This design comes from an exercise in tuning for small area and a short achievable clock period on the open sky130 flow, not from production work.
The RTL was checked by simulation tests, not by an equivalence proof against the original design.
The series may have gaps, and a smaller design here may also do less where the tests do not look.
No driver is modelled on the clock port, so clocking that relies on it looks cheaper here than on a real chip.
Power figures rest on the tool's default switching activity, not on a simulated workload.

`flow/config.mk`:
```
export PLATFORM = sky130hd
export DESIGN_NAME = mips_cpu
export DESIGN_NICKNAME = mips_cpu
export VERILOG_FILES = /design/flow/design.v
export SDC_FILE = /design/flow/constraint.sdc
export NUM_CORES = 4
export LEC_CHECK = 0
export ABC_AREA = 1
export CAP_MARGIN = 20
export CORE_MARGIN = 2
export CORE_UTILIZATION = 50
export SLEW_MARGIN = 20
```
`flow/run.sh`:
```
#!/bin/bash
# synth_recipe.tcl (not shown) runs the flow's synth.tcl, then flattens the netlist and writes it again
# the make line also repeats each setting of config.mk as NAME=value (left out here)
make -C /OpenROAD-flow-scripts/flow DESIGN_CONFIG=/design/flow/config.mk WORK_HOME=/design/flow/orfs CLKGATE_MAP_FILE= SYNTH_SCRIPT=/design/flow/synth_recipe.tcl finish
```
`flow/constraint.sdc`:
```
create_clock -name core_clock -period 21.0 [get_ports {clk}]
set_input_delay 4.2000 -clock core_clock [delete_from_list [all_inputs] [get_ports {clk}]]
set_output_delay 4.2000 -clock core_clock [all_outputs]
set_load 0.01 [all_outputs]
```
`flow/design.v`:
```
module mips_cpu (
    input  wire        clk,
    input  wire        rst,
    input  wire [31:0] mem_rdata,
    output wire [31:0] mem_addr,
    output wire [31:0] mem_wdata,
    output wire        mem_wr
);
localparam PS_ALU = 3'd0, PS_ALUOUT = 3'd1, PS_MDRB = 3'd2, PS_JUMP = 3'd3, PS_A = 3'd4;
localparam XS_PC = 2'd0, XS_A = 2'd1, XS_MDR = 2'd2, XS_ZERO = 2'd3;
localparam YS_B = 2'd0, YS_4 = 2'd1, YS_SE = 2'd2, YS_SL2 = 2'd3;
localparam OP_ADD = 2'd0, OP_SUB = 2'd1, OP_AND = 2'd2, OP_PASS = 2'd3;
localparam WA_RT = 2'd0, WA_RD = 2'd1, WA_31 = 2'd2, WA_RS = 2'd3;
localparam WS_ALUOUT = 3'd0, WS_LS = 3'd1, WS_HI = 3'd2, WS_LO = 3'd3, WS_LT = 3'd4,
           WS_SH = 3'd5, WS_A = 3'd6, WS_B = 3'd7;
localparam AM_PC = 3'd0, AM_ALU = 3'd1, AM_A = 3'd2, AM_ZERO = 3'd3, AM_ALUOUT = 3'd4,
           AM_E253 = 3'd5, AM_E254 = 3'd6, AM_E255 = 3'd7;
localparam S_DECODE1 = 7'd4, S_ESPERADEC = 7'd5, S_DECODE2 = 7'd6, S_INSTR = 7'd7,
           S_MULT2 = 7'd95, S_DIV2 = 7'd99, S_DIV3 = 7'd100;
reg  [6:0]  st, st_d;
reg  [5:0]  cnt, cnt_d;
reg         reset;
reg         memwr, memwr_d;
reg  [1:0]  ss_d;
reg         pcwe, pcwe_d;
reg  [2:0]  pcsrc, pcsrc_d;
reg         aluoutwe, aluoutwe_d;
reg  [1:0]  xsel_d, ysel_d, aop_d;
reg         rfwe, rfwe_d;
reg  [1:0]  rfwa, rfwa_d;
reg  [2:0]  rfws, rfws_d;
reg  [1:0]  ls, ls_d;
reg  [2:0]  am_d;
reg  [31:0] pc, ir, mdr, ra, rb, aluout, hi, lo, addr_q;
reg  [4:0]  raddr;
reg         lt_q, div0, bq;
reg  [31:0] rf [0:31];
wire [5:0]  opcode = ir[31:26];
wire [5:0]  funct  = ir[5:0];
wire [4:0]  rs = ir[25:21], rt = ir[20:16], rd = ir[15:11], shamt = ir[10:6];
wire [31:0] se16 = {{16{ir[15]}}, ir[15:0]};
wire [31:0] sl2  = {se16[29:0], 2'b00};
wire        cnt_nz = (cnt != 6'd0);
reg x_pc, x_a, x_mdr, x_hi, x_rem;
reg y_b, y_4, y_se, y_sl2, y_a, y_lo, y_hi;
reg sub_r, r_and, r_pass;
reg m_load, m_step, d_step, d_fixlo, d_fixhi, d_upd0;
wire [31:0] rem_sh = {hi[30:0], lo[31]};
wire        booth  = m_step && (lo[0] ^ bq);
wire [31:0] x = ({32{x_pc}} & pc) | ({32{x_a}} & ra) | ({32{x_mdr}} & mdr) |
                ({32{x_hi}} & hi) | ({32{x_rem}} & rem_sh);
wire [31:0] y = ({32{y_b}} & rb) | ({32{y_4}} & 32'd4) | ({32{y_se}} & se16) |
                ({32{y_sl2}} & sl2) | ({32{y_a | booth}} & ra) | ({32{y_lo}} & lo) |
                ({32{y_hi}} & hi);
wire        sub  = sub_r | (m_step && lo[0] && !bq);
wire [31:0] yy   = y ^ {32{sub}};
wire [33:0] sum1 = {1'b0, x, 1'b1} + {1'b0, yy, sub};
wire [31:0] sum  = sum1[32:1];
wire        cout = sum1[33];
wire        f_ovf = (x[31] == yy[31]) && (sum[31] != x[31]);
wire        f_lt  = sum[31] ^ f_ovf;
wire        f_eq  = (x == y);
wire        f_gt  = !f_lt && !f_eq;
wire [31:0] alu = r_and ? (x & y) : r_pass ? x : sum;
always @(*) begin
  st_d = st; cnt_d = cnt;
  memwr_d = 1'b0; ss_d = 2'd0; pcwe_d = 1'b0; pcsrc_d = PS_ALU; aluoutwe_d = 1'b0; xsel_d = XS_A; ysel_d = YS_SE; aop_d = OP_ADD;
  rfwe_d = 1'b0; rfwa_d = WA_RT; rfws_d = WS_ALUOUT; ls_d = 2'd0; am_d = AM_PC;
  case (st)
    7'd0: begin  
      st_d = 7'd1;
      memwr_d = 0;
      ss_d = 0;
      pcwe_d = 0;
      pcsrc_d = PS_ALU;
      aluoutwe_d = 0;
      xsel_d = XS_A;
      ysel_d = YS_SE;
      aop_d = OP_ADD;
      rfwe_d = 0;
      rfwa_d = WA_RT;
      rfws_d = WS_ALUOUT;
      ls_d = 0;
      am_d = AM_PC;
    end
    7'd1: begin  
      st_d = 7'd2;
      memwr_d = 0;
      ss_d = 0;
      pcwe_d = 0;
      pcsrc_d = PS_ALU;
      aluoutwe_d = 0;
      xsel_d = XS_A;
      ysel_d = YS_SE;
      aop_d = OP_ADD;
      rfwe_d = 0;
      rfwa_d = WA_RT;
      rfws_d = WS_ALUOUT;
      ls_d = 0;
      am_d = AM_PC;
    end
    7'd2: begin  
      st_d = 7'd3;
      memwr_d = 0;
      ss_d = 0;
      pcwe_d = 0;
      pcsrc_d = PS_ALU;
      aluoutwe_d = 0;
      xsel_d = XS_A;
      ysel_d = YS_SE;
      aop_d = OP_ADD;
      rfwe_d = 0;
      rfwa_d = WA_RT;
      rfws_d = WS_ALUOUT;
      ls_d = 0;
      am_d = AM_PC;
    end
    7'd3: begin  
      st_d = 7'd4;
      memwr_d = 0;
      ss_d = 0;
      pcwe_d = 1;
      pcsrc_d = PS_ALU;
      aluoutwe_d = 0;
      xsel_d = XS_PC;
      ysel_d = YS_4;
      aop_d = OP_ADD;
      rfwe_d = 0;
      rfwa_d = WA_RT;
      rfws_d = WS_ALUOUT;
      ls_d = 0;
      am_d = AM_PC;
    end
    7'd4: begin  
      st_d = 7'd5;
      memwr_d = 0;
      ss_d = 0;
      pcwe_d = 0;
      pcsrc_d = PS_ALU;
      aluoutwe_d = 0;
      xsel_d = XS_A;
      ysel_d = YS_SE;
      aop_d = OP_ADD;
      rfwe_d = 0;
      rfwa_d = WA_RT;
      rfws_d = WS_ALUOUT;
      ls_d = 0;
      am_d = AM_PC;
    end
    7'd5: begin  
      st_d = 7'd6;
      memwr_d = 0;
      ss_d = 0;
      pcwe_d = 0;
      pcsrc_d = PS_ALU;
      aluoutwe_d = 1;
      xsel_d = XS_PC;
      ysel_d = YS_SL2;
      aop_d = OP_ADD;
      rfwe_d = 0;
      rfwa_d = WA_RT;
      rfws_d = WS_ALUOUT;
      ls_d = 0;
      am_d = AM_PC;
    end
    7'd6: begin  
      st_d = 7'd7;
      memwr_d = 0;
      ss_d = 0;
      pcwe_d = 0;
      pcsrc_d = PS_ALU;
      aluoutwe_d = 0;
      xsel_d = XS_A;
      ysel_d = YS_SE;
      aop_d = OP_ADD;
      rfwe_d = 0;
      rfwa_d = WA_RT;
      rfws_d = WS_ALUOUT;
      ls_d = 0;
      am_d = AM_PC;
    end
    7'd7: begin  
      casez ({opcode, funct})
        {6'd0, 6'd32}: begin  
          st_d = 7'd8;
          memwr_d = 0;
          ss_d = 0;
          pcwe_d = 0;
          pcsrc_d = PS_ALU;
          aluoutwe_d = 0;
          xsel_d = XS_A;
          ysel_d = YS_B;
          aop_d = OP_ADD;
          rfwe_d = 0;
          rfwa_d = WA_RT;
          rfws_d = WS_ALUOUT;
          ls_d = 0;
          am_d = AM_PC;
        end
        {6'd0, 6'd34}: begin  
          st_d = 7'd9;
          memwr_d = 0;
          ss_d = 0;
          pcwe_d = 0;
          pcsrc_d = PS_ALU;
          aluoutwe_d = 0;
          xsel_d = XS_A;
          ysel_d = YS_B;
          aop_d = OP_SUB;
          rfwe_d = 0;
          rfwa_d = WA_RT;
          rfws_d = WS_ALUOUT;
          ls_d = 0;
          am_d = AM_PC;
        end
        {6'd0, 6'd36}: begin  
          st_d = 7'd10;
          memwr_d = 0;
          ss_d = 0;
          pcwe_d = 0;
          pcsrc_d = PS_ALU;
          aluoutwe_d = 0;
          xsel_d = XS_A;
          ysel_d = YS_SE;
          aop_d = OP_ADD;
          rfwe_d = 0;
          rfwa_d = WA_RT;
          rfws_d = WS_ALUOUT;
          ls_d = 0;
          am_d = AM_PC;
        end
        {6'd0, 6'd13}: begin  
          st_d = 7'd16;
          memwr_d = 0;
          ss_d = 0;
          pcwe_d = 0;
          pcsrc_d = PS_ALU;
          aluoutwe_d = 0;
          xsel_d = XS_A;
          ysel_d = YS_SE;
          aop_d = OP_ADD;
          rfwe_d = 0;
          rfwa_d = WA_RT;
          rfws_d = WS_ALUOUT;
          ls_d = 0;
          am_d = AM_PC;
        end
        {6'd0, 6'd19}: begin  
          st_d = 7'd18;
          memwr_d = 0;
          ss_d = 0;
          pcwe_d = 0;
          pcsrc_d = PS_ALU;
          aluoutwe_d = 0;
          xsel_d = XS_A;
          ysel_d = YS_SE;
          aop_d = OP_ADD;
          rfwe_d = 0;
          rfwa_d = WA_RT;
          rfws_d = WS_ALUOUT;
          ls_d = 0;
          am_d = AM_PC;
        end
        {6'd0, 6'd0}: begin  
          st_d = 7'd19;
          memwr_d = 0;
          ss_d = 0;
          pcwe_d = 0;
          pcsrc_d = PS_ALU;
          aluoutwe_d = 0;
          xsel_d = XS_A;
          ysel_d = YS_SE;
          aop_d = OP_ADD;
          rfwe_d = 0;
          rfwa_d = WA_RT;
          rfws_d = WS_ALUOUT;
          ls_d = 0;
          am_d = AM_PC;
        end
        {6'd0, 6'd4}: begin  
          st_d = 7'd22;
          memwr_d = 0;
          ss_d = 0;
          pcwe_d = 0;
          pcsrc_d = PS_ALU;
          aluoutwe_d = 0;
          xsel_d = XS_A;
          ysel_d = YS_SE;
          aop_d = OP_ADD;
          rfwe_d = 0;
          rfwa_d = WA_RT;
          rfws_d = WS_ALUOUT;
          ls_d = 0;
          am_d = AM_PC;
        end
        {6'd0, 6'd2}: begin  
          st_d = 7'd24;
          memwr_d = 0;
          ss_d = 0;
          pcwe_d = 0;
          pcsrc_d = PS_ALU;
          aluoutwe_d = 0;
          xsel_d = XS_A;
          ysel_d = YS_SE;
          aop_d = OP_ADD;
          rfwe_d = 0;
          rfwa_d = WA_RT;
          rfws_d = WS_ALUOUT;
          ls_d = 0;
          am_d = AM_PC;
        end
        {6'd0, 6'd3}: begin  
          st_d = 7'd26;
          memwr_d = 0;
          ss_d = 0;
          pcwe_d = 0;
          pcsrc_d = PS_ALU;
          aluoutwe_d = 0;
          xsel_d = XS_A;
          ysel_d = YS_SE;
          aop_d = OP_ADD;
          rfwe_d = 0;
          rfwa_d = WA_RT;
          rfws_d = WS_ALUOUT;
          ls_d = 0;
          am_d = AM_PC;
        end
        {6'd0, 6'd7}: begin  
          st_d = 7'd28;
          memwr_d = 0;
          ss_d = 0;
          pcwe_d = 0;
          pcsrc_d = PS_ALU;
          aluoutwe_d = 0;
          xsel_d = XS_A;
          ysel_d = YS_SE;
          aop_d = OP_ADD;
          rfwe_d = 0;
          rfwa_d = WA_RT;
          rfws_d = WS_ALUOUT;
          ls_d = 0;
          am_d = AM_PC;
        end
        {6'd0, 6'd42}: begin  
          st_d = 7'd32;
          memwr_d = 0;
          ss_d = 0;
          pcwe_d = 0;
          pcsrc_d = PS_ALU;
          aluoutwe_d = 0;
          xsel_d = XS_A;
          ysel_d = YS_B;
          aop_d = OP_SUB;
          rfwe_d = 0;
          rfwa_d = WA_RT;
          rfws_d = WS_ALUOUT;
          ls_d = 0;
          am_d = AM_PC;
        end
        {6'd0, 6'd8}: begin  
          st_d = 7'd34;
          memwr_d = 0;
          ss_d = 0;
          pcwe_d = 1;
          pcsrc_d = PS_A;
          aluoutwe_d = 0;
          xsel_d = XS_A;
          ysel_d = YS_SE;
          aop_d = OP_ADD;
          rfwe_d = 0;
          rfwa_d = WA_RT;
          rfws_d = WS_ALUOUT;
          ls_d = 0;
          am_d = AM_PC;
        end
        {6'd0, 6'd5}: begin  
          st_d = 7'd35;
          memwr_d = 0;
          ss_d = 0;
          pcwe_d = 0;
          pcsrc_d = PS_ALU;
          aluoutwe_d = 0;
          xsel_d = XS_A;
          ysel_d = YS_SE;
          aop_d = OP_ADD;
          rfwe_d = 1;
          rfwa_d = WA_RS;
          rfws_d = WS_B;
          ls_d = 0;
          am_d = AM_PC;
        end
        {6'd0, 6'd24}: begin  
          st_d = 7'd95;
          cnt_d = 6'd32;
          memwr_d = 0;
          ss_d = 0;
          pcwe_d = 0;
          pcsrc_d = PS_ALU;
          aluoutwe_d = 0;
          xsel_d = XS_A;
          ysel_d = YS_SE;
          aop_d = OP_ADD;
          rfwe_d = 0;
          rfwa_d = WA_RT;
          rfws_d = WS_ALUOUT;
          ls_d = 0;
          am_d = AM_PC;
        end
        {6'd0, 6'd16}: begin  
          st_d = 7'd97;
          memwr_d = 0;
          ss_d = 0;
          pcwe_d = 0;
          pcsrc_d = PS_ALU;
          aluoutwe_d = 0;
          xsel_d = XS_A;
          ysel_d = YS_SE;
          aop_d = OP_ADD;
          rfwe_d = 1;
          rfwa_d = WA_RD;
          rfws_d = WS_HI;
          ls_d = 0;
          am_d = AM_PC;
        end
        {6'd0, 6'd18}: begin  
          st_d = 7'd98;
          memwr_d = 0;
          ss_d = 0;
          pcwe_d = 0;
          pcsrc_d = PS_ALU;
          aluoutwe_d = 0;
          xsel_d = XS_A;
          ysel_d = YS_SE;
          aop_d = OP_ADD;
          rfwe_d = 1;
          rfwa_d = WA_RD;
          rfws_d = WS_LO;
          ls_d = 0;
          am_d = AM_PC;
        end
        {6'd0, 6'd26}: begin  
          st_d = 7'd99;
          cnt_d = 6'd32;
          memwr_d = 0;
          ss_d = 0;
          pcwe_d = 0;
          pcsrc_d = PS_ALU;
          aluoutwe_d = 0;
          xsel_d = XS_A;
          ysel_d = YS_SE;
          aop_d = OP_ADD;
          rfwe_d = 0;
          rfwa_d = WA_RT;
          rfws_d = WS_ALUOUT;
          ls_d = 0;
          am_d = AM_PC;
        end
        {6'd8, 6'b??????}: begin  
          st_d = 7'd13;
          memwr_d = 0;
          ss_d = 0;
          pcwe_d = 0;
          pcsrc_d = PS_ALU;
          aluoutwe_d = 0;
          xsel_d = XS_A;
          ysel_d = YS_SE;
          aop_d = OP_ADD;
          rfwe_d = 0;
          rfwa_d = WA_RT;
          rfws_d = WS_ALUOUT;
          ls_d = 0;
          am_d = AM_PC;
        end
        {6'd9, 6'b??????}: begin  
          st_d = 7'd30;
          memwr_d = 0;
          ss_d = 0;
          pcwe_d = 0;
          pcsrc_d = PS_ALU;
          aluoutwe_d = 0;
          xsel_d = XS_A;
          ysel_d = YS_SE;
          aop_d = OP_ADD;
          rfwe_d = 0;
          rfwa_d = WA_RT;
          rfws_d = WS_ALUOUT;
          ls_d = 0;
          am_d = AM_PC;
        end
        {6'd2, 6'b??????}: begin  
          st_d = 7'd38;
          memwr_d = 0;
          ss_d = 0;
          pcwe_d = 1;
          pcsrc_d = PS_JUMP;
          aluoutwe_d = 0;
          xsel_d = XS_A;
          ysel_d = YS_SE;
          aop_d = OP_ADD;
          rfwe_d = 0;
          rfwa_d = WA_RT;
          rfws_d = WS_ALUOUT;
          ls_d = 0;
          am_d = AM_PC;
        end
        {6'd3, 6'b??????}: begin  
          st_d = 7'd39;
          memwr_d = 0;
          ss_d = 0;
          pcwe_d = 1;
          pcsrc_d = PS_JUMP;
          aluoutwe_d = 1;
          xsel_d = XS_PC;
          ysel_d = YS_B;
          aop_d = OP_PASS;
          rfwe_d = 1;
          rfwa_d = WA_31;
          rfws_d = WS_ALUOUT;
          ls_d = 0;
          am_d = AM_PC;
        end
        {6'd15, 6'b??????}: begin  
          st_d = 7'd40;
          memwr_d = 0;
          ss_d = 0;
          pcwe_d = 0;
          pcsrc_d = PS_ALU;
          aluoutwe_d = 0;
          xsel_d = XS_A;
          ysel_d = YS_SE;
          aop_d = OP_ADD;
          rfwe_d = 0;
          rfwa_d = WA_RT;
          rfws_d = WS_ALUOUT;
          ls_d = 0;
          am_d = AM_PC;
        end
        {6'd10, 6'b??????}: begin  
          st_d = 7'd43;
          memwr_d = 0;
          ss_d = 0;
          pcwe_d = 0;
          pcsrc_d = PS_ALU;
          aluoutwe_d = 0;
          xsel_d = XS_A;
          ysel_d = YS_SE;
          aop_d = OP_SUB;
          rfwe_d = 0;
          rfwa_d = WA_RT;
          rfws_d = WS_ALUOUT;
          ls_d = 0;
          am_d = AM_PC;
        end
        {6'd4, 6'b??????}: begin  
          st_d = 7'd45;
          memwr_d = 0;
          ss_d = 0;
          pcwe_d = 0;
          pcsrc_d = PS_ALU;
          aluoutwe_d = 0;
          xsel_d = XS_A;
          ysel_d = YS_SE;
          aop_d = OP_ADD;
          rfwe_d = 0;
          rfwa_d = WA_RT;
          rfws_d = WS_ALUOUT;
          ls_d = 0;
          am_d = AM_PC;
        end
        {6'd5, 6'b??????}: begin  
          st_d = 7'd48;
          memwr_d = 0;
          ss_d = 0;
          pcwe_d = 0;
          pcsrc_d = PS_ALU;
          aluoutwe_d = 0;
          xsel_d = XS_A;
          ysel_d = YS_SE;
          aop_d = OP_ADD;
          rfwe_d = 0;
          rfwa_d = WA_RT;
          rfws_d = WS_ALUOUT;
          ls_d = 0;
          am_d = AM_PC;
        end
        {6'd6, 6'b??????}: begin  
          st_d = 7'd50;
          memwr_d = 0;
          ss_d = 0;
          pcwe_d = 0;
          pcsrc_d = PS_ALU;
          aluoutwe_d = 0;
          xsel_d = XS_A;
          ysel_d = YS_SE;
          aop_d = OP_ADD;
          rfwe_d = 0;
          rfwa_d = WA_RT;
          rfws_d = WS_ALUOUT;
          ls_d = 0;
          am_d = AM_PC;
        end
        {6'd7, 6'b??????}: begin  
          st_d = 7'd52;
          memwr_d = 0;
          ss_d = 0;
          pcwe_d = 0;
          pcsrc_d = PS_ALU;
          aluoutwe_d = 0;
          xsel_d = XS_A;
          ysel_d = YS_SE;
          aop_d = OP_ADD;
          rfwe_d = 0;
          rfwa_d = WA_RT;
          rfws_d = WS_ALUOUT;
          ls_d = 0;
          am_d = AM_PC;
        end
        {6'd40, 6'b??????}: begin  
          st_d = 7'd55;
          memwr_d = 0;
          ss_d = 0;
          pcwe_d = 0;
          pcsrc_d = PS_ALU;
          aluoutwe_d = 1;
          xsel_d = XS_A;
          ysel_d = YS_SE;
          aop_d = OP_ADD;
          rfwe_d = 0;
          rfwa_d = WA_RT;
          rfws_d = WS_ALUOUT;
          ls_d = 0;
          am_d = AM_ALUOUT;
        end
        {6'd32, 6'b??????}: begin  
          st_d = 7'd59;
          memwr_d = 0;
          ss_d = 0;
          pcwe_d = 0;
          pcsrc_d = PS_ALU;
          aluoutwe_d = 1;
          xsel_d = XS_A;
          ysel_d = YS_SE;
          aop_d = OP_ADD;
          rfwe_d = 0;
          rfwa_d = WA_RT;
          rfws_d = WS_ALUOUT;
          ls_d = 0;
          am_d = AM_ALU;
        end
        {6'd35, 6'b??????}: begin  
          st_d = 7'd69;
          memwr_d = 0;
          ss_d = 0;
          pcwe_d = 0;
          pcsrc_d = PS_ALU;
          aluoutwe_d = 1;
          xsel_d = XS_A;
          ysel_d = YS_SE;
          aop_d = OP_ADD;
          rfwe_d = 0;
          rfwa_d = WA_RT;
          rfws_d = WS_ALUOUT;
          ls_d = 0;
          am_d = AM_ALU;
        end
        {6'd33, 6'b??????}: begin  
          st_d = 7'd64;
          memwr_d = 0;
          ss_d = 0;
          pcwe_d = 0;
          pcsrc_d = PS_ALU;
          aluoutwe_d = 1;
          xsel_d = XS_A;
          ysel_d = YS_SE;
          aop_d = OP_ADD;
          rfwe_d = 0;
          rfwa_d = WA_RT;
          rfws_d = WS_ALUOUT;
          ls_d = 0;
          am_d = AM_ALU;
        end
        {6'd41, 6'b??????}: begin  
          st_d = 7'd74;
          memwr_d = 0;
          ss_d = 0;
          pcwe_d = 0;
          pcsrc_d = PS_ALU;
          aluoutwe_d = 1;
          xsel_d = XS_A;
          ysel_d = YS_SE;
          aop_d = OP_ADD;
          rfwe_d = 0;
          rfwa_d = WA_RT;
          rfws_d = WS_ALUOUT;
          ls_d = 0;
          am_d = AM_ALUOUT;
        end
        {6'd43, 6'b??????}: begin  
          st_d = 7'd78;
          memwr_d = 0;
          ss_d = 0;
          pcwe_d = 0;
          pcsrc_d = PS_ALU;
          aluoutwe_d = 1;
          xsel_d = XS_A;
          ysel_d = YS_SE;
          aop_d = OP_ADD;
          rfwe_d = 0;
          rfwa_d = WA_RT;
          rfws_d = WS_ALUOUT;
          ls_d = 0;
          am_d = AM_ALUOUT;
        end
        {6'd1, 6'b??????}: begin  
          st_d = 7'd82;
          memwr_d = 0;
          ss_d = 0;
          pcwe_d = 0;
          pcsrc_d = PS_ALU;
          aluoutwe_d = 0;
          xsel_d = XS_A;
          ysel_d = YS_SE;
          aop_d = OP_ADD;
          rfwe_d = 0;
          rfwa_d = WA_RT;
          rfws_d = WS_ALUOUT;
          ls_d = 0;
          am_d = AM_A;
        end
        default: begin  
          st_d = 7'd90;
          memwr_d = 0;
          ss_d = 0;
          pcwe_d = 0;
          pcsrc_d = PS_ALU;
          aluoutwe_d = 0;
          xsel_d = XS_A;
          ysel_d = YS_SE;
          aop_d = OP_ADD;
          rfwe_d = 0;
          rfwa_d = WA_RT;
          rfws_d = WS_ALUOUT;
          ls_d = 0;
          am_d = AM_PC;
        end
        {6'd0, 6'b??????}: begin  
          st_d = 7'd7;
          memwr_d = 0;
          ss_d = 0;
          pcwe_d = 0;
          pcsrc_d = PS_ALU;
          aluoutwe_d = 0;
          xsel_d = XS_A;
          ysel_d = YS_SE;
          aop_d = OP_ADD;
          rfwe_d = 0;
          rfwa_d = WA_RT;
          rfws_d = WS_ALUOUT;
          ls_d = 0;
          am_d = AM_PC;
        end
      endcase
    end
    7'd8: begin  
      if ((f_ovf)) begin
        st_d = 7'd54;
        memwr_d = 0;
        ss_d = 0;
        pcwe_d = 0;
        pcsrc_d = PS_ALU;
        aluoutwe_d = 0;
        xsel_d = XS_A;
        ysel_d = YS_SE;
        aop_d = OP_ADD;
        rfwe_d = 0;
        rfwa_d = WA_RT;
        rfws_d = WS_ALUOUT;
        ls_d = 0;
        am_d = AM_PC;
      end
      else if ((!(f_ovf))) begin
        st_d = 7'd11;
        memwr_d = 0;
        ss_d = 0;
        pcwe_d = 0;
        pcsrc_d = PS_ALU;
        aluoutwe_d = 1;
        xsel_d = XS_A;
        ysel_d = YS_B;
        aop_d = OP_ADD;
        rfwe_d = 0;
        rfwa_d = WA_RT;
        rfws_d = WS_ALUOUT;
        ls_d = 0;
        am_d = AM_PC;
      end
    end
    7'd9: begin  
      if ((f_ovf)) begin
        st_d = 7'd54;
        memwr_d = 0;
        ss_d = 0;
        pcwe_d = 0;
        pcsrc_d = PS_ALU;
        aluoutwe_d = 0;
        xsel_d = XS_A;
        ysel_d = YS_SE;
        aop_d = OP_ADD;
        rfwe_d = 0;
        rfwa_d = WA_RT;
        rfws_d = WS_ALUOUT;
        ls_d = 0;
        am_d = AM_PC;
      end
      else if ((!(f_ovf))) begin
        st_d = 7'd11;
        memwr_d = 0;
        ss_d = 0;
        pcwe_d = 0;
        pcsrc_d = PS_ALU;
        aluoutwe_d = 1;
        xsel_d = XS_A;
        ysel_d = YS_B;
        aop_d = OP_SUB;
        rfwe_d = 0;
        rfwa_d = WA_RT;
        rfws_d = WS_ALUOUT;
        ls_d = 0;
        am_d = AM_PC;
      end
    end
    7'd10: begin  
      st_d = 7'd11;
      memwr_d = 0;
      ss_d = 0;
      pcwe_d = 0;
      pcsrc_d = PS_ALU;
      aluoutwe_d = 1;
      xsel_d = XS_A;
      ysel_d = YS_B;
      aop_d = OP_AND;
      rfwe_d = 0;
      rfwa_d = WA_RT;
      rfws_d = WS_ALUOUT;
      ls_d = 0;
      am_d = AM_PC;
    end
    7'd11: begin  
      st_d = 7'd12;
      memwr_d = 0;
      ss_d = 0;
      pcwe_d = 0;
      pcsrc_d = PS_ALU;
      aluoutwe_d = 0;
      xsel_d = XS_A;
      ysel_d = YS_SE;
      aop_d = OP_ADD;
      rfwe_d = 0;
      rfwa_d = WA_RT;
      rfws_d = WS_ALUOUT;
      ls_d = 0;
      am_d = AM_PC;
    end
    7'd12: begin  
      st_d = 7'd0;
      memwr_d = 0;
      ss_d = 0;
      pcwe_d = 0;
      pcsrc_d = PS_ALU;
      aluoutwe_d = 0;
      xsel_d = XS_A;
      ysel_d = YS_SE;
      aop_d = OP_ADD;
      rfwe_d = 1;
      rfwa_d = WA_RD;
      rfws_d = WS_ALUOUT;
      ls_d = 0;
      am_d = AM_PC;
    end
    7'd13: begin  
      if ((f_ovf)) begin
        st_d = 7'd54;
        memwr_d = 0;
        ss_d = 0;
        pcwe_d = 0;
        pcsrc_d = PS_ALU;
        aluoutwe_d = 0;
        xsel_d = XS_A;
        ysel_d = YS_SE;
        aop_d = OP_ADD;
        rfwe_d = 0;
        rfwa_d = WA_RT;
        rfws_d = WS_ALUOUT;
        ls_d = 0;
        am_d = AM_PC;
      end
      else if ((!(f_ovf))) begin
        st_d = 7'd14;
        memwr_d = 0;
        ss_d = 0;
        pcwe_d = 0;
        pcsrc_d = PS_ALU;
        aluoutwe_d = 1;
        xsel_d = XS_A;
        ysel_d = YS_SE;
        aop_d = OP_ADD;
        rfwe_d = 0;
        rfwa_d = WA_RT;
        rfws_d = WS_ALUOUT;
        ls_d = 0;
        am_d = AM_PC;
      end
    end
    7'd14: begin  
      st_d = 7'd15;
      memwr_d = 0;
      ss_d = 0;
      pcwe_d = 0;
      pcsrc_d = PS_ALU;
      aluoutwe_d = 0;
      xsel_d = XS_A;
      ysel_d = YS_SE;
      aop_d = OP_ADD;
      rfwe_d = 0;
      rfwa_d = WA_RT;
      rfws_d = WS_ALUOUT;
      ls_d = 0;
      am_d = AM_PC;
    end
    7'd15: begin  
      st_d = 7'd0;
      memwr_d = 0;
      ss_d = 0;
      pcwe_d = 0;
      pcsrc_d = PS_ALU;
      aluoutwe_d = 0;
      xsel_d = XS_A;
      ysel_d = YS_SE;
      aop_d = OP_ADD;
      rfwe_d = 1;
      rfwa_d = WA_RT;
      rfws_d = WS_ALUOUT;
      ls_d = 0;
      am_d = AM_PC;
    end
    7'd16: begin  
      st_d = 7'd17;
      memwr_d = 0;
      ss_d = 0;
      pcwe_d = 1;
      pcsrc_d = PS_ALU;
      aluoutwe_d = 0;
      xsel_d = XS_PC;
      ysel_d = YS_4;
      aop_d = OP_SUB;
      rfwe_d = 0;
      rfwa_d = WA_RT;
      rfws_d = WS_ALUOUT;
      ls_d = 0;
      am_d = AM_PC;
    end
    7'd17: begin  
      st_d = 7'd0;
      memwr_d = 0;
      ss_d = 0;
      pcwe_d = 0;
      pcsrc_d = PS_ALU;
      aluoutwe_d = 0;
      xsel_d = XS_A;
      ysel_d = YS_SE;
      aop_d = OP_ADD;
      rfwe_d = 0;
      rfwa_d = WA_RT;
      rfws_d = WS_ALUOUT;
      ls_d = 0;
      am_d = AM_PC;
    end
    7'd18: begin  
      st_d = 7'd0;
      memwr_d = 0;
      ss_d = 0;
      pcwe_d = 0;
      pcsrc_d = PS_ALU;
      aluoutwe_d = 0;
      xsel_d = XS_A;
      ysel_d = YS_SE;
      aop_d = OP_ADD;
      rfwe_d = 0;
      rfwa_d = WA_RT;
      rfws_d = WS_ALUOUT;
      ls_d = 0;
      am_d = AM_PC;
    end
    7'd19: begin  
      st_d = 7'd20;
      memwr_d = 0;
      ss_d = 0;
      pcwe_d = 0;
      pcsrc_d = PS_ALU;
      aluoutwe_d = 0;
      xsel_d = XS_A;
      ysel_d = YS_SE;
      aop_d = OP_ADD;
      rfwe_d = 0;
      rfwa_d = WA_RT;
      rfws_d = WS_ALUOUT;
      ls_d = 0;
      am_d = AM_PC;
    end
    7'd20: begin  
      st_d = 7'd21;
      memwr_d = 0;
      ss_d = 0;
      pcwe_d = 0;
      pcsrc_d = PS_ALU;
      aluoutwe_d = 0;
      xsel_d = XS_A;
      ysel_d = YS_SE;
      aop_d = OP_ADD;
      rfwe_d = 0;
      rfwa_d = WA_RT;
      rfws_d = WS_ALUOUT;
      ls_d = 0;
      am_d = AM_PC;
    end
    7'd21: begin  
      st_d = 7'd0;
      memwr_d = 0;
      ss_d = 0;
      pcwe_d = 0;
      pcsrc_d = PS_ALU;
      aluoutwe_d = 0;
      xsel_d = XS_A;
      ysel_d = YS_SE;
      aop_d = OP_ADD;
      rfwe_d = 1;
      rfwa_d = WA_RD;
      rfws_d = WS_SH;
      ls_d = 0;
      am_d = AM_PC;
    end
    7'd22: begin  
      st_d = 7'd23;
      memwr_d = 0;
      ss_d = 0;
      pcwe_d = 0;
      pcsrc_d = PS_ALU;
      aluoutwe_d = 0;
      xsel_d = XS_A;
      ysel_d = YS_SE;
      aop_d = OP_ADD;
      rfwe_d = 0;
      rfwa_d = WA_RT;
      rfws_d = WS_ALUOUT;
      ls_d = 0;
      am_d = AM_PC;
    end
    7'd23: begin  
      st_d = 7'd21;
      memwr_d = 0;
      ss_d = 0;
      pcwe_d = 0;
      pcsrc_d = PS_ALU;
      aluoutwe_d = 0;
      xsel_d = XS_A;
      ysel_d = YS_SE;
      aop_d = OP_ADD;
      rfwe_d = 0;
      rfwa_d = WA_RT;
      rfws_d = WS_ALUOUT;
      ls_d = 0;
      am_d = AM_PC;
    end
    7'd24: begin  
      st_d = 7'd25;
      memwr_d = 0;
      ss_d = 0;
      pcwe_d = 0;
      pcsrc_d = PS_ALU;
      aluoutwe_d = 0;
      xsel_d = XS_A;
      ysel_d = YS_SE;
      aop_d = OP_ADD;
      rfwe_d = 0;
      rfwa_d = WA_RT;
      rfws_d = WS_ALUOUT;
      ls_d = 0;
      am_d = AM_PC;
    end
    7'd25: begin  
      st_d = 7'd21;
      memwr_d = 0;
      ss_d = 0;
      pcwe_d = 0;
      pcsrc_d = PS_ALU;
      aluoutwe_d = 0;
      xsel_d = XS_A;
      ysel_d = YS_SE;
      aop_d = OP_ADD;
      rfwe_d = 0;
      rfwa_d = WA_RT;
      rfws_d = WS_ALUOUT;
      ls_d = 0;
      am_d = AM_PC;
    end
    7'd26: begin  
      st_d = 7'd27;
      memwr_d = 0;
      ss_d = 0;
      pcwe_d = 0;
      pcsrc_d = PS_ALU;
      aluoutwe_d = 0;
      xsel_d = XS_A;
      ysel_d = YS_SE;
      aop_d = OP_ADD;
      rfwe_d = 0;
      rfwa_d = WA_RT;
      rfws_d = WS_ALUOUT;
      ls_d = 0;
      am_d = AM_PC;
    end
    7'd27: begin  
      st_d = 7'd21;
      memwr_d = 0;
      ss_d = 0;
      pcwe_d = 0;
      pcsrc_d = PS_ALU;
      aluoutwe_d = 0;
      xsel_d = XS_A;
      ysel_d = YS_SE;
      aop_d = OP_ADD;
      rfwe_d = 0;
      rfwa_d = WA_RT;
      rfws_d = WS_ALUOUT;
      ls_d = 0;
      am_d = AM_PC;
    end
    7'd28: begin  
      st_d = 7'd29;
      memwr_d = 0;
      ss_d = 0;
      pcwe_d = 0;
      pcsrc_d = PS_ALU;
      aluoutwe_d = 0;
      xsel_d = XS_A;
      ysel_d = YS_SE;
      aop_d = OP_ADD;
      rfwe_d = 0;
      rfwa_d = WA_RT;
      rfws_d = WS_ALUOUT;
      ls_d = 0;
      am_d = AM_PC;
    end
    7'd29: begin  
      st_d = 7'd21;
      memwr_d = 0;
      ss_d = 0;
      pcwe_d = 0;
      pcsrc_d = PS_ALU;
      aluoutwe_d = 0;
      xsel_d = XS_A;
      ysel_d = YS_SE;
      aop_d = OP_ADD;
      rfwe_d = 0;
      rfwa_d = WA_RT;
      rfws_d = WS_ALUOUT;
      ls_d = 0;
      am_d = AM_PC;
    end
    7'd30: begin  
      st_d = 7'd31;
      memwr_d = 0;
      ss_d = 0;
      pcwe_d = 0;
      pcsrc_d = PS_ALU;
      aluoutwe_d = 1;
      xsel_d = XS_A;
      ysel_d = YS_SE;
      aop_d = OP_ADD;
      rfwe_d = 0;
      rfwa_d = WA_RT;
      rfws_d = WS_ALUOUT;
      ls_d = 0;
      am_d = AM_PC;
    end
    7'd31: begin  
      st_d = 7'd15;
      memwr_d = 0;
      ss_d = 0;
      pcwe_d = 0;
      pcsrc_d = PS_ALU;
      aluoutwe_d = 0;
      xsel_d = XS_A;
      ysel_d = YS_SE;
      aop_d = OP_ADD;
      rfwe_d = 0;
      rfwa_d = WA_RT;
      rfws_d = WS_ALUOUT;
      ls_d = 0;
      am_d = AM_PC;
    end
    7'd32: begin  
      st_d = 7'd33;
      memwr_d = 0;
      ss_d = 0;
      pcwe_d = 0;
      pcsrc_d = PS_ALU;
      aluoutwe_d = 0;
      xsel_d = XS_A;
      ysel_d = YS_SE;
      aop_d = OP_ADD;
      rfwe_d = 1;
      rfwa_d = WA_RD;
      rfws_d = WS_LT;
      ls_d = 0;
      am_d = AM_PC;
    end
    7'd33: begin  
      st_d = 7'd0;
      memwr_d = 0;
      ss_d = 0;
      pcwe_d = 0;
      pcsrc_d = PS_ALU;
      aluoutwe_d = 0;
      xsel_d = XS_A;
      ysel_d = YS_SE;
      aop_d = OP_ADD;
      rfwe_d = 0;
      rfwa_d = WA_RT;
      rfws_d = WS_ALUOUT;
      ls_d = 0;
      am_d = AM_PC;
    end
    7'd34: begin  
      st_d = 7'd0;
      memwr_d = 0;
      ss_d = 0;
      pcwe_d = 0;
      pcsrc_d = PS_ALU;
      aluoutwe_d = 0;
      xsel_d = XS_A;
      ysel_d = YS_SE;
      aop_d = OP_ADD;
      rfwe_d = 0;
      rfwa_d = WA_RT;
      rfws_d = WS_ALUOUT;
      ls_d = 0;
      am_d = AM_PC;
    end
    7'd35: begin  
      st_d = 7'd36;
      memwr_d = 0;
      ss_d = 0;
      pcwe_d = 0;
      pcsrc_d = PS_ALU;
      aluoutwe_d = 0;
      xsel_d = XS_A;
      ysel_d = YS_SE;
      aop_d = OP_ADD;
      rfwe_d = 0;
      rfwa_d = WA_RT;
      rfws_d = WS_ALUOUT;
      ls_d = 0;
      am_d = AM_PC;
    end
    7'd36: begin  
      st_d = 7'd37;
      memwr_d = 0;
      ss_d = 0;
      pcwe_d = 0;
      pcsrc_d = PS_ALU;
      aluoutwe_d = 0;
      xsel_d = XS_A;
      ysel_d = YS_SE;
      aop_d = OP_ADD;
      rfwe_d = 1;
      rfwa_d = WA_RT;
      rfws_d = WS_A;
      ls_d = 0;
      am_d = AM_PC;
    end
    7'd37: begin  
      st_d = 7'd0;
      memwr_d = 0;
      ss_d = 0;
      pcwe_d = 0;
      pcsrc_d = PS_ALU;
      aluoutwe_d = 0;
      xsel_d = XS_A;
      ysel_d = YS_SE;
      aop_d = OP_ADD;
      rfwe_d = 0;
      rfwa_d = WA_RT;
      rfws_d = WS_ALUOUT;
      ls_d = 0;
      am_d = AM_PC;
    end
    7'd38: begin  
      st_d = 7'd0;
      memwr_d = 0;
      ss_d = 0;
      pcwe_d = 0;
      pcsrc_d = PS_ALU;
      aluoutwe_d = 0;
      xsel_d = XS_A;
      ysel_d = YS_SE;
      aop_d = OP_ADD;
      rfwe_d = 0;
      rfwa_d = WA_RT;
      rfws_d = WS_ALUOUT;
      ls_d = 0;
      am_d = AM_PC;
    end
    7'd39: begin  
      st_d = 7'd0;
      memwr_d = 0;
      ss_d = 0;
      pcwe_d = 0;
      pcsrc_d = PS_ALU;
      aluoutwe_d = 0;
      xsel_d = XS_A;
      ysel_d = YS_SE;
      aop_d = OP_ADD;
      rfwe_d = 0;
      rfwa_d = WA_RT;
      rfws_d = WS_ALUOUT;
      ls_d = 0;
      am_d = AM_PC;
    end
    7'd40: begin  
      st_d = 7'd41;
      memwr_d = 0;
      ss_d = 0;
      pcwe_d = 0;
      pcsrc_d = PS_ALU;
      aluoutwe_d = 0;
      xsel_d = XS_A;
      ysel_d = YS_SE;
      aop_d = OP_ADD;
      rfwe_d = 0;
      rfwa_d = WA_RT;
      rfws_d = WS_ALUOUT;
      ls_d = 0;
      am_d = AM_PC;
    end
    7'd41: begin  
      st_d = 7'd42;
      memwr_d = 0;
      ss_d = 0;
      pcwe_d = 0;
      pcsrc_d = PS_ALU;
      aluoutwe_d = 0;
      xsel_d = XS_A;
      ysel_d = YS_SE;
      aop_d = OP_ADD;
      rfwe_d = 0;
      rfwa_d = WA_RT;
      rfws_d = WS_ALUOUT;
      ls_d = 0;
      am_d = AM_PC;
    end
    7'd42: begin  
      st_d = 7'd0;
      memwr_d = 0;
      ss_d = 0;
      pcwe_d = 0;
      pcsrc_d = PS_ALU;
      aluoutwe_d = 0;
      xsel_d = XS_A;
      ysel_d = YS_SE;
      aop_d = OP_ADD;
      rfwe_d = 1;
      rfwa_d = WA_RT;
      rfws_d = WS_SH;
      ls_d = 0;
      am_d = AM_PC;
    end
    7'd43: begin  
      st_d = 7'd44;
      memwr_d = 0;
      ss_d = 0;
      pcwe_d = 0;
      pcsrc_d = PS_ALU;
      aluoutwe_d = 0;
      xsel_d = XS_A;
      ysel_d = YS_SE;
      aop_d = OP_ADD;
      rfwe_d = 1;
      rfwa_d = WA_RT;
      rfws_d = WS_LT;
      ls_d = 0;
      am_d = AM_PC;
    end
    7'd44: begin  
      st_d = 7'd0;
      memwr_d = 0;
      ss_d = 0;
      pcwe_d = 0;
      pcsrc_d = PS_ALU;
      aluoutwe_d = 0;
      xsel_d = XS_A;
      ysel_d = YS_SE;
      aop_d = OP_ADD;
      rfwe_d = 0;
      rfwa_d = WA_RT;
      rfws_d = WS_ALUOUT;
      ls_d = 0;
      am_d = AM_PC;
    end
    7'd45: begin  
      st_d = 7'd46;
      memwr_d = 0;
      ss_d = 0;
      pcwe_d = 0;
      pcsrc_d = PS_ALU;
      aluoutwe_d = 0;
      xsel_d = XS_A;
      ysel_d = YS_B;
      aop_d = OP_SUB;
      rfwe_d = 0;
      rfwa_d = WA_RT;
      rfws_d = WS_ALUOUT;
      ls_d = 0;
      am_d = AM_PC;
    end
    7'd46: begin  
      if ((f_eq)) begin
        st_d = 7'd47;
        memwr_d = 0;
        ss_d = 0;
        pcwe_d = 1;
        pcsrc_d = PS_ALUOUT;
        aluoutwe_d = 0;
        xsel_d = XS_A;
        ysel_d = YS_SE;
        aop_d = OP_ADD;
        rfwe_d = 0;
        rfwa_d = WA_RT;
        rfws_d = WS_ALUOUT;
        ls_d = 0;
        am_d = AM_PC;
      end
      else if ((!(f_eq))) begin
        st_d = 7'd47;
        memwr_d = 0;
        ss_d = 0;
        pcwe_d = 0;
        pcsrc_d = PS_ALU;
        aluoutwe_d = 0;
        xsel_d = XS_A;
        ysel_d = YS_SE;
        aop_d = OP_ADD;
        rfwe_d = 0;
        rfwa_d = WA_RT;
        rfws_d = WS_ALUOUT;
        ls_d = 0;
        am_d = AM_PC;
      end
    end
    7'd47: begin  
      st_d = 7'd0;
      memwr_d = 0;
      ss_d = 0;
      pcwe_d = 0;
      pcsrc_d = PS_ALU;
      aluoutwe_d = 0;
      xsel_d = XS_A;
      ysel_d = YS_SE;
      aop_d = OP_ADD;
      rfwe_d = 0;
      rfwa_d = WA_RT;
      rfws_d = WS_ALUOUT;
      ls_d = 0;
      am_d = AM_PC;
    end
    7'd48: begin  
      st_d = 7'd49;
      memwr_d = 0;
      ss_d = 0;
      pcwe_d = 0;
      pcsrc_d = PS_ALU;
      aluoutwe_d = 0;
      xsel_d = XS_A;
      ysel_d = YS_B;
      aop_d = OP_SUB;
      rfwe_d = 0;
      rfwa_d = WA_RT;
      rfws_d = WS_ALUOUT;
      ls_d = 0;
      am_d = AM_PC;
    end
    7'd49: begin  
      if ((! f_eq)) begin
        st_d = 7'd47;
        memwr_d = 0;
        ss_d = 0;
        pcwe_d = 1;
        pcsrc_d = PS_ALUOUT;
        aluoutwe_d = 0;
        xsel_d = XS_A;
        ysel_d = YS_SE;
        aop_d = OP_ADD;
        rfwe_d = 0;
        rfwa_d = WA_RT;
        rfws_d = WS_ALUOUT;
        ls_d = 0;
        am_d = AM_PC;
      end
      else if ((!(! f_eq))) begin
        st_d = 7'd47;
        memwr_d = 0;
        ss_d = 0;
        pcwe_d = 0;
        pcsrc_d = PS_ALU;
        aluoutwe_d = 0;
        xsel_d = XS_A;
        ysel_d = YS_SE;
        aop_d = OP_ADD;
        rfwe_d = 0;
        rfwa_d = WA_RT;
        rfws_d = WS_ALUOUT;
        ls_d = 0;
        am_d = AM_PC;
      end
    end
    7'd50: begin  
      st_d = 7'd51;
      memwr_d = 0;
      ss_d = 0;
      pcwe_d = 0;
      pcsrc_d = PS_ALU;
      aluoutwe_d = 0;
      xsel_d = XS_A;
      ysel_d = YS_B;
      aop_d = OP_SUB;
      rfwe_d = 0;
      rfwa_d = WA_RT;
      rfws_d = WS_ALUOUT;
      ls_d = 0;
      am_d = AM_PC;
    end
    7'd51: begin  
      if ((! f_gt)) begin
        st_d = 7'd47;
        memwr_d = 0;
        ss_d = 0;
        pcwe_d = 1;
        pcsrc_d = PS_ALUOUT;
        aluoutwe_d = 0;
        xsel_d = XS_A;
        ysel_d = YS_SE;
        aop_d = OP_ADD;
        rfwe_d = 0;
        rfwa_d = WA_RT;
        rfws_d = WS_ALUOUT;
        ls_d = 0;
        am_d = AM_PC;
      end
      else if ((!(! f_gt))) begin
        st_d = 7'd47;
        memwr_d = 0;
        ss_d = 0;
        pcwe_d = 0;
        pcsrc_d = PS_ALU;
        aluoutwe_d = 0;
        xsel_d = XS_A;
        ysel_d = YS_SE;
        aop_d = OP_ADD;
        rfwe_d = 0;
        rfwa_d = WA_RT;
        rfws_d = WS_ALUOUT;
        ls_d = 0;
        am_d = AM_PC;
      end
    end
    7'd52: begin  
      st_d = 7'd53;
      memwr_d = 0;
      ss_d = 0;
      pcwe_d = 0;
      pcsrc_d = PS_ALU;
      aluoutwe_d = 0;
      xsel_d = XS_A;
      ysel_d = YS_B;
      aop_d = OP_SUB;
      rfwe_d = 0;
      rfwa_d = WA_RT;
      rfws_d = WS_ALUOUT;
      ls_d = 0;
      am_d = AM_PC;
    end
    7'd53: begin  
      if ((f_gt)) begin
        st_d = 7'd47;
        memwr_d = 0;
        ss_d = 0;
        pcwe_d = 1;
        pcsrc_d = PS_ALUOUT;
        aluoutwe_d = 0;
        xsel_d = XS_A;
        ysel_d = YS_SE;
        aop_d = OP_ADD;
        rfwe_d = 0;
        rfwa_d = WA_RT;
        rfws_d = WS_ALUOUT;
        ls_d = 0;
        am_d = AM_PC;
      end
      else if ((!(f_gt))) begin
        st_d = 7'd47;
        memwr_d = 0;
        ss_d = 0;
        pcwe_d = 0;
        pcsrc_d = PS_ALU;
        aluoutwe_d = 0;
        xsel_d = XS_A;
        ysel_d = YS_SE;
        aop_d = OP_ADD;
        rfwe_d = 0;
        rfwa_d = WA_RT;
        rfws_d = WS_ALUOUT;
        ls_d = 0;
        am_d = AM_PC;
      end
    end
    7'd54: begin  
      st_d = 7'd86;
      memwr_d = 0;
      ss_d = 0;
      pcwe_d = 0;
      pcsrc_d = PS_ALU;
      aluoutwe_d = 0;
      xsel_d = XS_A;
      ysel_d = YS_SE;
      aop_d = OP_ADD;
      rfwe_d = 0;
      rfwa_d = WA_RT;
      rfws_d = WS_ALUOUT;
      ls_d = 0;
      am_d = AM_E254;
    end
    7'd55: begin  
      st_d = 7'd57;
      memwr_d = 0;
      ss_d = 0;
      pcwe_d = 0;
      pcsrc_d = PS_ALU;
      aluoutwe_d = 0;
      xsel_d = XS_A;
      ysel_d = YS_SE;
      aop_d = OP_ADD;
      rfwe_d = 0;
      rfwa_d = WA_RT;
      rfws_d = WS_ALUOUT;
      ls_d = 0;
      am_d = AM_ALUOUT;
    end
    7'd56: begin  
      st_d = 7'd0;
      memwr_d = 0;
      ss_d = 0;
      pcwe_d = 0;
      pcsrc_d = PS_ALU;
      aluoutwe_d = 0;
      xsel_d = XS_A;
      ysel_d = YS_SE;
      aop_d = OP_ADD;
      rfwe_d = 0;
      rfwa_d = WA_RT;
      rfws_d = WS_ALUOUT;
      ls_d = 0;
      am_d = AM_ALUOUT;
    end
    7'd57: begin  
      st_d = 7'd58;
      memwr_d = 0;
      ss_d = 0;
      pcwe_d = 0;
      pcsrc_d = PS_ALU;
      aluoutwe_d = 0;
      xsel_d = XS_A;
      ysel_d = YS_SE;
      aop_d = OP_ADD;
      rfwe_d = 0;
      rfwa_d = WA_RT;
      rfws_d = WS_ALUOUT;
      ls_d = 0;
      am_d = AM_ALUOUT;
    end
    7'd58: begin  
      st_d = 7'd56;
      memwr_d = 1;
      ss_d = 0;
      pcwe_d = 0;
      pcsrc_d = PS_ALU;
      aluoutwe_d = 0;
      xsel_d = XS_A;
      ysel_d = YS_SE;
      aop_d = OP_ADD;
      rfwe_d = 0;
      rfwa_d = WA_RT;
      rfws_d = WS_ALUOUT;
      ls_d = 0;
      am_d = AM_ALUOUT;
    end
    7'd59: begin  
      st_d = 7'd61;
      memwr_d = 0;
      ss_d = 0;
      pcwe_d = 0;
      pcsrc_d = PS_ALU;
      aluoutwe_d = 0;
      xsel_d = XS_A;
      ysel_d = YS_SE;
      aop_d = OP_ADD;
      rfwe_d = 0;
      rfwa_d = WA_RT;
      rfws_d = WS_ALUOUT;
      ls_d = 0;
      am_d = AM_ALU;
    end
    7'd60: begin  
      st_d = 7'd0;
      memwr_d = 0;
      ss_d = 0;
      pcwe_d = 0;
      pcsrc_d = PS_ALU;
      aluoutwe_d = 0;
      xsel_d = XS_A;
      ysel_d = YS_SE;
      aop_d = OP_ADD;
      rfwe_d = 0;
      rfwa_d = WA_RT;
      rfws_d = WS_ALUOUT;
      ls_d = 0;
      am_d = AM_ALU;
    end
    7'd61: begin  
      st_d = 7'd62;
      memwr_d = 0;
      ss_d = 0;
      pcwe_d = 0;
      pcsrc_d = PS_ALU;
      aluoutwe_d = 0;
      xsel_d = XS_A;
      ysel_d = YS_SE;
      aop_d = OP_ADD;
      rfwe_d = 0;
      rfwa_d = WA_RT;
      rfws_d = WS_ALUOUT;
      ls_d = 0;
      am_d = AM_ALU;
    end
    7'd62: begin  
      st_d = 7'd63;
      memwr_d = 0;
      ss_d = 0;
      pcwe_d = 0;
      pcsrc_d = PS_ALU;
      aluoutwe_d = 0;
      xsel_d = XS_A;
      ysel_d = YS_SE;
      aop_d = OP_ADD;
      rfwe_d = 1;
      rfwa_d = WA_RT;
      rfws_d = WS_LS;
      ls_d = 0;
      am_d = AM_ALU;
    end
    7'd63: begin  
      st_d = 7'd60;
      memwr_d = 0;
      ss_d = 0;
      pcwe_d = 0;
      pcsrc_d = PS_ALU;
      aluoutwe_d = 0;
      xsel_d = XS_A;
      ysel_d = YS_SE;
      aop_d = OP_ADD;
      rfwe_d = 0;
      rfwa_d = WA_RT;
      rfws_d = WS_ALUOUT;
      ls_d = 0;
      am_d = AM_ALU;
    end
    7'd64: begin  
      st_d = 7'd66;
      memwr_d = 0;
      ss_d = 0;
      pcwe_d = 0;
      pcsrc_d = PS_ALU;
      aluoutwe_d = 0;
      xsel_d = XS_A;
      ysel_d = YS_SE;
      aop_d = OP_ADD;
      rfwe_d = 0;
      rfwa_d = WA_RT;
      rfws_d = WS_ALUOUT;
      ls_d = 0;
      am_d = AM_ALU;
    end
    7'd65: begin  
      st_d = 7'd0;
      memwr_d = 0;
      ss_d = 0;
      pcwe_d = 0;
      pcsrc_d = PS_ALU;
      aluoutwe_d = 0;
      xsel_d = XS_A;
      ysel_d = YS_SE;
      aop_d = OP_ADD;
      rfwe_d = 0;
      rfwa_d = WA_RT;
      rfws_d = WS_ALUOUT;
      ls_d = 0;
      am_d = AM_ALU;
    end
    7'd66: begin  
      st_d = 7'd67;
      memwr_d = 0;
      ss_d = 0;
      pcwe_d = 0;
      pcsrc_d = PS_ALU;
      aluoutwe_d = 0;
      xsel_d = XS_A;
      ysel_d = YS_SE;
      aop_d = OP_ADD;
      rfwe_d = 0;
      rfwa_d = WA_RT;
      rfws_d = WS_ALUOUT;
      ls_d = 0;
      am_d = AM_ALU;
    end
    7'd67: begin  
      st_d = 7'd68;
      memwr_d = 0;
      ss_d = 0;
      pcwe_d = 0;
      pcsrc_d = PS_ALU;
      aluoutwe_d = 0;
      xsel_d = XS_A;
      ysel_d = YS_SE;
      aop_d = OP_ADD;
      rfwe_d = 1;
      rfwa_d = WA_RT;
      rfws_d = WS_LS;
      ls_d = 1;
      am_d = AM_ALU;
    end
    7'd68: begin  
      st_d = 7'd65;
      memwr_d = 0;
      ss_d = 0;
      pcwe_d = 0;
      pcsrc_d = PS_ALU;
      aluoutwe_d = 0;
      xsel_d = XS_A;
      ysel_d = YS_SE;
      aop_d = OP_ADD;
      rfwe_d = 0;
      rfwa_d = WA_RT;
      rfws_d = WS_ALUOUT;
      ls_d = 0;
      am_d = AM_ALU;
    end
    7'd69: begin  
      st_d = 7'd71;
      memwr_d = 0;
      ss_d = 0;
      pcwe_d = 0;
      pcsrc_d = PS_ALU;
      aluoutwe_d = 0;
      xsel_d = XS_A;
      ysel_d = YS_SE;
      aop_d = OP_ADD;
      rfwe_d = 0;
      rfwa_d = WA_RT;
      rfws_d = WS_ALUOUT;
      ls_d = 0;
      am_d = AM_ALU;
    end
    7'd70: begin  
      st_d = 7'd0;
      memwr_d = 0;
      ss_d = 0;
      pcwe_d = 0;
      pcsrc_d = PS_ALU;
      aluoutwe_d = 0;
      xsel_d = XS_A;
      ysel_d = YS_SE;
      aop_d = OP_ADD;
      rfwe_d = 0;
      rfwa_d = WA_RT;
      rfws_d = WS_ALUOUT;
      ls_d = 0;
      am_d = AM_ALU;
    end
    7'd71: begin  
      st_d = 7'd72;
      memwr_d = 0;
      ss_d = 0;
      pcwe_d = 0;
      pcsrc_d = PS_ALU;
      aluoutwe_d = 0;
      xsel_d = XS_A;
      ysel_d = YS_SE;
      aop_d = OP_ADD;
      rfwe_d = 0;
      rfwa_d = WA_RT;
      rfws_d = WS_ALUOUT;
      ls_d = 0;
      am_d = AM_ALU;
    end
    7'd72: begin  
      st_d = 7'd73;
      memwr_d = 0;
      ss_d = 0;
      pcwe_d = 0;
      pcsrc_d = PS_ALU;
      aluoutwe_d = 0;
      xsel_d = XS_A;
      ysel_d = YS_SE;
      aop_d = OP_ADD;
      rfwe_d = 1;
      rfwa_d = WA_RT;
      rfws_d = WS_LS;
      ls_d = 2;
      am_d = AM_ALU;
    end
    7'd73: begin  
      st_d = 7'd70;
      memwr_d = 0;
      ss_d = 0;
      pcwe_d = 0;
      pcsrc_d = PS_ALU;
      aluoutwe_d = 0;
      xsel_d = XS_A;
      ysel_d = YS_SE;
      aop_d = OP_ADD;
      rfwe_d = 0;
      rfwa_d = WA_RT;
      rfws_d = WS_ALUOUT;
      ls_d = 0;
      am_d = AM_ALU;
    end
    7'd74: begin  
      st_d = 7'd76;
      memwr_d = 0;
      ss_d = 0;
      pcwe_d = 0;
      pcsrc_d = PS_ALU;
      aluoutwe_d = 0;
      xsel_d = XS_A;
      ysel_d = YS_SE;
      aop_d = OP_ADD;
      rfwe_d = 0;
      rfwa_d = WA_RT;
      rfws_d = WS_ALUOUT;
      ls_d = 0;
      am_d = AM_ALUOUT;
    end
    7'd75: begin  
      st_d = 7'd0;
      memwr_d = 0;
      ss_d = 0;
      pcwe_d = 0;
      pcsrc_d = PS_ALU;
      aluoutwe_d = 0;
      xsel_d = XS_A;
      ysel_d = YS_SE;
      aop_d = OP_ADD;
      rfwe_d = 0;
      rfwa_d = WA_RT;
      rfws_d = WS_ALUOUT;
      ls_d = 0;
      am_d = AM_ALUOUT;
    end
    7'd76: begin  
      st_d = 7'd77;
      memwr_d = 0;
      ss_d = 0;
      pcwe_d = 0;
      pcsrc_d = PS_ALU;
      aluoutwe_d = 0;
      xsel_d = XS_A;
      ysel_d = YS_SE;
      aop_d = OP_ADD;
      rfwe_d = 0;
      rfwa_d = WA_RT;
      rfws_d = WS_ALUOUT;
      ls_d = 0;
      am_d = AM_ALUOUT;
    end
    7'd77: begin  
      st_d = 7'd75;
      memwr_d = 1;
      ss_d = 1;
      pcwe_d = 0;
      pcsrc_d = PS_ALU;
      aluoutwe_d = 0;
      xsel_d = XS_A;
      ysel_d = YS_SE;
      aop_d = OP_ADD;
      rfwe_d = 0;
      rfwa_d = WA_RT;
      rfws_d = WS_ALUOUT;
      ls_d = 0;
      am_d = AM_ALUOUT;
    end
    7'd78: begin  
      st_d = 7'd80;
      memwr_d = 0;
      ss_d = 0;
      pcwe_d = 0;
      pcsrc_d = PS_ALU;
      aluoutwe_d = 0;
      xsel_d = XS_A;
      ysel_d = YS_SE;
      aop_d = OP_ADD;
      rfwe_d = 0;
      rfwa_d = WA_RT;
      rfws_d = WS_ALUOUT;
      ls_d = 0;
      am_d = AM_ALUOUT;
    end
    7'd79: begin  
      st_d = 7'd0;
      memwr_d = 0;
      ss_d = 0;
      pcwe_d = 0;
      pcsrc_d = PS_ALU;
      aluoutwe_d = 0;
      xsel_d = XS_A;
      ysel_d = YS_SE;
      aop_d = OP_ADD;
      rfwe_d = 0;
      rfwa_d = WA_RT;
      rfws_d = WS_ALUOUT;
      ls_d = 0;
      am_d = AM_ALUOUT;
    end
    7'd80: begin  
      st_d = 7'd81;
      memwr_d = 0;
      ss_d = 0;
      pcwe_d = 0;
      pcsrc_d = PS_ALU;
      aluoutwe_d = 0;
      xsel_d = XS_A;
      ysel_d = YS_SE;
      aop_d = OP_ADD;
      rfwe_d = 0;
      rfwa_d = WA_RT;
      rfws_d = WS_ALUOUT;
      ls_d = 0;
      am_d = AM_ALUOUT;
    end
    7'd81: begin  
      st_d = 7'd79;
      memwr_d = 1;
      ss_d = 2;
      pcwe_d = 0;
      pcsrc_d = PS_ALU;
      aluoutwe_d = 0;
      xsel_d = XS_A;
      ysel_d = YS_SE;
      aop_d = OP_ADD;
      rfwe_d = 0;
      rfwa_d = WA_RT;
      rfws_d = WS_ALUOUT;
      ls_d = 0;
      am_d = AM_ALUOUT;
    end
    7'd82: begin  
      st_d = 7'd83;
      memwr_d = 0;
      ss_d = 0;
      pcwe_d = 0;
      pcsrc_d = PS_ALU;
      aluoutwe_d = 0;
      xsel_d = XS_A;
      ysel_d = YS_SE;
      aop_d = OP_ADD;
      rfwe_d = 0;
      rfwa_d = WA_RT;
      rfws_d = WS_ALUOUT;
      ls_d = 0;
      am_d = AM_A;
    end
    7'd83: begin  
      st_d = 7'd84;
      memwr_d = 0;
      ss_d = 0;
      pcwe_d = 0;
      pcsrc_d = PS_ALU;
      aluoutwe_d = 0;
      xsel_d = XS_A;
      ysel_d = YS_SE;
      aop_d = OP_ADD;
      rfwe_d = 0;
      rfwa_d = WA_RT;
      rfws_d = WS_ALUOUT;
      ls_d = 0;
      am_d = AM_ZERO;
    end
    7'd84: begin  
      st_d = 7'd85;
      memwr_d = 0;
      ss_d = 0;
      pcwe_d = 0;
      pcsrc_d = PS_ALU;
      aluoutwe_d = 0;
      xsel_d = XS_MDR;
      ysel_d = YS_B;
      aop_d = OP_SUB;
      rfwe_d = 0;
      rfwa_d = WA_RT;
      rfws_d = WS_ALUOUT;
      ls_d = 0;
      am_d = AM_ZERO;
    end
    7'd85: begin  
      if ((! f_eq && ! f_gt)) begin
        st_d = 7'd86;
        memwr_d = 0;
        ss_d = 0;
        pcwe_d = 1;
        pcsrc_d = PS_ALUOUT;
        aluoutwe_d = 0;
        xsel_d = XS_A;
        ysel_d = YS_SE;
        aop_d = OP_ADD;
        rfwe_d = 0;
        rfwa_d = WA_RT;
        rfws_d = WS_ALUOUT;
        ls_d = 0;
        am_d = AM_ZERO;
      end
      else if ((!(! f_eq && ! f_gt))) begin
        st_d = 7'd86;
        memwr_d = 0;
        ss_d = 0;
        pcwe_d = 0;
        pcsrc_d = PS_ALU;
        aluoutwe_d = 0;
        xsel_d = XS_A;
        ysel_d = YS_SE;
        aop_d = OP_ADD;
        rfwe_d = 0;
        rfwa_d = WA_RT;
        rfws_d = WS_ALUOUT;
        ls_d = 0;
        am_d = AM_ZERO;
      end
    end
    7'd86: begin  
      st_d = 7'd87;
      memwr_d = 0;
      ss_d = 0;
      pcwe_d = 0;
      pcsrc_d = PS_ALU;
      aluoutwe_d = 0;
      xsel_d = XS_A;
      ysel_d = YS_SE;
      aop_d = OP_ADD;
      rfwe_d = 0;
      rfwa_d = WA_RT;
      rfws_d = WS_ALUOUT;
      ls_d = 0;
      am_d = AM_E254;
    end
    7'd87: begin  
      st_d = 7'd88;
      memwr_d = 0;
      ss_d = 0;
      pcwe_d = 0;
      pcsrc_d = PS_ALU;
      aluoutwe_d = 0;
      xsel_d = XS_A;
      ysel_d = YS_SE;
      aop_d = OP_ADD;
      rfwe_d = 0;
      rfwa_d = WA_RT;
      rfws_d = WS_ALUOUT;
      ls_d = 0;
      am_d = AM_E254;
    end
    7'd88: begin  
      st_d = 7'd89;
      memwr_d = 0;
      ss_d = 0;
      pcwe_d = 1;
      pcsrc_d = PS_MDRB;
      aluoutwe_d = 0;
      xsel_d = XS_A;
      ysel_d = YS_SE;
      aop_d = OP_ADD;
      rfwe_d = 0;
      rfwa_d = WA_RT;
      rfws_d = WS_ALUOUT;
      ls_d = 0;
      am_d = AM_E254;
    end
    7'd89: begin  
      st_d = 7'd0;
      memwr_d = 0;
      ss_d = 0;
      pcwe_d = 0;
      pcsrc_d = PS_ALU;
      aluoutwe_d = 0;
      xsel_d = XS_A;
      ysel_d = YS_SE;
      aop_d = OP_ADD;
      rfwe_d = 0;
      rfwa_d = WA_RT;
      rfws_d = WS_ALUOUT;
      ls_d = 0;
      am_d = AM_E254;
    end
    7'd90: begin  
      st_d = 7'd91;
      memwr_d = 0;
      ss_d = 0;
      pcwe_d = 0;
      pcsrc_d = PS_ALU;
      aluoutwe_d = 0;
      xsel_d = XS_A;
      ysel_d = YS_SE;
      aop_d = OP_ADD;
      rfwe_d = 0;
      rfwa_d = WA_RT;
      rfws_d = WS_ALUOUT;
      ls_d = 0;
      am_d = AM_E253;
    end
    7'd91: begin  
      st_d = 7'd92;
      memwr_d = 0;
      ss_d = 0;
      pcwe_d = 0;
      pcsrc_d = PS_ALU;
      aluoutwe_d = 0;
      xsel_d = XS_A;
      ysel_d = YS_SE;
      aop_d = OP_ADD;
      rfwe_d = 0;
      rfwa_d = WA_RT;
      rfws_d = WS_ALUOUT;
      ls_d = 0;
      am_d = AM_E253;
    end
    7'd92: begin  
      st_d = 7'd93;
      memwr_d = 0;
      ss_d = 0;
      pcwe_d = 0;
      pcsrc_d = PS_ALU;
      aluoutwe_d = 0;
      xsel_d = XS_A;
      ysel_d = YS_SE;
      aop_d = OP_ADD;
      rfwe_d = 0;
      rfwa_d = WA_RT;
      rfws_d = WS_ALUOUT;
      ls_d = 0;
      am_d = AM_E253;
    end
    7'd93: begin  
      st_d = 7'd94;
      memwr_d = 0;
      ss_d = 0;
      pcwe_d = 1;
      pcsrc_d = PS_MDRB;
      aluoutwe_d = 0;
      xsel_d = XS_A;
      ysel_d = YS_SE;
      aop_d = OP_ADD;
      rfwe_d = 0;
      rfwa_d = WA_RT;
      rfws_d = WS_ALUOUT;
      ls_d = 0;
      am_d = AM_E253;
    end
    7'd94: begin  
      st_d = 7'd0;
      memwr_d = 0;
      ss_d = 0;
      pcwe_d = 0;
      pcsrc_d = PS_ALU;
      aluoutwe_d = 0;
      xsel_d = XS_A;
      ysel_d = YS_SE;
      aop_d = OP_ADD;
      rfwe_d = 0;
      rfwa_d = WA_RT;
      rfws_d = WS_ALUOUT;
      ls_d = 0;
      am_d = AM_E253;
    end
    7'd95: begin  
      if ((cnt_nz)) begin
        st_d = 7'd95;
        cnt_d = cnt - 6'd1;
        memwr_d = 0;
        ss_d = 0;
        pcwe_d = 0;
        pcsrc_d = PS_ALU;
        aluoutwe_d = 0;
        xsel_d = XS_A;
        ysel_d = YS_SE;
        aop_d = OP_ADD;
        rfwe_d = 0;
        rfwa_d = WA_RT;
        rfws_d = WS_ALUOUT;
        ls_d = 0;
        am_d = AM_PC;
      end
      else if ((!(cnt_nz))) begin
        st_d = 7'd96;
        memwr_d = 0;
        ss_d = 0;
        pcwe_d = 0;
        pcsrc_d = PS_ALU;
        aluoutwe_d = 0;
        xsel_d = XS_A;
        ysel_d = YS_SE;
        aop_d = OP_ADD;
        rfwe_d = 0;
        rfwa_d = WA_RT;
        rfws_d = WS_ALUOUT;
        ls_d = 0;
        am_d = AM_PC;
      end
    end
    7'd96: begin  
      st_d = 7'd0;
      memwr_d = 0;
      ss_d = 0;
      pcwe_d = 0;
      pcsrc_d = PS_ALU;
      aluoutwe_d = 0;
      xsel_d = XS_A;
      ysel_d = YS_SE;
      aop_d = OP_ADD;
      rfwe_d = 0;
      rfwa_d = WA_RT;
      rfws_d = WS_ALUOUT;
      ls_d = 0;
      am_d = AM_PC;
    end
    7'd97: begin  
      st_d = 7'd0;
      memwr_d = 0;
      ss_d = 0;
      pcwe_d = 0;
      pcsrc_d = PS_ALU;
      aluoutwe_d = 0;
      xsel_d = XS_A;
      ysel_d = YS_SE;
      aop_d = OP_ADD;
      rfwe_d = 0;
      rfwa_d = WA_RT;
      rfws_d = WS_ALUOUT;
      ls_d = 0;
      am_d = AM_PC;
    end
    7'd98: begin  
      st_d = 7'd0;
      memwr_d = 0;
      ss_d = 0;
      pcwe_d = 0;
      pcsrc_d = PS_ALU;
      aluoutwe_d = 0;
      xsel_d = XS_A;
      ysel_d = YS_SE;
      aop_d = OP_ADD;
      rfwe_d = 0;
      rfwa_d = WA_RT;
      rfws_d = WS_ALUOUT;
      ls_d = 0;
      am_d = AM_PC;
    end
    7'd99: begin  
      if ((div0)) begin
        st_d = 7'd101;
        memwr_d = 0;
        ss_d = 0;
        pcwe_d = 0;
        pcsrc_d = PS_ALU;
        aluoutwe_d = 0;
        xsel_d = XS_A;
        ysel_d = YS_SE;
        aop_d = OP_ADD;
        rfwe_d = 0;
        rfwa_d = WA_RT;
        rfws_d = WS_ALUOUT;
        ls_d = 0;
        am_d = AM_PC;
      end
      else if ((!(div0)) && (cnt_nz)) begin
        st_d = 7'd99;
        cnt_d = cnt - 6'd1;
        memwr_d = 0;
        ss_d = 0;
        pcwe_d = 0;
        pcsrc_d = PS_ALU;
        aluoutwe_d = 0;
        xsel_d = XS_A;
        ysel_d = YS_SE;
        aop_d = OP_ADD;
        rfwe_d = 0;
        rfwa_d = WA_RT;
        rfws_d = WS_ALUOUT;
        ls_d = 0;
        am_d = AM_PC;
      end
      else if ((!(div0)) && (!(cnt_nz))) begin
        st_d = 7'd100;
        memwr_d = 0;
        ss_d = 0;
        pcwe_d = 0;
        pcsrc_d = PS_ALU;
        aluoutwe_d = 0;
        xsel_d = XS_A;
        ysel_d = YS_SE;
        aop_d = OP_ADD;
        rfwe_d = 0;
        rfwa_d = WA_RT;
        rfws_d = WS_ALUOUT;
        ls_d = 0;
        am_d = AM_PC;
      end
    end
    7'd100: begin  
      st_d = 7'd0;
      memwr_d = 0;
      ss_d = 0;
      pcwe_d = 0;
      pcsrc_d = PS_ALU;
      aluoutwe_d = 0;
      xsel_d = XS_A;
      ysel_d = YS_SE;
      aop_d = OP_ADD;
      rfwe_d = 0;
      rfwa_d = WA_RT;
      rfws_d = WS_ALUOUT;
      ls_d = 0;
      am_d = AM_PC;
    end
    7'd101: begin  
      st_d = 7'd102;
      memwr_d = 0;
      ss_d = 0;
      pcwe_d = 0;
      pcsrc_d = PS_ALU;
      aluoutwe_d = 0;
      xsel_d = XS_A;
      ysel_d = YS_SE;
      aop_d = OP_ADD;
      rfwe_d = 0;
      rfwa_d = WA_RT;
      rfws_d = WS_ALUOUT;
      ls_d = 0;
      am_d = AM_E255;
    end
    7'd102: begin  
      st_d = 7'd103;
      memwr_d = 0;
      ss_d = 0;
      pcwe_d = 0;
      pcsrc_d = PS_ALU;
      aluoutwe_d = 0;
      xsel_d = XS_A;
      ysel_d = YS_SE;
      aop_d = OP_ADD;
      rfwe_d = 0;
      rfwa_d = WA_RT;
      rfws_d = WS_ALUOUT;
      ls_d = 0;
      am_d = AM_E255;
    end
    7'd103: begin  
      st_d = 7'd104;
      memwr_d = 0;
      ss_d = 0;
      pcwe_d = 0;
      pcsrc_d = PS_ALU;
      aluoutwe_d = 0;
      xsel_d = XS_A;
      ysel_d = YS_SE;
      aop_d = OP_ADD;
      rfwe_d = 0;
      rfwa_d = WA_RT;
      rfws_d = WS_ALUOUT;
      ls_d = 0;
      am_d = AM_E255;
    end
    7'd104: begin  
      st_d = 7'd105;
      memwr_d = 0;
      ss_d = 0;
      pcwe_d = 1;
      pcsrc_d = PS_MDRB;
      aluoutwe_d = 0;
      xsel_d = XS_A;
      ysel_d = YS_SE;
      aop_d = OP_ADD;
      rfwe_d = 0;
      rfwa_d = WA_RT;
      rfws_d = WS_ALUOUT;
      ls_d = 0;
      am_d = AM_E254;
    end
    7'd105: begin  
      st_d = 7'd0;
      memwr_d = 0;
      ss_d = 0;
      pcwe_d = 0;
      pcsrc_d = PS_ALU;
      aluoutwe_d = 0;
      xsel_d = XS_A;
      ysel_d = YS_SE;
      aop_d = OP_ADD;
      rfwe_d = 0;
      rfwa_d = WA_RT;
      rfws_d = WS_ALUOUT;
      ls_d = 0;
      am_d = AM_E255;
    end
    default: ;
  endcase
end
always @(posedge clk) begin
    if (rst) begin
        reset <= 1'b1;
        st <= 7'd0;
        cnt <= 6'd32;
        memwr <= 1'b0; pcwe <= 1'b0; pcsrc <= PS_ALU; aluoutwe <= 1'b0;
        rfwe <= 1'b0; rfwa <= WA_RT; rfws <= WS_ALUOUT; ls <= 2'd0;
    end else if (reset) begin
        reset <= 1'b0;
    end else begin
        st <= st_d; cnt <= cnt_d;
        memwr <= memwr_d; pcwe <= pcwe_d; pcsrc <= pcsrc_d; aluoutwe <= aluoutwe_d;
        rfwe <= rfwe_d; rfwa <= rfwa_d; rfws <= rfws_d; ls <= ls_d;
    end
end
wire run = !rst && !reset;
reg [31:0] ls_out;
always @(*) begin
    case (ls)
        2'd0:    ls_out = {24'd0, mdr[7:0]};
        2'd1:    ls_out = {16'd0, mdr[15:0]};
        2'd2:    ls_out = mdr;
        default: ls_out = 32'd0;
    endcase
end
reg [31:0] wd_q, sd_d;
always @(*) begin
    case (ss_d)
        2'd0:    sd_d = {mem_rdata[31:8], rb[7:0]};
        2'd1:    sd_d = {mem_rdata[31:16], rb[15:0]};
        default: sd_d = rb;
    endcase
end
always @(posedge clk) begin
    mdr  <= mem_rdata;
    wd_q <= sd_d;
end
assign mem_wdata = wd_q;
assign mem_wr = memwr;
always @(posedge clk) begin
    if (st == S_DECODE1) begin
        ir <= mem_rdata;
        raddr <= mem_rdata[25:21];
    end else if (st == S_ESPERADEC)
        raddr <= rt;
end
wire [31:0] rdata = rf[raddr];
always @(posedge clk) begin
    if (st == S_ESPERADEC) ra <= rdata;
    if (st == S_DECODE2)   rb <= rdata;
end
reg [31:0] pc_mux;
always @(*) begin
    case (pcsrc)
        PS_ALU:    pc_mux = alu;
        PS_ALUOUT: pc_mux = aluout;
        PS_MDRB:   pc_mux = {24'd0, mdr[7:0]};
        PS_JUMP:   pc_mux = {pc[31:28], ir[25:0], 2'b00};
        default:   pc_mux = ra;
    endcase
end
wire [31:0] pc_d = reset ? 32'd0 : (pcwe ? pc_mux : pc);
always @(posedge clk) pc <= pc_d;
wire [31:0] aluout_d = aluoutwe ? alu : aluout;
always @(posedge clk) aluout <= aluout_d;
always @(posedge clk) lt_q <= f_lt;
reg [31:0] addr_d;
always @(*) begin
    case (am_d)
        AM_PC:     addr_d = pc_d;
        AM_ALU:    addr_d = sum;
        AM_A:      addr_d = ra;
        AM_ZERO:   addr_d = 32'd0;
        AM_ALUOUT: addr_d = aluout_d;
        AM_E253:   addr_d = 32'd253;
        AM_E254:   addr_d = 32'd254;
        default:   addr_d = 32'd255;
    endcase
    if (!run) addr_d = 32'd0;
end
always @(posedge clk) addr_q <= addr_d;
assign mem_addr = addr_q;
wire [31:0] sh_in  = funct[2] ? ra : rb;
wire [4:0]  sh_amt = funct[2] ? rb[4:0] : shamt;
wire        sh_left = !funct[1];
wire        sh_fill = funct[0] && sh_in[31];
reg  [31:0] sh_r, sh_out;
integer j;
always @(*) begin
    for (j = 0; j < 32; j = j + 1) sh_r[j] = sh_left ? sh_in[31-j] : sh_in[j];
    if (sh_amt[4]) sh_r = {{16{sh_fill}}, sh_r[31:16]};
    if (sh_amt[3]) sh_r = {{8{sh_fill}},  sh_r[31:8]};
    if (sh_amt[2]) sh_r = {{4{sh_fill}},  sh_r[31:4]};
    if (sh_amt[1]) sh_r = {{2{sh_fill}},  sh_r[31:2]};
    if (sh_amt[0]) sh_r = {sh_fill,       sh_r[31:1]};
    for (j = 0; j < 32; j = j + 1) sh_out[j] = sh_left ? sh_r[31-j] : sh_r[j];
    if (opcode != 6'd0) sh_out = {ir[15:0], 16'd0};
end
reg [4:0]  wa;
reg [31:0] wd;
always @(*) begin
    case (rfwa)
        WA_RT:   wa = rt;
        WA_RD:   wa = rd;
        WA_31:   wa = 5'd31;
        default: wa = rs;
    endcase
    case (rfws)
        WS_ALUOUT: wd = aluout;
        WS_LS:     wd = ls_out;
        WS_HI:     wd = hi;
        WS_LO:     wd = lo;
        WS_LT:     wd = {32{lt_q}};
        WS_SH:     wd = sh_out;
        WS_A:      wd = ra;
        default:   wd = rb;
    endcase
end
integer i;
always @(posedge clk) begin
    for (i = 0; i < 32; i = i + 1)
        if (reset || (rfwe && wa == i))
            rf[i] <= reset ? 32'd0 : wd;
end
wire is_div  = (opcode == 6'd0) && (funct == 6'b011010);
wire b_zero  = (rb == 32'd0);
wire d_load  = (st == S_INSTR) && is_div && !div0 && !b_zero;
reg  div_go;
wire div_go_d = reset ? 1'b0 : d_load ? 1'b1 : (st == S_DIV3) ? 1'b0 : div_go;
wire n_mload = run && st_d == S_MULT2 && cnt_d == 6'd32;
wire n_mstep = run && st_d == S_MULT2 && cnt_d != 6'd32;
wire n_dstep = run && st_d == S_DIV2 && cnt_d != 6'd0 && div_go_d;
wire n_fixlo = run && st_d == S_DIV2 && cnt_d == 6'd0 && div_go_d;
wire n_fixhi = run && st_d == S_DIV3;
wire n_nega  = st == S_DECODE2 && is_div;       
wire n_md    = n_mstep || n_dstep || n_fixlo || n_fixhi || n_nega;
always @(posedge clk) begin
    div_go  <= div_go_d;
    m_load  <= n_mload;
    m_step  <= n_mstep;
    d_step  <= n_dstep;
    d_fixlo <= n_fixlo;
    d_fixhi <= n_fixhi;
    d_upd0  <= run && st_d == S_DIV2 && cnt_d == 6'd32;
    x_pc  <= !n_md && xsel_d == XS_PC;
    x_a   <= !n_md && xsel_d == XS_A;
    x_mdr <= !n_md && xsel_d == XS_MDR;
    x_hi  <= n_mstep;
    x_rem <= n_dstep;
    y_b   <= (!n_md && ysel_d == YS_B) || n_dstep;
    y_4   <= !n_md && ysel_d == YS_4;
    y_se  <= !n_md && ysel_d == YS_SE;
    y_sl2 <= !n_md && ysel_d == YS_SL2;
    y_a   <= n_nega;
    y_lo  <= n_fixlo;
    y_hi  <= n_fixhi;
    sub_r <= n_dstep ? !rb[31] : (n_nega || n_fixlo || n_fixhi) ? 1'b1 : (!n_md && aop_d == OP_SUB);
    r_and  <= !n_md && aop_d == OP_AND;
    r_pass <= !n_md && aop_d == OP_PASS;
end
always @(posedge clk) begin
    if (reset) begin
        hi <= 32'd0; lo <= 32'd0; div0 <= 1'b0;
    end else begin
        if (m_load) begin
            hi <= 32'd0; lo <= rb; bq <= 1'b0;
        end else if (m_step) begin
            hi <= {sum[31], sum[31:1]};
            lo <= {sum[0], lo[31:1]};
            bq <= lo[0];
        end else if (d_load) begin
            hi <= 32'd0;
            lo <= ra[31] ? sum : ra;
        end else if (d_step) begin
            hi <= cout ? sum : rem_sh;
            lo <= {lo[30:0], cout};
        end else if (d_fixlo) begin
            if (ra[31] ^ rb[31]) lo <= sum;
        end else if (d_fixhi) begin
            if (ra[31]) hi <= sum;
        end
        if (d_upd0) div0 <= b_zero;
    end
end
endmodule
```
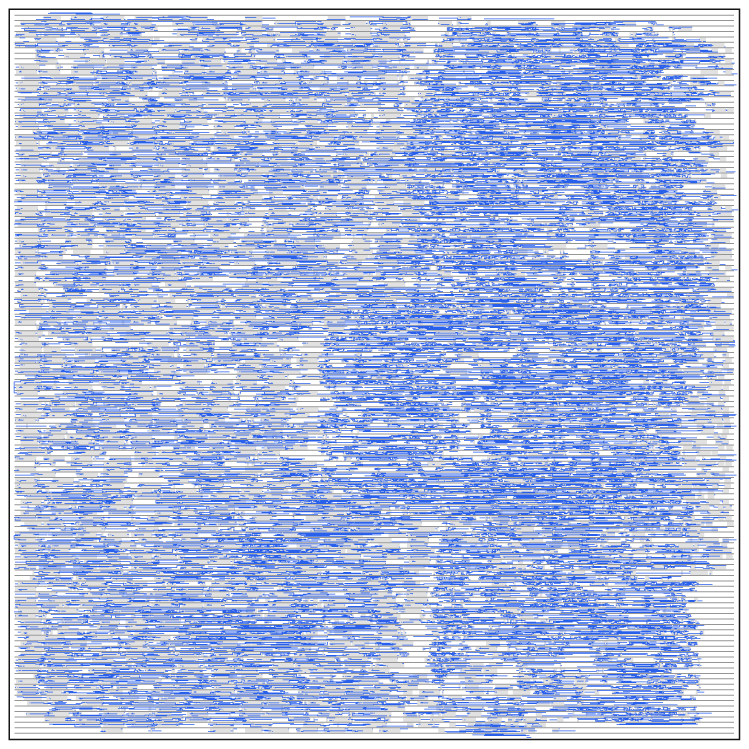
*Signal wires on met1, run 1*
Scale: 2 px per um. Supply wires on this layer in gray.
main direction	horizontal
longest straight run	128 um
wire length on this layer	100 mm
nets with wire on the layer	6220
share of all routed wire	37%

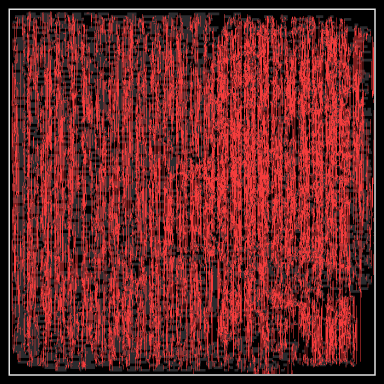
*Signal wires on met2, run 1*
Scale: 1 px per um.
nets with wire on the layer	5076
main direction	vertical

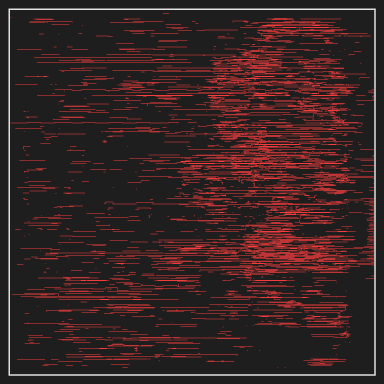
*Signal wires on met3, run 1*
Scale: 1 px per um.
share of all routed wire	12%
longest straight run	155 um

-- run 1: Yosys cell counts (all sizes together), types with 5 or more instances --
library cell  count
o2111ai          25
dfxtp           272
nand2          1174
a41oi            10
o22ai            74
o211ai           88
o31ai             7
nand4           135
a221o            36
a221oi          141
clkbuf          299
a211oi           23
nor4             78
mux2i            40
mux2              6
nor3             59
xor2             48
or2              12
a31oi            44
ha               65
a2111oi          14
nand3           338
edfxtp         1126
clkinv           10
a21boi           16
a22oi            21
nor2            308
a32o             41
buf              59
o221ai           75
o21ai           617
inv             509
a22o             97
and3              5
a21oi           423
o21a              7
-- run 1: cell type report --
class | count | area, um^2
fillers | 11100 | 55300
clock buffers | 204 | 4130
flip-flops and latches | 1398 | 39300
clock inverters | 66 | 667
diodes | 15 | 37.5
multi-input cells | 4056 | 23200
well taps | 1742 | 2180
inverters | 519 | 1960
repair buffers | 285 | 2400
-- run 1: cell usage in the layout (no fill, tap or decap), types with 44 or more instances in the layout --
cell type	count
inv_1	469
a21oi_1	398
o211ai_1	88
nand4_1	134
nand3_1	330
nor3_1	45
nor4_1	73
a31oi_1	44
xor2_1	48
a221oi_1	132
clkdlybuf4s50_1	98
o21ai_0	556
dfxtp_1	268
ha_1	65
o22ai_1	74
edfxtp_1	1126
clkbuf_16	155
nand2_1	1153
o221ai_1	75
buf_4	184
a22o_1	97
nor2_1	268
-- run 1: worst max-delay path by stage --
stage | start | to | slack [ps] | cells after the start
after floorplan | rst | y_se$_DFF_P_ | 15740 | 8
after global placement | rst | x_a$_DFF_P_ | 14530 | 9
after detailed placement | rst | y_se$_DFF_P_ | 14540 | 9
after CTS | addr_q[21]$_SDFF_PN0_ | mem_addr[21] | 14880 | 1
after global routing | d_fixlo$_DFF_P_ | hi[14]$_SDFFE_PP0P_ | 14600 | 24
final | addr_q[22]$_SDFF_PN0_ | mem_addr[22] | 14740 | 1
-- run 1: kinds of logic after synthesis --
kind of cell / Yosys count / share of synthesized area (%)
muxes: 46 / 0.721
xor gates and xnor gates: 52 / 0.702
and+or+nand+nor: 2113 / 14.3
AOI/OAI and AO/OA: 1780 / 17.4
buffers and inverters: 877 / 5.15
DFF: 1398 / 60.5
adders and majority gates: 65 / 1.25
-- run 1: stage by stage --
step                      cells  utilization, %  total power, W  hold WS (ps)  cell area [um^2]
after detailed placement   7999            53.4         0.00704           454             69000
final                      8285            57.2         0.00978           467             73800
after global routing       8273            57.1          0.0101           472             73800
after floorplan            6331               -         0.00573           394             64900
after global placement     7998            53.4         0.00702           453             69000
after CTS                  8269            57.1         0.00962           465             73800
-- run 1: routing by layer --
layer	part of all wire (%)	vias to the layer above	global-route usage (%)
met5	0.028	-	0
met4	7.7	12	25.5
met3	12	1026	11.8
met2	44	3897	61.0
met1	37	26800	51.1
li1	-	23500	-
-- run 1: power by group through the flow --
stage               Combinational (W)  Sequential, W  Clock [W]
detailed placement            0.00313        0.00392          0
finish                        0.00330        0.00388    0.00259
floorplan                     0.00189        0.00385          0
global route                  0.00350        0.00391    0.00272
CTS                           0.00314        0.00386    0.00261
global placement              0.00312        0.00391          0
==> run summary, run 1 <==
sequential power share - 39.7%
Final Setup Violations - 0
crit-path max FO - 1
Startpoint Class - flop
clk latency of the worst-skew pair - 820 ps
Detail Placement HPWL - 181 mm
critical path arrival - 2060 ps
CTS H-tree lvls - 4
Chip Width - 364 um
Reg with most FFs - rf
CTS Hold Bufs - 0
RR Endpoint - hi[22]$_SDFFE_PP0P_
number of global-route vias before repair - 50700
CTS tree - yes
worst r2r src - d_fixlo$_DFF_P_
Syn Inst Count - 6331
CP endpoint kind - output pin
first-pass GRT wire length - 380 mm
CTS Buf Count - 148
Hold Violations, Final - 0
Area Overhead vs Synth - 13.7%
clk buf depth - 3
PD cells - 132 nW/um^2
I/O pin count - 99
Final period util - 29.8%
Fmax - 0.160 GHz
share of Yosys cell area claimed by the top area cell type - 52.1%
CP delay by family, top - buffers and inverters
setup ws final - 14740 ps
Int Pwr - 0.00601 W
Setup Buffers After CTS - 0
# rows - 132
Avg Inst Size Synth - 10.3 um^2
Worst Hold Endpoint - lo[18]$_SDFFE_PP0P_
VDD IR max - 0.0859 mV
CP max stage cell - clkdlybuf4s50_1
largest net degree at the start of global routing - 103
GRT Total Usage - 40.4%
Slew Viols, Final - 0
DRT Pass-1 Iters - 7
Crit path buffers/inverters - 1
initial DRC count - 8253
Critical Path RT - 16800 ps
status - no timing/DRC/antenna violations
Core Footprint - 129000 um^2
Seq/Total Area, Yosys - 60.5%
--- run 2 (diff from run 1) ---
==> flow/flow/run.sh (new file) <==
#!/bin/bash
# Own layout flow: the standard flow (standard.sh), with the port buffers
# that global placement inserts made sky130_fd_sc_hd__buf_4 instead of the
# default cell (a slow clock-delay buffer). Every input and output port still
# gets its own buffer. Each tool's full output goes to standard.log here.
set -euo pipefail
export BUFFER_PORTS_ARGS="-buffer_cell sky130_fd_sc_hd__buf_4"
bash standard.sh > standard.log 2>&1
==> flow/standard.sh (new file) <==
#!/bin/bash
# synth_recipe.tcl (not shown) runs the flow's synth.tcl, then flattens the netlist and writes it again
# the make line also repeats each setting of config.mk as NAME=value (left out here)
make -C /OpenROAD-flow-scripts/flow DESIGN_CONFIG=/design/flow/config.mk WORK_HOME=/design/flow/orfs CLKGATE_MAP_FILE= SYNTH_SCRIPT=/design/flow/synth_recipe.tcl "${@:-finish}"
removed: flow/run.sh
==> run 2 against run 1 <==
  * Still clean
  * Design area is 0.48% lower
  * Setup slack improved by 320 ps
  * Flip-flop and latch count unchanged
  * Cell count decreased by 0.14%
  * Hold slack worse by 13 ps
  * Critical path type is now flop to flop
  * Largest power group unchanged
==> run summary, run 2 <==
status - no timing/DRC/antenna violations (unchanged)
Tot Pwr - 0.00980 W (was 0.00978 W)
commonest non-fill, non-tap cell in the layout - nand2_1 (unchanged)
Core Footprint - 129000 um^2 (unchanged)
CTS tree - yes (unchanged)
Final Setup Violations - 0 (unchanged)
largest net degree at the start of global routing - 104 (was 103)
Slew Viols, Final - 0 (unchanged)
VDD IR max - 0.0851 mV (was 0.0859 mV)
first-pass GRT wire length - 388 mm (was 380 mm)
Final period util - 28.3% (was 29.8%)
Startpoint Class - flop (unchanged)
Syn Inst Count - 6331 (unchanged)
Critical Path RT - 21650 ps (was 16800 ps)
Fmax - 0.168 GHz (was 0.160 GHz)
PD cells - 133 nW/um^2 (was 132 nW/um^2)
Area Overhead vs Synth - 13.2% (was 13.7%)
I/O pin count - 99 (unchanged)
number of global-route vias before repair - 51200 (was 50700)
Avg Inst Size Synth - 10.3 um^2 (unchanged)
initial DRC count - 8013 (was 8253)
commonest cells in the synthesized netlist - 1155 x nand2_1, 1126 x edfxtp_1, 590 x o21ai_0 (unchanged)
GRT Total Usage - 41.4% (was 40.4%)
CTS H-tree lvls - 4 (unchanged)
clk buf depth - 3 (unchanged)
Hold Violations, Final - 0 (unchanged)
critical path arrival - 6590 ps (was 2060 ps)
clk latency of the worst-skew pair - 820 ps (about the same)
CP endpoint kind - flop (was output pin)
# rows - 132 (unchanged)
most frequent cells in the layout - 1153 x nand2_1, 1126 x edfxtp_1, 555 x o21ai_0 (was 1153 x nand2_1, 1126 x edfxtp_1, 556 x o21ai_0)
DRT Pass-1 Iters - 7 (unchanged)
Seq/Total Area, Yosys - 60.5% (unchanged)
top-count cell post-synth - nand2_1 (unchanged)
crit-path max FO - 20 (was 1)
run 2: cell counts after synthesis:
No cell type changed its count.
run 2: power by group:
part | internal [W] | switching, W
combinational | 0.000887 | 0.00244
clock | 0.00142 | 0.00116
sequential | 0.00366 | 0.000232
run 2: final timing paths:
check,startpoint,endpoint,slack [ps],depth (start not counted)
max,y_b$_DFF_P_,d_fixlo$_DFF_P_,15060,22
min,d_upd0$_DFF_P_,div0$_SDFFE_PP0P_,450,1
max reg2reg,y_b$_DFF_P_,d_fixlo$_DFF_P_,15060,22
min reg2reg,d_upd0$_DFF_P_,div0$_SDFFE_PP0P_,450,1
run 2: cell type report:
type / instances / area, um^2 / share of cell area, %
well taps: 1742 / 2180 / 2.97
inverters: 519 / 1960 / 2.67
clock inverters: 83 / 788 / 1.07
repair buffers: 282 / 2130 / 2.90
flip-flops and latches: 1398 / 39300 / 53.4
diodes: 8 / 20.0 / 0.0272
clock buffers: 185 / 3930 / 5.34
multi-input cells: 4056 / 23200 / 31.6
run 2: critical path, stage by stage, from the launching register on:
cell and delay [ps]:
dfxtp_1 290, buf_4 250, inv_1 550, o21ai_0 210, a221oi_1 420, o221ai_1 310
xor2_1 220, ha_1 390, a21oi_1 150, inv_1 80, a21oi_1 170, o21ai_0 110
inv_1 70, o21ai_0 70, a21oi_1 800, nand3_1 400, nand3_2 210, nand2_1 100
nand2_1 170, nand3b_4 100, nor2_4 140, nand4_4 120, nor2_1 420
run 2: kinds of logic (layout without fill, tap and decap cells):
logic type      count (synthesis)  count (layout)  synth area share (%)
mux                            46              46                 0.721
buf+inv                       877            1069                  5.15
xor+xnor                       52              52                 0.702
compound gates               1780            1780                  17.4
flops                        1398            1398                  60.5
other cells                     0               8                     0
fa+ha+maj                      65              65                  1.25
simple gates                 2113            2113                  14.3
run 2: per-layer routing:
| metal | wire length (um) | vias up | track usage, % |
|---|---|---|---|
| met1 | 105000 | 27000 | 53.5 |
| met5 | 84 | - | 0 |
| li1 | - | 23500 | - |
| met2 | 118000 | 3944 | 60.1 |
| met3 | 34300 | 1065 | 12.6 |
| met4 | 22200 | 12 | 27.6 |
run 2: stage by stage:
step	setup slack [ps]	instance area (um^2)	cells	hold WS (ps)	util, %
finish	15060	73500	8273	454	56.9
global route	15090	73500	8265	476	56.9
CTS	15320	73400	8264	445	56.9
detailed placement	14820	68700	7996	426	53.2
global placement	14920	68700	7996	429	53.2
floorplan	15740	64900	6331	394	-
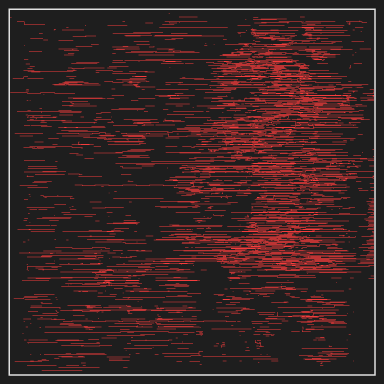
*Signal wires on met3, run 2*
Scale: 1 px per um.
longest straight run	122 um
wire length on this layer	34.3 mm
share of all routed wire	12%
nets with wire on the layer	959
main direction	horizontal
met3 usage: 12.6%
Via Count: 55500

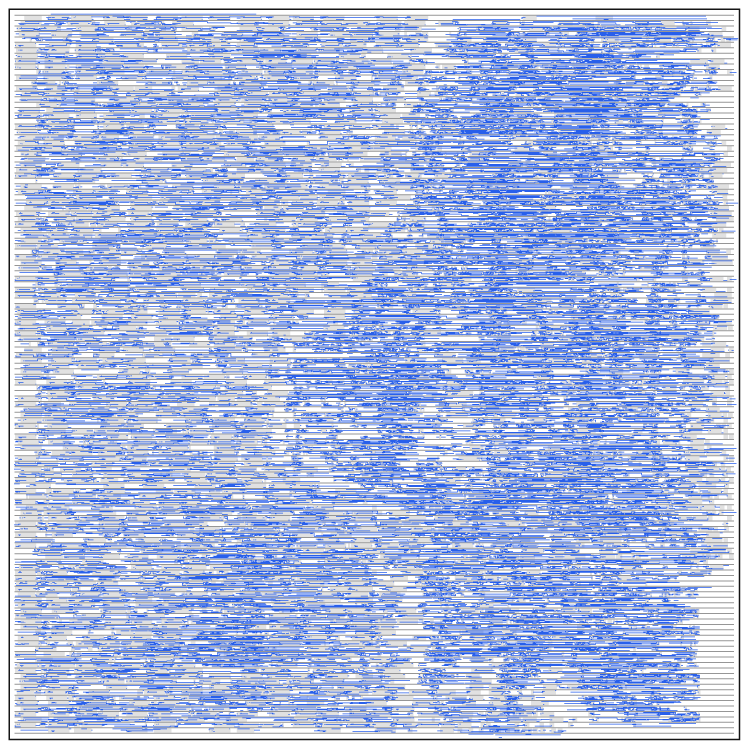
*Signal wires on met1, run 2*
Scale: 2 px per um. Supply wires on this layer in gray.
share of all routed wire	38%
longest straight run	137 um
DRT Wirelength: 279 mm
met1 GRT Util: 53.5%

==> run 3: a larger rewrite; changed files in full <==
==> flow/design.v <==
module mips_cpu (
    input  wire        clk,
    input  wire        rst,
    input  wire [31:0] mem_rdata,
    output wire [31:0] mem_addr,
    output wire [31:0] mem_wdata,
    output wire        mem_wr
);
localparam PS_ALU = 3'd0, PS_ALUOUT = 3'd1, PS_MDRB = 3'd2, PS_JUMP = 3'd3, PS_A = 3'd4;
localparam XS_PC = 2'd0, XS_A = 2'd1, XS_MDR = 2'd2, XS_ZERO = 2'd3;
localparam YS_B = 2'd0, YS_4 = 2'd1, YS_SE = 2'd2, YS_SL2 = 2'd3;
localparam OP_ADD = 3'd0, OP_SUB = 3'd1, OP_AND = 3'd2, OP_PASS = 3'd3, OP_LT = 3'd4, OP_SH = 3'd5, OP_LD = 3'd6;
localparam WA_RT = 2'd0, WA_RD = 2'd1, WA_31 = 2'd2, WA_RS = 2'd3;
localparam WS_ALUOUT = 3'd0, WS_LS = 3'd1, WS_HI = 3'd2, WS_LO = 3'd3, WS_LT = 3'd4,
           WS_SH = 3'd5, WS_A = 3'd6, WS_B = 3'd7;
localparam AM_PC = 3'd0, AM_ALU = 3'd1, AM_A = 3'd2, AM_ZERO = 3'd3, AM_ALUOUT = 3'd4,
           AM_E253 = 3'd5, AM_E254 = 3'd6, AM_E255 = 3'd7;
localparam S_DECODE1 = 7'd4, S_ESPERADEC = 7'd5, S_DECODE2 = 7'd6, S_INSTR = 7'd7,
           S_MULT2 = 7'd95, S_DIV2 = 7'd99, S_DIV3 = 7'd100;
reg  [6:0]  st, st_d;
reg  [5:0]  cnt, cnt_d;
reg         reset;
reg         memwr, memwr_d;
reg  [1:0]  ss_d;
reg         pcwe, pcwe_d;
reg  [2:0]  pcsrc, pcsrc_d;
reg         aluoutwe, aluoutwe_d;
reg  [1:0]  xsel_d, ysel_d;
reg  [2:0]  aop_d;
reg         rfwe, rfwe_d;
reg  [1:0]  rfwa, rfwa_d;
reg  [1:0]  ls, ls_d;
reg  [2:0]  am_d;
reg  [31:0] pc, ir, mdr, ra, rb, aluout, hi, lo, addr_q;
reg  [4:0]  raddr;
reg         ovf_q, div0, bq;
reg  [31:0] rf [0:31];
wire [5:0]  opcode = ir[31:26];
wire [5:0]  funct  = ir[5:0];
wire [4:0]  rs = ir[25:21], rt = ir[20:16], rd = ir[15:11], shamt = ir[10:6];
wire [31:0] se16 = {{16{ir[15]}}, ir[15:0]};
wire [31:0] sl2  = {se16[29:0], 2'b00};
wire        cnt_nz = (cnt != 6'd0);
reg x_pc, x_a, x_mdr, x_hi, x_rem;
reg y_b, y_4, y_se, y_sl2, y_a, y_lo, y_hi;
reg sub_r, r_and, r_pass, r_lt, r_sh, r_ld;
reg m_load, m_step, d_step, d_fixlo, d_fixhi, d_upd0;
wire [31:0] rem_sh = {hi[30:0], lo[31]};
wire [31:0] x = ({32{x_pc}} & pc) | ({32{x_a}} & ra) | ({32{x_mdr}} & mdr) |
                ({32{x_hi}} & hi) | ({32{x_rem}} & rem_sh);
wire [31:0] y = ({32{y_b}} & rb) | ({32{y_4}} & 32'd4) | ({32{y_se}} & se16) |
                ({32{y_sl2}} & sl2) | ({32{y_a}} & ra) | ({32{y_lo}} & lo) |
                ({32{y_hi}} & hi);
wire        sub  = sub_r;
wire [31:0] yy   = y ^ {32{sub}};
wire [33:0] sum1 = {1'b0, x, 1'b1} + {1'b0, yy, sub};
wire [31:0] sum  = sum1[32:1];
wire        cout = sum1[33];
wire        f_ovf = (x[31] == yy[31]) && (sum[31] != x[31]);
wire        f_lt  = sum[31] ^ f_ovf;
wire        f_eq  = (x == y);
wire        f_gt  = !f_lt && !f_eq;
reg  [31:0] ld_val, sh_out;
wire [31:0] alu = r_and ? (x & y) : r_pass ? x : r_lt ? {32{f_lt}} : r_sh ? sh_out :
                  r_ld ? ld_val : sum;
always @(*) begin
  st_d = st; cnt_d = cnt;
  memwr_d = 1'b0; ss_d = 2'd0; pcwe_d = 1'b0; pcsrc_d = PS_ALU; aluoutwe_d = 1'b0; xsel_d = XS_A; ysel_d = YS_SE; aop_d = OP_ADD;
  rfwe_d = 1'b0; rfwa_d = WA_RT; ls_d = 2'd0; am_d = AM_PC;
  case (st)
    7'd0: begin  
      st_d = 7'd1;
      memwr_d = 0;
      ss_d = 0;
      pcwe_d = 0;
      pcsrc_d = PS_ALU;
      aluoutwe_d = 0;
      xsel_d = XS_A;
      ysel_d = YS_SE;
      aop_d = OP_ADD;
      rfwe_d = 0;
      rfwa_d = WA_RT;
      ls_d = 0;
      am_d = AM_PC;
    end
    7'd1: begin  
      st_d = 7'd2;
      memwr_d = 0;
      ss_d = 0;
      pcwe_d = 0;
      pcsrc_d = PS_ALU;
      aluoutwe_d = 0;
      xsel_d = XS_A;
      ysel_d = YS_SE;
      aop_d = OP_ADD;
      rfwe_d = 0;
      rfwa_d = WA_RT;
      ls_d = 0;
      am_d = AM_PC;
    end
    7'd2: begin  
      st_d = 7'd3;
      memwr_d = 0;
      ss_d = 0;
      pcwe_d = 0;
      pcsrc_d = PS_ALU;
      aluoutwe_d = 1;
      xsel_d = XS_PC;
      ysel_d = YS_4;
      aop_d = OP_ADD;
      rfwe_d = 0;
      rfwa_d = WA_RT;
      ls_d = 0;
      am_d = AM_PC;
    end
    7'd3: begin  
      st_d = 7'd4;
      memwr_d = 0;
      ss_d = 0;
      pcwe_d = 1;
      pcsrc_d = PS_ALUOUT;
      aluoutwe_d = 0;
      xsel_d = XS_A;
      ysel_d = YS_SE;
      aop_d = OP_ADD;
      rfwe_d = 0;
      rfwa_d = WA_RT;
      ls_d = 0;
      am_d = AM_PC;
    end
    7'd4: begin  
      st_d = 7'd5;
      memwr_d = 0;
      ss_d = 0;
      pcwe_d = 0;
      pcsrc_d = PS_ALU;
      aluoutwe_d = 0;
      xsel_d = XS_A;
      ysel_d = YS_SE;
      aop_d = OP_ADD;
      rfwe_d = 0;
      rfwa_d = WA_RT;
      ls_d = 0;
      am_d = AM_PC;
    end
    7'd5: begin  
      st_d = 7'd6;
      memwr_d = 0;
      ss_d = 0;
      pcwe_d = 0;
      pcsrc_d = PS_ALU;
      aluoutwe_d = 1;
      xsel_d = XS_PC;
      ysel_d = YS_SL2;
      aop_d = OP_ADD;
      rfwe_d = 0;
      rfwa_d = WA_RT;
      ls_d = 0;
      am_d = AM_PC;
    end
    7'd6: begin  
      st_d = 7'd7;
      memwr_d = 0;
      ss_d = 0;
      pcwe_d = 0;
      pcsrc_d = PS_ALU;
      aluoutwe_d = 0;
      xsel_d = XS_A;
      ysel_d = YS_SE;
      aop_d = OP_ADD;
      rfwe_d = 0;
      rfwa_d = WA_RT;
      ls_d = 0;
      am_d = AM_PC;
      if (opcode == 6'd0 && (funct == 6'b000101 || funct == 6'b010000 || funct == 6'b010010)) aluoutwe_d = 1'b1;  
    end
    7'd7: begin  
      casez ({opcode, funct})
        {6'd0, 6'd32}: begin  
          st_d = 7'd8;
          memwr_d = 0;
          ss_d = 0;
          pcwe_d = 0;
          pcsrc_d = PS_ALU;
          aluoutwe_d = 0;
          xsel_d = XS_A;
          ysel_d = YS_B;
          aop_d = OP_ADD;
          rfwe_d = 0;
          rfwa_d = WA_RT;
          ls_d = 0;
          am_d = AM_PC;
        end
        {6'd0, 6'd34}: begin  
          st_d = 7'd9;
          memwr_d = 0;
          ss_d = 0;
          pcwe_d = 0;
          pcsrc_d = PS_ALU;
          aluoutwe_d = 0;
          xsel_d = XS_A;
          ysel_d = YS_B;
          aop_d = OP_SUB;
          rfwe_d = 0;
          rfwa_d = WA_RT;
          ls_d = 0;
          am_d = AM_PC;
        end
        {6'd0, 6'd36}: begin  
          st_d = 7'd10;
          memwr_d = 0;
          ss_d = 0;
          pcwe_d = 0;
          pcsrc_d = PS_ALU;
          aluoutwe_d = 0;
          xsel_d = XS_A;
          ysel_d = YS_SE;
          aop_d = OP_ADD;
          rfwe_d = 0;
          rfwa_d = WA_RT;
          ls_d = 0;
          am_d = AM_PC;
        end
        {6'd0, 6'd13}: begin  
          st_d = 7'd16;
          memwr_d = 0;
          ss_d = 0;
          pcwe_d = 0;
          pcsrc_d = PS_ALU;
          aluoutwe_d = 1;
          xsel_d = XS_PC;
          ysel_d = YS_4;
          aop_d = OP_SUB;
          rfwe_d = 0;
          rfwa_d = WA_RT;
          ls_d = 0;
          am_d = AM_PC;
        end
        {6'd0, 6'd19}: begin  
          st_d = 7'd18;
          memwr_d = 0;
          ss_d = 0;
          pcwe_d = 0;
          pcsrc_d = PS_ALU;
          aluoutwe_d = 0;
          xsel_d = XS_A;
          ysel_d = YS_SE;
          aop_d = OP_ADD;
          rfwe_d = 0;
          rfwa_d = WA_RT;
          ls_d = 0;
          am_d = AM_PC;
        end
        {6'd0, 6'd0}: begin  
          st_d = 7'd19;
          memwr_d = 0;
          ss_d = 0;
          pcwe_d = 0;
          pcsrc_d = PS_ALU;
          aluoutwe_d = 0;
          xsel_d = XS_A;
          ysel_d = YS_SE;
          aop_d = OP_ADD;
          rfwe_d = 0;
          rfwa_d = WA_RT;
          ls_d = 0;
          am_d = AM_PC;
        end
        {6'd0, 6'd4}: begin  
          st_d = 7'd22;
          memwr_d = 0;
          ss_d = 0;
          pcwe_d = 0;
          pcsrc_d = PS_ALU;
          aluoutwe_d = 0;
          xsel_d = XS_A;
          ysel_d = YS_SE;
          aop_d = OP_ADD;
          rfwe_d = 0;
          rfwa_d = WA_RT;
          ls_d = 0;
          am_d = AM_PC;
        end
        {6'd0, 6'd2}: begin  
          st_d = 7'd24;
          memwr_d = 0;
          ss_d = 0;
          pcwe_d = 0;
          pcsrc_d = PS_ALU;
          aluoutwe_d = 0;
          xsel_d = XS_A;
          ysel_d = YS_SE;
          aop_d = OP_ADD;
          rfwe_d = 0;
          rfwa_d = WA_RT;
          ls_d = 0;
          am_d = AM_PC;
        end
        {6'd0, 6'd3}: begin  
          st_d = 7'd26;
          memwr_d = 0;
          ss_d = 0;
          pcwe_d = 0;
          pcsrc_d = PS_ALU;
          aluoutwe_d = 0;
          xsel_d = XS_A;
          ysel_d = YS_SE;
          aop_d = OP_ADD;
          rfwe_d = 0;
          rfwa_d = WA_RT;
          ls_d = 0;
          am_d = AM_PC;
        end
        {6'd0, 6'd7}: begin  
          st_d = 7'd28;
          memwr_d = 0;
          ss_d = 0;
          pcwe_d = 0;
          pcsrc_d = PS_ALU;
          aluoutwe_d = 0;
          xsel_d = XS_A;
          ysel_d = YS_SE;
          aop_d = OP_ADD;
          rfwe_d = 0;
          rfwa_d = WA_RT;
          ls_d = 0;
          am_d = AM_PC;
        end
        {6'd0, 6'd42}: begin  
          st_d = 7'd32;
          memwr_d = 0;
          ss_d = 0;
          pcwe_d = 0;
          pcsrc_d = PS_ALU;
          aluoutwe_d = 1;
          xsel_d = XS_A;
          ysel_d = YS_B;
          aop_d = OP_LT;
          rfwe_d = 0;
          rfwa_d = WA_RT;
          ls_d = 0;
          am_d = AM_PC;
        end
        {6'd0, 6'd8}: begin  
          st_d = 7'd34;
          memwr_d = 0;
          ss_d = 0;
          pcwe_d = 1;
          pcsrc_d = PS_A;
          aluoutwe_d = 0;
          xsel_d = XS_A;
          ysel_d = YS_SE;
          aop_d = OP_ADD;
          rfwe_d = 0;
          rfwa_d = WA_RT;
          ls_d = 0;
          am_d = AM_PC;
        end
        {6'd0, 6'd5}: begin  
          st_d = 7'd35;
          memwr_d = 0;
          ss_d = 0;
          pcwe_d = 0;
          pcsrc_d = PS_ALU;
          aluoutwe_d = 0;
          xsel_d = XS_A;
          ysel_d = YS_SE;
          aop_d = OP_ADD;
          rfwe_d = 1;
          rfwa_d = WA_RS;
          ls_d = 0;
          am_d = AM_PC;
        end
        {6'd0, 6'd24}: begin  
          st_d = 7'd95;
          cnt_d = 6'd32;
          memwr_d = 0;
          ss_d = 0;
          pcwe_d = 0;
          pcsrc_d = PS_ALU;
          aluoutwe_d = 0;
          xsel_d = XS_A;
          ysel_d = YS_SE;
          aop_d = OP_ADD;
          rfwe_d = 0;
          rfwa_d = WA_RT;
          ls_d = 0;
          am_d = AM_PC;
        end
        {6'd0, 6'd16}: begin  
          st_d = 7'd97;
          memwr_d = 0;
          ss_d = 0;
          pcwe_d = 0;
          pcsrc_d = PS_ALU;
          aluoutwe_d = 0;
          xsel_d = XS_A;
          ysel_d = YS_SE;
          aop_d = OP_ADD;
          rfwe_d = 1;
          rfwa_d = WA_RD;
          ls_d = 0;
          am_d = AM_PC;
        end
        {6'd0, 6'd18}: begin  
          st_d = 7'd98;
          memwr_d = 0;
          ss_d = 0;
          pcwe_d = 0;
          pcsrc_d = PS_ALU;
          aluoutwe_d = 0;
          xsel_d = XS_A;
          ysel_d = YS_SE;
          aop_d = OP_ADD;
          rfwe_d = 1;
          rfwa_d = WA_RD;
          ls_d = 0;
          am_d = AM_PC;
        end
        {6'd0, 6'd26}: begin  
          st_d = 7'd99;
          cnt_d = 6'd32;
          memwr_d = 0;
          ss_d = 0;
          pcwe_d = 0;
          pcsrc_d = PS_ALU;
          aluoutwe_d = 0;
          xsel_d = XS_A;
          ysel_d = YS_SE;
          aop_d = OP_ADD;
          rfwe_d = 0;
          rfwa_d = WA_RT;
          ls_d = 0;
          am_d = AM_PC;
        end
        {6'd8, 6'b??????}: begin  
          st_d = 7'd13;
          memwr_d = 0;
          ss_d = 0;
          pcwe_d = 0;
          pcsrc_d = PS_ALU;
          aluoutwe_d = 0;
          xsel_d = XS_A;
          ysel_d = YS_SE;
          aop_d = OP_ADD;
          rfwe_d = 0;
          rfwa_d = WA_RT;
          ls_d = 0;
          am_d = AM_PC;
        end
        {6'd9, 6'b??????}: begin  
          st_d = 7'd30;
          memwr_d = 0;
          ss_d = 0;
          pcwe_d = 0;
          pcsrc_d = PS_ALU;
          aluoutwe_d = 0;
          xsel_d = XS_A;
          ysel_d = YS_SE;
          aop_d = OP_ADD;
          rfwe_d = 0;
          rfwa_d = WA_RT;
          ls_d = 0;
          am_d = AM_PC;
        end
        {6'd2, 6'b??????}: begin  
          st_d = 7'd38;
          memwr_d = 0;
          ss_d = 0;
          pcwe_d = 1;
          pcsrc_d = PS_JUMP;
          aluoutwe_d = 0;
          xsel_d = XS_A;
          ysel_d = YS_SE;
          aop_d = OP_ADD;
          rfwe_d = 0;
          rfwa_d = WA_RT;
          ls_d = 0;
          am_d = AM_PC;
        end
        {6'd3, 6'b??????}: begin  
          st_d = 7'd39;
          memwr_d = 0;
          ss_d = 0;
          pcwe_d = 1;
          pcsrc_d = PS_JUMP;
          aluoutwe_d = 1;
          xsel_d = XS_PC;
          ysel_d = YS_B;
          aop_d = OP_PASS;
          rfwe_d = 1;
          rfwa_d = WA_31;
          ls_d = 0;
          am_d = AM_PC;
        end
        {6'd15, 6'b??????}: begin  
          st_d = 7'd40;
          memwr_d = 0;
          ss_d = 0;
          pcwe_d = 0;
          pcsrc_d = PS_ALU;
          aluoutwe_d = 0;
          xsel_d = XS_A;
          ysel_d = YS_SE;
          aop_d = OP_ADD;
          rfwe_d = 0;
          rfwa_d = WA_RT;
          ls_d = 0;
          am_d = AM_PC;
        end
        {6'd10, 6'b??????}: begin  
          st_d = 7'd43;
          memwr_d = 0;
          ss_d = 0;
          pcwe_d = 0;
          pcsrc_d = PS_ALU;
          aluoutwe_d = 1;
          xsel_d = XS_A;
          ysel_d = YS_SE;
          aop_d = OP_LT;
          rfwe_d = 0;
          rfwa_d = WA_RT;
          ls_d = 0;
          am_d = AM_PC;
        end
        {6'd4, 6'b??????}: begin  
          st_d = 7'd45;
          memwr_d = 0;
          ss_d = 0;
          pcwe_d = 0;
          pcsrc_d = PS_ALU;
          aluoutwe_d = 0;
          xsel_d = XS_A;
          ysel_d = YS_SE;
          aop_d = OP_ADD;
          rfwe_d = 0;
          rfwa_d = WA_RT;
          ls_d = 0;
          am_d = AM_PC;
        end
        {6'd5, 6'b??????}: begin  
          st_d = 7'd48;
          memwr_d = 0;
          ss_d = 0;
          pcwe_d = 0;
          pcsrc_d = PS_ALU;
          aluoutwe_d = 0;
          xsel_d = XS_A;
          ysel_d = YS_SE;
          aop_d = OP_ADD;
          rfwe_d = 0;
          rfwa_d = WA_RT;
          ls_d = 0;
          am_d = AM_PC;
        end
        {6'd6, 6'b??????}: begin  
          st_d = 7'd50;
          memwr_d = 0;
          ss_d = 0;
          pcwe_d = 0;
          pcsrc_d = PS_ALU;
          aluoutwe_d = 0;
          xsel_d = XS_A;
          ysel_d = YS_SE;
          aop_d = OP_ADD;
          rfwe_d = 0;
          rfwa_d = WA_RT;
          ls_d = 0;
          am_d = AM_PC;
        end
        {6'd7, 6'b??????}: begin  
          st_d = 7'd52;
          memwr_d = 0;
          ss_d = 0;
          pcwe_d = 0;
          pcsrc_d = PS_ALU;
          aluoutwe_d = 0;
          xsel_d = XS_A;
          ysel_d = YS_SE;
          aop_d = OP_ADD;
          rfwe_d = 0;
          rfwa_d = WA_RT;
          ls_d = 0;
          am_d = AM_PC;
        end
        {6'd40, 6'b??????}: begin  
          st_d = 7'd55;
          memwr_d = 0;
          ss_d = 0;
          pcwe_d = 0;
          pcsrc_d = PS_ALU;
          aluoutwe_d = 1;
          xsel_d = XS_A;
          ysel_d = YS_SE;
          aop_d = OP_ADD;
          rfwe_d = 0;
          rfwa_d = WA_RT;
          ls_d = 0;
          am_d = AM_ALUOUT;
        end
        {6'd32, 6'b??????}: begin  
          st_d = 7'd59;
          memwr_d = 0;
          ss_d = 0;
          pcwe_d = 0;
          pcsrc_d = PS_ALU;
          aluoutwe_d = 1;
          xsel_d = XS_A;
          ysel_d = YS_SE;
          aop_d = OP_ADD;
          rfwe_d = 0;
          rfwa_d = WA_RT;
          ls_d = 0;
          am_d = AM_ALU;
        end
        {6'd35, 6'b??????}: begin  
          st_d = 7'd69;
          memwr_d = 0;
          ss_d = 0;
          pcwe_d = 0;
          pcsrc_d = PS_ALU;
          aluoutwe_d = 1;
          xsel_d = XS_A;
          ysel_d = YS_SE;
          aop_d = OP_ADD;
          rfwe_d = 0;
          rfwa_d = WA_RT;
          ls_d = 0;
          am_d = AM_ALU;
        end
        {6'd33, 6'b??????}: begin  
          st_d = 7'd64;
          memwr_d = 0;
          ss_d = 0;
          pcwe_d = 0;
          pcsrc_d = PS_ALU;
          aluoutwe_d = 1;
          xsel_d = XS_A;
          ysel_d = YS_SE;
          aop_d = OP_ADD;
          rfwe_d = 0;
          rfwa_d = WA_RT;
          ls_d = 0;
          am_d = AM_ALU;
        end
        {6'd41, 6'b??????}: begin  
          st_d = 7'd74;
          memwr_d = 0;
          ss_d = 0;
          pcwe_d = 0;
          pcsrc_d = PS_ALU;
          aluoutwe_d = 1;
          xsel_d = XS_A;
          ysel_d = YS_SE;
          aop_d = OP_ADD;
          rfwe_d = 0;
          rfwa_d = WA_RT;
          ls_d = 0;
          am_d = AM_ALUOUT;
        end
        {6'd43, 6'b??????}: begin  
          st_d = 7'd78;
          memwr_d = 0;
          ss_d = 0;
          pcwe_d = 0;
          pcsrc_d = PS_ALU;
          aluoutwe_d = 1;
          xsel_d = XS_A;
          ysel_d = YS_SE;
          aop_d = OP_ADD;
          rfwe_d = 0;
          rfwa_d = WA_RT;
          ls_d = 0;
          am_d = AM_ALUOUT;
        end
        {6'd1, 6'b??????}: begin  
          st_d = 7'd82;
          memwr_d = 0;
          ss_d = 0;
          pcwe_d = 0;
          pcsrc_d = PS_ALU;
          aluoutwe_d = 0;
          xsel_d = XS_A;
          ysel_d = YS_SE;
          aop_d = OP_ADD;
          rfwe_d = 0;
          rfwa_d = WA_RT;
          ls_d = 0;
          am_d = AM_A;
        end
        default: begin  
          st_d = 7'd90;
          memwr_d = 0;
          ss_d = 0;
          pcwe_d = 0;
          pcsrc_d = PS_ALU;
          aluoutwe_d = 0;
          xsel_d = XS_A;
          ysel_d = YS_SE;
          aop_d = OP_ADD;
          rfwe_d = 0;
          rfwa_d = WA_RT;
          ls_d = 0;
          am_d = AM_PC;
        end
        {6'd0, 6'b??????}: begin  
          st_d = 7'd7;
          memwr_d = 0;
          ss_d = 0;
          pcwe_d = 0;
          pcsrc_d = PS_ALU;
          aluoutwe_d = 0;
          xsel_d = XS_A;
          ysel_d = YS_SE;
          aop_d = OP_ADD;
          rfwe_d = 0;
          rfwa_d = WA_RT;
          ls_d = 0;
          am_d = AM_PC;
        end
      endcase
    end
    7'd8: begin  
      if ((ovf_q)) begin
        st_d = 7'd54;
        memwr_d = 0;
        ss_d = 0;
        pcwe_d = 0;
        pcsrc_d = PS_ALU;
        aluoutwe_d = 0;
        xsel_d = XS_A;
        ysel_d = YS_SE;
        aop_d = OP_ADD;
        rfwe_d = 0;
        rfwa_d = WA_RT;
        ls_d = 0;
        am_d = AM_PC;
      end
      else if ((!(ovf_q))) begin
        st_d = 7'd11;
        memwr_d = 0;
        ss_d = 0;
        pcwe_d = 0;
        pcsrc_d = PS_ALU;
        aluoutwe_d = 1;
        xsel_d = XS_A;
        ysel_d = YS_B;
        aop_d = OP_ADD;
        rfwe_d = 0;
        rfwa_d = WA_RT;
        ls_d = 0;
        am_d = AM_PC;
      end
    end
    7'd9: begin  
      if ((ovf_q)) begin
        st_d = 7'd54;
        memwr_d = 0;
        ss_d = 0;
        pcwe_d = 0;
        pcsrc_d = PS_ALU;
        aluoutwe_d = 0;
        xsel_d = XS_A;
        ysel_d = YS_SE;
        aop_d = OP_ADD;
        rfwe_d = 0;
        rfwa_d = WA_RT;
        ls_d = 0;
        am_d = AM_PC;
      end
      else if ((!(ovf_q))) begin
        st_d = 7'd11;
        memwr_d = 0;
        ss_d = 0;
        pcwe_d = 0;
        pcsrc_d = PS_ALU;
        aluoutwe_d = 1;
        xsel_d = XS_A;
        ysel_d = YS_B;
        aop_d = OP_SUB;
        rfwe_d = 0;
        rfwa_d = WA_RT;
        ls_d = 0;
        am_d = AM_PC;
      end
    end
    7'd10: begin  
      st_d = 7'd11;
      memwr_d = 0;
      ss_d = 0;
      pcwe_d = 0;
      pcsrc_d = PS_ALU;
      aluoutwe_d = 1;
      xsel_d = XS_A;
      ysel_d = YS_B;
      aop_d = OP_AND;
      rfwe_d = 0;
      rfwa_d = WA_RT;
      ls_d = 0;
      am_d = AM_PC;
    end
    7'd11: begin  
      st_d = 7'd12;
      memwr_d = 0;
      ss_d = 0;
      pcwe_d = 0;
      pcsrc_d = PS_ALU;
      aluoutwe_d = 0;
      xsel_d = XS_A;
      ysel_d = YS_SE;
      aop_d = OP_ADD;
      rfwe_d = 0;
      rfwa_d = WA_RT;
      ls_d = 0;
      am_d = AM_PC;
    end
    7'd12: begin  
      st_d = 7'd0;
      memwr_d = 0;
      ss_d = 0;
      pcwe_d = 0;
      pcsrc_d = PS_ALU;
      aluoutwe_d = 0;
      xsel_d = XS_A;
      ysel_d = YS_SE;
      aop_d = OP_ADD;
      rfwe_d = 1;
      rfwa_d = WA_RD;
      ls_d = 0;
      am_d = AM_PC;
    end
    7'd13: begin  
      if ((ovf_q)) begin
        st_d = 7'd54;
        memwr_d = 0;
        ss_d = 0;
        pcwe_d = 0;
        pcsrc_d = PS_ALU;
        aluoutwe_d = 0;
        xsel_d = XS_A;
        ysel_d = YS_SE;
        aop_d = OP_ADD;
        rfwe_d = 0;
        rfwa_d = WA_RT;
        ls_d = 0;
        am_d = AM_PC;
      end
      else if ((!(ovf_q))) begin
        st_d = 7'd14;
        memwr_d = 0;
        ss_d = 0;
        pcwe_d = 0;
        pcsrc_d = PS_ALU;
        aluoutwe_d = 1;
        xsel_d = XS_A;
        ysel_d = YS_SE;
        aop_d = OP_ADD;
        rfwe_d = 0;
        rfwa_d = WA_RT;
        ls_d = 0;
        am_d = AM_PC;
      end
    end
    7'd14: begin  
      st_d = 7'd15;
      memwr_d = 0;
      ss_d = 0;
      pcwe_d = 0;
      pcsrc_d = PS_ALU;
      aluoutwe_d = 0;
      xsel_d = XS_A;
      ysel_d = YS_SE;
      aop_d = OP_ADD;
      rfwe_d = 0;
      rfwa_d = WA_RT;
      ls_d = 0;
      am_d = AM_PC;
    end
    7'd15: begin  
      st_d = 7'd0;
      memwr_d = 0;
      ss_d = 0;
      pcwe_d = 0;
      pcsrc_d = PS_ALU;
      aluoutwe_d = 0;
      xsel_d = XS_A;
      ysel_d = YS_SE;
      aop_d = OP_ADD;
      rfwe_d = 1;
      rfwa_d = WA_RT;
      ls_d = 0;
      am_d = AM_PC;
    end
    7'd16: begin  
      st_d = 7'd17;
      memwr_d = 0;
      ss_d = 0;
      pcwe_d = 1;
      pcsrc_d = PS_ALUOUT;
      aluoutwe_d = 0;
      xsel_d = XS_A;
      ysel_d = YS_SE;
      aop_d = OP_ADD;
      rfwe_d = 0;
      rfwa_d = WA_RT;
      ls_d = 0;
      am_d = AM_PC;
    end
    7'd17: begin  
      st_d = 7'd0;
      memwr_d = 0;
      ss_d = 0;
      pcwe_d = 0;
      pcsrc_d = PS_ALU;
      aluoutwe_d = 0;
      xsel_d = XS_A;
      ysel_d = YS_SE;
      aop_d = OP_ADD;
      rfwe_d = 0;
      rfwa_d = WA_RT;
      ls_d = 0;
      am_d = AM_PC;
    end
    7'd18: begin  
      st_d = 7'd0;
      memwr_d = 0;
      ss_d = 0;
      pcwe_d = 0;
      pcsrc_d = PS_ALU;
      aluoutwe_d = 0;
      xsel_d = XS_A;
      ysel_d = YS_SE;
      aop_d = OP_ADD;
      rfwe_d = 0;
      rfwa_d = WA_RT;
      ls_d = 0;
      am_d = AM_PC;
    end
    7'd19: begin  
      st_d = 7'd20;
      memwr_d = 0;
      ss_d = 0;
      pcwe_d = 0;
      pcsrc_d = PS_ALU;
      aluoutwe_d = 0;
      xsel_d = XS_A;
      ysel_d = YS_SE;
      aop_d = OP_ADD;
      rfwe_d = 0;
      rfwa_d = WA_RT;
      ls_d = 0;
      am_d = AM_PC;
    end
    7'd20: begin  
      st_d = 7'd21;
      memwr_d = 0;
      ss_d = 0;
      pcwe_d = 0;
      pcsrc_d = PS_ALU;
      aluoutwe_d = 1;
      xsel_d = XS_A;
      ysel_d = YS_SE;
      aop_d = OP_SH;
      rfwe_d = 0;
      rfwa_d = WA_RT;
      ls_d = 0;
      am_d = AM_PC;
    end
    7'd21: begin  
      st_d = 7'd0;
      memwr_d = 0;
      ss_d = 0;
      pcwe_d = 0;
      pcsrc_d = PS_ALU;
      aluoutwe_d = 0;
      xsel_d = XS_A;
      ysel_d = YS_SE;
      aop_d = OP_ADD;
      rfwe_d = 1;
      rfwa_d = WA_RD;
      ls_d = 0;
      am_d = AM_PC;
    end
    7'd22: begin  
      st_d = 7'd23;
      memwr_d = 0;
      ss_d = 0;
      pcwe_d = 0;
      pcsrc_d = PS_ALU;
      aluoutwe_d = 0;
      xsel_d = XS_A;
      ysel_d = YS_SE;
      aop_d = OP_ADD;
      rfwe_d = 0;
      rfwa_d = WA_RT;
      ls_d = 0;
      am_d = AM_PC;
    end
    7'd23: begin  
      st_d = 7'd21;
      memwr_d = 0;
      ss_d = 0;
      pcwe_d = 0;
      pcsrc_d = PS_ALU;
      aluoutwe_d = 1;
      xsel_d = XS_A;
      ysel_d = YS_SE;
      aop_d = OP_SH;
      rfwe_d = 0;
      rfwa_d = WA_RT;
      ls_d = 0;
      am_d = AM_PC;
    end
    7'd24: begin  
      st_d = 7'd25;
      memwr_d = 0;
      ss_d = 0;
      pcwe_d = 0;
      pcsrc_d = PS_ALU;
      aluoutwe_d = 0;
      xsel_d = XS_A;
      ysel_d = YS_SE;
      aop_d = OP_ADD;
      rfwe_d = 0;
      rfwa_d = WA_RT;
      ls_d = 0;
      am_d = AM_PC;
    end
    7'd25: begin  
      st_d = 7'd21;
      memwr_d = 0;
      ss_d = 0;
      pcwe_d = 0;
      pcsrc_d = PS_ALU;
      aluoutwe_d = 1;
      xsel_d = XS_A;
      ysel_d = YS_SE;
      aop_d = OP_SH;
      rfwe_d = 0;
      rfwa_d = WA_RT;
      ls_d = 0;
      am_d = AM_PC;
    end
    7'd26: begin  
      st_d = 7'd27;
      memwr_d = 0;
      ss_d = 0;
      pcwe_d = 0;
      pcsrc_d = PS_ALU;
      aluoutwe_d = 0;
      xsel_d = XS_A;
      ysel_d = YS_SE;
      aop_d = OP_ADD;
      rfwe_d = 0;
      rfwa_d = WA_RT;
      ls_d = 0;
      am_d = AM_PC;
    end
    7'd27: begin  
      st_d = 7'd21;
      memwr_d = 0;
      ss_d = 0;
      pcwe_d = 0;
      pcsrc_d = PS_ALU;
      aluoutwe_d = 1;
      xsel_d = XS_A;
      ysel_d = YS_SE;
      aop_d = OP_SH;
      rfwe_d = 0;
      rfwa_d = WA_RT;
      ls_d = 0;
      am_d = AM_PC;
    end
    7'd28: begin  
      st_d = 7'd29;
      memwr_d = 0;
      ss_d = 0;
      pcwe_d = 0;
      pcsrc_d = PS_ALU;
      aluoutwe_d = 0;
      xsel_d = XS_A;
      ysel_d = YS_SE;
      aop_d = OP_ADD;
      rfwe_d = 0;
      rfwa_d = WA_RT;
      ls_d = 0;
      am_d = AM_PC;
    end
    7'd29: begin  
      st_d = 7'd21;
      memwr_d = 0;
      ss_d = 0;
      pcwe_d = 0;
      pcsrc_d = PS_ALU;
      aluoutwe_d = 1;
      xsel_d = XS_A;
      ysel_d = YS_SE;
      aop_d = OP_SH;
      rfwe_d = 0;
      rfwa_d = WA_RT;
      ls_d = 0;
      am_d = AM_PC;
    end
    7'd30: begin  
      st_d = 7'd31;
      memwr_d = 0;
      ss_d = 0;
      pcwe_d = 0;
      pcsrc_d = PS_ALU;
      aluoutwe_d = 1;
      xsel_d = XS_A;
      ysel_d = YS_SE;
      aop_d = OP_ADD;
      rfwe_d = 0;
      rfwa_d = WA_RT;
      ls_d = 0;
      am_d = AM_PC;
    end
    7'd31: begin  
      st_d = 7'd15;
      memwr_d = 0;
      ss_d = 0;
      pcwe_d = 0;
      pcsrc_d = PS_ALU;
      aluoutwe_d = 0;
      xsel_d = XS_A;
      ysel_d = YS_SE;
      aop_d = OP_ADD;
      rfwe_d = 0;
      rfwa_d = WA_RT;
      ls_d = 0;
      am_d = AM_PC;
    end
    7'd32: begin  
      st_d = 7'd33;
      memwr_d = 0;
      ss_d = 0;
      pcwe_d = 0;
      pcsrc_d = PS_ALU;
      aluoutwe_d = 0;
      xsel_d = XS_A;
      ysel_d = YS_SE;
      aop_d = OP_ADD;
      rfwe_d = 1;
      rfwa_d = WA_RD;
      ls_d = 0;
      am_d = AM_PC;
    end
    7'd33: begin  
      st_d = 7'd0;
      memwr_d = 0;
      ss_d = 0;
      pcwe_d = 0;
      pcsrc_d = PS_ALU;
      aluoutwe_d = 0;
      xsel_d = XS_A;
      ysel_d = YS_SE;
      aop_d = OP_ADD;
      rfwe_d = 0;
      rfwa_d = WA_RT;
      ls_d = 0;
      am_d = AM_PC;
    end
    7'd34: begin  
      st_d = 7'd0;
      memwr_d = 0;
      ss_d = 0;
      pcwe_d = 0;
      pcsrc_d = PS_ALU;
      aluoutwe_d = 0;
      xsel_d = XS_A;
      ysel_d = YS_SE;
      aop_d = OP_ADD;
      rfwe_d = 0;
      rfwa_d = WA_RT;
      ls_d = 0;
      am_d = AM_PC;
    end
    7'd35: begin  
      st_d = 7'd36;
      memwr_d = 0;
      ss_d = 0;
      pcwe_d = 0;
      pcsrc_d = PS_ALU;
      aluoutwe_d = 1;
      xsel_d = XS_A;
      ysel_d = YS_SE;
      aop_d = OP_PASS;
      rfwe_d = 0;
      rfwa_d = WA_RT;
      ls_d = 0;
      am_d = AM_PC;
    end
    7'd36: begin  
      st_d = 7'd37;
      memwr_d = 0;
      ss_d = 0;
      pcwe_d = 0;
      pcsrc_d = PS_ALU;
      aluoutwe_d = 0;
      xsel_d = XS_A;
      ysel_d = YS_SE;
      aop_d = OP_ADD;
      rfwe_d = 1;
      rfwa_d = WA_RT;
      ls_d = 0;
      am_d = AM_PC;
    end
    7'd37: begin  
      st_d = 7'd0;
      memwr_d = 0;
      ss_d = 0;
      pcwe_d = 0;
      pcsrc_d = PS_ALU;
      aluoutwe_d = 0;
      xsel_d = XS_A;
      ysel_d = YS_SE;
      aop_d = OP_ADD;
      rfwe_d = 0;
      rfwa_d = WA_RT;
      ls_d = 0;
      am_d = AM_PC;
    end
    7'd38: begin  
      st_d = 7'd0;
      memwr_d = 0;
      ss_d = 0;
      pcwe_d = 0;
      pcsrc_d = PS_ALU;
      aluoutwe_d = 0;
      xsel_d = XS_A;
      ysel_d = YS_SE;
      aop_d = OP_ADD;
      rfwe_d = 0;
      rfwa_d = WA_RT;
      ls_d = 0;
      am_d = AM_PC;
    end
    7'd39: begin  
      st_d = 7'd0;
      memwr_d = 0;
      ss_d = 0;
      pcwe_d = 0;
      pcsrc_d = PS_ALU;
      aluoutwe_d = 0;
      xsel_d = XS_A;
      ysel_d = YS_SE;
      aop_d = OP_ADD;
      rfwe_d = 0;
      rfwa_d = WA_RT;
      ls_d = 0;
      am_d = AM_PC;
    end
    7'd40: begin  
      st_d = 7'd41;
      memwr_d = 0;
      ss_d = 0;
      pcwe_d = 0;
      pcsrc_d = PS_ALU;
      aluoutwe_d = 0;
      xsel_d = XS_A;
      ysel_d = YS_SE;
      aop_d = OP_ADD;
      rfwe_d = 0;
      rfwa_d = WA_RT;
      ls_d = 0;
      am_d = AM_PC;
    end
    7'd41: begin  
      st_d = 7'd42;
      memwr_d = 0;
      ss_d = 0;
      pcwe_d = 0;
      pcsrc_d = PS_ALU;
      aluoutwe_d = 1;
      xsel_d = XS_A;
      ysel_d = YS_SE;
      aop_d = OP_SH;
      rfwe_d = 0;
      rfwa_d = WA_RT;
      ls_d = 0;
      am_d = AM_PC;
    end
    7'd42: begin  
      st_d = 7'd0;
      memwr_d = 0;
      ss_d = 0;
      pcwe_d = 0;
      pcsrc_d = PS_ALU;
      aluoutwe_d = 0;
      xsel_d = XS_A;
      ysel_d = YS_SE;
      aop_d = OP_ADD;
      rfwe_d = 1;
      rfwa_d = WA_RT;
      ls_d = 0;
      am_d = AM_PC;
    end
    7'd43: begin  
      st_d = 7'd44;
      memwr_d = 0;
      ss_d = 0;
      pcwe_d = 0;
      pcsrc_d = PS_ALU;
      aluoutwe_d = 0;
      xsel_d = XS_A;
      ysel_d = YS_SE;
      aop_d = OP_ADD;
      rfwe_d = 1;
      rfwa_d = WA_RT;
      ls_d = 0;
      am_d = AM_PC;
    end
    7'd44: begin  
      st_d = 7'd0;
      memwr_d = 0;
      ss_d = 0;
      pcwe_d = 0;
      pcsrc_d = PS_ALU;
      aluoutwe_d = 0;
      xsel_d = XS_A;
      ysel_d = YS_SE;
      aop_d = OP_ADD;
      rfwe_d = 0;
      rfwa_d = WA_RT;
      ls_d = 0;
      am_d = AM_PC;
    end
    7'd45: begin  
      st_d = 7'd46;
      memwr_d = 0;
      ss_d = 0;
      pcwe_d = 0;
      pcsrc_d = PS_ALU;
      aluoutwe_d = 0;
      xsel_d = XS_A;
      ysel_d = YS_B;
      aop_d = OP_SUB;
      rfwe_d = 0;
      rfwa_d = WA_RT;
      ls_d = 0;
      am_d = AM_PC;
    end
    7'd46: begin  
      if ((f_eq)) begin
        st_d = 7'd47;
        memwr_d = 0;
        ss_d = 0;
        pcwe_d = 1;
        pcsrc_d = PS_ALUOUT;
        aluoutwe_d = 0;
        xsel_d = XS_A;
        ysel_d = YS_SE;
        aop_d = OP_ADD;
        rfwe_d = 0;
        rfwa_d = WA_RT;
        ls_d = 0;
        am_d = AM_PC;
      end
      else if ((!(f_eq))) begin
        st_d = 7'd47;
        memwr_d = 0;
        ss_d = 0;
        pcwe_d = 0;
        pcsrc_d = PS_ALU;
        aluoutwe_d = 0;
        xsel_d = XS_A;
        ysel_d = YS_SE;
        aop_d = OP_ADD;
        rfwe_d = 0;
        rfwa_d = WA_RT;
        ls_d = 0;
        am_d = AM_PC;
      end
    end
    7'd47: begin  
      st_d = 7'd0;
      memwr_d = 0;
      ss_d = 0;
      pcwe_d = 0;
      pcsrc_d = PS_ALU;
      aluoutwe_d = 0;
      xsel_d = XS_A;
      ysel_d = YS_SE;
      aop_d = OP_ADD;
      rfwe_d = 0;
      rfwa_d = WA_RT;
      ls_d = 0;
      am_d = AM_PC;
    end
    7'd48: begin  
      st_d = 7'd49;
      memwr_d = 0;
      ss_d = 0;
      pcwe_d = 0;
      pcsrc_d = PS_ALU;
      aluoutwe_d = 0;
      xsel_d = XS_A;
      ysel_d = YS_B;
      aop_d = OP_SUB;
      rfwe_d = 0;
      rfwa_d = WA_RT;
      ls_d = 0;
      am_d = AM_PC;
    end
    7'd49: begin  
      if ((! f_eq)) begin
        st_d = 7'd47;
        memwr_d = 0;
        ss_d = 0;
        pcwe_d = 1;
        pcsrc_d = PS_ALUOUT;
        aluoutwe_d = 0;
        xsel_d = XS_A;
        ysel_d = YS_SE;
        aop_d = OP_ADD;
        rfwe_d = 0;
        rfwa_d = WA_RT;
        ls_d = 0;
        am_d = AM_PC;
      end
      else if ((!(! f_eq))) begin
        st_d = 7'd47;
        memwr_d = 0;
        ss_d = 0;
        pcwe_d = 0;
        pcsrc_d = PS_ALU;
        aluoutwe_d = 0;
        xsel_d = XS_A;
        ysel_d = YS_SE;
        aop_d = OP_ADD;
        rfwe_d = 0;
        rfwa_d = WA_RT;
        ls_d = 0;
        am_d = AM_PC;
      end
    end
    7'd50: begin  
      st_d = 7'd51;
      memwr_d = 0;
      ss_d = 0;
      pcwe_d = 0;
      pcsrc_d = PS_ALU;
      aluoutwe_d = 0;
      xsel_d = XS_A;
      ysel_d = YS_B;
      aop_d = OP_SUB;
      rfwe_d = 0;
      rfwa_d = WA_RT;
      ls_d = 0;
      am_d = AM_PC;
    end
    7'd51: begin  
      if ((! f_gt)) begin
        st_d = 7'd47;
        memwr_d = 0;
        ss_d = 0;
        pcwe_d = 1;
        pcsrc_d = PS_ALUOUT;
        aluoutwe_d = 0;
        xsel_d = XS_A;
        ysel_d = YS_SE;
        aop_d = OP_ADD;
        rfwe_d = 0;
        rfwa_d = WA_RT;
        ls_d = 0;
        am_d = AM_PC;
      end
      else if ((!(! f_gt))) begin
        st_d = 7'd47;
        memwr_d = 0;
        ss_d = 0;
        pcwe_d = 0;
        pcsrc_d = PS_ALU;
        aluoutwe_d = 0;
        xsel_d = XS_A;
        ysel_d = YS_SE;
        aop_d = OP_ADD;
        rfwe_d = 0;
        rfwa_d = WA_RT;
        ls_d = 0;
        am_d = AM_PC;
      end
    end
    7'd52: begin  
      st_d = 7'd53;
      memwr_d = 0;
      ss_d = 0;
      pcwe_d = 0;
      pcsrc_d = PS_ALU;
      aluoutwe_d = 0;
      xsel_d = XS_A;
      ysel_d = YS_B;
      aop_d = OP_SUB;
      rfwe_d = 0;
      rfwa_d = WA_RT;
      ls_d = 0;
      am_d = AM_PC;
    end
    7'd53: begin  
      if ((f_gt)) begin
        st_d = 7'd47;
        memwr_d = 0;
        ss_d = 0;
        pcwe_d = 1;
        pcsrc_d = PS_ALUOUT;
        aluoutwe_d = 0;
        xsel_d = XS_A;
        ysel_d = YS_SE;
        aop_d = OP_ADD;
        rfwe_d = 0;
        rfwa_d = WA_RT;
        ls_d = 0;
        am_d = AM_PC;
      end
      else if ((!(f_gt))) begin
        st_d = 7'd47;
        memwr_d = 0;
        ss_d = 0;
        pcwe_d = 0;
        pcsrc_d = PS_ALU;
        aluoutwe_d = 0;
        xsel_d = XS_A;
        ysel_d = YS_SE;
        aop_d = OP_ADD;
        rfwe_d = 0;
        rfwa_d = WA_RT;
        ls_d = 0;
        am_d = AM_PC;
      end
    end
    7'd54: begin  
      st_d = 7'd86;
      memwr_d = 0;
      ss_d = 0;
      pcwe_d = 0;
      pcsrc_d = PS_ALU;
      aluoutwe_d = 0;
      xsel_d = XS_A;
      ysel_d = YS_SE;
      aop_d = OP_ADD;
      rfwe_d = 0;
      rfwa_d = WA_RT;
      ls_d = 0;
      am_d = AM_E254;
    end
    7'd55: begin  
      st_d = 7'd57;
      memwr_d = 0;
      ss_d = 0;
      pcwe_d = 0;
      pcsrc_d = PS_ALU;
      aluoutwe_d = 0;
      xsel_d = XS_A;
      ysel_d = YS_SE;
      aop_d = OP_ADD;
      rfwe_d = 0;
      rfwa_d = WA_RT;
      ls_d = 0;
      am_d = AM_ALUOUT;
    end
    7'd56: begin  
      st_d = 7'd0;
      memwr_d = 0;
      ss_d = 0;
      pcwe_d = 0;
      pcsrc_d = PS_ALU;
      aluoutwe_d = 0;
      xsel_d = XS_A;
      ysel_d = YS_SE;
      aop_d = OP_ADD;
      rfwe_d = 0;
      rfwa_d = WA_RT;
      ls_d = 0;
      am_d = AM_ALUOUT;
    end
    7'd57: begin  
      st_d = 7'd58;
      memwr_d = 0;
      ss_d = 0;
      pcwe_d = 0;
      pcsrc_d = PS_ALU;
      aluoutwe_d = 0;
      xsel_d = XS_A;
      ysel_d = YS_SE;
      aop_d = OP_ADD;
      rfwe_d = 0;
      rfwa_d = WA_RT;
      ls_d = 0;
      am_d = AM_ALUOUT;
    end
    7'd58: begin  
      st_d = 7'd56;
      memwr_d = 1;
      ss_d = 0;
      pcwe_d = 0;
      pcsrc_d = PS_ALU;
      aluoutwe_d = 0;
      xsel_d = XS_A;
      ysel_d = YS_SE;
      aop_d = OP_ADD;
      rfwe_d = 0;
      rfwa_d = WA_RT;
      ls_d = 0;
      am_d = AM_ALUOUT;
    end
    7'd59: begin  
      st_d = 7'd61;
      memwr_d = 0;
      ss_d = 0;
      pcwe_d = 0;
      pcsrc_d = PS_ALU;
      aluoutwe_d = 0;
      xsel_d = XS_A;
      ysel_d = YS_SE;
      aop_d = OP_ADD;
      rfwe_d = 0;
      rfwa_d = WA_RT;
      ls_d = 0;
      am_d = AM_ALU;
    end
    7'd60: begin  
      st_d = 7'd0;
      memwr_d = 0;
      ss_d = 0;
      pcwe_d = 0;
      pcsrc_d = PS_ALU;
      aluoutwe_d = 0;
      xsel_d = XS_A;
      ysel_d = YS_SE;
      aop_d = OP_ADD;
      rfwe_d = 0;
      rfwa_d = WA_RT;
      ls_d = 0;
      am_d = AM_ALU;
    end
    7'd61: begin  
      st_d = 7'd62;
      memwr_d = 0;
      ss_d = 0;
      pcwe_d = 0;
      pcsrc_d = PS_ALU;
      aluoutwe_d = 1;
      xsel_d = XS_A;
      ysel_d = YS_SE;
      aop_d = OP_LD;
      rfwe_d = 0;
      rfwa_d = WA_RT;
      ls_d = 0;
      am_d = AM_ALU;
    end
    7'd62: begin  
      st_d = 7'd63;
      memwr_d = 0;
      ss_d = 0;
      pcwe_d = 0;
      pcsrc_d = PS_ALU;
      aluoutwe_d = 0;
      xsel_d = XS_A;
      ysel_d = YS_SE;
      aop_d = OP_ADD;
      rfwe_d = 1;
      rfwa_d = WA_RT;
      ls_d = 0;
      am_d = AM_ALU;
    end
    7'd63: begin  
      st_d = 7'd60;
      memwr_d = 0;
      ss_d = 0;
      pcwe_d = 0;
      pcsrc_d = PS_ALU;
      aluoutwe_d = 0;
      xsel_d = XS_A;
      ysel_d = YS_SE;
      aop_d = OP_ADD;
      rfwe_d = 0;
      rfwa_d = WA_RT;
      ls_d = 0;
      am_d = AM_ALU;
    end
    7'd64: begin  
      st_d = 7'd66;
      memwr_d = 0;
      ss_d = 0;
      pcwe_d = 0;
      pcsrc_d = PS_ALU;
      aluoutwe_d = 0;
      xsel_d = XS_A;
      ysel_d = YS_SE;
      aop_d = OP_ADD;
      rfwe_d = 0;
      rfwa_d = WA_RT;
      ls_d = 0;
      am_d = AM_ALU;
    end
    7'd65: begin  
      st_d = 7'd0;
      memwr_d = 0;
      ss_d = 0;
      pcwe_d = 0;
      pcsrc_d = PS_ALU;
      aluoutwe_d = 0;
      xsel_d = XS_A;
      ysel_d = YS_SE;
      aop_d = OP_ADD;
      rfwe_d = 0;
      rfwa_d = WA_RT;
      ls_d = 0;
      am_d = AM_ALU;
    end
    7'd66: begin  
      st_d = 7'd67;
      memwr_d = 0;
      ss_d = 0;
      pcwe_d = 0;
      pcsrc_d = PS_ALU;
      aluoutwe_d = 1;
      xsel_d = XS_A;
      ysel_d = YS_SE;
      aop_d = OP_LD;
      rfwe_d = 0;
      rfwa_d = WA_RT;
      ls_d = 1;
      am_d = AM_ALU;
    end
    7'd67: begin  
      st_d = 7'd68;
      memwr_d = 0;
      ss_d = 0;
      pcwe_d = 0;
      pcsrc_d = PS_ALU;
      aluoutwe_d = 0;
      xsel_d = XS_A;
      ysel_d = YS_SE;
      aop_d = OP_ADD;
      rfwe_d = 1;
      rfwa_d = WA_RT;
      ls_d = 0;
      am_d = AM_ALU;
    end
    7'd68: begin  
      st_d = 7'd65;
      memwr_d = 0;
      ss_d = 0;
      pcwe_d = 0;
      pcsrc_d = PS_ALU;
      aluoutwe_d = 0;
      xsel_d = XS_A;
      ysel_d = YS_SE;
      aop_d = OP_ADD;
      rfwe_d = 0;
      rfwa_d = WA_RT;
      ls_d = 0;
      am_d = AM_ALU;
    end
    7'd69: begin  
      st_d = 7'd71;
      memwr_d = 0;
      ss_d = 0;
      pcwe_d = 0;
      pcsrc_d = PS_ALU;
      aluoutwe_d = 0;
      xsel_d = XS_A;
      ysel_d = YS_SE;
      aop_d = OP_ADD;
      rfwe_d = 0;
      rfwa_d = WA_RT;
      ls_d = 0;
      am_d = AM_ALU;
    end
    7'd70: begin  
      st_d = 7'd0;
      memwr_d = 0;
      ss_d = 0;
      pcwe_d = 0;
      pcsrc_d = PS_ALU;
      aluoutwe_d = 0;
      xsel_d = XS_A;
      ysel_d = YS_SE;
      aop_d = OP_ADD;
      rfwe_d = 0;
      rfwa_d = WA_RT;
      ls_d = 0;
      am_d = AM_ALU;
    end
    7'd71: begin  
      st_d = 7'd72;
      memwr_d = 0;
      ss_d = 0;
      pcwe_d = 0;
      pcsrc_d = PS_ALU;
      aluoutwe_d = 1;
      xsel_d = XS_A;
      ysel_d = YS_SE;
      aop_d = OP_LD;
      rfwe_d = 0;
      rfwa_d = WA_RT;
      ls_d = 2;
      am_d = AM_ALU;
    end
    7'd72: begin  
      st_d = 7'd73;
      memwr_d = 0;
      ss_d = 0;
      pcwe_d = 0;
      pcsrc_d = PS_ALU;
      aluoutwe_d = 0;
      xsel_d = XS_A;
      ysel_d = YS_SE;
      aop_d = OP_ADD;
      rfwe_d = 1;
      rfwa_d = WA_RT;
      ls_d = 0;
      am_d = AM_ALU;
    end
    7'd73: begin  
      st_d = 7'd70;
      memwr_d = 0;
      ss_d = 0;
      pcwe_d = 0;
      pcsrc_d = PS_ALU;
      aluoutwe_d = 0;
      xsel_d = XS_A;
      ysel_d = YS_SE;
      aop_d = OP_ADD;
      rfwe_d = 0;
      rfwa_d = WA_RT;
      ls_d = 0;
      am_d = AM_ALU;
    end
    7'd74: begin  
      st_d = 7'd76;
      memwr_d = 0;
      ss_d = 0;
      pcwe_d = 0;
      pcsrc_d = PS_ALU;
      aluoutwe_d = 0;
      xsel_d = XS_A;
      ysel_d = YS_SE;
      aop_d = OP_ADD;
      rfwe_d = 0;
      rfwa_d = WA_RT;
      ls_d = 0;
      am_d = AM_ALUOUT;
    end
    7'd75: begin  
      st_d = 7'd0;
      memwr_d = 0;
      ss_d = 0;
      pcwe_d = 0;
      pcsrc_d = PS_ALU;
      aluoutwe_d = 0;
      xsel_d = XS_A;
      ysel_d = YS_SE;
      aop_d = OP_ADD;
      rfwe_d = 0;
      rfwa_d = WA_RT;
      ls_d = 0;
      am_d = AM_ALUOUT;
    end
    7'd76: begin  
      st_d = 7'd77;
      memwr_d = 0;
      ss_d = 0;
      pcwe_d = 0;
      pcsrc_d = PS_ALU;
      aluoutwe_d = 0;
      xsel_d = XS_A;
      ysel_d = YS_SE;
      aop_d = OP_ADD;
      rfwe_d = 0;
      rfwa_d = WA_RT;
      ls_d = 0;
      am_d = AM_ALUOUT;
    end
    7'd77: begin  
      st_d = 7'd75;
      memwr_d = 1;
      ss_d = 1;
      pcwe_d = 0;
      pcsrc_d = PS_ALU;
      aluoutwe_d = 0;
      xsel_d = XS_A;
      ysel_d = YS_SE;
      aop_d = OP_ADD;
      rfwe_d = 0;
      rfwa_d = WA_RT;
      ls_d = 0;
      am_d = AM_ALUOUT;
    end
    7'd78: begin  
      st_d = 7'd80;
      memwr_d = 0;
      ss_d = 0;
      pcwe_d = 0;
      pcsrc_d = PS_ALU;
      aluoutwe_d = 0;
      xsel_d = XS_A;
      ysel_d = YS_SE;
      aop_d = OP_ADD;
      rfwe_d = 0;
      rfwa_d = WA_RT;
      ls_d = 0;
      am_d = AM_ALUOUT;
    end
    7'd79: begin  
      st_d = 7'd0;
      memwr_d = 0;
      ss_d = 0;
      pcwe_d = 0;
      pcsrc_d = PS_ALU;
      aluoutwe_d = 0;
      xsel_d = XS_A;
      ysel_d = YS_SE;
      aop_d = OP_ADD;
      rfwe_d = 0;
      rfwa_d = WA_RT;
      ls_d = 0;
      am_d = AM_ALUOUT;
    end
    7'd80: begin  
      st_d = 7'd81;
      memwr_d = 0;
      ss_d = 0;
      pcwe_d = 0;
      pcsrc_d = PS_ALU;
      aluoutwe_d = 0;
      xsel_d = XS_A;
      ysel_d = YS_SE;
      aop_d = OP_ADD;
      rfwe_d = 0;
      rfwa_d = WA_RT;
      ls_d = 0;
      am_d = AM_ALUOUT;
    end
    7'd81: begin  
      st_d = 7'd79;
      memwr_d = 1;
      ss_d = 2;
      pcwe_d = 0;
      pcsrc_d = PS_ALU;
      aluoutwe_d = 0;
      xsel_d = XS_A;
      ysel_d = YS_SE;
      aop_d = OP_ADD;
      rfwe_d = 0;
      rfwa_d = WA_RT;
      ls_d = 0;
      am_d = AM_ALUOUT;
    end
    7'd82: begin  
      st_d = 7'd83;
      memwr_d = 0;
      ss_d = 0;
      pcwe_d = 0;
      pcsrc_d = PS_ALU;
      aluoutwe_d = 0;
      xsel_d = XS_A;
      ysel_d = YS_SE;
      aop_d = OP_ADD;
      rfwe_d = 0;
      rfwa_d = WA_RT;
      ls_d = 0;
      am_d = AM_A;
    end
    7'd83: begin  
      st_d = 7'd84;
      memwr_d = 0;
      ss_d = 0;
      pcwe_d = 0;
      pcsrc_d = PS_ALU;
      aluoutwe_d = 0;
      xsel_d = XS_A;
      ysel_d = YS_SE;
      aop_d = OP_ADD;
      rfwe_d = 0;
      rfwa_d = WA_RT;
      ls_d = 0;
      am_d = AM_ZERO;
    end
    7'd84: begin  
      st_d = 7'd85;
      memwr_d = 0;
      ss_d = 0;
      pcwe_d = 0;
      pcsrc_d = PS_ALU;
      aluoutwe_d = 0;
      xsel_d = XS_MDR;
      ysel_d = YS_B;
      aop_d = OP_SUB;
      rfwe_d = 0;
      rfwa_d = WA_RT;
      ls_d = 0;
      am_d = AM_ZERO;
    end
    7'd85: begin  
      if ((! f_eq && ! f_gt)) begin
        st_d = 7'd86;
        memwr_d = 0;
        ss_d = 0;
        pcwe_d = 1;
        pcsrc_d = PS_ALUOUT;
        aluoutwe_d = 0;
        xsel_d = XS_A;
        ysel_d = YS_SE;
        aop_d = OP_ADD;
        rfwe_d = 0;
        rfwa_d = WA_RT;
        ls_d = 0;
        am_d = AM_ZERO;
      end
      else if ((!(! f_eq && ! f_gt))) begin
        st_d = 7'd86;
        memwr_d = 0;
        ss_d = 0;
        pcwe_d = 0;
        pcsrc_d = PS_ALU;
        aluoutwe_d = 0;
        xsel_d = XS_A;
        ysel_d = YS_SE;
        aop_d = OP_ADD;
        rfwe_d = 0;
        rfwa_d = WA_RT;
        ls_d = 0;
        am_d = AM_ZERO;
      end
    end
    7'd86: begin  
      st_d = 7'd87;
      memwr_d = 0;
      ss_d = 0;
      pcwe_d = 0;
      pcsrc_d = PS_ALU;
      aluoutwe_d = 0;
      xsel_d = XS_A;
      ysel_d = YS_SE;
      aop_d = OP_ADD;
      rfwe_d = 0;
      rfwa_d = WA_RT;
      ls_d = 0;
      am_d = AM_E254;
    end
    7'd87: begin  
      st_d = 7'd88;
      memwr_d = 0;
      ss_d = 0;
      pcwe_d = 0;
      pcsrc_d = PS_ALU;
      aluoutwe_d = 0;
      xsel_d = XS_A;
      ysel_d = YS_SE;
      aop_d = OP_ADD;
      rfwe_d = 0;
      rfwa_d = WA_RT;
      ls_d = 0;
      am_d = AM_E254;
    end
    7'd88: begin  
      st_d = 7'd89;
      memwr_d = 0;
      ss_d = 0;
      pcwe_d = 1;
      pcsrc_d = PS_MDRB;
      aluoutwe_d = 0;
      xsel_d = XS_A;
      ysel_d = YS_SE;
      aop_d = OP_ADD;
      rfwe_d = 0;
      rfwa_d = WA_RT;
      ls_d = 0;
      am_d = AM_E254;
    end
    7'd89: begin  
      st_d = 7'd0;
      memwr_d = 0;
      ss_d = 0;
      pcwe_d = 0;
      pcsrc_d = PS_ALU;
      aluoutwe_d = 0;
      xsel_d = XS_A;
      ysel_d = YS_SE;
      aop_d = OP_ADD;
      rfwe_d = 0;
      rfwa_d = WA_RT;
      ls_d = 0;
      am_d = AM_E254;
    end
    7'd90: begin  
      st_d = 7'd91;
      memwr_d = 0;
      ss_d = 0;
      pcwe_d = 0;
      pcsrc_d = PS_ALU;
      aluoutwe_d = 0;
      xsel_d = XS_A;
      ysel_d = YS_SE;
      aop_d = OP_ADD;
      rfwe_d = 0;
      rfwa_d = WA_RT;
      ls_d = 0;
      am_d = AM_E253;
    end
    7'd91: begin  
      st_d = 7'd92;
      memwr_d = 0;
      ss_d = 0;
      pcwe_d = 0;
      pcsrc_d = PS_ALU;
      aluoutwe_d = 0;
      xsel_d = XS_A;
      ysel_d = YS_SE;
      aop_d = OP_ADD;
      rfwe_d = 0;
      rfwa_d = WA_RT;
      ls_d = 0;
      am_d = AM_E253;
    end
    7'd92: begin  
      st_d = 7'd93;
      memwr_d = 0;
      ss_d = 0;
      pcwe_d = 0;
      pcsrc_d = PS_ALU;
      aluoutwe_d = 0;
      xsel_d = XS_A;
      ysel_d = YS_SE;
      aop_d = OP_ADD;
      rfwe_d = 0;
      rfwa_d = WA_RT;
      ls_d = 0;
      am_d = AM_E253;
    end
    7'd93: begin  
      st_d = 7'd94;
      memwr_d = 0;
      ss_d = 0;
      pcwe_d = 1;
      pcsrc_d = PS_MDRB;
      aluoutwe_d = 0;
      xsel_d = XS_A;
      ysel_d = YS_SE;
      aop_d = OP_ADD;
      rfwe_d = 0;
      rfwa_d = WA_RT;
      ls_d = 0;
      am_d = AM_E253;
    end
    7'd94: begin  
      st_d = 7'd0;
      memwr_d = 0;
      ss_d = 0;
      pcwe_d = 0;
      pcsrc_d = PS_ALU;
      aluoutwe_d = 0;
      xsel_d = XS_A;
      ysel_d = YS_SE;
      aop_d = OP_ADD;
      rfwe_d = 0;
      rfwa_d = WA_RT;
      ls_d = 0;
      am_d = AM_E253;
    end
    7'd95: begin  
      if ((cnt_nz)) begin
        st_d = 7'd95;
        cnt_d = cnt - 6'd1;
        memwr_d = 0;
        ss_d = 0;
        pcwe_d = 0;
        pcsrc_d = PS_ALU;
        aluoutwe_d = 0;
        xsel_d = XS_A;
        ysel_d = YS_SE;
        aop_d = OP_ADD;
        rfwe_d = 0;
        rfwa_d = WA_RT;
        ls_d = 0;
        am_d = AM_PC;
      end
      else if ((!(cnt_nz))) begin
        st_d = 7'd96;
        memwr_d = 0;
        ss_d = 0;
        pcwe_d = 0;
        pcsrc_d = PS_ALU;
        aluoutwe_d = 0;
        xsel_d = XS_A;
        ysel_d = YS_SE;
        aop_d = OP_ADD;
        rfwe_d = 0;
        rfwa_d = WA_RT;
        ls_d = 0;
        am_d = AM_PC;
      end
    end
    7'd96: begin  
      st_d = 7'd0;
      memwr_d = 0;
      ss_d = 0;
      pcwe_d = 0;
      pcsrc_d = PS_ALU;
      aluoutwe_d = 0;
      xsel_d = XS_A;
      ysel_d = YS_SE;
      aop_d = OP_ADD;
      rfwe_d = 0;
      rfwa_d = WA_RT;
      ls_d = 0;
      am_d = AM_PC;
    end
    7'd97: begin  
      st_d = 7'd0;
      memwr_d = 0;
      ss_d = 0;
      pcwe_d = 0;
      pcsrc_d = PS_ALU;
      aluoutwe_d = 0;
      xsel_d = XS_A;
      ysel_d = YS_SE;
      aop_d = OP_ADD;
      rfwe_d = 0;
      rfwa_d = WA_RT;
      ls_d = 0;
      am_d = AM_PC;
    end
    7'd98: begin  
      st_d = 7'd0;
      memwr_d = 0;
      ss_d = 0;
      pcwe_d = 0;
      pcsrc_d = PS_ALU;
      aluoutwe_d = 0;
      xsel_d = XS_A;
      ysel_d = YS_SE;
      aop_d = OP_ADD;
      rfwe_d = 0;
      rfwa_d = WA_RT;
      ls_d = 0;
      am_d = AM_PC;
    end
    7'd99: begin  
      if ((div0)) begin
        st_d = 7'd101;
        memwr_d = 0;
        ss_d = 0;
        pcwe_d = 0;
        pcsrc_d = PS_ALU;
        aluoutwe_d = 0;
        xsel_d = XS_A;
        ysel_d = YS_SE;
        aop_d = OP_ADD;
        rfwe_d = 0;
        rfwa_d = WA_RT;
        ls_d = 0;
        am_d = AM_PC;
      end
      else if ((!(div0)) && (cnt_nz)) begin
        st_d = 7'd99;
        cnt_d = cnt - 6'd1;
        memwr_d = 0;
        ss_d = 0;
        pcwe_d = 0;
        pcsrc_d = PS_ALU;
        aluoutwe_d = 0;
        xsel_d = XS_A;
        ysel_d = YS_SE;
        aop_d = OP_ADD;
        rfwe_d = 0;
        rfwa_d = WA_RT;
        ls_d = 0;
        am_d = AM_PC;
      end
      else if ((!(div0)) && (!(cnt_nz))) begin
        st_d = 7'd100;
        memwr_d = 0;
        ss_d = 0;
        pcwe_d = 0;
        pcsrc_d = PS_ALU;
        aluoutwe_d = 0;
        xsel_d = XS_A;
        ysel_d = YS_SE;
        aop_d = OP_ADD;
        rfwe_d = 0;
        rfwa_d = WA_RT;
        ls_d = 0;
        am_d = AM_PC;
      end
    end
    7'd100: begin  
      st_d = 7'd0;
      memwr_d = 0;
      ss_d = 0;
      pcwe_d = 0;
      pcsrc_d = PS_ALU;
      aluoutwe_d = 0;
      xsel_d = XS_A;
      ysel_d = YS_SE;
      aop_d = OP_ADD;
      rfwe_d = 0;
      rfwa_d = WA_RT;
      ls_d = 0;
      am_d = AM_PC;
    end
    7'd101: begin  
      st_d = 7'd102;
      memwr_d = 0;
      ss_d = 0;
      pcwe_d = 0;
      pcsrc_d = PS_ALU;
      aluoutwe_d = 0;
      xsel_d = XS_A;
      ysel_d = YS_SE;
      aop_d = OP_ADD;
      rfwe_d = 0;
      rfwa_d = WA_RT;
      ls_d = 0;
      am_d = AM_E255;
    end
    7'd102: begin  
      st_d = 7'd103;
      memwr_d = 0;
      ss_d = 0;
      pcwe_d = 0;
      pcsrc_d = PS_ALU;
      aluoutwe_d = 0;
      xsel_d = XS_A;
      ysel_d = YS_SE;
      aop_d = OP_ADD;
      rfwe_d = 0;
      rfwa_d = WA_RT;
      ls_d = 0;
      am_d = AM_E255;
    end
    7'd103: begin  
      st_d = 7'd104;
      memwr_d = 0;
      ss_d = 0;
      pcwe_d = 0;
      pcsrc_d = PS_ALU;
      aluoutwe_d = 0;
      xsel_d = XS_A;
      ysel_d = YS_SE;
      aop_d = OP_ADD;
      rfwe_d = 0;
      rfwa_d = WA_RT;
      ls_d = 0;
      am_d = AM_E255;
    end
    7'd104: begin  
      st_d = 7'd105;
      memwr_d = 0;
      ss_d = 0;
      pcwe_d = 1;
      pcsrc_d = PS_MDRB;
      aluoutwe_d = 0;
      xsel_d = XS_A;
      ysel_d = YS_SE;
      aop_d = OP_ADD;
      rfwe_d = 0;
      rfwa_d = WA_RT;
      ls_d = 0;
      am_d = AM_E254;
    end
    7'd105: begin  
      st_d = 7'd0;
      memwr_d = 0;
      ss_d = 0;
      pcwe_d = 0;
      pcsrc_d = PS_ALU;
      aluoutwe_d = 0;
      xsel_d = XS_A;
      ysel_d = YS_SE;
      aop_d = OP_ADD;
      rfwe_d = 0;
      rfwa_d = WA_RT;
      ls_d = 0;
      am_d = AM_E255;
    end
    default: ;
  endcase
end
always @(posedge clk) reset <= rst;
always @(posedge clk) begin
    if (reset) begin
        st <= 7'd0;
        cnt <= 6'd32;
        memwr <= 1'b0; pcwe <= 1'b0; pcsrc <= PS_ALU; aluoutwe <= 1'b0;
        rfwe <= 1'b0; rfwa <= WA_RT; ls <= 2'd0;
    end else begin
        st <= st_d; cnt <= cnt_d;
        memwr <= memwr_d && !rst; pcwe <= pcwe_d; pcsrc <= pcsrc_d; aluoutwe <= aluoutwe_d;
        rfwe <= rfwe_d; rfwa <= rfwa_d; ls <= ls_d;
    end
end
wire run = !reset;
always @(*) begin
    case (ls)
        2'd0:    ld_val = {24'd0, mem_rdata[7:0]};
        2'd1:    ld_val = {16'd0, mem_rdata[15:0]};
        2'd2:    ld_val = mem_rdata;
        default: ld_val = 32'd0;
    endcase
end
reg [31:0] wd_q, sd_d;
always @(*) begin
    case (ss_d)
        2'd0:    sd_d = {mem_rdata[31:8], rb[7:0]};
        2'd1:    sd_d = {mem_rdata[31:16], rb[15:0]};
        default: sd_d = rb;
    endcase
end
always @(posedge clk) begin
    mdr  <= mem_rdata;
    wd_q <= sd_d;
end
assign mem_wdata = wd_q;
assign mem_wr = memwr;
always @(posedge clk) begin
    if (st == S_DECODE1) begin
        ir <= mem_rdata;
        raddr <= mem_rdata[25:21];
    end else if (st == S_ESPERADEC)
        raddr <= rt;
end
wire [31:0] rdata = rf[raddr];
always @(posedge clk) begin
    if (st == S_ESPERADEC) ra <= rdata;
    if (st == S_DECODE2)   rb <= rdata;
end
reg [31:0] pc_mux;
always @(*) begin
    case (pcsrc)
        PS_MDRB:   pc_mux = {24'd0, mdr[7:0]};
        PS_JUMP:   pc_mux = {pc[31:28], ir[25:0], 2'b00};
        PS_A:      pc_mux = ra;
        default:   pc_mux = aluout;
    endcase
end
wire [31:0] pc_d = reset ? 32'd0 : (pcwe ? pc_mux : pc);
always @(posedge clk) pc <= pc_d;
wire [31:0] aluout_d = aluoutwe ? alu : aluout;
always @(posedge clk) aluout <= aluout_d;
always @(posedge clk) ovf_q <= f_ovf;
reg [31:0] addr_d;
always @(*) begin
    case (am_d)
        AM_PC:     addr_d = pc_d;
        AM_ALU:    addr_d = sum;
        AM_A:      addr_d = ra;
        AM_ZERO:   addr_d = 32'd0;
        AM_ALUOUT: addr_d = aluoutwe ? sum : aluout;    
        AM_E253:   addr_d = 32'd253;
        AM_E254:   addr_d = 32'd254;
        default:   addr_d = 32'd255;
    endcase
    if (reset) addr_d = 32'd0;
end
always @(posedge clk) addr_q <= addr_d;
assign mem_addr = addr_q;
wire [31:0] sh_in  = funct[2] ? ra : rb;
wire [4:0]  sh_amt = funct[2] ? rb[4:0] : shamt;
wire        sh_left = !funct[1];
wire        sh_fill = funct[0] && sh_in[31];
reg  [31:0] sh_r;
integer j;
always @(*) begin
    for (j = 0; j < 32; j = j + 1) sh_r[j] = sh_left ? sh_in[31-j] : sh_in[j];
    if (sh_amt[4]) sh_r = {{16{sh_fill}}, sh_r[31:16]};
    if (sh_amt[3]) sh_r = {{8{sh_fill}},  sh_r[31:8]};
    if (sh_amt[2]) sh_r = {{4{sh_fill}},  sh_r[31:4]};
    if (sh_amt[1]) sh_r = {{2{sh_fill}},  sh_r[31:2]};
    if (sh_amt[0]) sh_r = {sh_fill,       sh_r[31:1]};
    for (j = 0; j < 32; j = j + 1) sh_out[j] = sh_left ? sh_r[31-j] : sh_r[j];
    if (opcode != 6'd0) sh_out = {ir[15:0], 16'd0};
end
reg [4:0]  wa;
always @(*) begin
    case (rfwa)
        WA_RT:   wa = rt;
        WA_RD:   wa = rd;
        WA_31:   wa = 5'd31;
        default: wa = rs;
    endcase
end
wire [31:0] wd = aluout;
integer i;
always @(posedge clk) begin
    for (i = 0; i < 32; i = i + 1)
        if (reset || (rfwe && wa == i))
            rf[i] <= reset ? 32'd0 : wd;
end
wire is_div  = (opcode == 6'd0) && (funct == 6'b011010);
wire b_zero  = (rb == 32'd0);
wire d_load  = (st == S_INSTR) && is_div && !div0 && !b_zero;
reg  div_go;
wire div_go_d = reset ? 1'b0 : d_load ? 1'b1 : (st == S_DIV3) ? 1'b0 : div_go;
wire n_mload = run && st_d == S_MULT2 && cnt_d == 6'd32;
wire n_mstep = run && st_d == S_MULT2 && cnt_d != 6'd32;
wire n_dstep = run && st_d == S_DIV2 && cnt_d != 6'd0 && div_go_d;
wire n_fixlo = run && st_d == S_DIV2 && cnt_d == 6'd0 && div_go_d;
wire n_fixhi = run && st_d == S_DIV3;
wire n_nega  = st == S_DECODE2 && is_div;       
wire n_md    = n_mstep || n_dstep || n_fixlo || n_fixhi || n_nega || n_ipass;
wire nb_lo0  = m_step ? lo[1] : rb[0];
wire nb_q    = m_step ? lo[0] : 1'b0;
wire n_badd  = n_mstep && (nb_lo0 ^ nb_q);
wire n_bsub  = n_mstep && nb_lo0 && !nb_q;
wire n_iadd  = st == S_DECODE2 && opcode == 6'd0 && funct == 6'b100000;
wire n_isub  = st == S_DECODE2 && opcode == 6'd0 && funct == 6'b100010;
wire n_ixchg = st == S_DECODE2 && opcode == 6'd0 && funct == 6'b000101;
wire n_imfhi = st == S_DECODE2 && opcode == 6'd0 && funct == 6'b010000;
wire n_imflo = st == S_DECODE2 && opcode == 6'd0 && funct == 6'b010010;
wire n_ipass = n_ixchg || n_imfhi || n_imflo;
always @(posedge clk) begin
    div_go  <= div_go_d;
    m_load  <= n_mload;
    m_step  <= n_mstep;
    d_step  <= n_dstep;
    d_fixlo <= n_fixlo;
    d_fixhi <= n_fixhi;
    d_upd0  <= run && st_d == S_DIV2 && cnt_d == 6'd32;
    x_pc  <= !n_md && xsel_d == XS_PC;
    x_a   <= !n_md && xsel_d == XS_A;
    x_mdr <= !n_md && xsel_d == XS_MDR;
    x_hi  <= n_mstep || n_imfhi;
    x_rem <= n_dstep;
    y_b   <= (!n_md && ysel_d == YS_B) || n_dstep || n_iadd || n_isub || n_ixchg;
    y_4   <= !n_md && ysel_d == YS_4;
    y_se  <= !n_md && ysel_d == YS_SE && !n_iadd && !n_isub;
    y_sl2 <= !n_md && ysel_d == YS_SL2;
    y_a   <= n_nega || n_badd;
    y_lo  <= n_fixlo || n_imflo;
    y_hi  <= n_fixhi;
    sub_r <= n_dstep ? !rb[31] : (n_nega || n_fixlo || n_fixhi || n_bsub || n_isub) ? 1'b1 :
             (!n_md && (aop_d == OP_SUB || aop_d == OP_LT));
    r_and  <= !n_md && aop_d == OP_AND;
    r_pass <= !n_md && aop_d == OP_PASS;
    r_lt   <= !n_md && aop_d == OP_LT;
    r_sh   <= !n_md && aop_d == OP_SH;
    r_ld   <= !n_md && aop_d == OP_LD;
end
always @(posedge clk) begin
    if (reset) begin
        hi <= 32'd0; lo <= 32'd0; div0 <= 1'b0;
    end else begin
        if (m_load) begin
            hi <= 32'd0; lo <= rb; bq <= 1'b0;
        end else if (m_step) begin
            hi <= {sum[31], sum[31:1]};
            lo <= {sum[0], lo[31:1]};
            bq <= lo[0];
        end else if (d_load) begin
            hi <= 32'd0;
            lo <= ra[31] ? sum : ra;
        end else if (d_step) begin
            hi <= cout ? sum : rem_sh;
            lo <= {lo[30:0], cout};
        end else if (d_fixlo) begin
            if (ra[31] ^ rb[31]) lo <= sum;
        end else if (d_fixhi) begin
            if (ra[31]) hi <= sum;
        end
        if (d_upd0) div0 <= b_zero;
    end
end
endmodule
==> flow/flow/run.sh <==
#!/bin/bash
# Own layout flow: the standard flow (standard.sh) run in three parts, with
# these changes (the design, the SDC and the clock period are the standard flow's own):
#  - the port buffers that global placement inserts are sky130_fd_sc_hd__buf_4
#    instead of the default cell (a slow clock-delay buffer); every input and
#    output port still gets its own buffer;
#  - clock tree synthesis runs without dummy load cells and with larger sink
#    clusters (fewer clock buffers); the clock port drives only the root buffer;
#  - after placement, the flip-flops that drive output port buffers are given
#    a stronger drive (dfxtp_1 -> dfxtp_4, same cell type) and re-legalized;
#  - after clock tree synthesis, repair_timing is run with a setup margin, so
#    the resizer sizes up the gates of the longest paths.
# Each tool's full output goes to its own log file in this folder.
set -euo pipefail
export BUFFER_PORTS_ARGS="-buffer_cell sky130_fd_sc_hd__buf_4"
export CTS_ARGS="-sink_clustering_enable -repair_clock_nets -dont_use_dummy_load -sink_clustering_size 24 -sink_clustering_max_diameter 80"
R=orfs/results/sky130hd/mips_cpu/base
bash standard.sh place > standard_place.log 2>&1
ODB_IN=$R/3_place.odb ODB_OUT=$R/3_place.odb openroad -exit flow/upsize.tcl > upsize.log 2>&1
bash standard.sh cts > standard_cts.log 2>&1
ODB_IN=$R/4_cts.odb SDC_IN=$R/4_cts.sdc ODB_OUT=$R/4_cts.odb MARGIN=15.7 openroad -exit flow/repair.tcl > repair.log 2>&1
bash standard.sh > standard_finish.log 2>&1
==> flow/flow/repair.tcl <==
# repair_timing with a setup margin on the clock-tree-synthesized design, under
# the design's own SDC; then re-legalize the placement.
read_liberty $::env(FLOW_HOME)/platforms/sky130hd/lib/sky130_fd_sc_hd__tt_025C_1v80.lib
read_db $::env(ODB_IN)
read_sdc $::env(SDC_IN)
set_propagated_clock [all_clocks]
source $::env(FLOW_HOME)/platforms/sky130hd/setRC.tcl
set_dont_use [get_lib_cells {sky130_fd_sc_hd__probe_p_8 sky130_fd_sc_hd__probec_p_8 sky130_fd_sc_hd__lpflow_*}]
estimate_parasitics -placement
report_worst_slack -max
report_design_area
repair_timing -setup -setup_margin $::env(MARGIN) -repair_tns 100 -verbose
detailed_placement
check_placement
estimate_parasitics -placement
report_worst_slack -max
report_worst_slack -min
report_design_area
write_db $::env(ODB_OUT)
==> flow/flow/upsize.tcl <==
# Upsize the flip-flops that drive the output ports' buffers (drive strength
# only; the cell type stays the same), then re-legalize the placement.
read_db $::env(ODB_IN)
set db [ord::get_db]
set block [ord::get_db_block]
set n 0
foreach bterm [$block getBTerms] {
  if {[$bterm getIoType] != "OUTPUT"} { continue }
  set net [$bterm getNet]
  set buf ""
  foreach it [$net getITerms] { if {[$it isOutputSignal]} { set buf [$it getInst] } }
  if {$buf == ""} { continue }
  set n2 ""
  foreach it [$buf getITerms] { if {[$it isInputSignal] && [$it getNet] != "NULL"} { set n2 [$it getNet] } }
  if {$n2 == ""} { continue }
  foreach it [$n2 getITerms] {
    if {[$it isOutputSignal]} {
      set ff [$it getInst]
      set m [[$ff getMaster] getName]
      if {[regexp {^(sky130_fd_sc_hd__dfxtp)_1$} $m -> base]} {
        $ff swapMaster [$db findMaster ${base}_4]
        incr n
      }
    }
  }
}
puts "upsized $n output flip-flops"
detailed_placement
check_placement
write_db $::env(ODB_OUT)
==> flow/config.mk <==
export PLATFORM = sky130hd
export DESIGN_NAME = mips_cpu
export DESIGN_NICKNAME = mips_cpu
export VERILOG_FILES = /design/flow/design.v
export SDC_FILE = /design/flow/constraint.sdc
export NUM_CORES = 4
export LEC_CHECK = 0
export ABC_AREA = 0
export CAP_MARGIN = 20
export CORE_MARGIN = 2
export CORE_UTILIZATION = 55
export SLEW_MARGIN = 20
==> run 3 against run 2 <==
  * Fmax up 9.3%
  * Wire length down 3.8%
  * Sequential share of layout area grew 4.1 points
  * Register-to-register slack better by 510 ps
  * Clock-buffer cell count down 107
  * Critical path depth is 7 lower
  * Die area fell by 10%
  * Critical path type unchanged
  * Total power down 17%
==> run summary, run 3 <==
clk latency of the worst-skew pair - 700 ps (was 820 ps)
DRT Pass-1 Iters - 10 (was 7)
first-pass GRT wire length - 367 mm (was 388 mm)
die area - 119000 um^2 (was 133000 um^2)
Detail Placement HPWL - 161 mm (was 184 mm)
Hold Path Stages - 2 (was 1)
CTS Hold Bufs - 0 (unchanged)
Final Setup Violations - 0 (unchanged)
top-count cell post-synth - edfxtp_1 (was nand2_1)
Final period util - 25.9% (was 28.3%)
worst r2r src - y_sl2$_DFF_P_ (was y_b$_DFF_P_)
VDD IR max - 0.0885 mV (was 0.0851 mV)
# rows - 125 (was 132)
crit-path max FO - 16 (was 20)
critical path arrival - 5950 ps (was 6590 ps)
Syn Inst Count - 5078 (was 6331)
CTS tree - yes (unchanged)
number of global-route vias before repair - 46300 (was 51200)
Metal-1 WL - 94.9 mm (was 105 mm)
wire length on met3 - 38.4 mm (was 34.3 mm)
status - no timing/DRC/antenna violations (unchanged)
cell area after layout - 69300 um^2 (was 73500 um^2)
Worst Hold Endpoint - pc[15]$_DFF_P_ (was div0$_SDFFE_PP0P_)
r2r setup slk - 15570 ps (was 15060 ps)
largest net degree at the start of global routing - 94 (was 104)
post-route ant nets - 0 (unchanged)
PD cells - 117 nW/um^2 (was 133 nW/um^2)
Setup Buffers After CTS - 0 (unchanged)
Critical Path RT - 21520 ps (was 21650 ps)
clk buf depth - 3 (unchanged)
initial DRC count - 9220 (was 8013)
RR Endpoint - pcwe$_SDFF_PP0_ (was d_fixlo$_DFF_P_)
CP endpoint kind - flop (unchanged)
commonest cells in the synthesized netlist - 1157 x edfxtp_1, 360 x nand2_1, 353 x a22oi_1 (was 1155 x nand2_1, 1126 x edfxtp_1, 590 x o21ai_0)
Startpoint Class - flop (unchanged)
Hold Violations, Final - 0 (unchanged)
Tot Pwr - 0.00811 W (was 0.00980 W)
commonest non-fill, non-tap cell in the layout - edfxtp_1 (was nand2_1)
Area Overhead vs Synth - 8.50% (was 13.2%)
Slew Viols, Final - 0 (unchanged)
Post-DP Area - 66700 um^2 (was 68700 um^2)
Avg Inst Size Synth - 12.6 um^2 (was 10.3 um^2)
CTS H-tree lvls - 3 (was 4)
Min-Delay Startpoint - pc[15]$_DFF_P_ (was d_upd0$_DFF_P_)
WL met2 - 116 mm (was 118 mm)
Seq/Total Area, Yosys - 62.0% (was 60.5%)
share of Yosys cell area claimed by the top area cell type - 54.4% (was 52.1%)
Fmax - 0.184 GHz (was 0.168 GHz)
Chip Width - 345 um (was 364 um)
final core utilization - 59.9% (was 56.9%)
Reg with most FFs - rf (unchanged)
CTS Buf Count - 78 (was 148)
highest routed layer - met5 (unchanged)
GRT Total Usage - 44.3% (was 41.4%)
## run 3: power by group
part / switching, W / internal, W
Combinational: 0.00187 / 0.000925
Sequential: 0.000238 / 0.00354
Clock: 0.000875 / 0.000662
Total: 0.00298 / 0.00512
## run 3: cell type report
cell class              instances  area (um^2)
fillers                      9188        46400
inverters                      74          278
diodes                          9         22.5
multi-input cells            3225        23100
clock buffers                  78         1950
flip-flops and latches       1399        39800
well taps                    1524         1910
repair buffers                259         2190
## run 3: worst max-delay path: stages, from the launching register on
cell and delay [ps]:
dfxtp_1 980, o21ai_1 150, buf_4 250, nand3_1 140, xnor2_1 80, ha_1 440, a21oi_1 240, a21boi_0 140
a311o_1 370, a31oi_1 360, o211a_1 280, o21ai_2 130, a21oi_1 930, mux2i_1 190, a311oi_1 440, a21oi_1 120
## run 3: logic make-up after synthesis
family,Yosys count,synth area share (%)
xor+xnor,68,0.932
buf+inv,454,3.00
flops,1399,62.0
simple gates,1230,9.51
compound gates,1688,19.7
mux,173,3.60
fa+ha+maj,66,1.29
## run 3: how the worst max path moves through the flow
stage	startpoint	endpoint	cells after the start
floorplan	mem_rdata[8]	aluout[8]$_DFFE_PP_	5
CTS	wd_q[20]$_DFF_P_	mem_wdata[20]	1
detailed placement	mem_rdata[8]	aluout[8]$_DFFE_PP_	6
global placement	mem_rdata[8]	aluout[8]$_DFFE_PP_	6
global route	rb[0]$_DFFE_PP_	aluout[30]$_DFFE_PP_	14
finish	y_sl2$_DFF_P_	pcwe$_SDFF_PP0_	15
## run 3: stage by stage
stage	cells	setup WS (ps)	hold WS (ps)
after floorplan	5078	15750	343
final	6568	15570	514
after CTS	6556	15590	507
after detailed placement	6478	15510	498
after global placement	6478	15530	492
after global routing	6559	15480	535
## run 3: routing by layer
layer | global-route usage, % | vias up
met2 | 66.0 | 4379
met3 | 11.9 | 954
met1 | 58.9 | 25300
li1 | - | 20300
met5 | 0 | -
met4 | 25.4 | 22
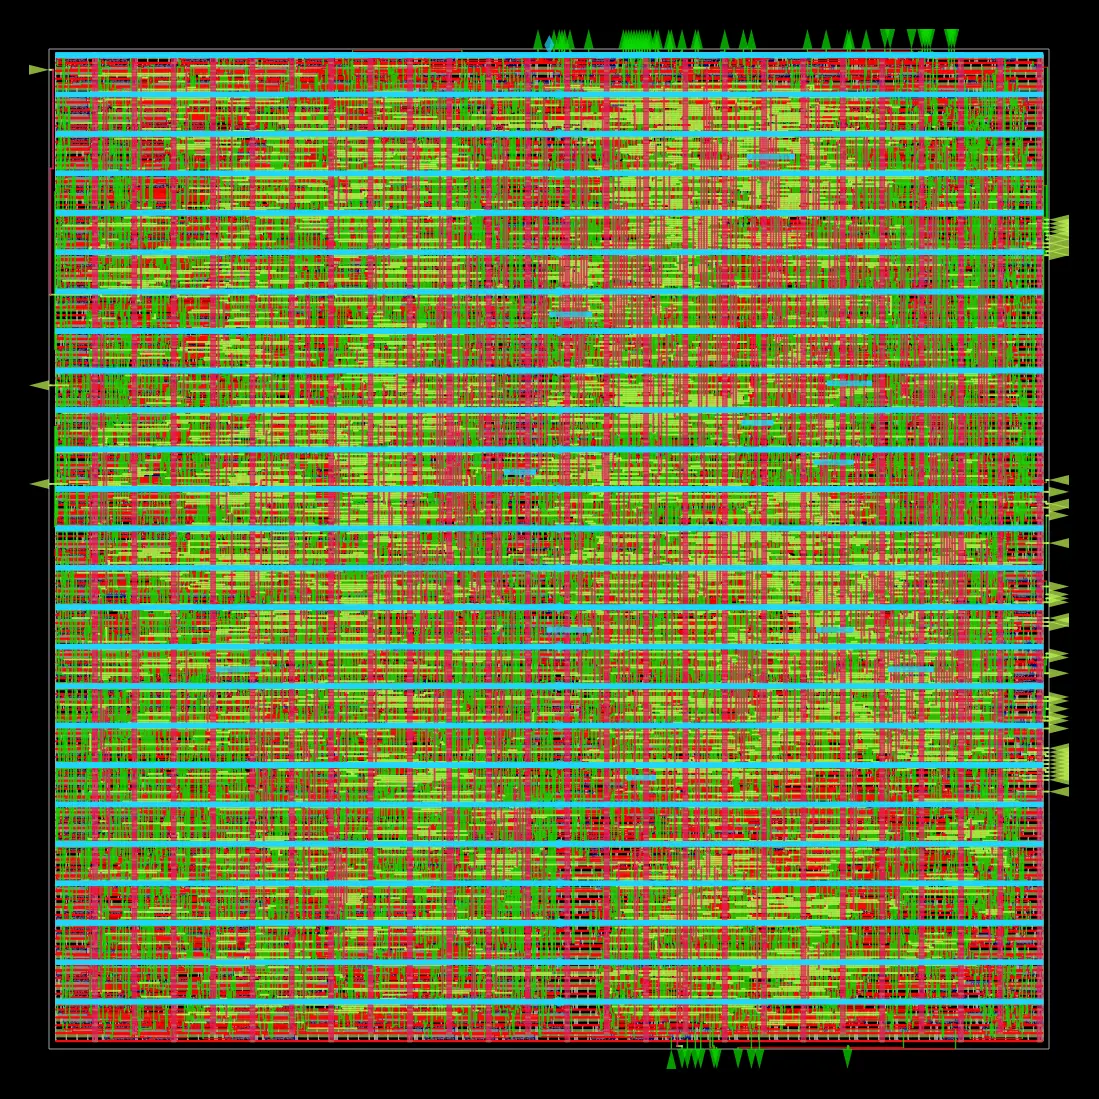
*Finished layout with every layer on, run 3*
height of the die: 345 um
DRT Wirelength: 268 mm

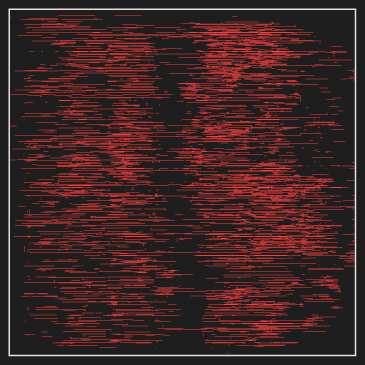
*Signal wires on met3, run 3*
Scale: 1 px per um.
main direction	horizontal
wire length on this layer	38.4 mm
Via Count: 50900
met3 usage: 11.9%

--- run 4 (diff from run 3) ---
--- a/flow/design.v
+++ b/flow/design.v
@@ -42,7 +42,7 @@
 wire [31:0] sl2  = {se16[29:0], 2'b00};
 wire        cnt_nz = (cnt != 6'd0);
 reg x_pc, x_a, x_mdr, x_hi, x_rem;
-reg y_b, y_4, y_se, y_sl2, y_a, y_lo, y_hi;
+reg y_b, y_4, y_se, y_sl2, y_a, y_lo, y_hi, y_lui;
 reg sub_r, r_and, r_pass, r_lt, r_sh, r_ld;
 reg m_load, m_step, d_step, d_fixlo, d_fixhi, d_upd0;
 wire [31:0] rem_sh = {hi[30:0], lo[31]};
@@ -50,7 +50,7 @@
                 ({32{x_hi}} & hi) | ({32{x_rem}} & rem_sh);
 wire [31:0] y = ({32{y_b}} & rb) | ({32{y_4}} & 32'd4) | ({32{y_se}} & se16) |
                 ({32{y_sl2}} & sl2) | ({32{y_a}} & ra) | ({32{y_lo}} & lo) |
-                ({32{y_hi}} & hi);
+                ({32{y_hi}} & hi) | ({32{y_lui}} & {ir[15:0], 16'd0});
 wire        sub  = sub_r;
 wire [31:0] yy   = y ^ {32{sub}};
 wire [33:0] sum1 = {1'b0, x, 1'b1} + {1'b0, yy, sub};
@@ -173,6 +173,7 @@
       ls_d = 0;
       am_d = AM_PC;
       if (opcode == 6'd0 && (funct == 6'b000101 || funct == 6'b010000 || funct == 6'b010010)) aluoutwe_d = 1'b1;  
+      if ((opcode == 6'd0 && (funct == 6'b000000 || funct == 6'b000010 || funct == 6'b000011 || funct == 6'b000100 || funct == 6'b000111)) || opcode == 6'b001111) aluoutwe_d = 1'b1;  
     end
     7'd7: begin  
       casez ({opcode, funct})
@@ -1272,10 +1273,10 @@
       ss_d = 0;
       pcwe_d = 0;
       pcsrc_d = PS_ALU;
-      aluoutwe_d = 1;
+      aluoutwe_d = 0;
       xsel_d = XS_A;
       ysel_d = YS_SE;
-      aop_d = OP_SH;
+      aop_d = OP_ADD;
       rfwe_d = 0;
       rfwa_d = WA_RT;
       ls_d = 0;
@@ -2458,21 +2459,19 @@
 end
 always @(posedge clk) addr_q <= addr_d;
 assign mem_addr = addr_q;
-wire [31:0] sh_in  = funct[2] ? ra : rb;
 wire [4:0]  sh_amt = funct[2] ? rb[4:0] : shamt;
 wire        sh_left = !funct[1];
-wire        sh_fill = funct[0] && sh_in[31];
+wire        sh_fill = funct[0] && aluout[31];
 reg  [31:0] sh_r;
 integer j;
 always @(*) begin
-    for (j = 0; j < 32; j = j + 1) sh_r[j] = sh_left ? sh_in[31-j] : sh_in[j];
+    for (j = 0; j < 32; j = j + 1) sh_r[j] = sh_left ? aluout[31-j] : aluout[j];
     if (sh_amt[4]) sh_r = {{16{sh_fill}}, sh_r[31:16]};
     if (sh_amt[3]) sh_r = {{8{sh_fill}},  sh_r[31:8]};
     if (sh_amt[2]) sh_r = {{4{sh_fill}},  sh_r[31:4]};
     if (sh_amt[1]) sh_r = {{2{sh_fill}},  sh_r[31:2]};
     if (sh_amt[0]) sh_r = {sh_fill,       sh_r[31:1]};
     for (j = 0; j < 32; j = j + 1) sh_out[j] = sh_left ? sh_r[31-j] : sh_r[j];
-    if (opcode != 6'd0) sh_out = {ir[15:0], 16'd0};
 end
 reg [4:0]  wa;
 always @(*) begin
@@ -2492,7 +2491,8 @@
 end
 wire is_div  = (opcode == 6'd0) && (funct == 6'b011010);
 wire b_zero  = (rb == 32'd0);
-wire d_load  = (st == S_INSTR) && is_div && !div0 && !b_zero;
+reg  d_load;
+always @(posedge clk) d_load <= !reset && st == S_DECODE2 && is_div && !div0 && (rdata != 32'd0);
 reg  div_go;
 wire div_go_d = reset ? 1'b0 : d_load ? 1'b1 : (st == S_DIV3) ? 1'b0 : div_go;
 wire n_mload = run && st_d == S_MULT2 && cnt_d == 6'd32;
@@ -2511,7 +2511,10 @@
 wire n_ixchg = st == S_DECODE2 && opcode == 6'd0 && funct == 6'b000101;
 wire n_imfhi = st == S_DECODE2 && opcode == 6'd0 && funct == 6'b010000;
 wire n_imflo = st == S_DECODE2 && opcode == 6'd0 && funct == 6'b010010;
-wire n_ipass = n_ixchg || n_imfhi || n_imflo;
+wire n_ishb  = st == S_DECODE2 && opcode == 6'd0 && (funct == 6'b000000 || funct == 6'b000010 || funct == 6'b000011);
+wire n_isha  = st == S_DECODE2 && opcode == 6'd0 && (funct == 6'b000100 || funct == 6'b000111);
+wire n_ilui  = st == S_DECODE2 && opcode == 6'b001111;
+wire n_ipass = n_ixchg || n_imfhi || n_imflo || n_ishb || n_isha || n_ilui;
 always @(posedge clk) begin
     div_go  <= div_go_d;
     m_load  <= n_mload;
@@ -2521,17 +2524,18 @@
     d_fixhi <= n_fixhi;
     d_upd0  <= run && st_d == S_DIV2 && cnt_d == 6'd32;
     x_pc  <= !n_md && xsel_d == XS_PC;
-    x_a   <= !n_md && xsel_d == XS_A;
+    x_a   <= (!n_md && xsel_d == XS_A) || n_isha;
     x_mdr <= !n_md && xsel_d == XS_MDR;
     x_hi  <= n_mstep || n_imfhi;
     x_rem <= n_dstep;
-    y_b   <= (!n_md && ysel_d == YS_B) || n_dstep || n_iadd || n_isub || n_ixchg;
+    y_b   <= (!n_md && ysel_d == YS_B) || n_dstep || n_iadd || n_isub || n_ixchg || n_ishb;
     y_4   <= !n_md && ysel_d == YS_4;
     y_se  <= !n_md && ysel_d == YS_SE && !n_iadd && !n_isub;
     y_sl2 <= !n_md && ysel_d == YS_SL2;
     y_a   <= n_nega || n_badd;
     y_lo  <= n_fixlo || n_imflo;
     y_hi  <= n_fixhi;
+    y_lui <= n_ilui;
     sub_r <= n_dstep ? !rb[31] : (n_nega || n_fixlo || n_fixhi || n_bsub || n_isub) ? 1'b1 :
              (!n_md && (aop_d == OP_SUB || aop_d == OP_LT));
     r_and  <= !n_md && aop_d == OP_AND;
--- a/flow/flow/run.sh
+++ b/flow/flow/run.sh
@@ -18,5 +18,5 @@
 bash standard.sh place > standard_place.log 2>&1
 ODB_IN=$R/3_place.odb ODB_OUT=$R/3_place.odb openroad -exit flow/upsize.tcl > upsize.log 2>&1
 bash standard.sh cts > standard_cts.log 2>&1
-ODB_IN=$R/4_cts.odb SDC_IN=$R/4_cts.sdc ODB_OUT=$R/4_cts.odb MARGIN=15.7 openroad -exit flow/repair.tcl > repair.log 2>&1
+ODB_IN=$R/4_cts.odb SDC_IN=$R/4_cts.sdc ODB_OUT=$R/4_cts.odb MARGIN=16.0 openroad -exit flow/repair.tcl > repair.log 2>&1
 bash standard.sh > standard_finish.log 2>&1
==> run 4 against run 3 <==
  * Still clean
  * Clock skew is 3.2 ps lower
  * Sequential power is 5% lower
  * Total power is 8.6% lower
  * Highest routed layer unchanged
==> run summary, run 4 <==
height of the die - 346 um (was 345 um)
post-route ant nets - 0 (unchanged)
RR Endpoint - aluout[31]$_DFFE_PP_ (was pcwe$_SDFF_PP0_)
share of Yosys cell area claimed by the top area cell type - 54.1% (was 54.4%)
Hold Path Stages - 2 (unchanged)
largest net degree at the start of global routing - 71 (was 94)
Gate power share - 31.3% (was 34.5%)
Avg Inst Size Synth - 12.2 um^2 (was 12.6 um^2)
CTS H-tree lvls - 3 (unchanged)
GRT Total Usage - 43.4% (was 44.3%)
initial DRC count - 9992 (was 9220)
# rows - 125 (unchanged)
Clock power frac - 20.3% (was 19.0%)
Hold Violations, Final - 0 (unchanged)
Area Overhead vs Synth - 8.16% (was 8.50%)
clk buf depth - 3 (unchanged)
commonest cells in the synthesized netlist - 1157 x edfxtp_1, 575 x a22oi_1, 476 x nand2_1 (was 1157 x edfxtp_1, 360 x nand2_1, 353 x a22oi_1)
Critical Path Max Stage Delay - 440 ps (was 980 ps)
CP endpoint kind - output pin (was flop)
met3 usage - 11.4% (was 11.9%)
CTS Hold Bufs - 0 (unchanged)
clk latency of the worst-skew pair - 730 ps (was 700 ps)
CP delay by family, top - flip-flops (was compound AO/OA/AOI/OAI gates)
I/O pin count - 99 (unchanged)
Worst Hold Endpoint - pc[7]$_DFF_P_ (was pc[15]$_DFF_P_)
Critical Path RT - 16800 ps (was 21520 ps)
status - no timing/DRC/antenna violations (unchanged)
Startpoint Class - flop (unchanged)
Reg with most FFs - rf (unchanged)
die area - 119000 um^2 (about the same)
first-pass GRT wire length - 367 mm (about the same)
Final Setup Violations - 0 (unchanged)
R2R depth - 11 (was 15)
Fmax - 0.182 GHz (was 0.184 GHz)
sw power - 0.00260 W (was 0.00298 W)
sequential power share - 48.3% (was 46.6%)
Syn Inst Count - 5258 (was 5078)
critical path arrival - 1290 ps (was 5950 ps)
CTS Buf Count - 75 (was 78)
top-count cell post-synth - edfxtp_1 (unchanged)
Register Area - 39900 um^2 (was 39800 um^2)
Chip Width - 346 um (was 345 um)
met1 GRT Util - 56.5% (was 58.9%)
DRT Pass-1 Iters - 11 (was 10)
CTS tree - yes (unchanged)
commonest non-fill, non-tap cell in the layout - edfxtp_1 (unchanged)
multi-input logic area - 23300 um^2 (was 23100 um^2)
Setup Buffers After CTS - 0 (unchanged)
crit-path max FO - 1 (was 16)
Tot Pwr - 0.00741 W (was 0.00811 W)
Min-Delay Startpoint - pc[7]$_DFF_P_ (was pc[15]$_DFF_P_)
PD cells - 107 nW/um^2 (was 117 nW/um^2)
Final period util - 26.1% (was 25.9%)
GRT Max-Usage Layer - met2 (unchanged)
Slew Viols, Final - 0 (unchanged)
run 4: cells by family (layout without fill, tap and decap cells):
kind of cell	count (synthesis)	after routing	share of synthesized area [%]
buffers and inverters	456	387	2.97
other	0	8	0
AOI/OAI and AO/OA	1640	1640	18.5
muxes	248	248	4.27
xor gates and xnor gates	78	78	1.06
adders and majority gates	65	65	1.27
and+or+nand+nor	1370	1370	10.2
DFF	1401	1401	61.8
run 4: per-stage QoR:
stage	std cells	setup slack [ps]	hold slack, ps	utilization [%]	cell area, um^2
final	6721	15510	512	59.9	69400
after global routing	6714	15500	523	59.9	69400
after CTS	6711	15360	505	59.5	69000
after detailed placement	6636	15380	492	57.7	66900
after global placement	6636	15550	478	57.7	66900
after floorplan	5258	16000	379	-	64200
run 4: worst max-delay path by stage:
| stage | cells after the start | endpoint | from |
|---|---|---|---|
| after floorplan | 4 | aluout[19]$_DFFE_PP_ | mem_rdata[19] |
| after global placement | 15 | hi[14]$_SDFFE_PP0P_ | ir[0]$_DFFE_PP_ |
| after detailed placement | 16 | aluout[18]$_DFFE_PP_ | y_sl2$_DFF_P_ |
| after CTS | 16 | aluout[8]$_DFFE_PP_ | y_sl2$_DFF_P_ |
| after global routing | 1 | mem_addr[20] | addr_q[20]$_SDFF_PP0_ |
| final | 1 | mem_addr[20] | addr_q[20]$_SDFF_PP0_ |
run 4: area by class of cell:
| cell class | instances | share of cell area (%) |
|---|---|---|
| Timing Repair Buffer | 265 | 3.22 |
| Multi-Input combinational cell | 3401 | 33.6 |
| Inverter | 47 | 0.256 |
| Sequential cell | 1401 | 57.5 |
| Tap cell | 1524 | 2.75 |
| Antenna cell | 8 | 0.0288 |
| Clock buffer | 75 | 2.70 |
run 4: worst reg2reg max path, stage by stage (launching register included):
cell	delay, ps
edfxtp_1	1070
buf_4	830
mux2i_1	820
mux2i_1	290
mux4_2	520
nand2_1	100
o21ai_0	130
nand2b_1	180
o31a_1	200
o21ai_0	510
a221o_1	250
a21oi_1	60
run 4: layer usage:
| metal | wire length, um | share of wire [%] |
|---|---|---|
| met5 | 124 | 0.047 |
| met4 | 18800 | 7.1 |
| met3 | 36900 | 14 |
| met2 | 117000 | 44 |
| met1 | 92700 | 35 |
run 4: power groups by stage:
stage               Sequential [W]  Clock [W]  Combinational (W)
detailed placement         0.00362          0            0.00220
global placement           0.00361          0            0.00220
floorplan                  0.00354          0            0.00142
finish                     0.00358    0.00151            0.00232
global route               0.00359    0.00159            0.00243
CTS                        0.00356    0.00151            0.00221
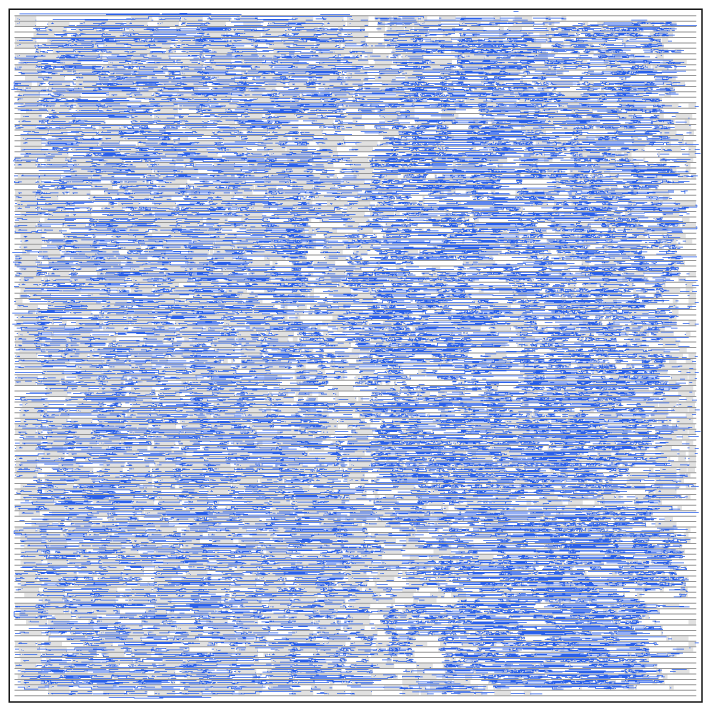
*Signal wires on met1, run 4*
Scale: 2 px per um. Supply wires on this layer in gray.
share of all routed wire	35%
wire length on this layer	92.7 mm

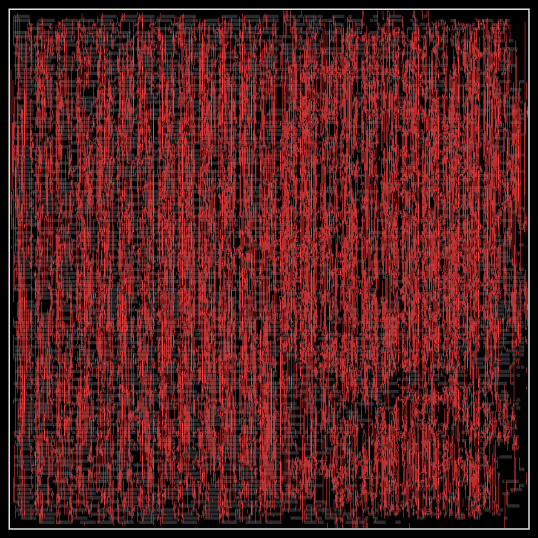
*Signal wires on met2, run 4*
Scale: 1.5 px per um.
nets with wire on the layer	4260
wire length on this layer	117 mm
DRT Wirelength: 265 mm
Via Count: 51200
GR Util met2: 66.2%

--- run 5 (diff from run 4) ---
--- a/flow/design.v
+++ b/flow/design.v
@@ -30,7 +30,7 @@
 reg         rfwe, rfwe_d;
 reg  [1:0]  rfwa, rfwa_d;
 reg  [1:0]  ls, ls_d;
-reg  [2:0]  am_d;
+reg  [2:0]  am_d, am_n, am_r;
 reg  [31:0] pc, ir, mdr, ra, rb, aluout, hi, lo, addr_q;
 reg  [4:0]  raddr;
 reg         ovf_q, div0, bq;
@@ -2381,6 +2381,157 @@
     default: ;
   endcase
 end
+always @(*) begin
+  am_n = AM_PC;
+  case (st_d)
+    7'd0: am_n = AM_PC;  
+    7'd1: am_n = AM_PC;  
+    7'd2: am_n = AM_PC;  
+    7'd3: am_n = AM_PC;  
+    7'd4: am_n = AM_PC;  
+    7'd5: am_n = AM_PC;  
+    7'd6: am_n = AM_PC;  
+    7'd7: begin  
+      casez ({opcode, funct})
+        {6'd0, 6'd32}: am_n = AM_PC;
+        {6'd0, 6'd34}: am_n = AM_PC;
+        {6'd0, 6'd36}: am_n = AM_PC;
+        {6'd0, 6'd13}: am_n = AM_PC;
+        {6'd0, 6'd19}: am_n = AM_PC;
+        {6'd0, 6'd0}: am_n = AM_PC;
+        {6'd0, 6'd4}: am_n = AM_PC;
+        {6'd0, 6'd2}: am_n = AM_PC;
+        {6'd0, 6'd3}: am_n = AM_PC;
+        {6'd0, 6'd7}: am_n = AM_PC;
+        {6'd0, 6'd42}: am_n = AM_PC;
+        {6'd0, 6'd8}: am_n = AM_PC;
+        {6'd0, 6'd5}: am_n = AM_PC;
+        {6'd0, 6'd24}: am_n = AM_PC;
+        {6'd0, 6'd16}: am_n = AM_PC;
+        {6'd0, 6'd18}: am_n = AM_PC;
+        {6'd0, 6'd26}: am_n = AM_PC;
+        {6'd8, 6'b??????}: am_n = AM_PC;
+        {6'd9, 6'b??????}: am_n = AM_PC;
+        {6'd2, 6'b??????}: am_n = AM_PC;
+        {6'd3, 6'b??????}: am_n = AM_PC;
+        {6'd15, 6'b??????}: am_n = AM_PC;
+        {6'd10, 6'b??????}: am_n = AM_PC;
+        {6'd4, 6'b??????}: am_n = AM_PC;
+        {6'd5, 6'b??????}: am_n = AM_PC;
+        {6'd6, 6'b??????}: am_n = AM_PC;
+        {6'd7, 6'b??????}: am_n = AM_PC;
+        {6'd40, 6'b??????}: am_n = AM_ALUOUT;
+        {6'd32, 6'b??????}: am_n = AM_ALU;
+        {6'd35, 6'b??????}: am_n = AM_ALU;
+        {6'd33, 6'b??????}: am_n = AM_ALU;
+        {6'd41, 6'b??????}: am_n = AM_ALUOUT;
+        {6'd43, 6'b??????}: am_n = AM_ALUOUT;
+        {6'd1, 6'b??????}: am_n = AM_A;
+        default: am_n = AM_PC;
+        {6'd0, 6'b??????}: am_n = AM_PC;
+      endcase
+    end
+    7'd8: am_n = AM_PC;  
+    7'd9: am_n = AM_PC;  
+    7'd10: am_n = AM_PC;  
+    7'd11: am_n = AM_PC;  
+    7'd12: am_n = AM_PC;  
+    7'd13: am_n = AM_PC;  
+    7'd14: am_n = AM_PC;  
+    7'd15: am_n = AM_PC;  
+    7'd16: am_n = AM_PC;  
+    7'd17: am_n = AM_PC;  
+    7'd18: am_n = AM_PC;  
+    7'd19: am_n = AM_PC;  
+    7'd20: am_n = AM_PC;  
+    7'd21: am_n = AM_PC;  
+    7'd22: am_n = AM_PC;  
+    7'd23: am_n = AM_PC;  
+    7'd24: am_n = AM_PC;  
+    7'd25: am_n = AM_PC;  
+    7'd26: am_n = AM_PC;  
+    7'd27: am_n = AM_PC;  
+    7'd28: am_n = AM_PC;  
+    7'd29: am_n = AM_PC;  
+    7'd30: am_n = AM_PC;  
+    7'd31: am_n = AM_PC;  
+    7'd32: am_n = AM_PC;  
+    7'd33: am_n = AM_PC;  
+    7'd34: am_n = AM_PC;  
+    7'd35: am_n = AM_PC;  
+    7'd36: am_n = AM_PC;  
+    7'd37: am_n = AM_PC;  
+    7'd38: am_n = AM_PC;  
+    7'd39: am_n = AM_PC;  
+    7'd40: am_n = AM_PC;  
+    7'd41: am_n = AM_PC;  
+    7'd42: am_n = AM_PC;  
+    7'd43: am_n = AM_PC;  
+    7'd44: am_n = AM_PC;  
+    7'd45: am_n = AM_PC;  
+    7'd46: am_n = AM_PC;  
+    7'd47: am_n = AM_PC;  
+    7'd48: am_n = AM_PC;  
+    7'd49: am_n = AM_PC;  
+    7'd50: am_n = AM_PC;  
+    7'd51: am_n = AM_PC;  
+    7'd52: am_n = AM_PC;  
+    7'd53: am_n = AM_PC;  
+    7'd54: am_n = AM_E254;  
+    7'd55: am_n = AM_ALUOUT;  
+    7'd56: am_n = AM_ALUOUT;  
+    7'd57: am_n = AM_ALUOUT;  
+    7'd58: am_n = AM_ALUOUT;  
+    7'd59: am_n = AM_ALU;  
+    7'd60: am_n = AM_ALU;  
+    7'd61: am_n = AM_ALU;  
+    7'd62: am_n = AM_ALU;  
+    7'd63: am_n = AM_ALU;  
+    7'd64: am_n = AM_ALU;  
+    7'd65: am_n = AM_ALU;  
+    7'd66: am_n = AM_ALU;  
+    7'd67: am_n = AM_ALU;  
+    7'd68: am_n = AM_ALU;  
+    7'd69: am_n = AM_ALU;  
+    7'd70: am_n = AM_ALU;  
+    7'd71: am_n = AM_ALU;  
+    7'd72: am_n = AM_ALU;  
+    7'd73: am_n = AM_ALU;  
+    7'd74: am_n = AM_ALUOUT;  
+    7'd75: am_n = AM_ALUOUT;  
+    7'd76: am_n = AM_ALUOUT;  
+    7'd77: am_n = AM_ALUOUT;  
+    7'd78: am_n = AM_ALUOUT;  
+    7'd79: am_n = AM_ALUOUT;  
+    7'd80: am_n = AM_ALUOUT;  
+    7'd81: am_n = AM_ALUOUT;  
+    7'd82: am_n = AM_A;  
+    7'd83: am_n = AM_ZERO;  
+    7'd84: am_n = AM_ZERO;  
+    7'd85: am_n = AM_ZERO;  
+    7'd86: am_n = AM_E254;  
+    7'd87: am_n = AM_E254;  
+    7'd88: am_n = AM_E254;  
+    7'd89: am_n = AM_E254;  
+    7'd90: am_n = AM_E253;  
+    7'd91: am_n = AM_E253;  
+    7'd92: am_n = AM_E253;  
+    7'd93: am_n = AM_E253;  
+    7'd94: am_n = AM_E253;  
+    7'd95: am_n = AM_PC;  
+    7'd96: am_n = AM_PC;  
+    7'd97: am_n = AM_PC;  
+    7'd98: am_n = AM_PC;  
+    7'd99: am_n = AM_PC;  
+    7'd100: am_n = AM_PC;  
+    7'd101: am_n = AM_E255;  
+    7'd102: am_n = AM_E255;  
+    7'd103: am_n = AM_E255;  
+    7'd104: am_n = AM_E254;  
+    7'd105: am_n = AM_E255;  
+    default: ;
+  endcase
+end
 always @(posedge clk) reset <= rst;
 always @(posedge clk) begin
     if (reset) begin
@@ -2445,7 +2596,7 @@
 always @(posedge clk) ovf_q <= f_ovf;
 reg [31:0] addr_d;
 always @(*) begin
-    case (am_d)
+    case (am_r)
         AM_PC:     addr_d = pc_d;
         AM_ALU:    addr_d = sum;
         AM_A:      addr_d = ra;
@@ -2458,6 +2609,7 @@
     if (reset) addr_d = 32'd0;
 end
 always @(posedge clk) addr_q <= addr_d;
+always @(posedge clk) am_r <= reset ? AM_PC : am_n;
 assign mem_addr = addr_q;
 wire [4:0]  sh_amt = funct[2] ? rb[4:0] : shamt;
 wire        sh_left = !funct[1];
==> run 5 against run 4 <==
  * Sequential power increased by 6.1%
  * Clock skew increased by 7.9 ps
  * Clock power about the same
  * Die area increased by 0.27%
  * Wire length increased by 1.8%
  * Cell count increased by 1.6%
  * Global-route usage increased by 0.76 points
  * Largest cell class unchanged
  * Highest routed layer unchanged
==> run summary, run 5 <==
Clock power frac - 18.0% (was 20.3%)
most frequent cells in the layout - 1157 x edfxtp_1, 573 x a22oi_1, 539 x nand2_1 (was 1157 x edfxtp_1, 575 x a22oi_1, 463 x nand2_1)
Int Pwr - 0.00524 W (was 0.00481 W)
worst r2r src - y_lo$_DFF_P_ (was ir[1]$_DFFE_PP_)
Startpoint Class - flop (unchanged)
Fill cells - 9251 (was 9227)
sequential power share - 44.5% (was 48.3%)
crit path cell chain - buf_6 (unchanged)
Setup Buffers After CTS - 0 (unchanged)
Slew Viols, Final - 0 (unchanged)
Register Area - 39900 um^2 (about the same)
Min-Delay Startpoint - lo[7]$_SDFFE_PP0P_ (was pc[7]$_DFF_P_)
post-route ant nets - 0 (unchanged)
share of Yosys cell area claimed by the top area cell type - 54.0% (was 54.1%)
CTS tree - yes (unchanged)
die area - 120000 um^2 (was 119000 um^2)
CTS Buf Count - 78 (was 75)
Crit path buffers/inverters - 1 (unchanged)
placed insts - 6738 (was 6636)
multi-input logic area - 23600 um^2 (was 23300 um^2)
PD cells - 122 nW/um^2 (was 107 nW/um^2)
Critical Path Max Stage Delay - 410 ps (was 440 ps)
Final Setup Violations - 0 (unchanged)
critical path arrival - 1240 ps (was 1290 ps)
Reg with most FFs - rf (unchanged)
CP max stage cell - dfxtp_4 (unchanged)
VDD IR max - 0.0862 mV (was 0.0892 mV)
first-pass GRT wire length - 372 mm (was 367 mm)
commonest cells in the synthesized netlist - 1157 x edfxtp_1, 573 x a22oi_1, 553 x nand2_1 (was 1157 x edfxtp_1, 575 x a22oi_1, 476 x nand2_1)
Syn Inst Count - 5345 (was 5258)
Seq/Total Area, Yosys - 61.7% (was 61.8%)
largest net degree at the start of global routing - 83 (was 71)
Core Footprint - 116000 um^2 (about the same)
Area Overhead vs Synth - 8.60% (was 8.16%)
Final period util - 25.9% (was 26.1%)
final std cells w/o fill - 6826 (was 6721)
Fmax - 0.184 GHz (was 0.182 GHz)
DRT Pass-1 Iters - 11 (unchanged)
# rows - 125 (unchanged)
CP delay by family, top - flip-flops (unchanged)
Critical Path RT - 16800 ps (about the same)
clk latency of the worst-skew pair - 750 ps (was 730 ps)
status - no timing/DRC/antenna violations (unchanged)
commonest non-fill, non-tap cell in the layout - edfxtp_1 (unchanged)
pre-CTS setup slack - 15650 ps (was 15380 ps)
Gate power share - 37.5% (was 31.3%)
Detail Placement HPWL - 169 mm (was 165 mm)
Tot Pwr - 0.00853 W (was 0.00741 W)
number of global-route vias before repair - 47200 (was 47100)
sw power - 0.00329 W (was 0.00260 W)
setup ws final - 15560 ps (was 15510 ps)
Hold Violations, Final - 0 (unchanged)
-- run 5: layer usage --
metal  part of all wire (%)  GRT usage (%)  vias up  routed length (um)
met2                     43           66.1     4284              117000
li1                       -              -    20900                   -
met5                   0.10          0.800        -                 276
met4                    7.8           27.4       22               21000
met1                     35           57.4    25300               95600
met3                     13           11.9     1008               36100
-- run 5: cells by family after synthesis --
group | synth area share [%]
multiplexers | 3.76
buffers and inverters | 2.84
AND/OR/NAND/NOR | 10.8
XOR/XNOR | 1.03
flip-flops | 61.7
AO/OA/AOI/OAI | 18.6
adder cells (fa/ha/maj) | 1.26
-- run 5: cell type report --
type | count | share of cell area [%]
diodes | 9 | 0.0322
clock buffers | 78 | 2.79
inverters | 42 | 0.227
multi-input cells | 3504 | 33.8
flip-flops and latches | 1404 | 57.2
well taps | 1524 | 2.73
repair buffers | 265 | 3.23
-- run 5: worst paths after layout --
kind	slack, ps	cells after the start	to
max	15560	1	mem_addr[27]
min	500	2	lo[7]$_SDFFE_PP0P_
min reg2reg	500	2	lo[7]$_SDFFE_PP0P_
max reg2reg	15780	15	lo[17]$_SDFFE_PP0P_
-- run 5: power by group through the flow --
stage	sequential (W)	combinational (W)	clock, W
6_report	0.00380	0.00320	0.00154
5_1_grt	0.00381	0.00336	0.00161
4_1_cts	0.00377	0.00304	0.00153
3_5_place_dp	0.00382	0.00303	0
3_3_place_gp	0.00381	0.00303	0
2_1_floorplan	0.00369	0.00192	0
-- run 5: through the flow --
stage	area [um^2]	utilization (%)
CTS	69500	59.9
detailed placement	67300	58.0
floorplan	64300	-
global route	69900	60.2
finish	69900	60.2
global placement	67300	58.0
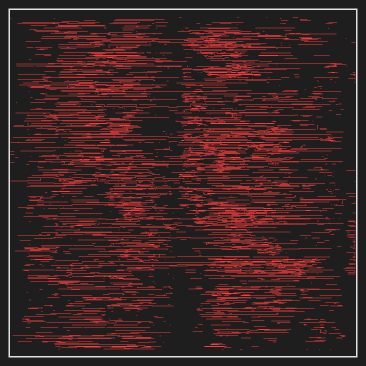
*Signal wires on met3, run 5*
Scale: 1 px per um.
wire length on this layer	36.1 mm
nets with wire on the layer	895
met3 usage: 11.9%
Via Count: 51500

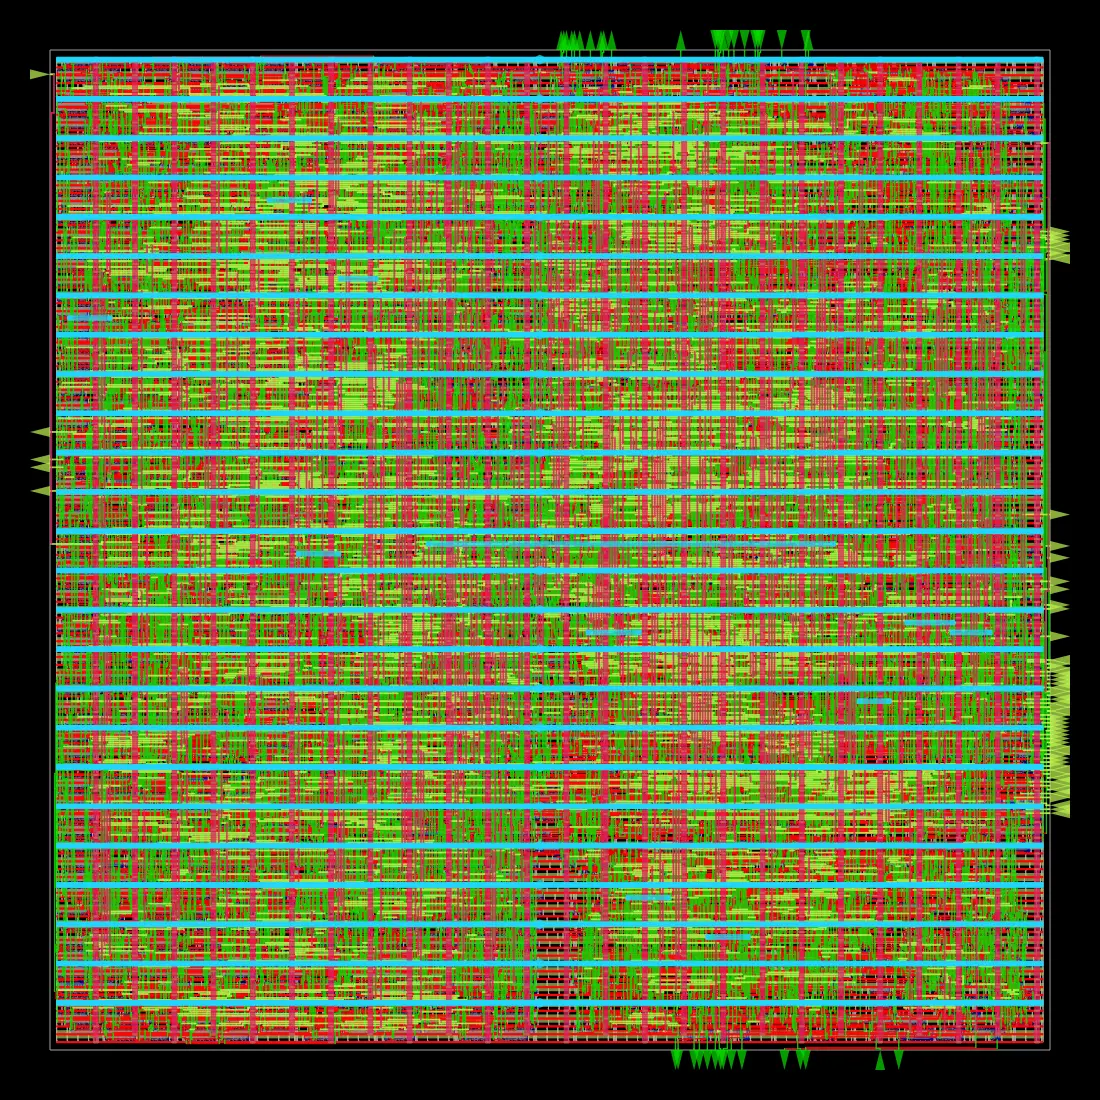
*Finished layout with every layer on, run 5*
Chip Width: 346 um
I/O pin count: 99
DRT Wirelength: 270 mm

## Run 6: large edit since run 5, in outline
flow/design.v: 2723 -> 2655 lines; modules unchanged: 0
  mips_cpu: edited, 2723 -> 2655 lines
==> run 6 against run 5 <==
  * Still clean on timing, DRC and antenna
  * Synthesized cell count shrank 4.5%
  * Fmax grew 0.19%
  * Hold slack gained 16 ps
  * Design area shrank 0.61%
  * Sequential power is essentially flat
  * Clock power is essentially flat
  * Cell count shrank 3.7%
  * Total power shrank 2.1%
  * Via count shrank 1.9%
  * Critical path type unchanged
  * Critical endpoint is now mem_addr[23]
  * Highest routed layer unchanged
==> run summary, run 6 <==
CTS tree - yes (unchanged)
Critical Path Max Stage Delay - 420 ps (was 410 ps)
post_cts resized - 0 (unchanged)
commonest non-fill, non-tap cell in the layout - edfxtp_1 (unchanged)
VDD IR max - 0.102 mV (was 0.0862 mV)
sw frac - 38.0% (was 38.5%)
most frequent cells in the layout - 1157 x edfxtp_1, 306 x nand2_1, 304 x nor2_1 (was 1157 x edfxtp_1, 573 x a22oi_1, 539 x nand2_1)
DRT Pass-1 Iters - 17 (was 11)
share of Yosys cell area claimed by the top area cell type - 54.4% (was 54.0%)
setup ws final - 15570 ps (was 15560 ps)
Chip Width - 345 um (was 346 um)
Critical Path RT - 16800 ps (about the same)
Crit path buffers/inverters - 1 (unchanged)
I/O pin count - 99 (unchanged)
crit-path max FO - 2 (was 1)
Seq/Total Area, Yosys - 62.3% (was 61.7%)
Syn Inst Count - 5107 (was 5345)
Clock power frac - 18.2% (was 18.0%)
Hold Violations, Final - 0 (unchanged)
CP endpoint kind - output pin (unchanged)
cell area after layout - 69500 um^2 (was 69900 um^2)
final core utilization - 60.5% (was 60.2%)
Startpoint Class - flop (unchanged)
Setup Buffers After CTS - 0 (unchanged)
height of the die - 345 um (was 346 um)
status - no timing/DRC/antenna violations (unchanged)
CTS Hold Bufs - 0 (unchanged)
clk buf depth - 3 (unchanged)
first-pass GRT wire length - 363 mm (was 372 mm)
top-count cell post-synth - edfxtp_1 (unchanged)
GRT Total Usage - 43.7% (was 44.2%)
Slew Viols, Final - 0 (unchanged)
CTS Buf Count - 76 (was 78)
largest net degree at the start of global routing - 68 (was 83)
post-route ant nets - 0 (unchanged)
pre-CTS setup slack - 15570 ps (was 15650 ps)
CTS H-tree lvls - 3 (unchanged)
crit path cell chain - buf_6 (unchanged)
sw power - 0.00317 W (was 0.00329 W)
initial DRC count - 8859 (was 9434)
die area - 119000 um^2 (was 120000 um^2)
Post-DP Area - 66800 um^2 (was 67300 um^2)
clk latency of the worst-skew pair - 710 ps (was 750 ps)
Gate power share - 35.9% (was 37.5%)
Final Setup Violations - 0 (unchanged)
Detail Placement HPWL - 163 mm (was 169 mm)
Core Footprint - 115000 um^2 (was 116000 um^2)
commonest cells in the synthesized netlist - 1157 x edfxtp_1, 337 x nor2_1, 323 x clkbuf_1 (was 1157 x edfxtp_1, 573 x a22oi_1, 553 x nand2_1)
PD cells - 120 nW/um^2 (was 122 nW/um^2)
critical path arrival - 1230 ps (was 1240 ps)
root buf cell - clkbuf_16 (unchanged)
number of global-route vias before repair - 46400 (was 47200)
Synth async-reset ratio - 0% (unchanged)
# rows - 124 (was 125)
CP delay by family, top - flip-flops (unchanged)
Avg Inst Size Synth - 12.5 um^2 (was 12.0 um^2)
Int Pwr - 0.00518 W (was 0.00524 W)
Area Overhead vs Synth - 8.78% (was 8.60%)
==> run 6: path summary, 6_finish.rpt <==
check                                             start                    to  slack (ps)  cells after the start
worst max-delay path            addr_q[23]$_SDFFE_PP0P_          mem_addr[23]       15570                      1
worst max register to register          rb[2]$_DFFE_PP_  aluout[25]$_DFFE_PP_       15830                     15
worst min register to register       lo[2]$_SDFFE_PP0P_    lo[2]$_SDFFE_PP0P_         520                      2
worst min-delay path                 lo[2]$_SDFFE_PP0P_    lo[2]$_SDFFE_PP0P_         520                      2
==> run 6: logic make-up (layout without fill, tap and decap cells) <==
kind of cell	count (synthesis)	after routing	synth area share (%)
AOI/OAI and AO/OA	1671	1671	19.5
DFF	1409	1409	62.3
adders and majority gates	65	65	1.27
other	0	8	0
and+or+nand+nor	1192	1192	9.07
muxes	252	252	4.15
xor gates and xnor gates	73	73	1.00
buffers and inverters	445	392	2.70
==> run 6: metrics by stage <==
step | cells | power [W] | hold slack [ps]
global placement | 6481 | 0.00667 | 490
detailed placement | 6481 | 0.00669 | 499
floorplan | 5107 | 0.00555 | 394
global route | 6567 | 0.00858 | 541
CTS | 6557 | 0.00815 | 511
finish | 6574 | 0.00835 | 520
==> run 6: layout make-up <==
cell class | count | area [um^2] | share of cell area [%]
Antenna cell | 8 | 20.0 | 0.0288
Tap cell | 1512 | 1890 | 2.72
Timing Repair Buffer | 263 | 2230 | 3.20
Clock buffer | 76 | 1900 | 2.74
Sequential cell | 1409 | 40000 | 57.7
Inverter | 53 | 200 | 0.288
Multi-Input combinational cell | 3253 | 23200 | 33.4
==> run 6: power by group through the flow <==
stage / sequential, W / clock (W) / combinational (W)
after floorplan: 0.00371 / 0 / 0.00184
after global placement: 0.00386 / 0 / 0.00281
after detailed placement: 0.00387 / 0 / 0.00282
after CTS: 0.00380 / 0.00152 / 0.00283
after global routing: 0.00384 / 0.00160 / 0.00313
final: 0.00383 / 0.00152 / 0.00300
==> run 6: worst register-to-register path: stages, from the launching register on <==
cell      delay, ps
edfxtp_1        710
a222oi_1        490
nand3_1         260
xnor2_1         200
ha_1            380
nand2_1          90
a211oi_1        190
and4b_1         340
nor3b_4         280
nor3_2          130
or4_1           670
a31oi_2         350
o31ai_4         170
buf_6           240
a311oi_1        270
o31ai_1         120
==> run 6: per-layer routing <==
layer / vias up / GRT usage, % / wire length [um]
li1: 20400 / - / -
met1: 25200 / 58.3 / 94600
met2: 4036 / 65.4 / 114000
met3: 924 / 10.2 / 35400
met4: 8 / 25.9 / 19600
met5: - / 0 / 43
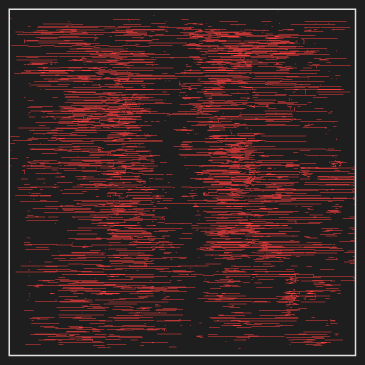
*Signal wires on met3, run 6*
Scale: 1 px per um.
main direction	horizontal
nets with wire on the layer	860
wire length on this layer	35.4 mm
share of all routed wire	13%
longest straight run	140 um
Via Count: 50500
met3 usage: 10.2%

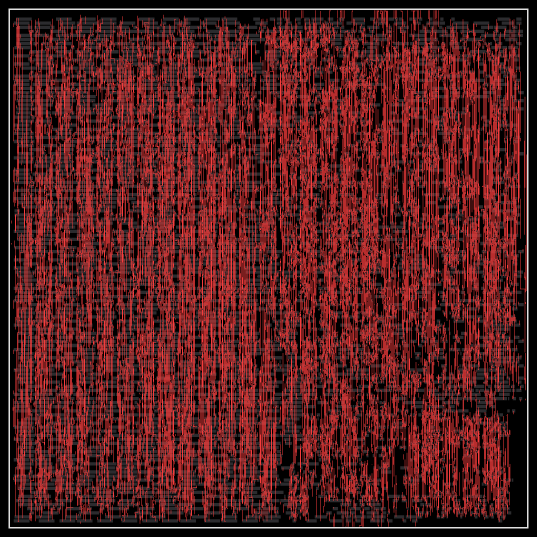
*Signal wires on met2, run 6*
Scale: 1.5 px per um.
longest straight run	120 um
nets with wire on the layer	4203
main direction	vertical
share of all routed wire	43%

--- run 7 (diff from run 6) ---
--- a/flow/design.v
+++ b/flow/design.v
@@ -14,7 +14,7 @@
 localparam WA_RT = 2'd0, WA_RD = 2'd1, WA_31 = 2'd2, WA_RS = 2'd3;
 localparam WS_ALUOUT = 3'd0, WS_LS = 3'd1, WS_HI = 3'd2, WS_LO = 3'd3, WS_LT = 3'd4,
            WS_SH = 3'd5, WS_A = 3'd6, WS_B = 3'd7;
-localparam AM_PC = 3'd0, AM_HOLD = 3'd1, AM_A = 3'd2, AM_ZERO = 3'd3, AM_ALUOUT = 3'd4,
+localparam AM_PC = 3'd0, AM_A = 3'd2, AM_ZERO = 3'd3, AM_ALUOUT = 3'd4,
            AM_E253 = 3'd5, AM_E254 = 3'd6, AM_E255 = 3'd7;
 localparam S_DECODE1 = 7'd4, S_ESPERADEC = 7'd5, S_DECODE2 = 7'd6, S_INSTR = 7'd7,
            S_MULT2 = 7'd95, S_DIV2 = 7'd99, S_DIV3 = 7'd100;
@@ -1557,7 +1557,7 @@
       rfwe_d = 0;
       rfwa_d = WA_RT;
       ls_d = 0;
-      am_d = AM_HOLD;
+      am_d = AM_ALUOUT;
     end
     7'd60: begin  
       st_d = 7'd0;
@@ -1569,10 +1569,10 @@
       xsel_d = XS_A;
       ysel_d = YS_SE;
       aop_d = OP_ADD;
-      rfwe_d = 0;
+      rfwe_d = 1;
       rfwa_d = WA_RT;
       ls_d = 0;
-      am_d = AM_HOLD;
+      am_d = AM_ALUOUT;
     end
     7'd61: begin  
       st_d = 7'd62;
@@ -1580,14 +1580,14 @@
       ss_d = 0;
       pcwe_d = 0;
       pcsrc_d = PS_ALU;
-      aluoutwe_d = 1;
+      aluoutwe_d = 0;
       xsel_d = XS_A;
       ysel_d = YS_SE;
-      aop_d = OP_LD;
+      aop_d = OP_ADD;
       rfwe_d = 0;
       rfwa_d = WA_RT;
       ls_d = 0;
-      am_d = AM_HOLD;
+      am_d = AM_ALUOUT;
     end
     7'd62: begin  
       st_d = 7'd63;
@@ -1599,10 +1599,10 @@
       xsel_d = XS_A;
       ysel_d = YS_SE;
       aop_d = OP_ADD;
-      rfwe_d = 1;
+      rfwe_d = 0;
       rfwa_d = WA_RT;
       ls_d = 0;
-      am_d = AM_HOLD;
+      am_d = AM_ALUOUT;
     end
     7'd63: begin  
       st_d = 7'd60;
@@ -1610,14 +1610,14 @@
       ss_d = 0;
       pcwe_d = 0;
       pcsrc_d = PS_ALU;
-      aluoutwe_d = 0;
+      aluoutwe_d = 1;
       xsel_d = XS_A;
       ysel_d = YS_SE;
-      aop_d = OP_ADD;
+      aop_d = OP_LD;
       rfwe_d = 0;
       rfwa_d = WA_RT;
       ls_d = 0;
-      am_d = AM_HOLD;
+      am_d = AM_ALUOUT;
     end
     7'd64: begin  
       st_d = 7'd66;
@@ -1632,7 +1632,7 @@
       rfwe_d = 0;
       rfwa_d = WA_RT;
       ls_d = 0;
-      am_d = AM_HOLD;
+      am_d = AM_ALUOUT;
     end
     7'd65: begin  
       st_d = 7'd0;
@@ -1644,10 +1644,10 @@
       xsel_d = XS_A;
       ysel_d = YS_SE;
       aop_d = OP_ADD;
-      rfwe_d = 0;
+      rfwe_d = 1;
       rfwa_d = WA_RT;
       ls_d = 0;
-      am_d = AM_HOLD;
+      am_d = AM_ALUOUT;
     end
     7'd66: begin  
       st_d = 7'd67;
@@ -1655,14 +1655,14 @@
       ss_d = 0;
       pcwe_d = 0;
       pcsrc_d = PS_ALU;
-      aluoutwe_d = 1;
+      aluoutwe_d = 0;
       xsel_d = XS_A;
       ysel_d = YS_SE;
-      aop_d = OP_LD;
+      aop_d = OP_ADD;
       rfwe_d = 0;
       rfwa_d = WA_RT;
-      ls_d = 1;
-      am_d = AM_HOLD;
+      ls_d = 0;
+      am_d = AM_ALUOUT;
     end
     7'd67: begin  
       st_d = 7'd68;
@@ -1674,10 +1674,10 @@
       xsel_d = XS_A;
       ysel_d = YS_SE;
       aop_d = OP_ADD;
-      rfwe_d = 1;
+      rfwe_d = 0;
       rfwa_d = WA_RT;
       ls_d = 0;
-      am_d = AM_HOLD;
+      am_d = AM_ALUOUT;
     end
     7'd68: begin  
       st_d = 7'd65;
@@ -1685,14 +1685,14 @@
       ss_d = 0;
       pcwe_d = 0;
       pcsrc_d = PS_ALU;
-      aluoutwe_d = 0;
+      aluoutwe_d = 1;
       xsel_d = XS_A;
       ysel_d = YS_SE;
-      aop_d = OP_ADD;
+      aop_d = OP_LD;
       rfwe_d = 0;
       rfwa_d = WA_RT;
-      ls_d = 0;
-      am_d = AM_HOLD;
+      ls_d = 1;
+      am_d = AM_ALUOUT;
     end
     7'd69: begin  
       st_d = 7'd71;
@@ -1707,7 +1707,7 @@
       rfwe_d = 0;
       rfwa_d = WA_RT;
       ls_d = 0;
-      am_d = AM_HOLD;
+      am_d = AM_ALUOUT;
     end
     7'd70: begin  
       st_d = 7'd0;
@@ -1719,10 +1719,10 @@
       xsel_d = XS_A;
       ysel_d = YS_SE;
       aop_d = OP_ADD;
-      rfwe_d = 0;
+      rfwe_d = 1;
       rfwa_d = WA_RT;
       ls_d = 0;
-      am_d = AM_HOLD;
+      am_d = AM_ALUOUT;
     end
     7'd71: begin  
       st_d = 7'd72;
@@ -1730,14 +1730,14 @@
       ss_d = 0;
       pcwe_d = 0;
       pcsrc_d = PS_ALU;
-      aluoutwe_d = 1;
+      aluoutwe_d = 0;
       xsel_d = XS_A;
       ysel_d = YS_SE;
-      aop_d = OP_LD;
+      aop_d = OP_ADD;
       rfwe_d = 0;
       rfwa_d = WA_RT;
-      ls_d = 2;
-      am_d = AM_HOLD;
+      ls_d = 0;
+      am_d = AM_ALUOUT;
     end
     7'd72: begin  
       st_d = 7'd73;
@@ -1749,10 +1749,10 @@
       xsel_d = XS_A;
       ysel_d = YS_SE;
       aop_d = OP_ADD;
-      rfwe_d = 1;
+      rfwe_d = 0;
       rfwa_d = WA_RT;
       ls_d = 0;
-      am_d = AM_HOLD;
+      am_d = AM_ALUOUT;
     end
     7'd73: begin  
       st_d = 7'd70;
@@ -1760,14 +1760,14 @@
       ss_d = 0;
       pcwe_d = 0;
       pcsrc_d = PS_ALU;
-      aluoutwe_d = 0;
+      aluoutwe_d = 1;
       xsel_d = XS_A;
       ysel_d = YS_SE;
-      aop_d = OP_ADD;
+      aop_d = OP_LD;
       rfwe_d = 0;
       rfwa_d = WA_RT;
-      ls_d = 0;
-      am_d = AM_HOLD;
+      ls_d = 2;
+      am_d = AM_ALUOUT;
     end
     7'd74: begin  
       st_d = 7'd76;
@@ -2405,21 +2405,21 @@
     7'd56: am_n = AM_ALUOUT;  
     7'd57: am_n = AM_ALUOUT;  
     7'd58: am_n = AM_ALUOUT;  
-    7'd59: am_n = AM_HOLD;  
-    7'd60: am_n = AM_HOLD;  
-    7'd61: am_n = AM_HOLD;  
-    7'd62: am_n = AM_HOLD;  
-    7'd63: am_n = AM_HOLD;  
-    7'd64: am_n = AM_HOLD;  
-    7'd65: am_n = AM_HOLD;  
-    7'd66: am_n = AM_HOLD;  
-    7'd67: am_n = AM_HOLD;  
-    7'd68: am_n = AM_HOLD;  
-    7'd69: am_n = AM_HOLD;  
-    7'd70: am_n = AM_HOLD;  
-    7'd71: am_n = AM_HOLD;  
-    7'd72: am_n = AM_HOLD;  
-    7'd73: am_n = AM_HOLD;  
+    7'd59: am_n = AM_ALUOUT;  
+    7'd60: am_n = AM_ALUOUT;  
+    7'd61: am_n = AM_ALUOUT;  
+    7'd62: am_n = AM_ALUOUT;  
+    7'd63: am_n = AM_ALUOUT;  
+    7'd64: am_n = AM_ALUOUT;  
+    7'd65: am_n = AM_ALUOUT;  
+    7'd66: am_n = AM_ALUOUT;  
+    7'd67: am_n = AM_ALUOUT;  
+    7'd68: am_n = AM_ALUOUT;  
+    7'd69: am_n = AM_ALUOUT;  
+    7'd70: am_n = AM_ALUOUT;  
+    7'd71: am_n = AM_ALUOUT;  
+    7'd72: am_n = AM_ALUOUT;  
+    7'd73: am_n = AM_ALUOUT;  
     7'd74: am_n = AM_ALUOUT;  
     7'd75: am_n = AM_ALUOUT;  
     7'd76: am_n = AM_ALUOUT;  
@@ -2529,7 +2529,6 @@
 always @(*) begin
     case (am_r)
         AM_PC:     addr_d = pc_d;
-        AM_HOLD:   addr_d = addr_q;
         AM_A:      addr_d = ra;
         AM_ZERO:   addr_d = 32'd0;
         AM_ALUOUT: addr_d = aluout;
==> run 7 against run 6 <==
  * Still clean on timing, DRC and antenna
  * Non-clock buffer count down 11
  * Hold slack lost 21 ps
  * First-iteration DRC count decreased by 1.9%
  * Register-to-register slack lost 150 ps
  * Sequential power down 7.6%
  * Clock-buffer cell count shrank 1
  * Sequential share of layout area rose by 0.38 points
  * Utilization fell by 0.23 points
  * Design area is 0.66% lower
  * Wire length fell by 2.2%
  * Synthesized cell count shrank 0.59%
  * Largest power group unchanged
  * Highest routed layer unchanged
==> run summary, run 7 <==
clk latency of the worst-skew pair - 710 ps (about the same)
Syn Inst Count - 5077 (was 5107)
top-count cell post-synth - edfxtp_1 (unchanged)
CTS H-tree lvls - 3 (unchanged)
GRT Total Usage - 42.9% (was 43.7%)
Crit path buffers/inverters - 1 (unchanged)
Synth async-reset ratio - 0% (unchanged)
commonest non-fill, non-tap cell in the layout - edfxtp_1 (unchanged)
cell area after layout - 69000 um^2 (was 69500 um^2)
height of the die - 344 um (was 345 um)
critical path arrival - 1160 ps (was 1230 ps)
root buf cell - clkbuf_16 (unchanged)
Post-DP Area - 66500 um^2 (was 66800 um^2)
status - no timing/DRC/antenna violations (unchanged)
crit path cell chain - buf_6 (unchanged)
VDD IR max - 0.0896 mV (was 0.102 mV)
CP delay by family, top - flip-flops (unchanged)
sw power - 0.00248 W (was 0.00317 W)
largest net degree at the start of global routing - 66 (was 68)
PD cells - 104 nW/um^2 (was 120 nW/um^2)
initial DRC count - 8695 (was 8859)
post-route ant nets - 0 (unchanged)
CP endpoint kind - output pin (unchanged)
number of global-route vias before repair - 45300 (was 46400)
Final period util - 25.5% (was 25.9%)
worst r2r src - y_a$_DFF_P_ (was rb[2]$_DFFE_PP_)
CTS Hold Bufs - 0 (unchanged)
Avg Inst Size Synth - 12.5 um^2 (about the same)
Critical Path Max Stage Delay - 350 ps (was 420 ps)
post_cts resized - 0 (unchanged)
# rows - 124 (unchanged)
Fmax - 0.186 GHz (was 0.184 GHz)
Gate power share - 29.8% (was 35.9%)
Critical Path Source - addr_q[26]$_SDFF_PP0_ (was addr_q[23]$_SDFFE_PP0P_)
Hold Violations, Final - 0 (unchanged)
run 7: cell types whose count changed in the layout (fill, tap and decap cells not counted), sizes merged, moves of 9 or more:
cell | previous run | this run
a221oi | 269 | 230
nor2b | 66 | 55
a211oi | 72 | 102
and3 | 29 | 19
and2 | 12 | 21
nand2 | 318 | 307
a31oi | 51 | 34
o22a | 14 | 5
o21ai | 156 | 205
a2111oi | 6 | 16
a21oi | 269 | 295
buf | 263 | 252
a22oi | 277 | 246
nor3 | 67 | 55
run 7: worst reg2reg max path, cell delays in order (launching register included):
cell       delay (ps)
dfxtp_1           310
buf_4             250
a222oi_1          950
nand2_1           220
xnor2_1           190
ha_1              380
a21o_1            210
a21o_1            180
a21o_1            200
a21oi_1           250
a2bb2oi_1         340
a31oi_1           220
o32ai_4           150
buf_4             550
mux2_2            470
a221oi_1          260
nor2_1             80
run 7: stage by stage:
step                setup slack [ps]  hold WS, ps  utilization, %  std cells
finish                         15640          499            60.3       6537
global route                   15610          526            60.2       6531
CTS                            15470          493            59.9       6528
detailed placement             15470          481            58.0       6453
global placement               15470          477            58.0       6453
floorplan                      16030          388               -       5077
run 7: kinds of logic after synthesis:
| kind of cell | share of synthesized area, % |
|---|---|
| fa+ha+maj | 1.28 |
| simple gates | 8.88 |
| mux | 4.33 |
| compound gates | 19.2 |
| xor+xnor | 1.01 |
| flops | 62.6 |
| buf+inv | 2.66 |
run 7: final timing paths:
check                   endpoint  slack (ps)  cells past startpoint
max                 mem_addr[26]       15640                      1
max reg2reg  hi[12]$_SDFFE_PP0P_       15680                     16
min           lo[4]$_SDFFE_PP0P_         500                      2
min reg2reg   lo[4]$_SDFFE_PP0P_         500                      2
run 7: cell type report:
class	instances	area [um^2]
Multi-Input combinational cell	3235	22800
Antenna cell	6	15.0
Fill cell	9092	45500
Clock buffer	75	1880
Tap cell	1512	1890
Sequential cell	1409	40000
Timing Repair Buffer	252	2150
Inverter	48	181
run 7: per-layer routing:
layer	up-vias	track usage (%)	share of wire (%)
li1	20200	-	-
met1	24600	59.0	36
met2	4150	63.6	43
met3	802	10.1	14
met4	6	23.0	6.5
met5	-	0	0.014
run 7: power groups by stage:
stage	Sequential [W]	Clock, W	Combinational [W]
CTS	0.00353	0.00150	0.00204
global placement	0.00358	0	0.00203
detailed placement	0.00359	0	0.00203
global route	0.00355	0.00159	0.00225
finish	0.00354	0.00151	0.00215
floorplan	0.00351	0	0.00133
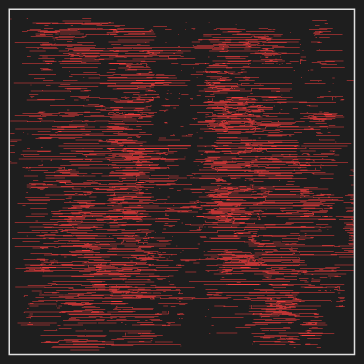
*Signal wires on met3, run 7*
Scale: 1 px per um.
longest straight run	171 um
share of all routed wire	14%
nets with wire on the layer	876
main direction	horizontal
wire length on this layer	36.3 mm
DRT Wirelength: 258 mm
Via Count: 49700
met3 usage: 10.1%

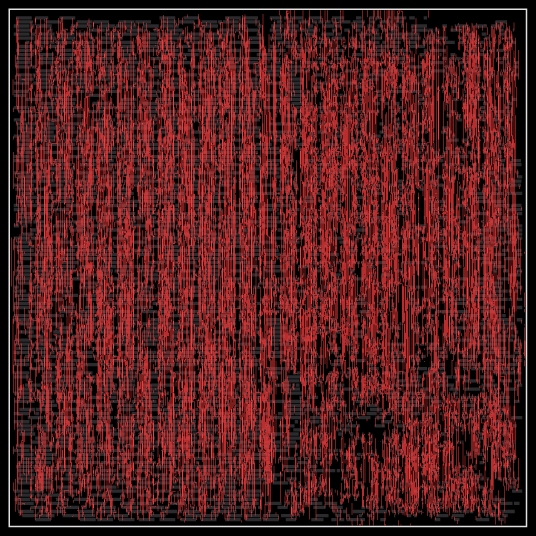
*Signal wires on met2, run 7*
Scale: 1.5 px per um.
main direction	vertical
longest straight run	161 um
share of all routed wire	43%
GR Util met2: 63.6%

--- run 8 (diff from run 7) ---
--- a/flow/flow/run.sh
+++ b/flow/flow/run.sh
@@ -18,5 +18,5 @@
 bash standard.sh place > standard_place.log 2>&1
 ODB_IN=$R/3_place.odb ODB_OUT=$R/3_place.odb openroad -exit flow/upsize.tcl > upsize.log 2>&1
 bash standard.sh cts > standard_cts.log 2>&1
-ODB_IN=$R/4_cts.odb SDC_IN=$R/4_cts.sdc ODB_OUT=$R/4_cts.odb MARGIN=16.0 openroad -exit flow/repair.tcl > repair.log 2>&1
+ODB_IN=$R/4_cts.odb SDC_IN=$R/4_cts.sdc ODB_OUT=$R/4_cts.odb MARGIN=16.3 openroad -exit flow/repair.tcl > repair.log 2>&1
 bash standard.sh > standard_finish.log 2>&1
==> run 8 against run 7 <==
  * Utilization grew 0.052 points
  * Clock power hardly changed
  * Clock skew up 1.0 ps
  * Flip-flop and latch count unchanged
  * Non-clock buffer count grew 1
  * Synthesized cell count unchanged
  * Largest power group unchanged
  * Sequential share of layout area about the same
  * Design area about the same
==> run summary, run 8 <==
status - no timing/DRC/antenna violations (unchanged)
Hold Path Stages - 2 (unchanged)
Seq/Total Area, Yosys - 62.6% (unchanged)
GRT Max-Usage Layer - met2 (unchanged)
Core Footprint - 115000 um^2 (unchanged)
CTS tree - yes (unchanged)
clk buf depth - 3 (unchanged)
pre-CTS setup slack - 15470 ps (unchanged)
Reg with most FFs - rf (unchanged)
Post-DP Area - 66500 um^2 (unchanged)
Fill cells - 9091 (was 9092)
CP max stage cell - dfxtp_4 (unchanged)
crit path cell chain - buf_6 (unchanged)
height of the die - 344 um (unchanged)
RR Endpoint - hi[12]$_SDFFE_PP0P_ (unchanged)
VDD IR max - 0.0906 mV (was 0.0896 mV)
Register Area - 40000 um^2 (about the same)
Crit path buffers/inverters - 1 (unchanged)
Hold Violations, Final - 0 (unchanged)
GR Util met2 - 63.6% (about the same)
Final Setup Violations - 0 (unchanged)
PD cells - 104 nW/um^2 (about the same)
clk latency of the worst-skew pair - 710 ps (about the same)
multi-input logic area - 22900 um^2 (was 22800 um^2)
DRT Pass-1 Iters - 11 (was 9)
Fmax - 0.187 GHz (was 0.186 GHz)
post_cts resized - 0 (unchanged)
Critical Path RT - 16800 ps (about the same)
Slew Viols, Final - 0 (unchanged)
commonest non-fill, non-tap cell in the layout - edfxtp_1 (unchanged)
I/O pin count - 99 (unchanged)
CTS H-tree lvls - 3 (unchanged)
Detail Placement HPWL - 159 mm (unchanged)
Min-Delay Startpoint - lo[6]$_SDFFE_PP0P_ (was lo[4]$_SDFFE_PP0P_)
r2r setup slk - 15960 ps (was 15680 ps)
top-count cell post-synth - edfxtp_1 (unchanged)
sw power - 0.00248 W (about the same)
Final period util - 25.5% (about the same)
root buf cell - clkbuf_16 (unchanged)
cell area after layout - 69100 um^2 (was 69000 um^2)
post-route ant nets - 0 (unchanged)
Gate power share - 29.9% (was 29.8%)
CTS Buf Count - 75 (unchanged)
CP endpoint kind - output pin (unchanged)
first-pass GRT wire length - 355 mm (about the same)
Area Overhead vs Synth - 8.71% (was 8.61%)
Chip Width - 344 um (unchanged)
Synth async-reset ratio - 0% (unchanged)
==> run 8: cell counts after synthesis <==
No cell type changed its count.
==> run 8: how the worst max path moves through the flow <==
stage | startpoint | depth (start not counted) | to | slack (ps)
2_1_floorplan | mem_rdata[30] | 3 | aluout[30]$_DFFE_PP_ | 16030
3_3_place_gp | ir[1]$_DFFE_PP_ | 16 | hi[12]$_SDFFE_PP0P_ | 15470
3_5_place_dp | ir[1]$_DFFE_PP_ | 16 | hi[12]$_SDFFE_PP0P_ | 15470
4_1_cts | ir[1]$_DFFE_PP_ | 16 | hi[12]$_SDFFE_PP0P_ | 15470
5_1_grt | addr_q[23]$_SDFF_PP0_ | 1 | mem_addr[23] | 15610
6_report | addr_q[23]$_SDFF_PP0_ | 1 | mem_addr[23] | 15640
==> run 8: metal layers <==
metal	wire length, um	share of wire (%)	vias up
li1	-	-	20200
met1	93700	36	24600
met2	111000	43	4130
met3	36100	14	791
met4	16500	6.4	12
met5	78	0.030	-
==> run 8: final cells by class <==
class | count | share of cell area [%]
antenna | 11 | 0.0399
clock buffer | 75 | 2.72
inverter | 48 | 0.263
multi-input combinational | 3235 | 33.1
sequential | 1409 | 58.0
tap | 1512 | 2.74
timing repair buffer | 253 | 3.15
==> run 8: metrics by stage <==
| step | instances | util [%] | power, W |
|---|---|---|---|
| 2_1_floorplan | 5077 | - | 0.00484 |
| 3_3_place_gp | 6453 | 58.0 | 0.00561 |
| 3_5_place_dp | 6453 | 58.0 | 0.00562 |
| 4_1_cts | 6528 | 59.9 | 0.00707 |
| 6_report | 6543 | 60.3 | 0.00719 |
| 5_1_grt | 6532 | 60.3 | 0.00740 |
==> run 8: power groups by stage <==
| stage | Combinational (W) | Sequential (W) | Clock [W] |
|---|---|---|---|
| 4_1_cts | 0.00204 | 0.00353 | 0.00150 |
| 2_1_floorplan | 0.00133 | 0.00351 | 0 |
| 5_1_grt | 0.00226 | 0.00355 | 0.00159 |
| 3_5_place_dp | 0.00203 | 0.00359 | 0 |
| 6_report | 0.00215 | 0.00354 | 0.00150 |
| 3_3_place_gp | 0.00203 | 0.00358 | 0 |
==> run 8: worst min-delay path: cells and delay by family, from the launching register on <==
kind | cells | cell delay, ps
AND/OR/NAND/NOR | 1 | 60
AO/OA/AOI/OAI | 1 | 50
flip-flops | 1 | 340
==> run 8: kinds of logic (layout without fill, tap and decap cells) <==
kind of cell,Yosys count,after routing,share of synthesized area (%)
compound gates,1674,1674,19.2
flops,1409,1409,62.6
simple gates,1163,1163,8.88
buf+inv,433,376,2.66
mux,260,260,4.33
xor+xnor,73,73,1.01
fa+ha+maj,65,65,1.28
other cells,0,11,0
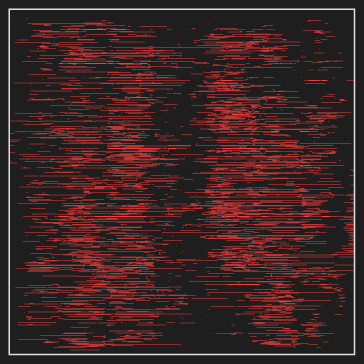
*Signal wires on met3, run 8*
Scale: 1 px per um.
wire length on this layer	36.1 mm
main direction	horizontal
Via Count: 49700
met3 usage: 10.5%
DRT Wirelength: 258 mm

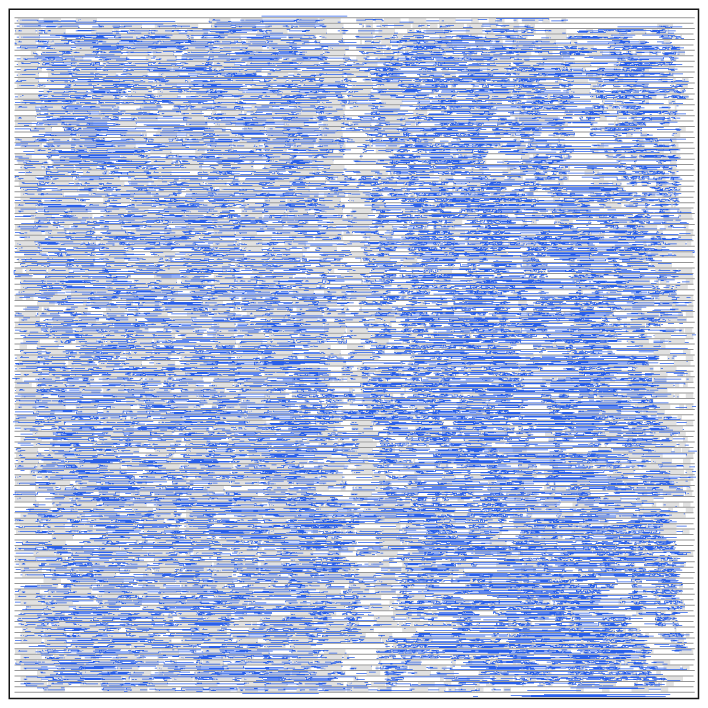
*Signal wires on met1, run 8*
Scale: 2 px per um. Supply wires on this layer in gray.
share of all routed wire	36%
main direction	horizontal
met1 GRT Util: 58.7%

--- run 9 (diff from run 8) ---
--- a/flow/flow/run.sh
+++ b/flow/flow/run.sh
@@ -7,13 +7,14 @@
 #  - clock tree synthesis runs without dummy load cells and with larger sink
 #    clusters (fewer clock buffers); the clock port drives only the root buffer;
 #  - after placement, the flip-flops that drive output port buffers are given
-#    a stronger drive (dfxtp_1 -> dfxtp_4, same cell type) and re-legalized;
+#    a stronger drive (dfxtp_1 -> dfxtp_4, same cell type), moved next to
+#    their port buffers, and the placement is re-legalized;
 #  - after clock tree synthesis, repair_timing is run with a setup margin, so
 #    the resizer sizes up the gates of the longest paths.
 # Each tool's full output goes to its own log file in this folder.
 set -euo pipefail
 export BUFFER_PORTS_ARGS="-buffer_cell sky130_fd_sc_hd__buf_4"
-export CTS_ARGS="-sink_clustering_enable -repair_clock_nets -dont_use_dummy_load -sink_clustering_size 24 -sink_clustering_max_diameter 80"
+export CTS_ARGS="-sink_clustering_enable -repair_clock_nets -dont_use_dummy_load -sink_clustering_size 26 -sink_clustering_max_diameter 90"
 R=orfs/results/sky130hd/mips_cpu/base
 bash standard.sh place > standard_place.log 2>&1
 ODB_IN=$R/3_place.odb ODB_OUT=$R/3_place.odb openroad -exit flow/upsize.tcl > upsize.log 2>&1
--- a/flow/flow/upsize.tcl
+++ b/flow/flow/upsize.tcl
@@ -1,5 +1,6 @@
 # Upsize the flip-flops that drive the output ports' buffers (drive strength
-# only; the cell type stays the same), then re-legalize the placement.
+# only), move each next to its port buffer, then re-legalize the placement.
+# (The output flops then sit by their pins: a short wire from each to its buffer.)
 read_db $::env(ODB_IN)
 set db [ord::get_db]
 set block [ord::get_db_block]
@@ -21,6 +22,8 @@
         $ff swapMaster [$db findMaster ${base}_4]
         incr n
       }
+      set loc [$buf getLocation]
+      $ff setLocation [lindex $loc 0] [lindex $loc 1]
     }
   }
 }
==> run 9 against run 8 <==
  * Critical path type unchanged
  * Critical endpoint is now mem_addr[27]
  * Sequential share of layout area is 0.12 points higher
  * Wire length hardly changed
  * Critical path depth stayed put
  * Area after synthesis stayed put
  * Utilization is 0.12 points lower
==> run summary, run 9 <==
Final Setup Violations - 0 (unchanged)
first-pass GRT wire length - 356 mm (was 355 mm)
DRT Pass-1 Iters - 10 (was 11)
top-count cell post-synth - edfxtp_1 (unchanged)
Hold Path Stages - 2 (unchanged)
largest net degree at the start of global routing - 66 (unchanged)
sequential power share - 49.7% (was 49.2%)
Fill cells - 9072 (was 9091)
post-route ant nets - 0 (unchanged)
sw frac - 34.6% (was 34.4%)
clk buf depth - 3 (unchanged)
crit-path max FO - 1 (unchanged)
commonest non-fill, non-tap cell in the layout - edfxtp_1 (unchanged)
GRT Total Usage - 43.0% (was 42.9%)
Chip Width - 344 um (unchanged)
die area - 118000 um^2 (unchanged)
crit path cell chain - buf_6 (unchanged)
Setup Buffers After CTS - 0 (unchanged)
number of global-route vias before repair - 45100 (was 45300)
VDD IR max - 0.0863 mV (was 0.0906 mV)
Critical Path RT - 16800 ps (about the same)
I/O pin count - 99 (unchanged)
Seq/Total Area, Yosys - 62.6% (unchanged)
# rows - 124 (unchanged)
Int Pwr - 0.00466 W (was 0.00472 W)
share of Yosys cell area claimed by the top area cell type - 54.7% (unchanged)
PD cells - 103 nW/um^2 (was 104 nW/um^2)
Detail Placement HPWL - 159 mm (unchanged)
commonest cells in the synthesized netlist - 1157 x edfxtp_1, 343 x nor2_1, 307 x clkbuf_1 (unchanged)
CP delay by family, top - flip-flops (unchanged)
Reg with most FFs - rf (unchanged)
R2R depth - 16 (unchanged)
worst r2r src - y_a$_DFF_P_ (unchanged)
RR Endpoint - hi[12]$_SDFFE_PP0P_ (unchanged)
Slew Viols, Final - 0 (unchanged)
CP max stage cell - dfxtp_4 (unchanged)
status - no timing/DRC/antenna violations (unchanged)
Fmax - 0.187 GHz (about the same)
Critical Path Max Stage Delay - 350 ps (about the same)
most frequent cells in the layout - 1157 x edfxtp_1, 308 x nor2_1, 294 x nand2_1 (unchanged)
Clock power frac - 20.1% (was 20.9%)
Startpoint Class - flop (unchanged)
final core utilization - 60.2% (was 60.3%)
Area Overhead vs Synth - 8.48% (was 8.71%)
Avg Inst Size Synth - 12.5 um^2 (unchanged)
Syn Inst Count - 5077 (unchanged)
==> run 9: cell type report <==
type / instances / area share (%)
sequential: 1409 / 58.1
multi-input combinational: 3235 / 33.2
clock buffer: 68 / 2.47
timing repair buffer: 257 / 3.20
inverter: 48 / 0.263
antenna: 12 / 0.0436
tap: 1512 / 2.75
==> run 9: how the worst max path moves through the flow <==
| stage | cells past startpoint | endpoint | start | slack [ps] |
|---|---|---|---|---|
| detailed placement | 16 | hi[12]$_SDFFE_PP0P_ | ir[1]$_DFFE_PP_ | 15470 |
| global route | 1 | mem_addr[23] | addr_q[23]$_SDFF_PP0_ | 15630 |
| CTS | 16 | hi[29]$_SDFFE_PP0P_ | ir[1]$_DFFE_PP_ | 15470 |
| floorplan | 3 | aluout[30]$_DFFE_PP_ | mem_rdata[30] | 16030 |
| global placement | 16 | hi[12]$_SDFFE_PP0P_ | ir[1]$_DFFE_PP_ | 15470 |
| finish | 1 | mem_addr[27] | addr_q[27]$_SDFF_PP0_ | 15650 |
==> run 9: power groups by stage <==
| stage | combinational (W) | sequential (W) | clock [W] |
|---|---|---|---|
| after global routing | 0.00226 | 0.00355 | 0.00152 |
| after detailed placement | 0.00203 | 0.00359 | 0 |
| after CTS | 0.00204 | 0.00353 | 0.00143 |
| final | 0.00215 | 0.00354 | 0.00144 |
| after floorplan | 0.00133 | 0.00351 | 0 |
| after global placement | 0.00203 | 0.00358 | 0 |
==> run 9: per-stage QoR <==
stage	cells	setup slack, ps	instance area (um^2)	hold slack, ps	power, W
after floorplan	5077	16030	63500	388	0.00484
after global placement	6453	15470	66500	477	0.00561
after detailed placement	6453	15470	66500	481	0.00562
after CTS	6521	15470	68400	496	0.00700
after global routing	6529	15630	68900	527	0.00733
final	6541	15650	68900	498	0.00713
==> run 9: kinds of logic (layout without fill, tap and decap cells) <==
logic type,after synthesis,in the layout,synth area share (%)
AOI/OAI and AO/OA,1674,1674,19.2
xor gates and xnor gates,73,73,1.01
adders and majority gates,65,65,1.28
buffers and inverters,433,373,2.66
DFF,1409,1409,62.6
muxes,260,260,4.33
other,0,12,0
and+or+nand+nor,1163,1163,8.88
==> run 9: layer usage <==
layer / up-vias / wire [um] / global-route usage (%)
met5: - / 74 / 0
met4: 14 / 15800 / 22.1
met3: 740 / 36200 / 11.2
met2: 4082 / 112000 / 63.8
met1: 24600 / 94000 / 58.8
li1: 20100 / - / -
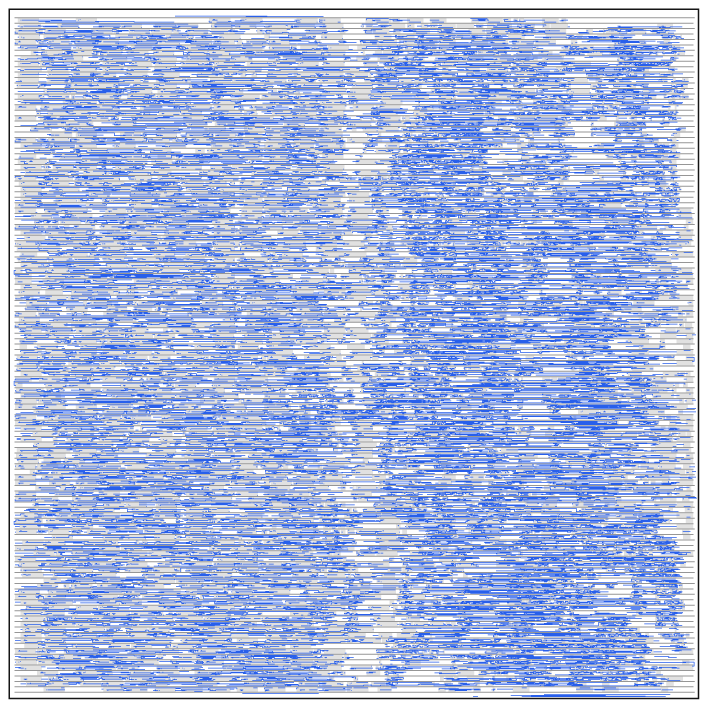
*Signal wires on met1, run 9*
Scale: 2 px per um. Supply wires on this layer in gray.
wire length on this layer	94.0 mm
longest straight run	171 um
nets with wire on the layer	4869
main direction	horizontal

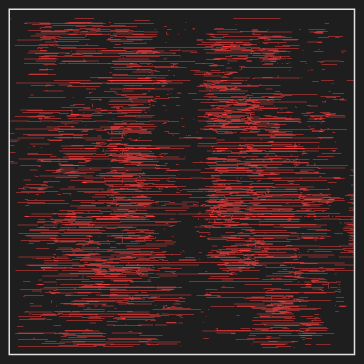
*Signal wires on met3, run 9*
Scale: 1 px per um.
share of all routed wire	14%
wire length on this layer	36.2 mm

--- run 10 (diff from run 9) ---
--- a/flow/flow/run.sh
+++ b/flow/flow/run.sh
@@ -19,5 +19,5 @@
 bash standard.sh place > standard_place.log 2>&1
 ODB_IN=$R/3_place.odb ODB_OUT=$R/3_place.odb openroad -exit flow/upsize.tcl > upsize.log 2>&1
 bash standard.sh cts > standard_cts.log 2>&1
-ODB_IN=$R/4_cts.odb SDC_IN=$R/4_cts.sdc ODB_OUT=$R/4_cts.odb MARGIN=16.3 openroad -exit flow/repair.tcl > repair.log 2>&1
+ODB_IN=$R/4_cts.odb SDC_IN=$R/4_cts.sdc ODB_OUT=$R/4_cts.odb MARGIN=16.0 openroad -exit flow/repair.tcl > repair.log 2>&1
 bash standard.sh > standard_finish.log 2>&1
==> run 10 against run 9 <==
  * Still clean
  * Clock skew down 1.4 ps
  * Flip-flop and latch count unchanged
  * Cell count shrank 0.15%
  * Combinational power hardly changed
  * First-iteration DRC count rose by 1.6%
  * Synthesized cell count is the same
  * Total power down 0.10%
  * Setup slack worse by 4.7 ps
  * Hold slack improved by 2.8 ps
  * Area after synthesis stayed put
  * Utilization down 0.073 points
  * Critical path depth did not move
  * Largest cell class unchanged
==> run summary, run 10 <==
placed insts - 6453 (unchanged)
root buf cell - clkbuf_16 (unchanged)
Crit path buffers/inverters - 1 (unchanged)
Post-DP Area - 66500 um^2 (unchanged)
Reg with most FFs - rf (unchanged)
clk buf depth - 3 (unchanged)
CTS Buf Count - 68 (unchanged)
clk latency of the worst-skew pair - 680 ps (about the same)
Worst Hold Endpoint - lo[18]$_SDFFE_PP0P_ (unchanged)
Register Area - 40000 um^2 (unchanged)
Detail Placement HPWL - 159 mm (unchanged)
Min Hold Slack - 501 ps (was 498 ps)
multi-input logic area - 22800 um^2 (was 22900 um^2)
status - no timing/DRC/antenna violations (unchanged)
Final Setup Violations - 0 (unchanged)
Hold Path Stages - 2 (unchanged)
Area Overhead vs Synth - 8.35% (was 8.48%)
number of global-route vias before repair - 45100 (about the same)
Avg Inst Size Synth - 12.5 um^2 (unchanged)
Syn Inst Count - 5077 (unchanged)
crit path cell chain - buf_6 (unchanged)
RR Endpoint - hi[29]$_SDFFE_PP0P_ (was hi[12]$_SDFFE_PP0P_)
commonest non-fill, non-tap cell in the layout - edfxtp_1 (unchanged)
CTS tree - yes (unchanged)
Fmax - 0.187 GHz (about the same)
Seq/Total Area, Yosys - 62.6% (unchanged)
final core utilization - 60.1% (was 60.2%)
share of Yosys cell area claimed by the top area cell type - 54.7% (unchanged)
CTS Hold Bufs - 0 (unchanged)
most frequent cells in the layout - 1157 x edfxtp_1, 309 x nor2_1, 294 x nand2_1, 294 x a21oi_1, 246 x a22oi_1 (was 1157 x edfxtp_1, 308 x nor2_1, 294 x nand2_1)
cell area after layout - 68800 um^2 (was 68900 um^2)
VDD IR max - 0.0869 mV (was 0.0863 mV)
Min-Delay Startpoint - lo[18]$_SDFFE_PP0P_ (unchanged)
Synth async-reset ratio - 0% (unchanged)
run 10: logic make-up after synthesis:
logic type / after synthesis / share of synthesized area [%]
AO/OA/AOI/OAI: 1674 / 19.2
flip-flops: 1409 / 62.6
AND/OR/NAND/NOR: 1163 / 8.88
buffers and inverters: 433 / 2.66
multiplexers: 260 / 4.33
XOR/XNOR: 73 / 1.01
adder cells (fa/ha/maj): 65 / 1.28
run 10: layout make-up:
| class | instances | share of cell area, % |
|---|---|---|
| Inverter | 48 | 0.264 |
| Timing Repair Buffer | 254 | 3.15 |
| Multi-Input combinational cell | 3235 | 33.2 |
| Clock buffer | 68 | 2.47 |
| Tap cell | 1512 | 2.75 |
| Antenna cell | 5 | 0.0182 |
| Sequential cell | 1409 | 58.2 |
run 10: where the power goes:
| group | switching (W) | internal, W |
|---|---|---|
| logic | 0.00143 | 0.000711 |
| clock network | 0.000854 | 0.000582 |
| registers | 0.000175 | 0.00337 |
run 10: how the worst max path moves through the flow:
stage	startpoint	to
after global placement	ir[1]$_DFFE_PP_	hi[12]$_SDFFE_PP0P_
final	addr_q[27]$_SDFF_PP0_	mem_addr[27]
after global routing	y_a$_DFF_P_	hi[29]$_SDFFE_PP0P_
after detailed placement	ir[1]$_DFFE_PP_	hi[12]$_SDFFE_PP0P_
after floorplan	mem_rdata[30]	aluout[30]$_DFFE_PP_
after CTS	ir[1]$_DFFE_PP_	hi[29]$_SDFFE_PP0P_
run 10: layer usage:
metal / share of wire, % / up-vias / GRT usage, % / routed length (um)
li1: - / 20100 / - / -
met1: 37 / 24600 / 59.2 / 94300
met2: 43 / 4035 / 63.7 / 111000
met3: 14 / 707 / 10.5 / 36200
met4: 6.2 / 4 / 22.0 / 15900
met5: 0.0089 / - / 0 / 23
run 10: per-stage QoR:
stage	total power (W)	worst slack, ps
2_1_floorplan	0.00484	16030
3_3_place_gp	0.00561	15470
3_5_place_dp	0.00562	15470
4_1_cts	0.00700	15470
5_1_grt	0.00733	15610
6_report	0.00712	15640
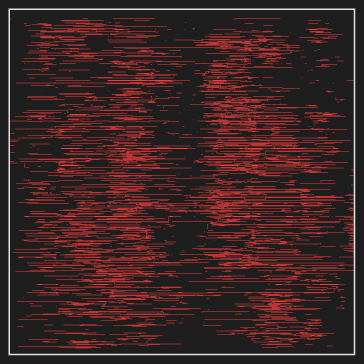
*Signal wires on met3, run 10*
Scale: 1 px per um.
nets with wire on the layer	855
wire length on this layer	36.2 mm
share of all routed wire	14%
longest straight run	167 um
Via Count: 49500
met3 usage: 10.5%
DRT Wirelength: 258 mm

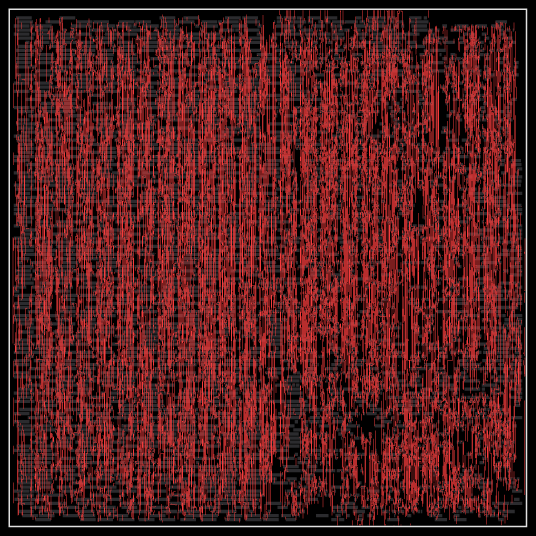
*Signal wires on met2, run 10*
Scale: 1.5 px per um.
nets with wire on the layer	4125
wire length on this layer	111 mm
GR Util met2: 63.7%


==> screenshots <==
Signal wires on met2.
(a)
Scale: 1.5 px per um.
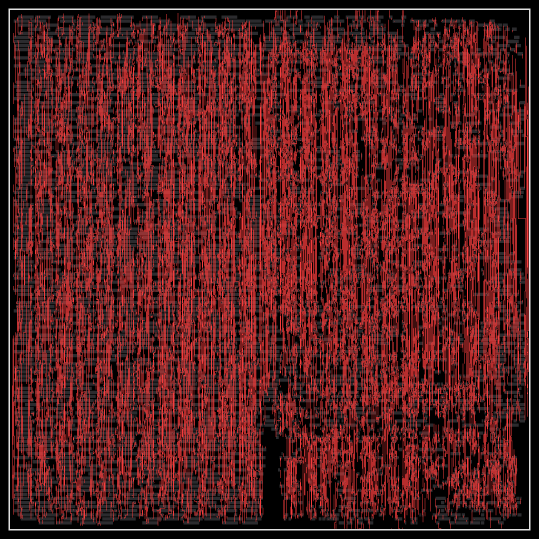
(b)
Scale: 1 px per um.
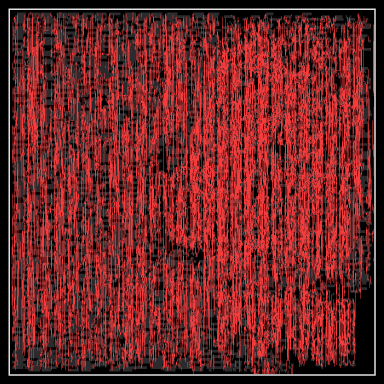
(c)
Scale: 1.5 px per um.
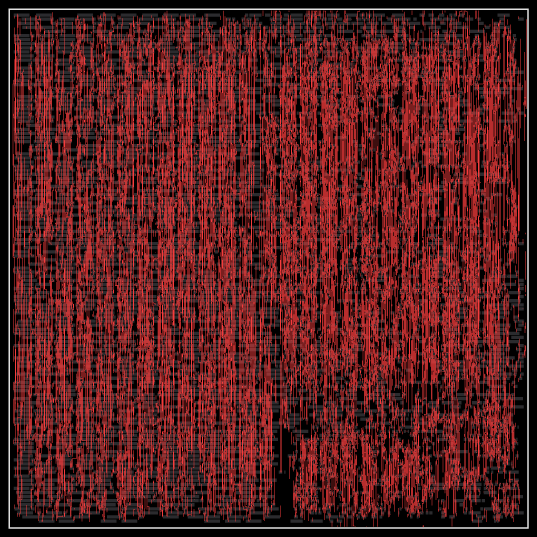
| picture | from |
|---|---|
| (a) | run 5 |
| (b) | run 2 |
| (c) | run 3 |

Key to (a):
wire length on this layer	117 mm
share of all routed wire	43%
nets with wire on the layer	4285
longest straight run	167 um


==> screenshots <==
Met4 routing.
Scale: 2 px per um. Supply wires on this layer in gray.
panel A
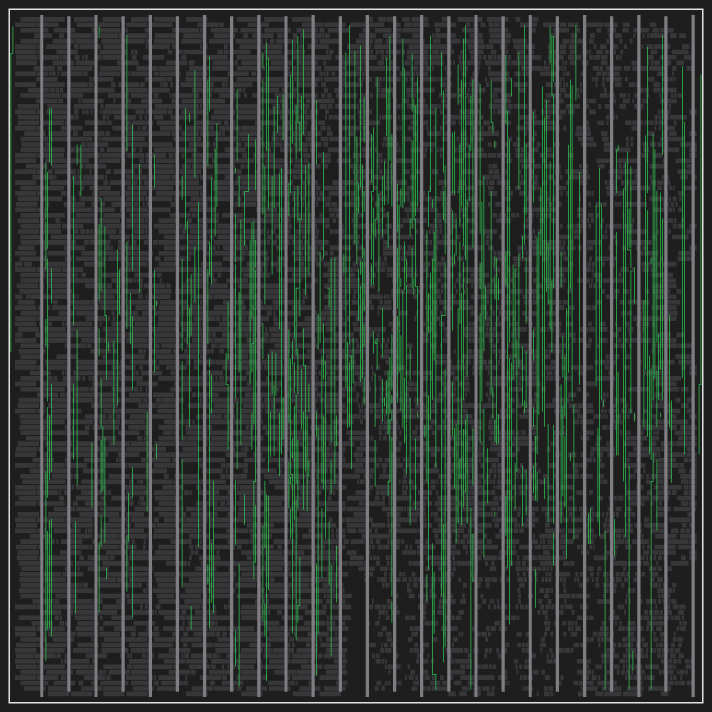
panel B
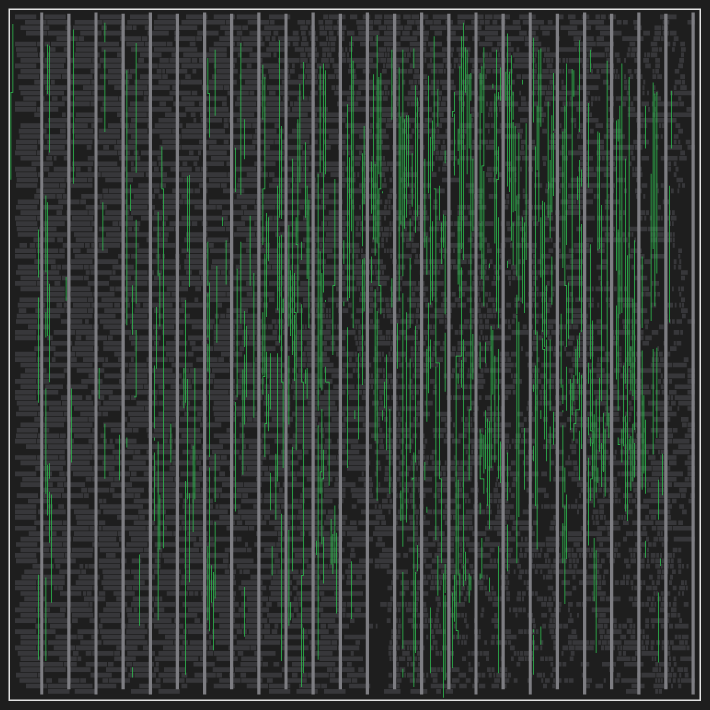
panel C
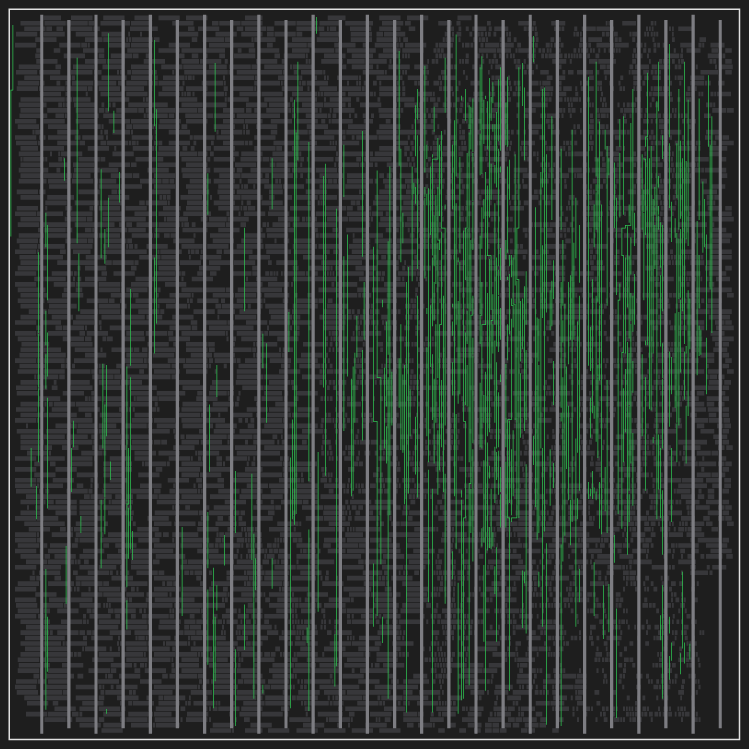
panel D
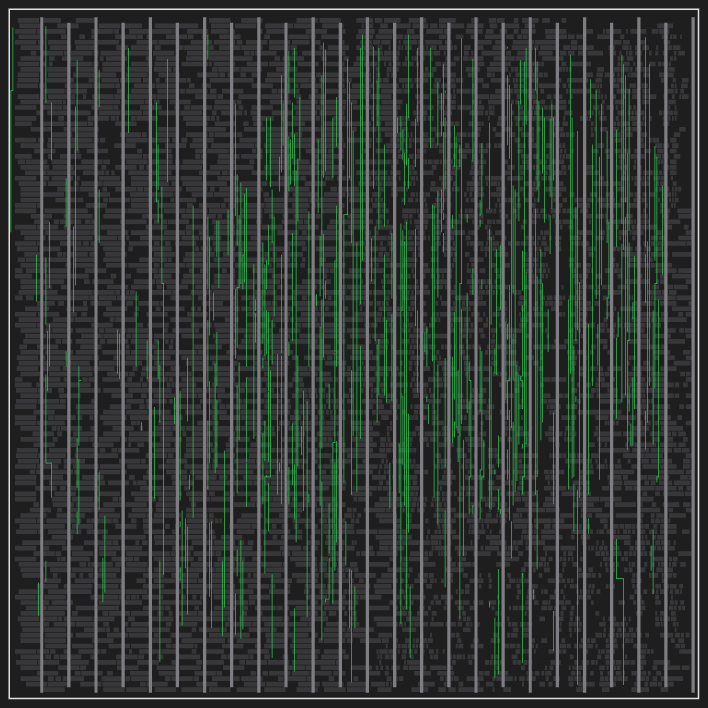
Panel D comes from run 7.
Panel B comes from run 3.
Panel C comes from run 1.
Panel A comes from run 5.

## port drivers added, routing unchanged
Ports are ideal in the flow. The routed layouts listed here were re-timed in OpenROAD. Step 1, drivers: a clkbuf_16 drives clk and a buf_2 each remaining input, both assumed. Step 2 adds t to the input delays and takes it off the output delays; t is the mean of the earliest and latest rising clock arrival at the registers after step 1. Input paths then give back, and output paths get back, about the clock's delay inside the block. a / b / c = ideal ports / drivers / drivers and shift; a / b = the first two.
| run | t (ns) | setup slack, ns | worst setup path at the end | pins driven straight from the clock port |
|---|---|---|---|---|
| run 1 | 0.873 | 14.739 / 14.657 / 14.448 | input to register | 1 |
| run 2 | 0.883 | 15.060 / 15.060 / 14.648 | input to register | 1 |
| run 3 | 0.728 | 15.567 / 15.534 / 15.427 | input to register | 1 |
| run 4 | 0.766 | 15.513 / 15.430 / 15.727 | input to register | 1 |
| run 5 | 0.772 | 15.555 / 15.479 / 15.607 | input to register | 1 |
| run 6 | 0.742 | 15.566 / 15.485 / 15.647 | input to register | 1 |
| run 7 | 0.748 | 15.637 / 15.560 / 15.678 | register to register | 1 |
| run 8 | 0.750 | 15.639 / 15.560 / 15.703 | input to register | 1 |
| run 9 | 0.720 | 15.646 / 15.569 / 15.736 | input to register | 1 |
| run 10 | 0.720 | 15.641 / 15.565 / 15.710 | register to register | 1 |
After both steps setup and hold are still met in every run listed. The setup slack of run 2, which loses most, moves by 0.000 ns with the drivers and by -0.412 ns with both steps.
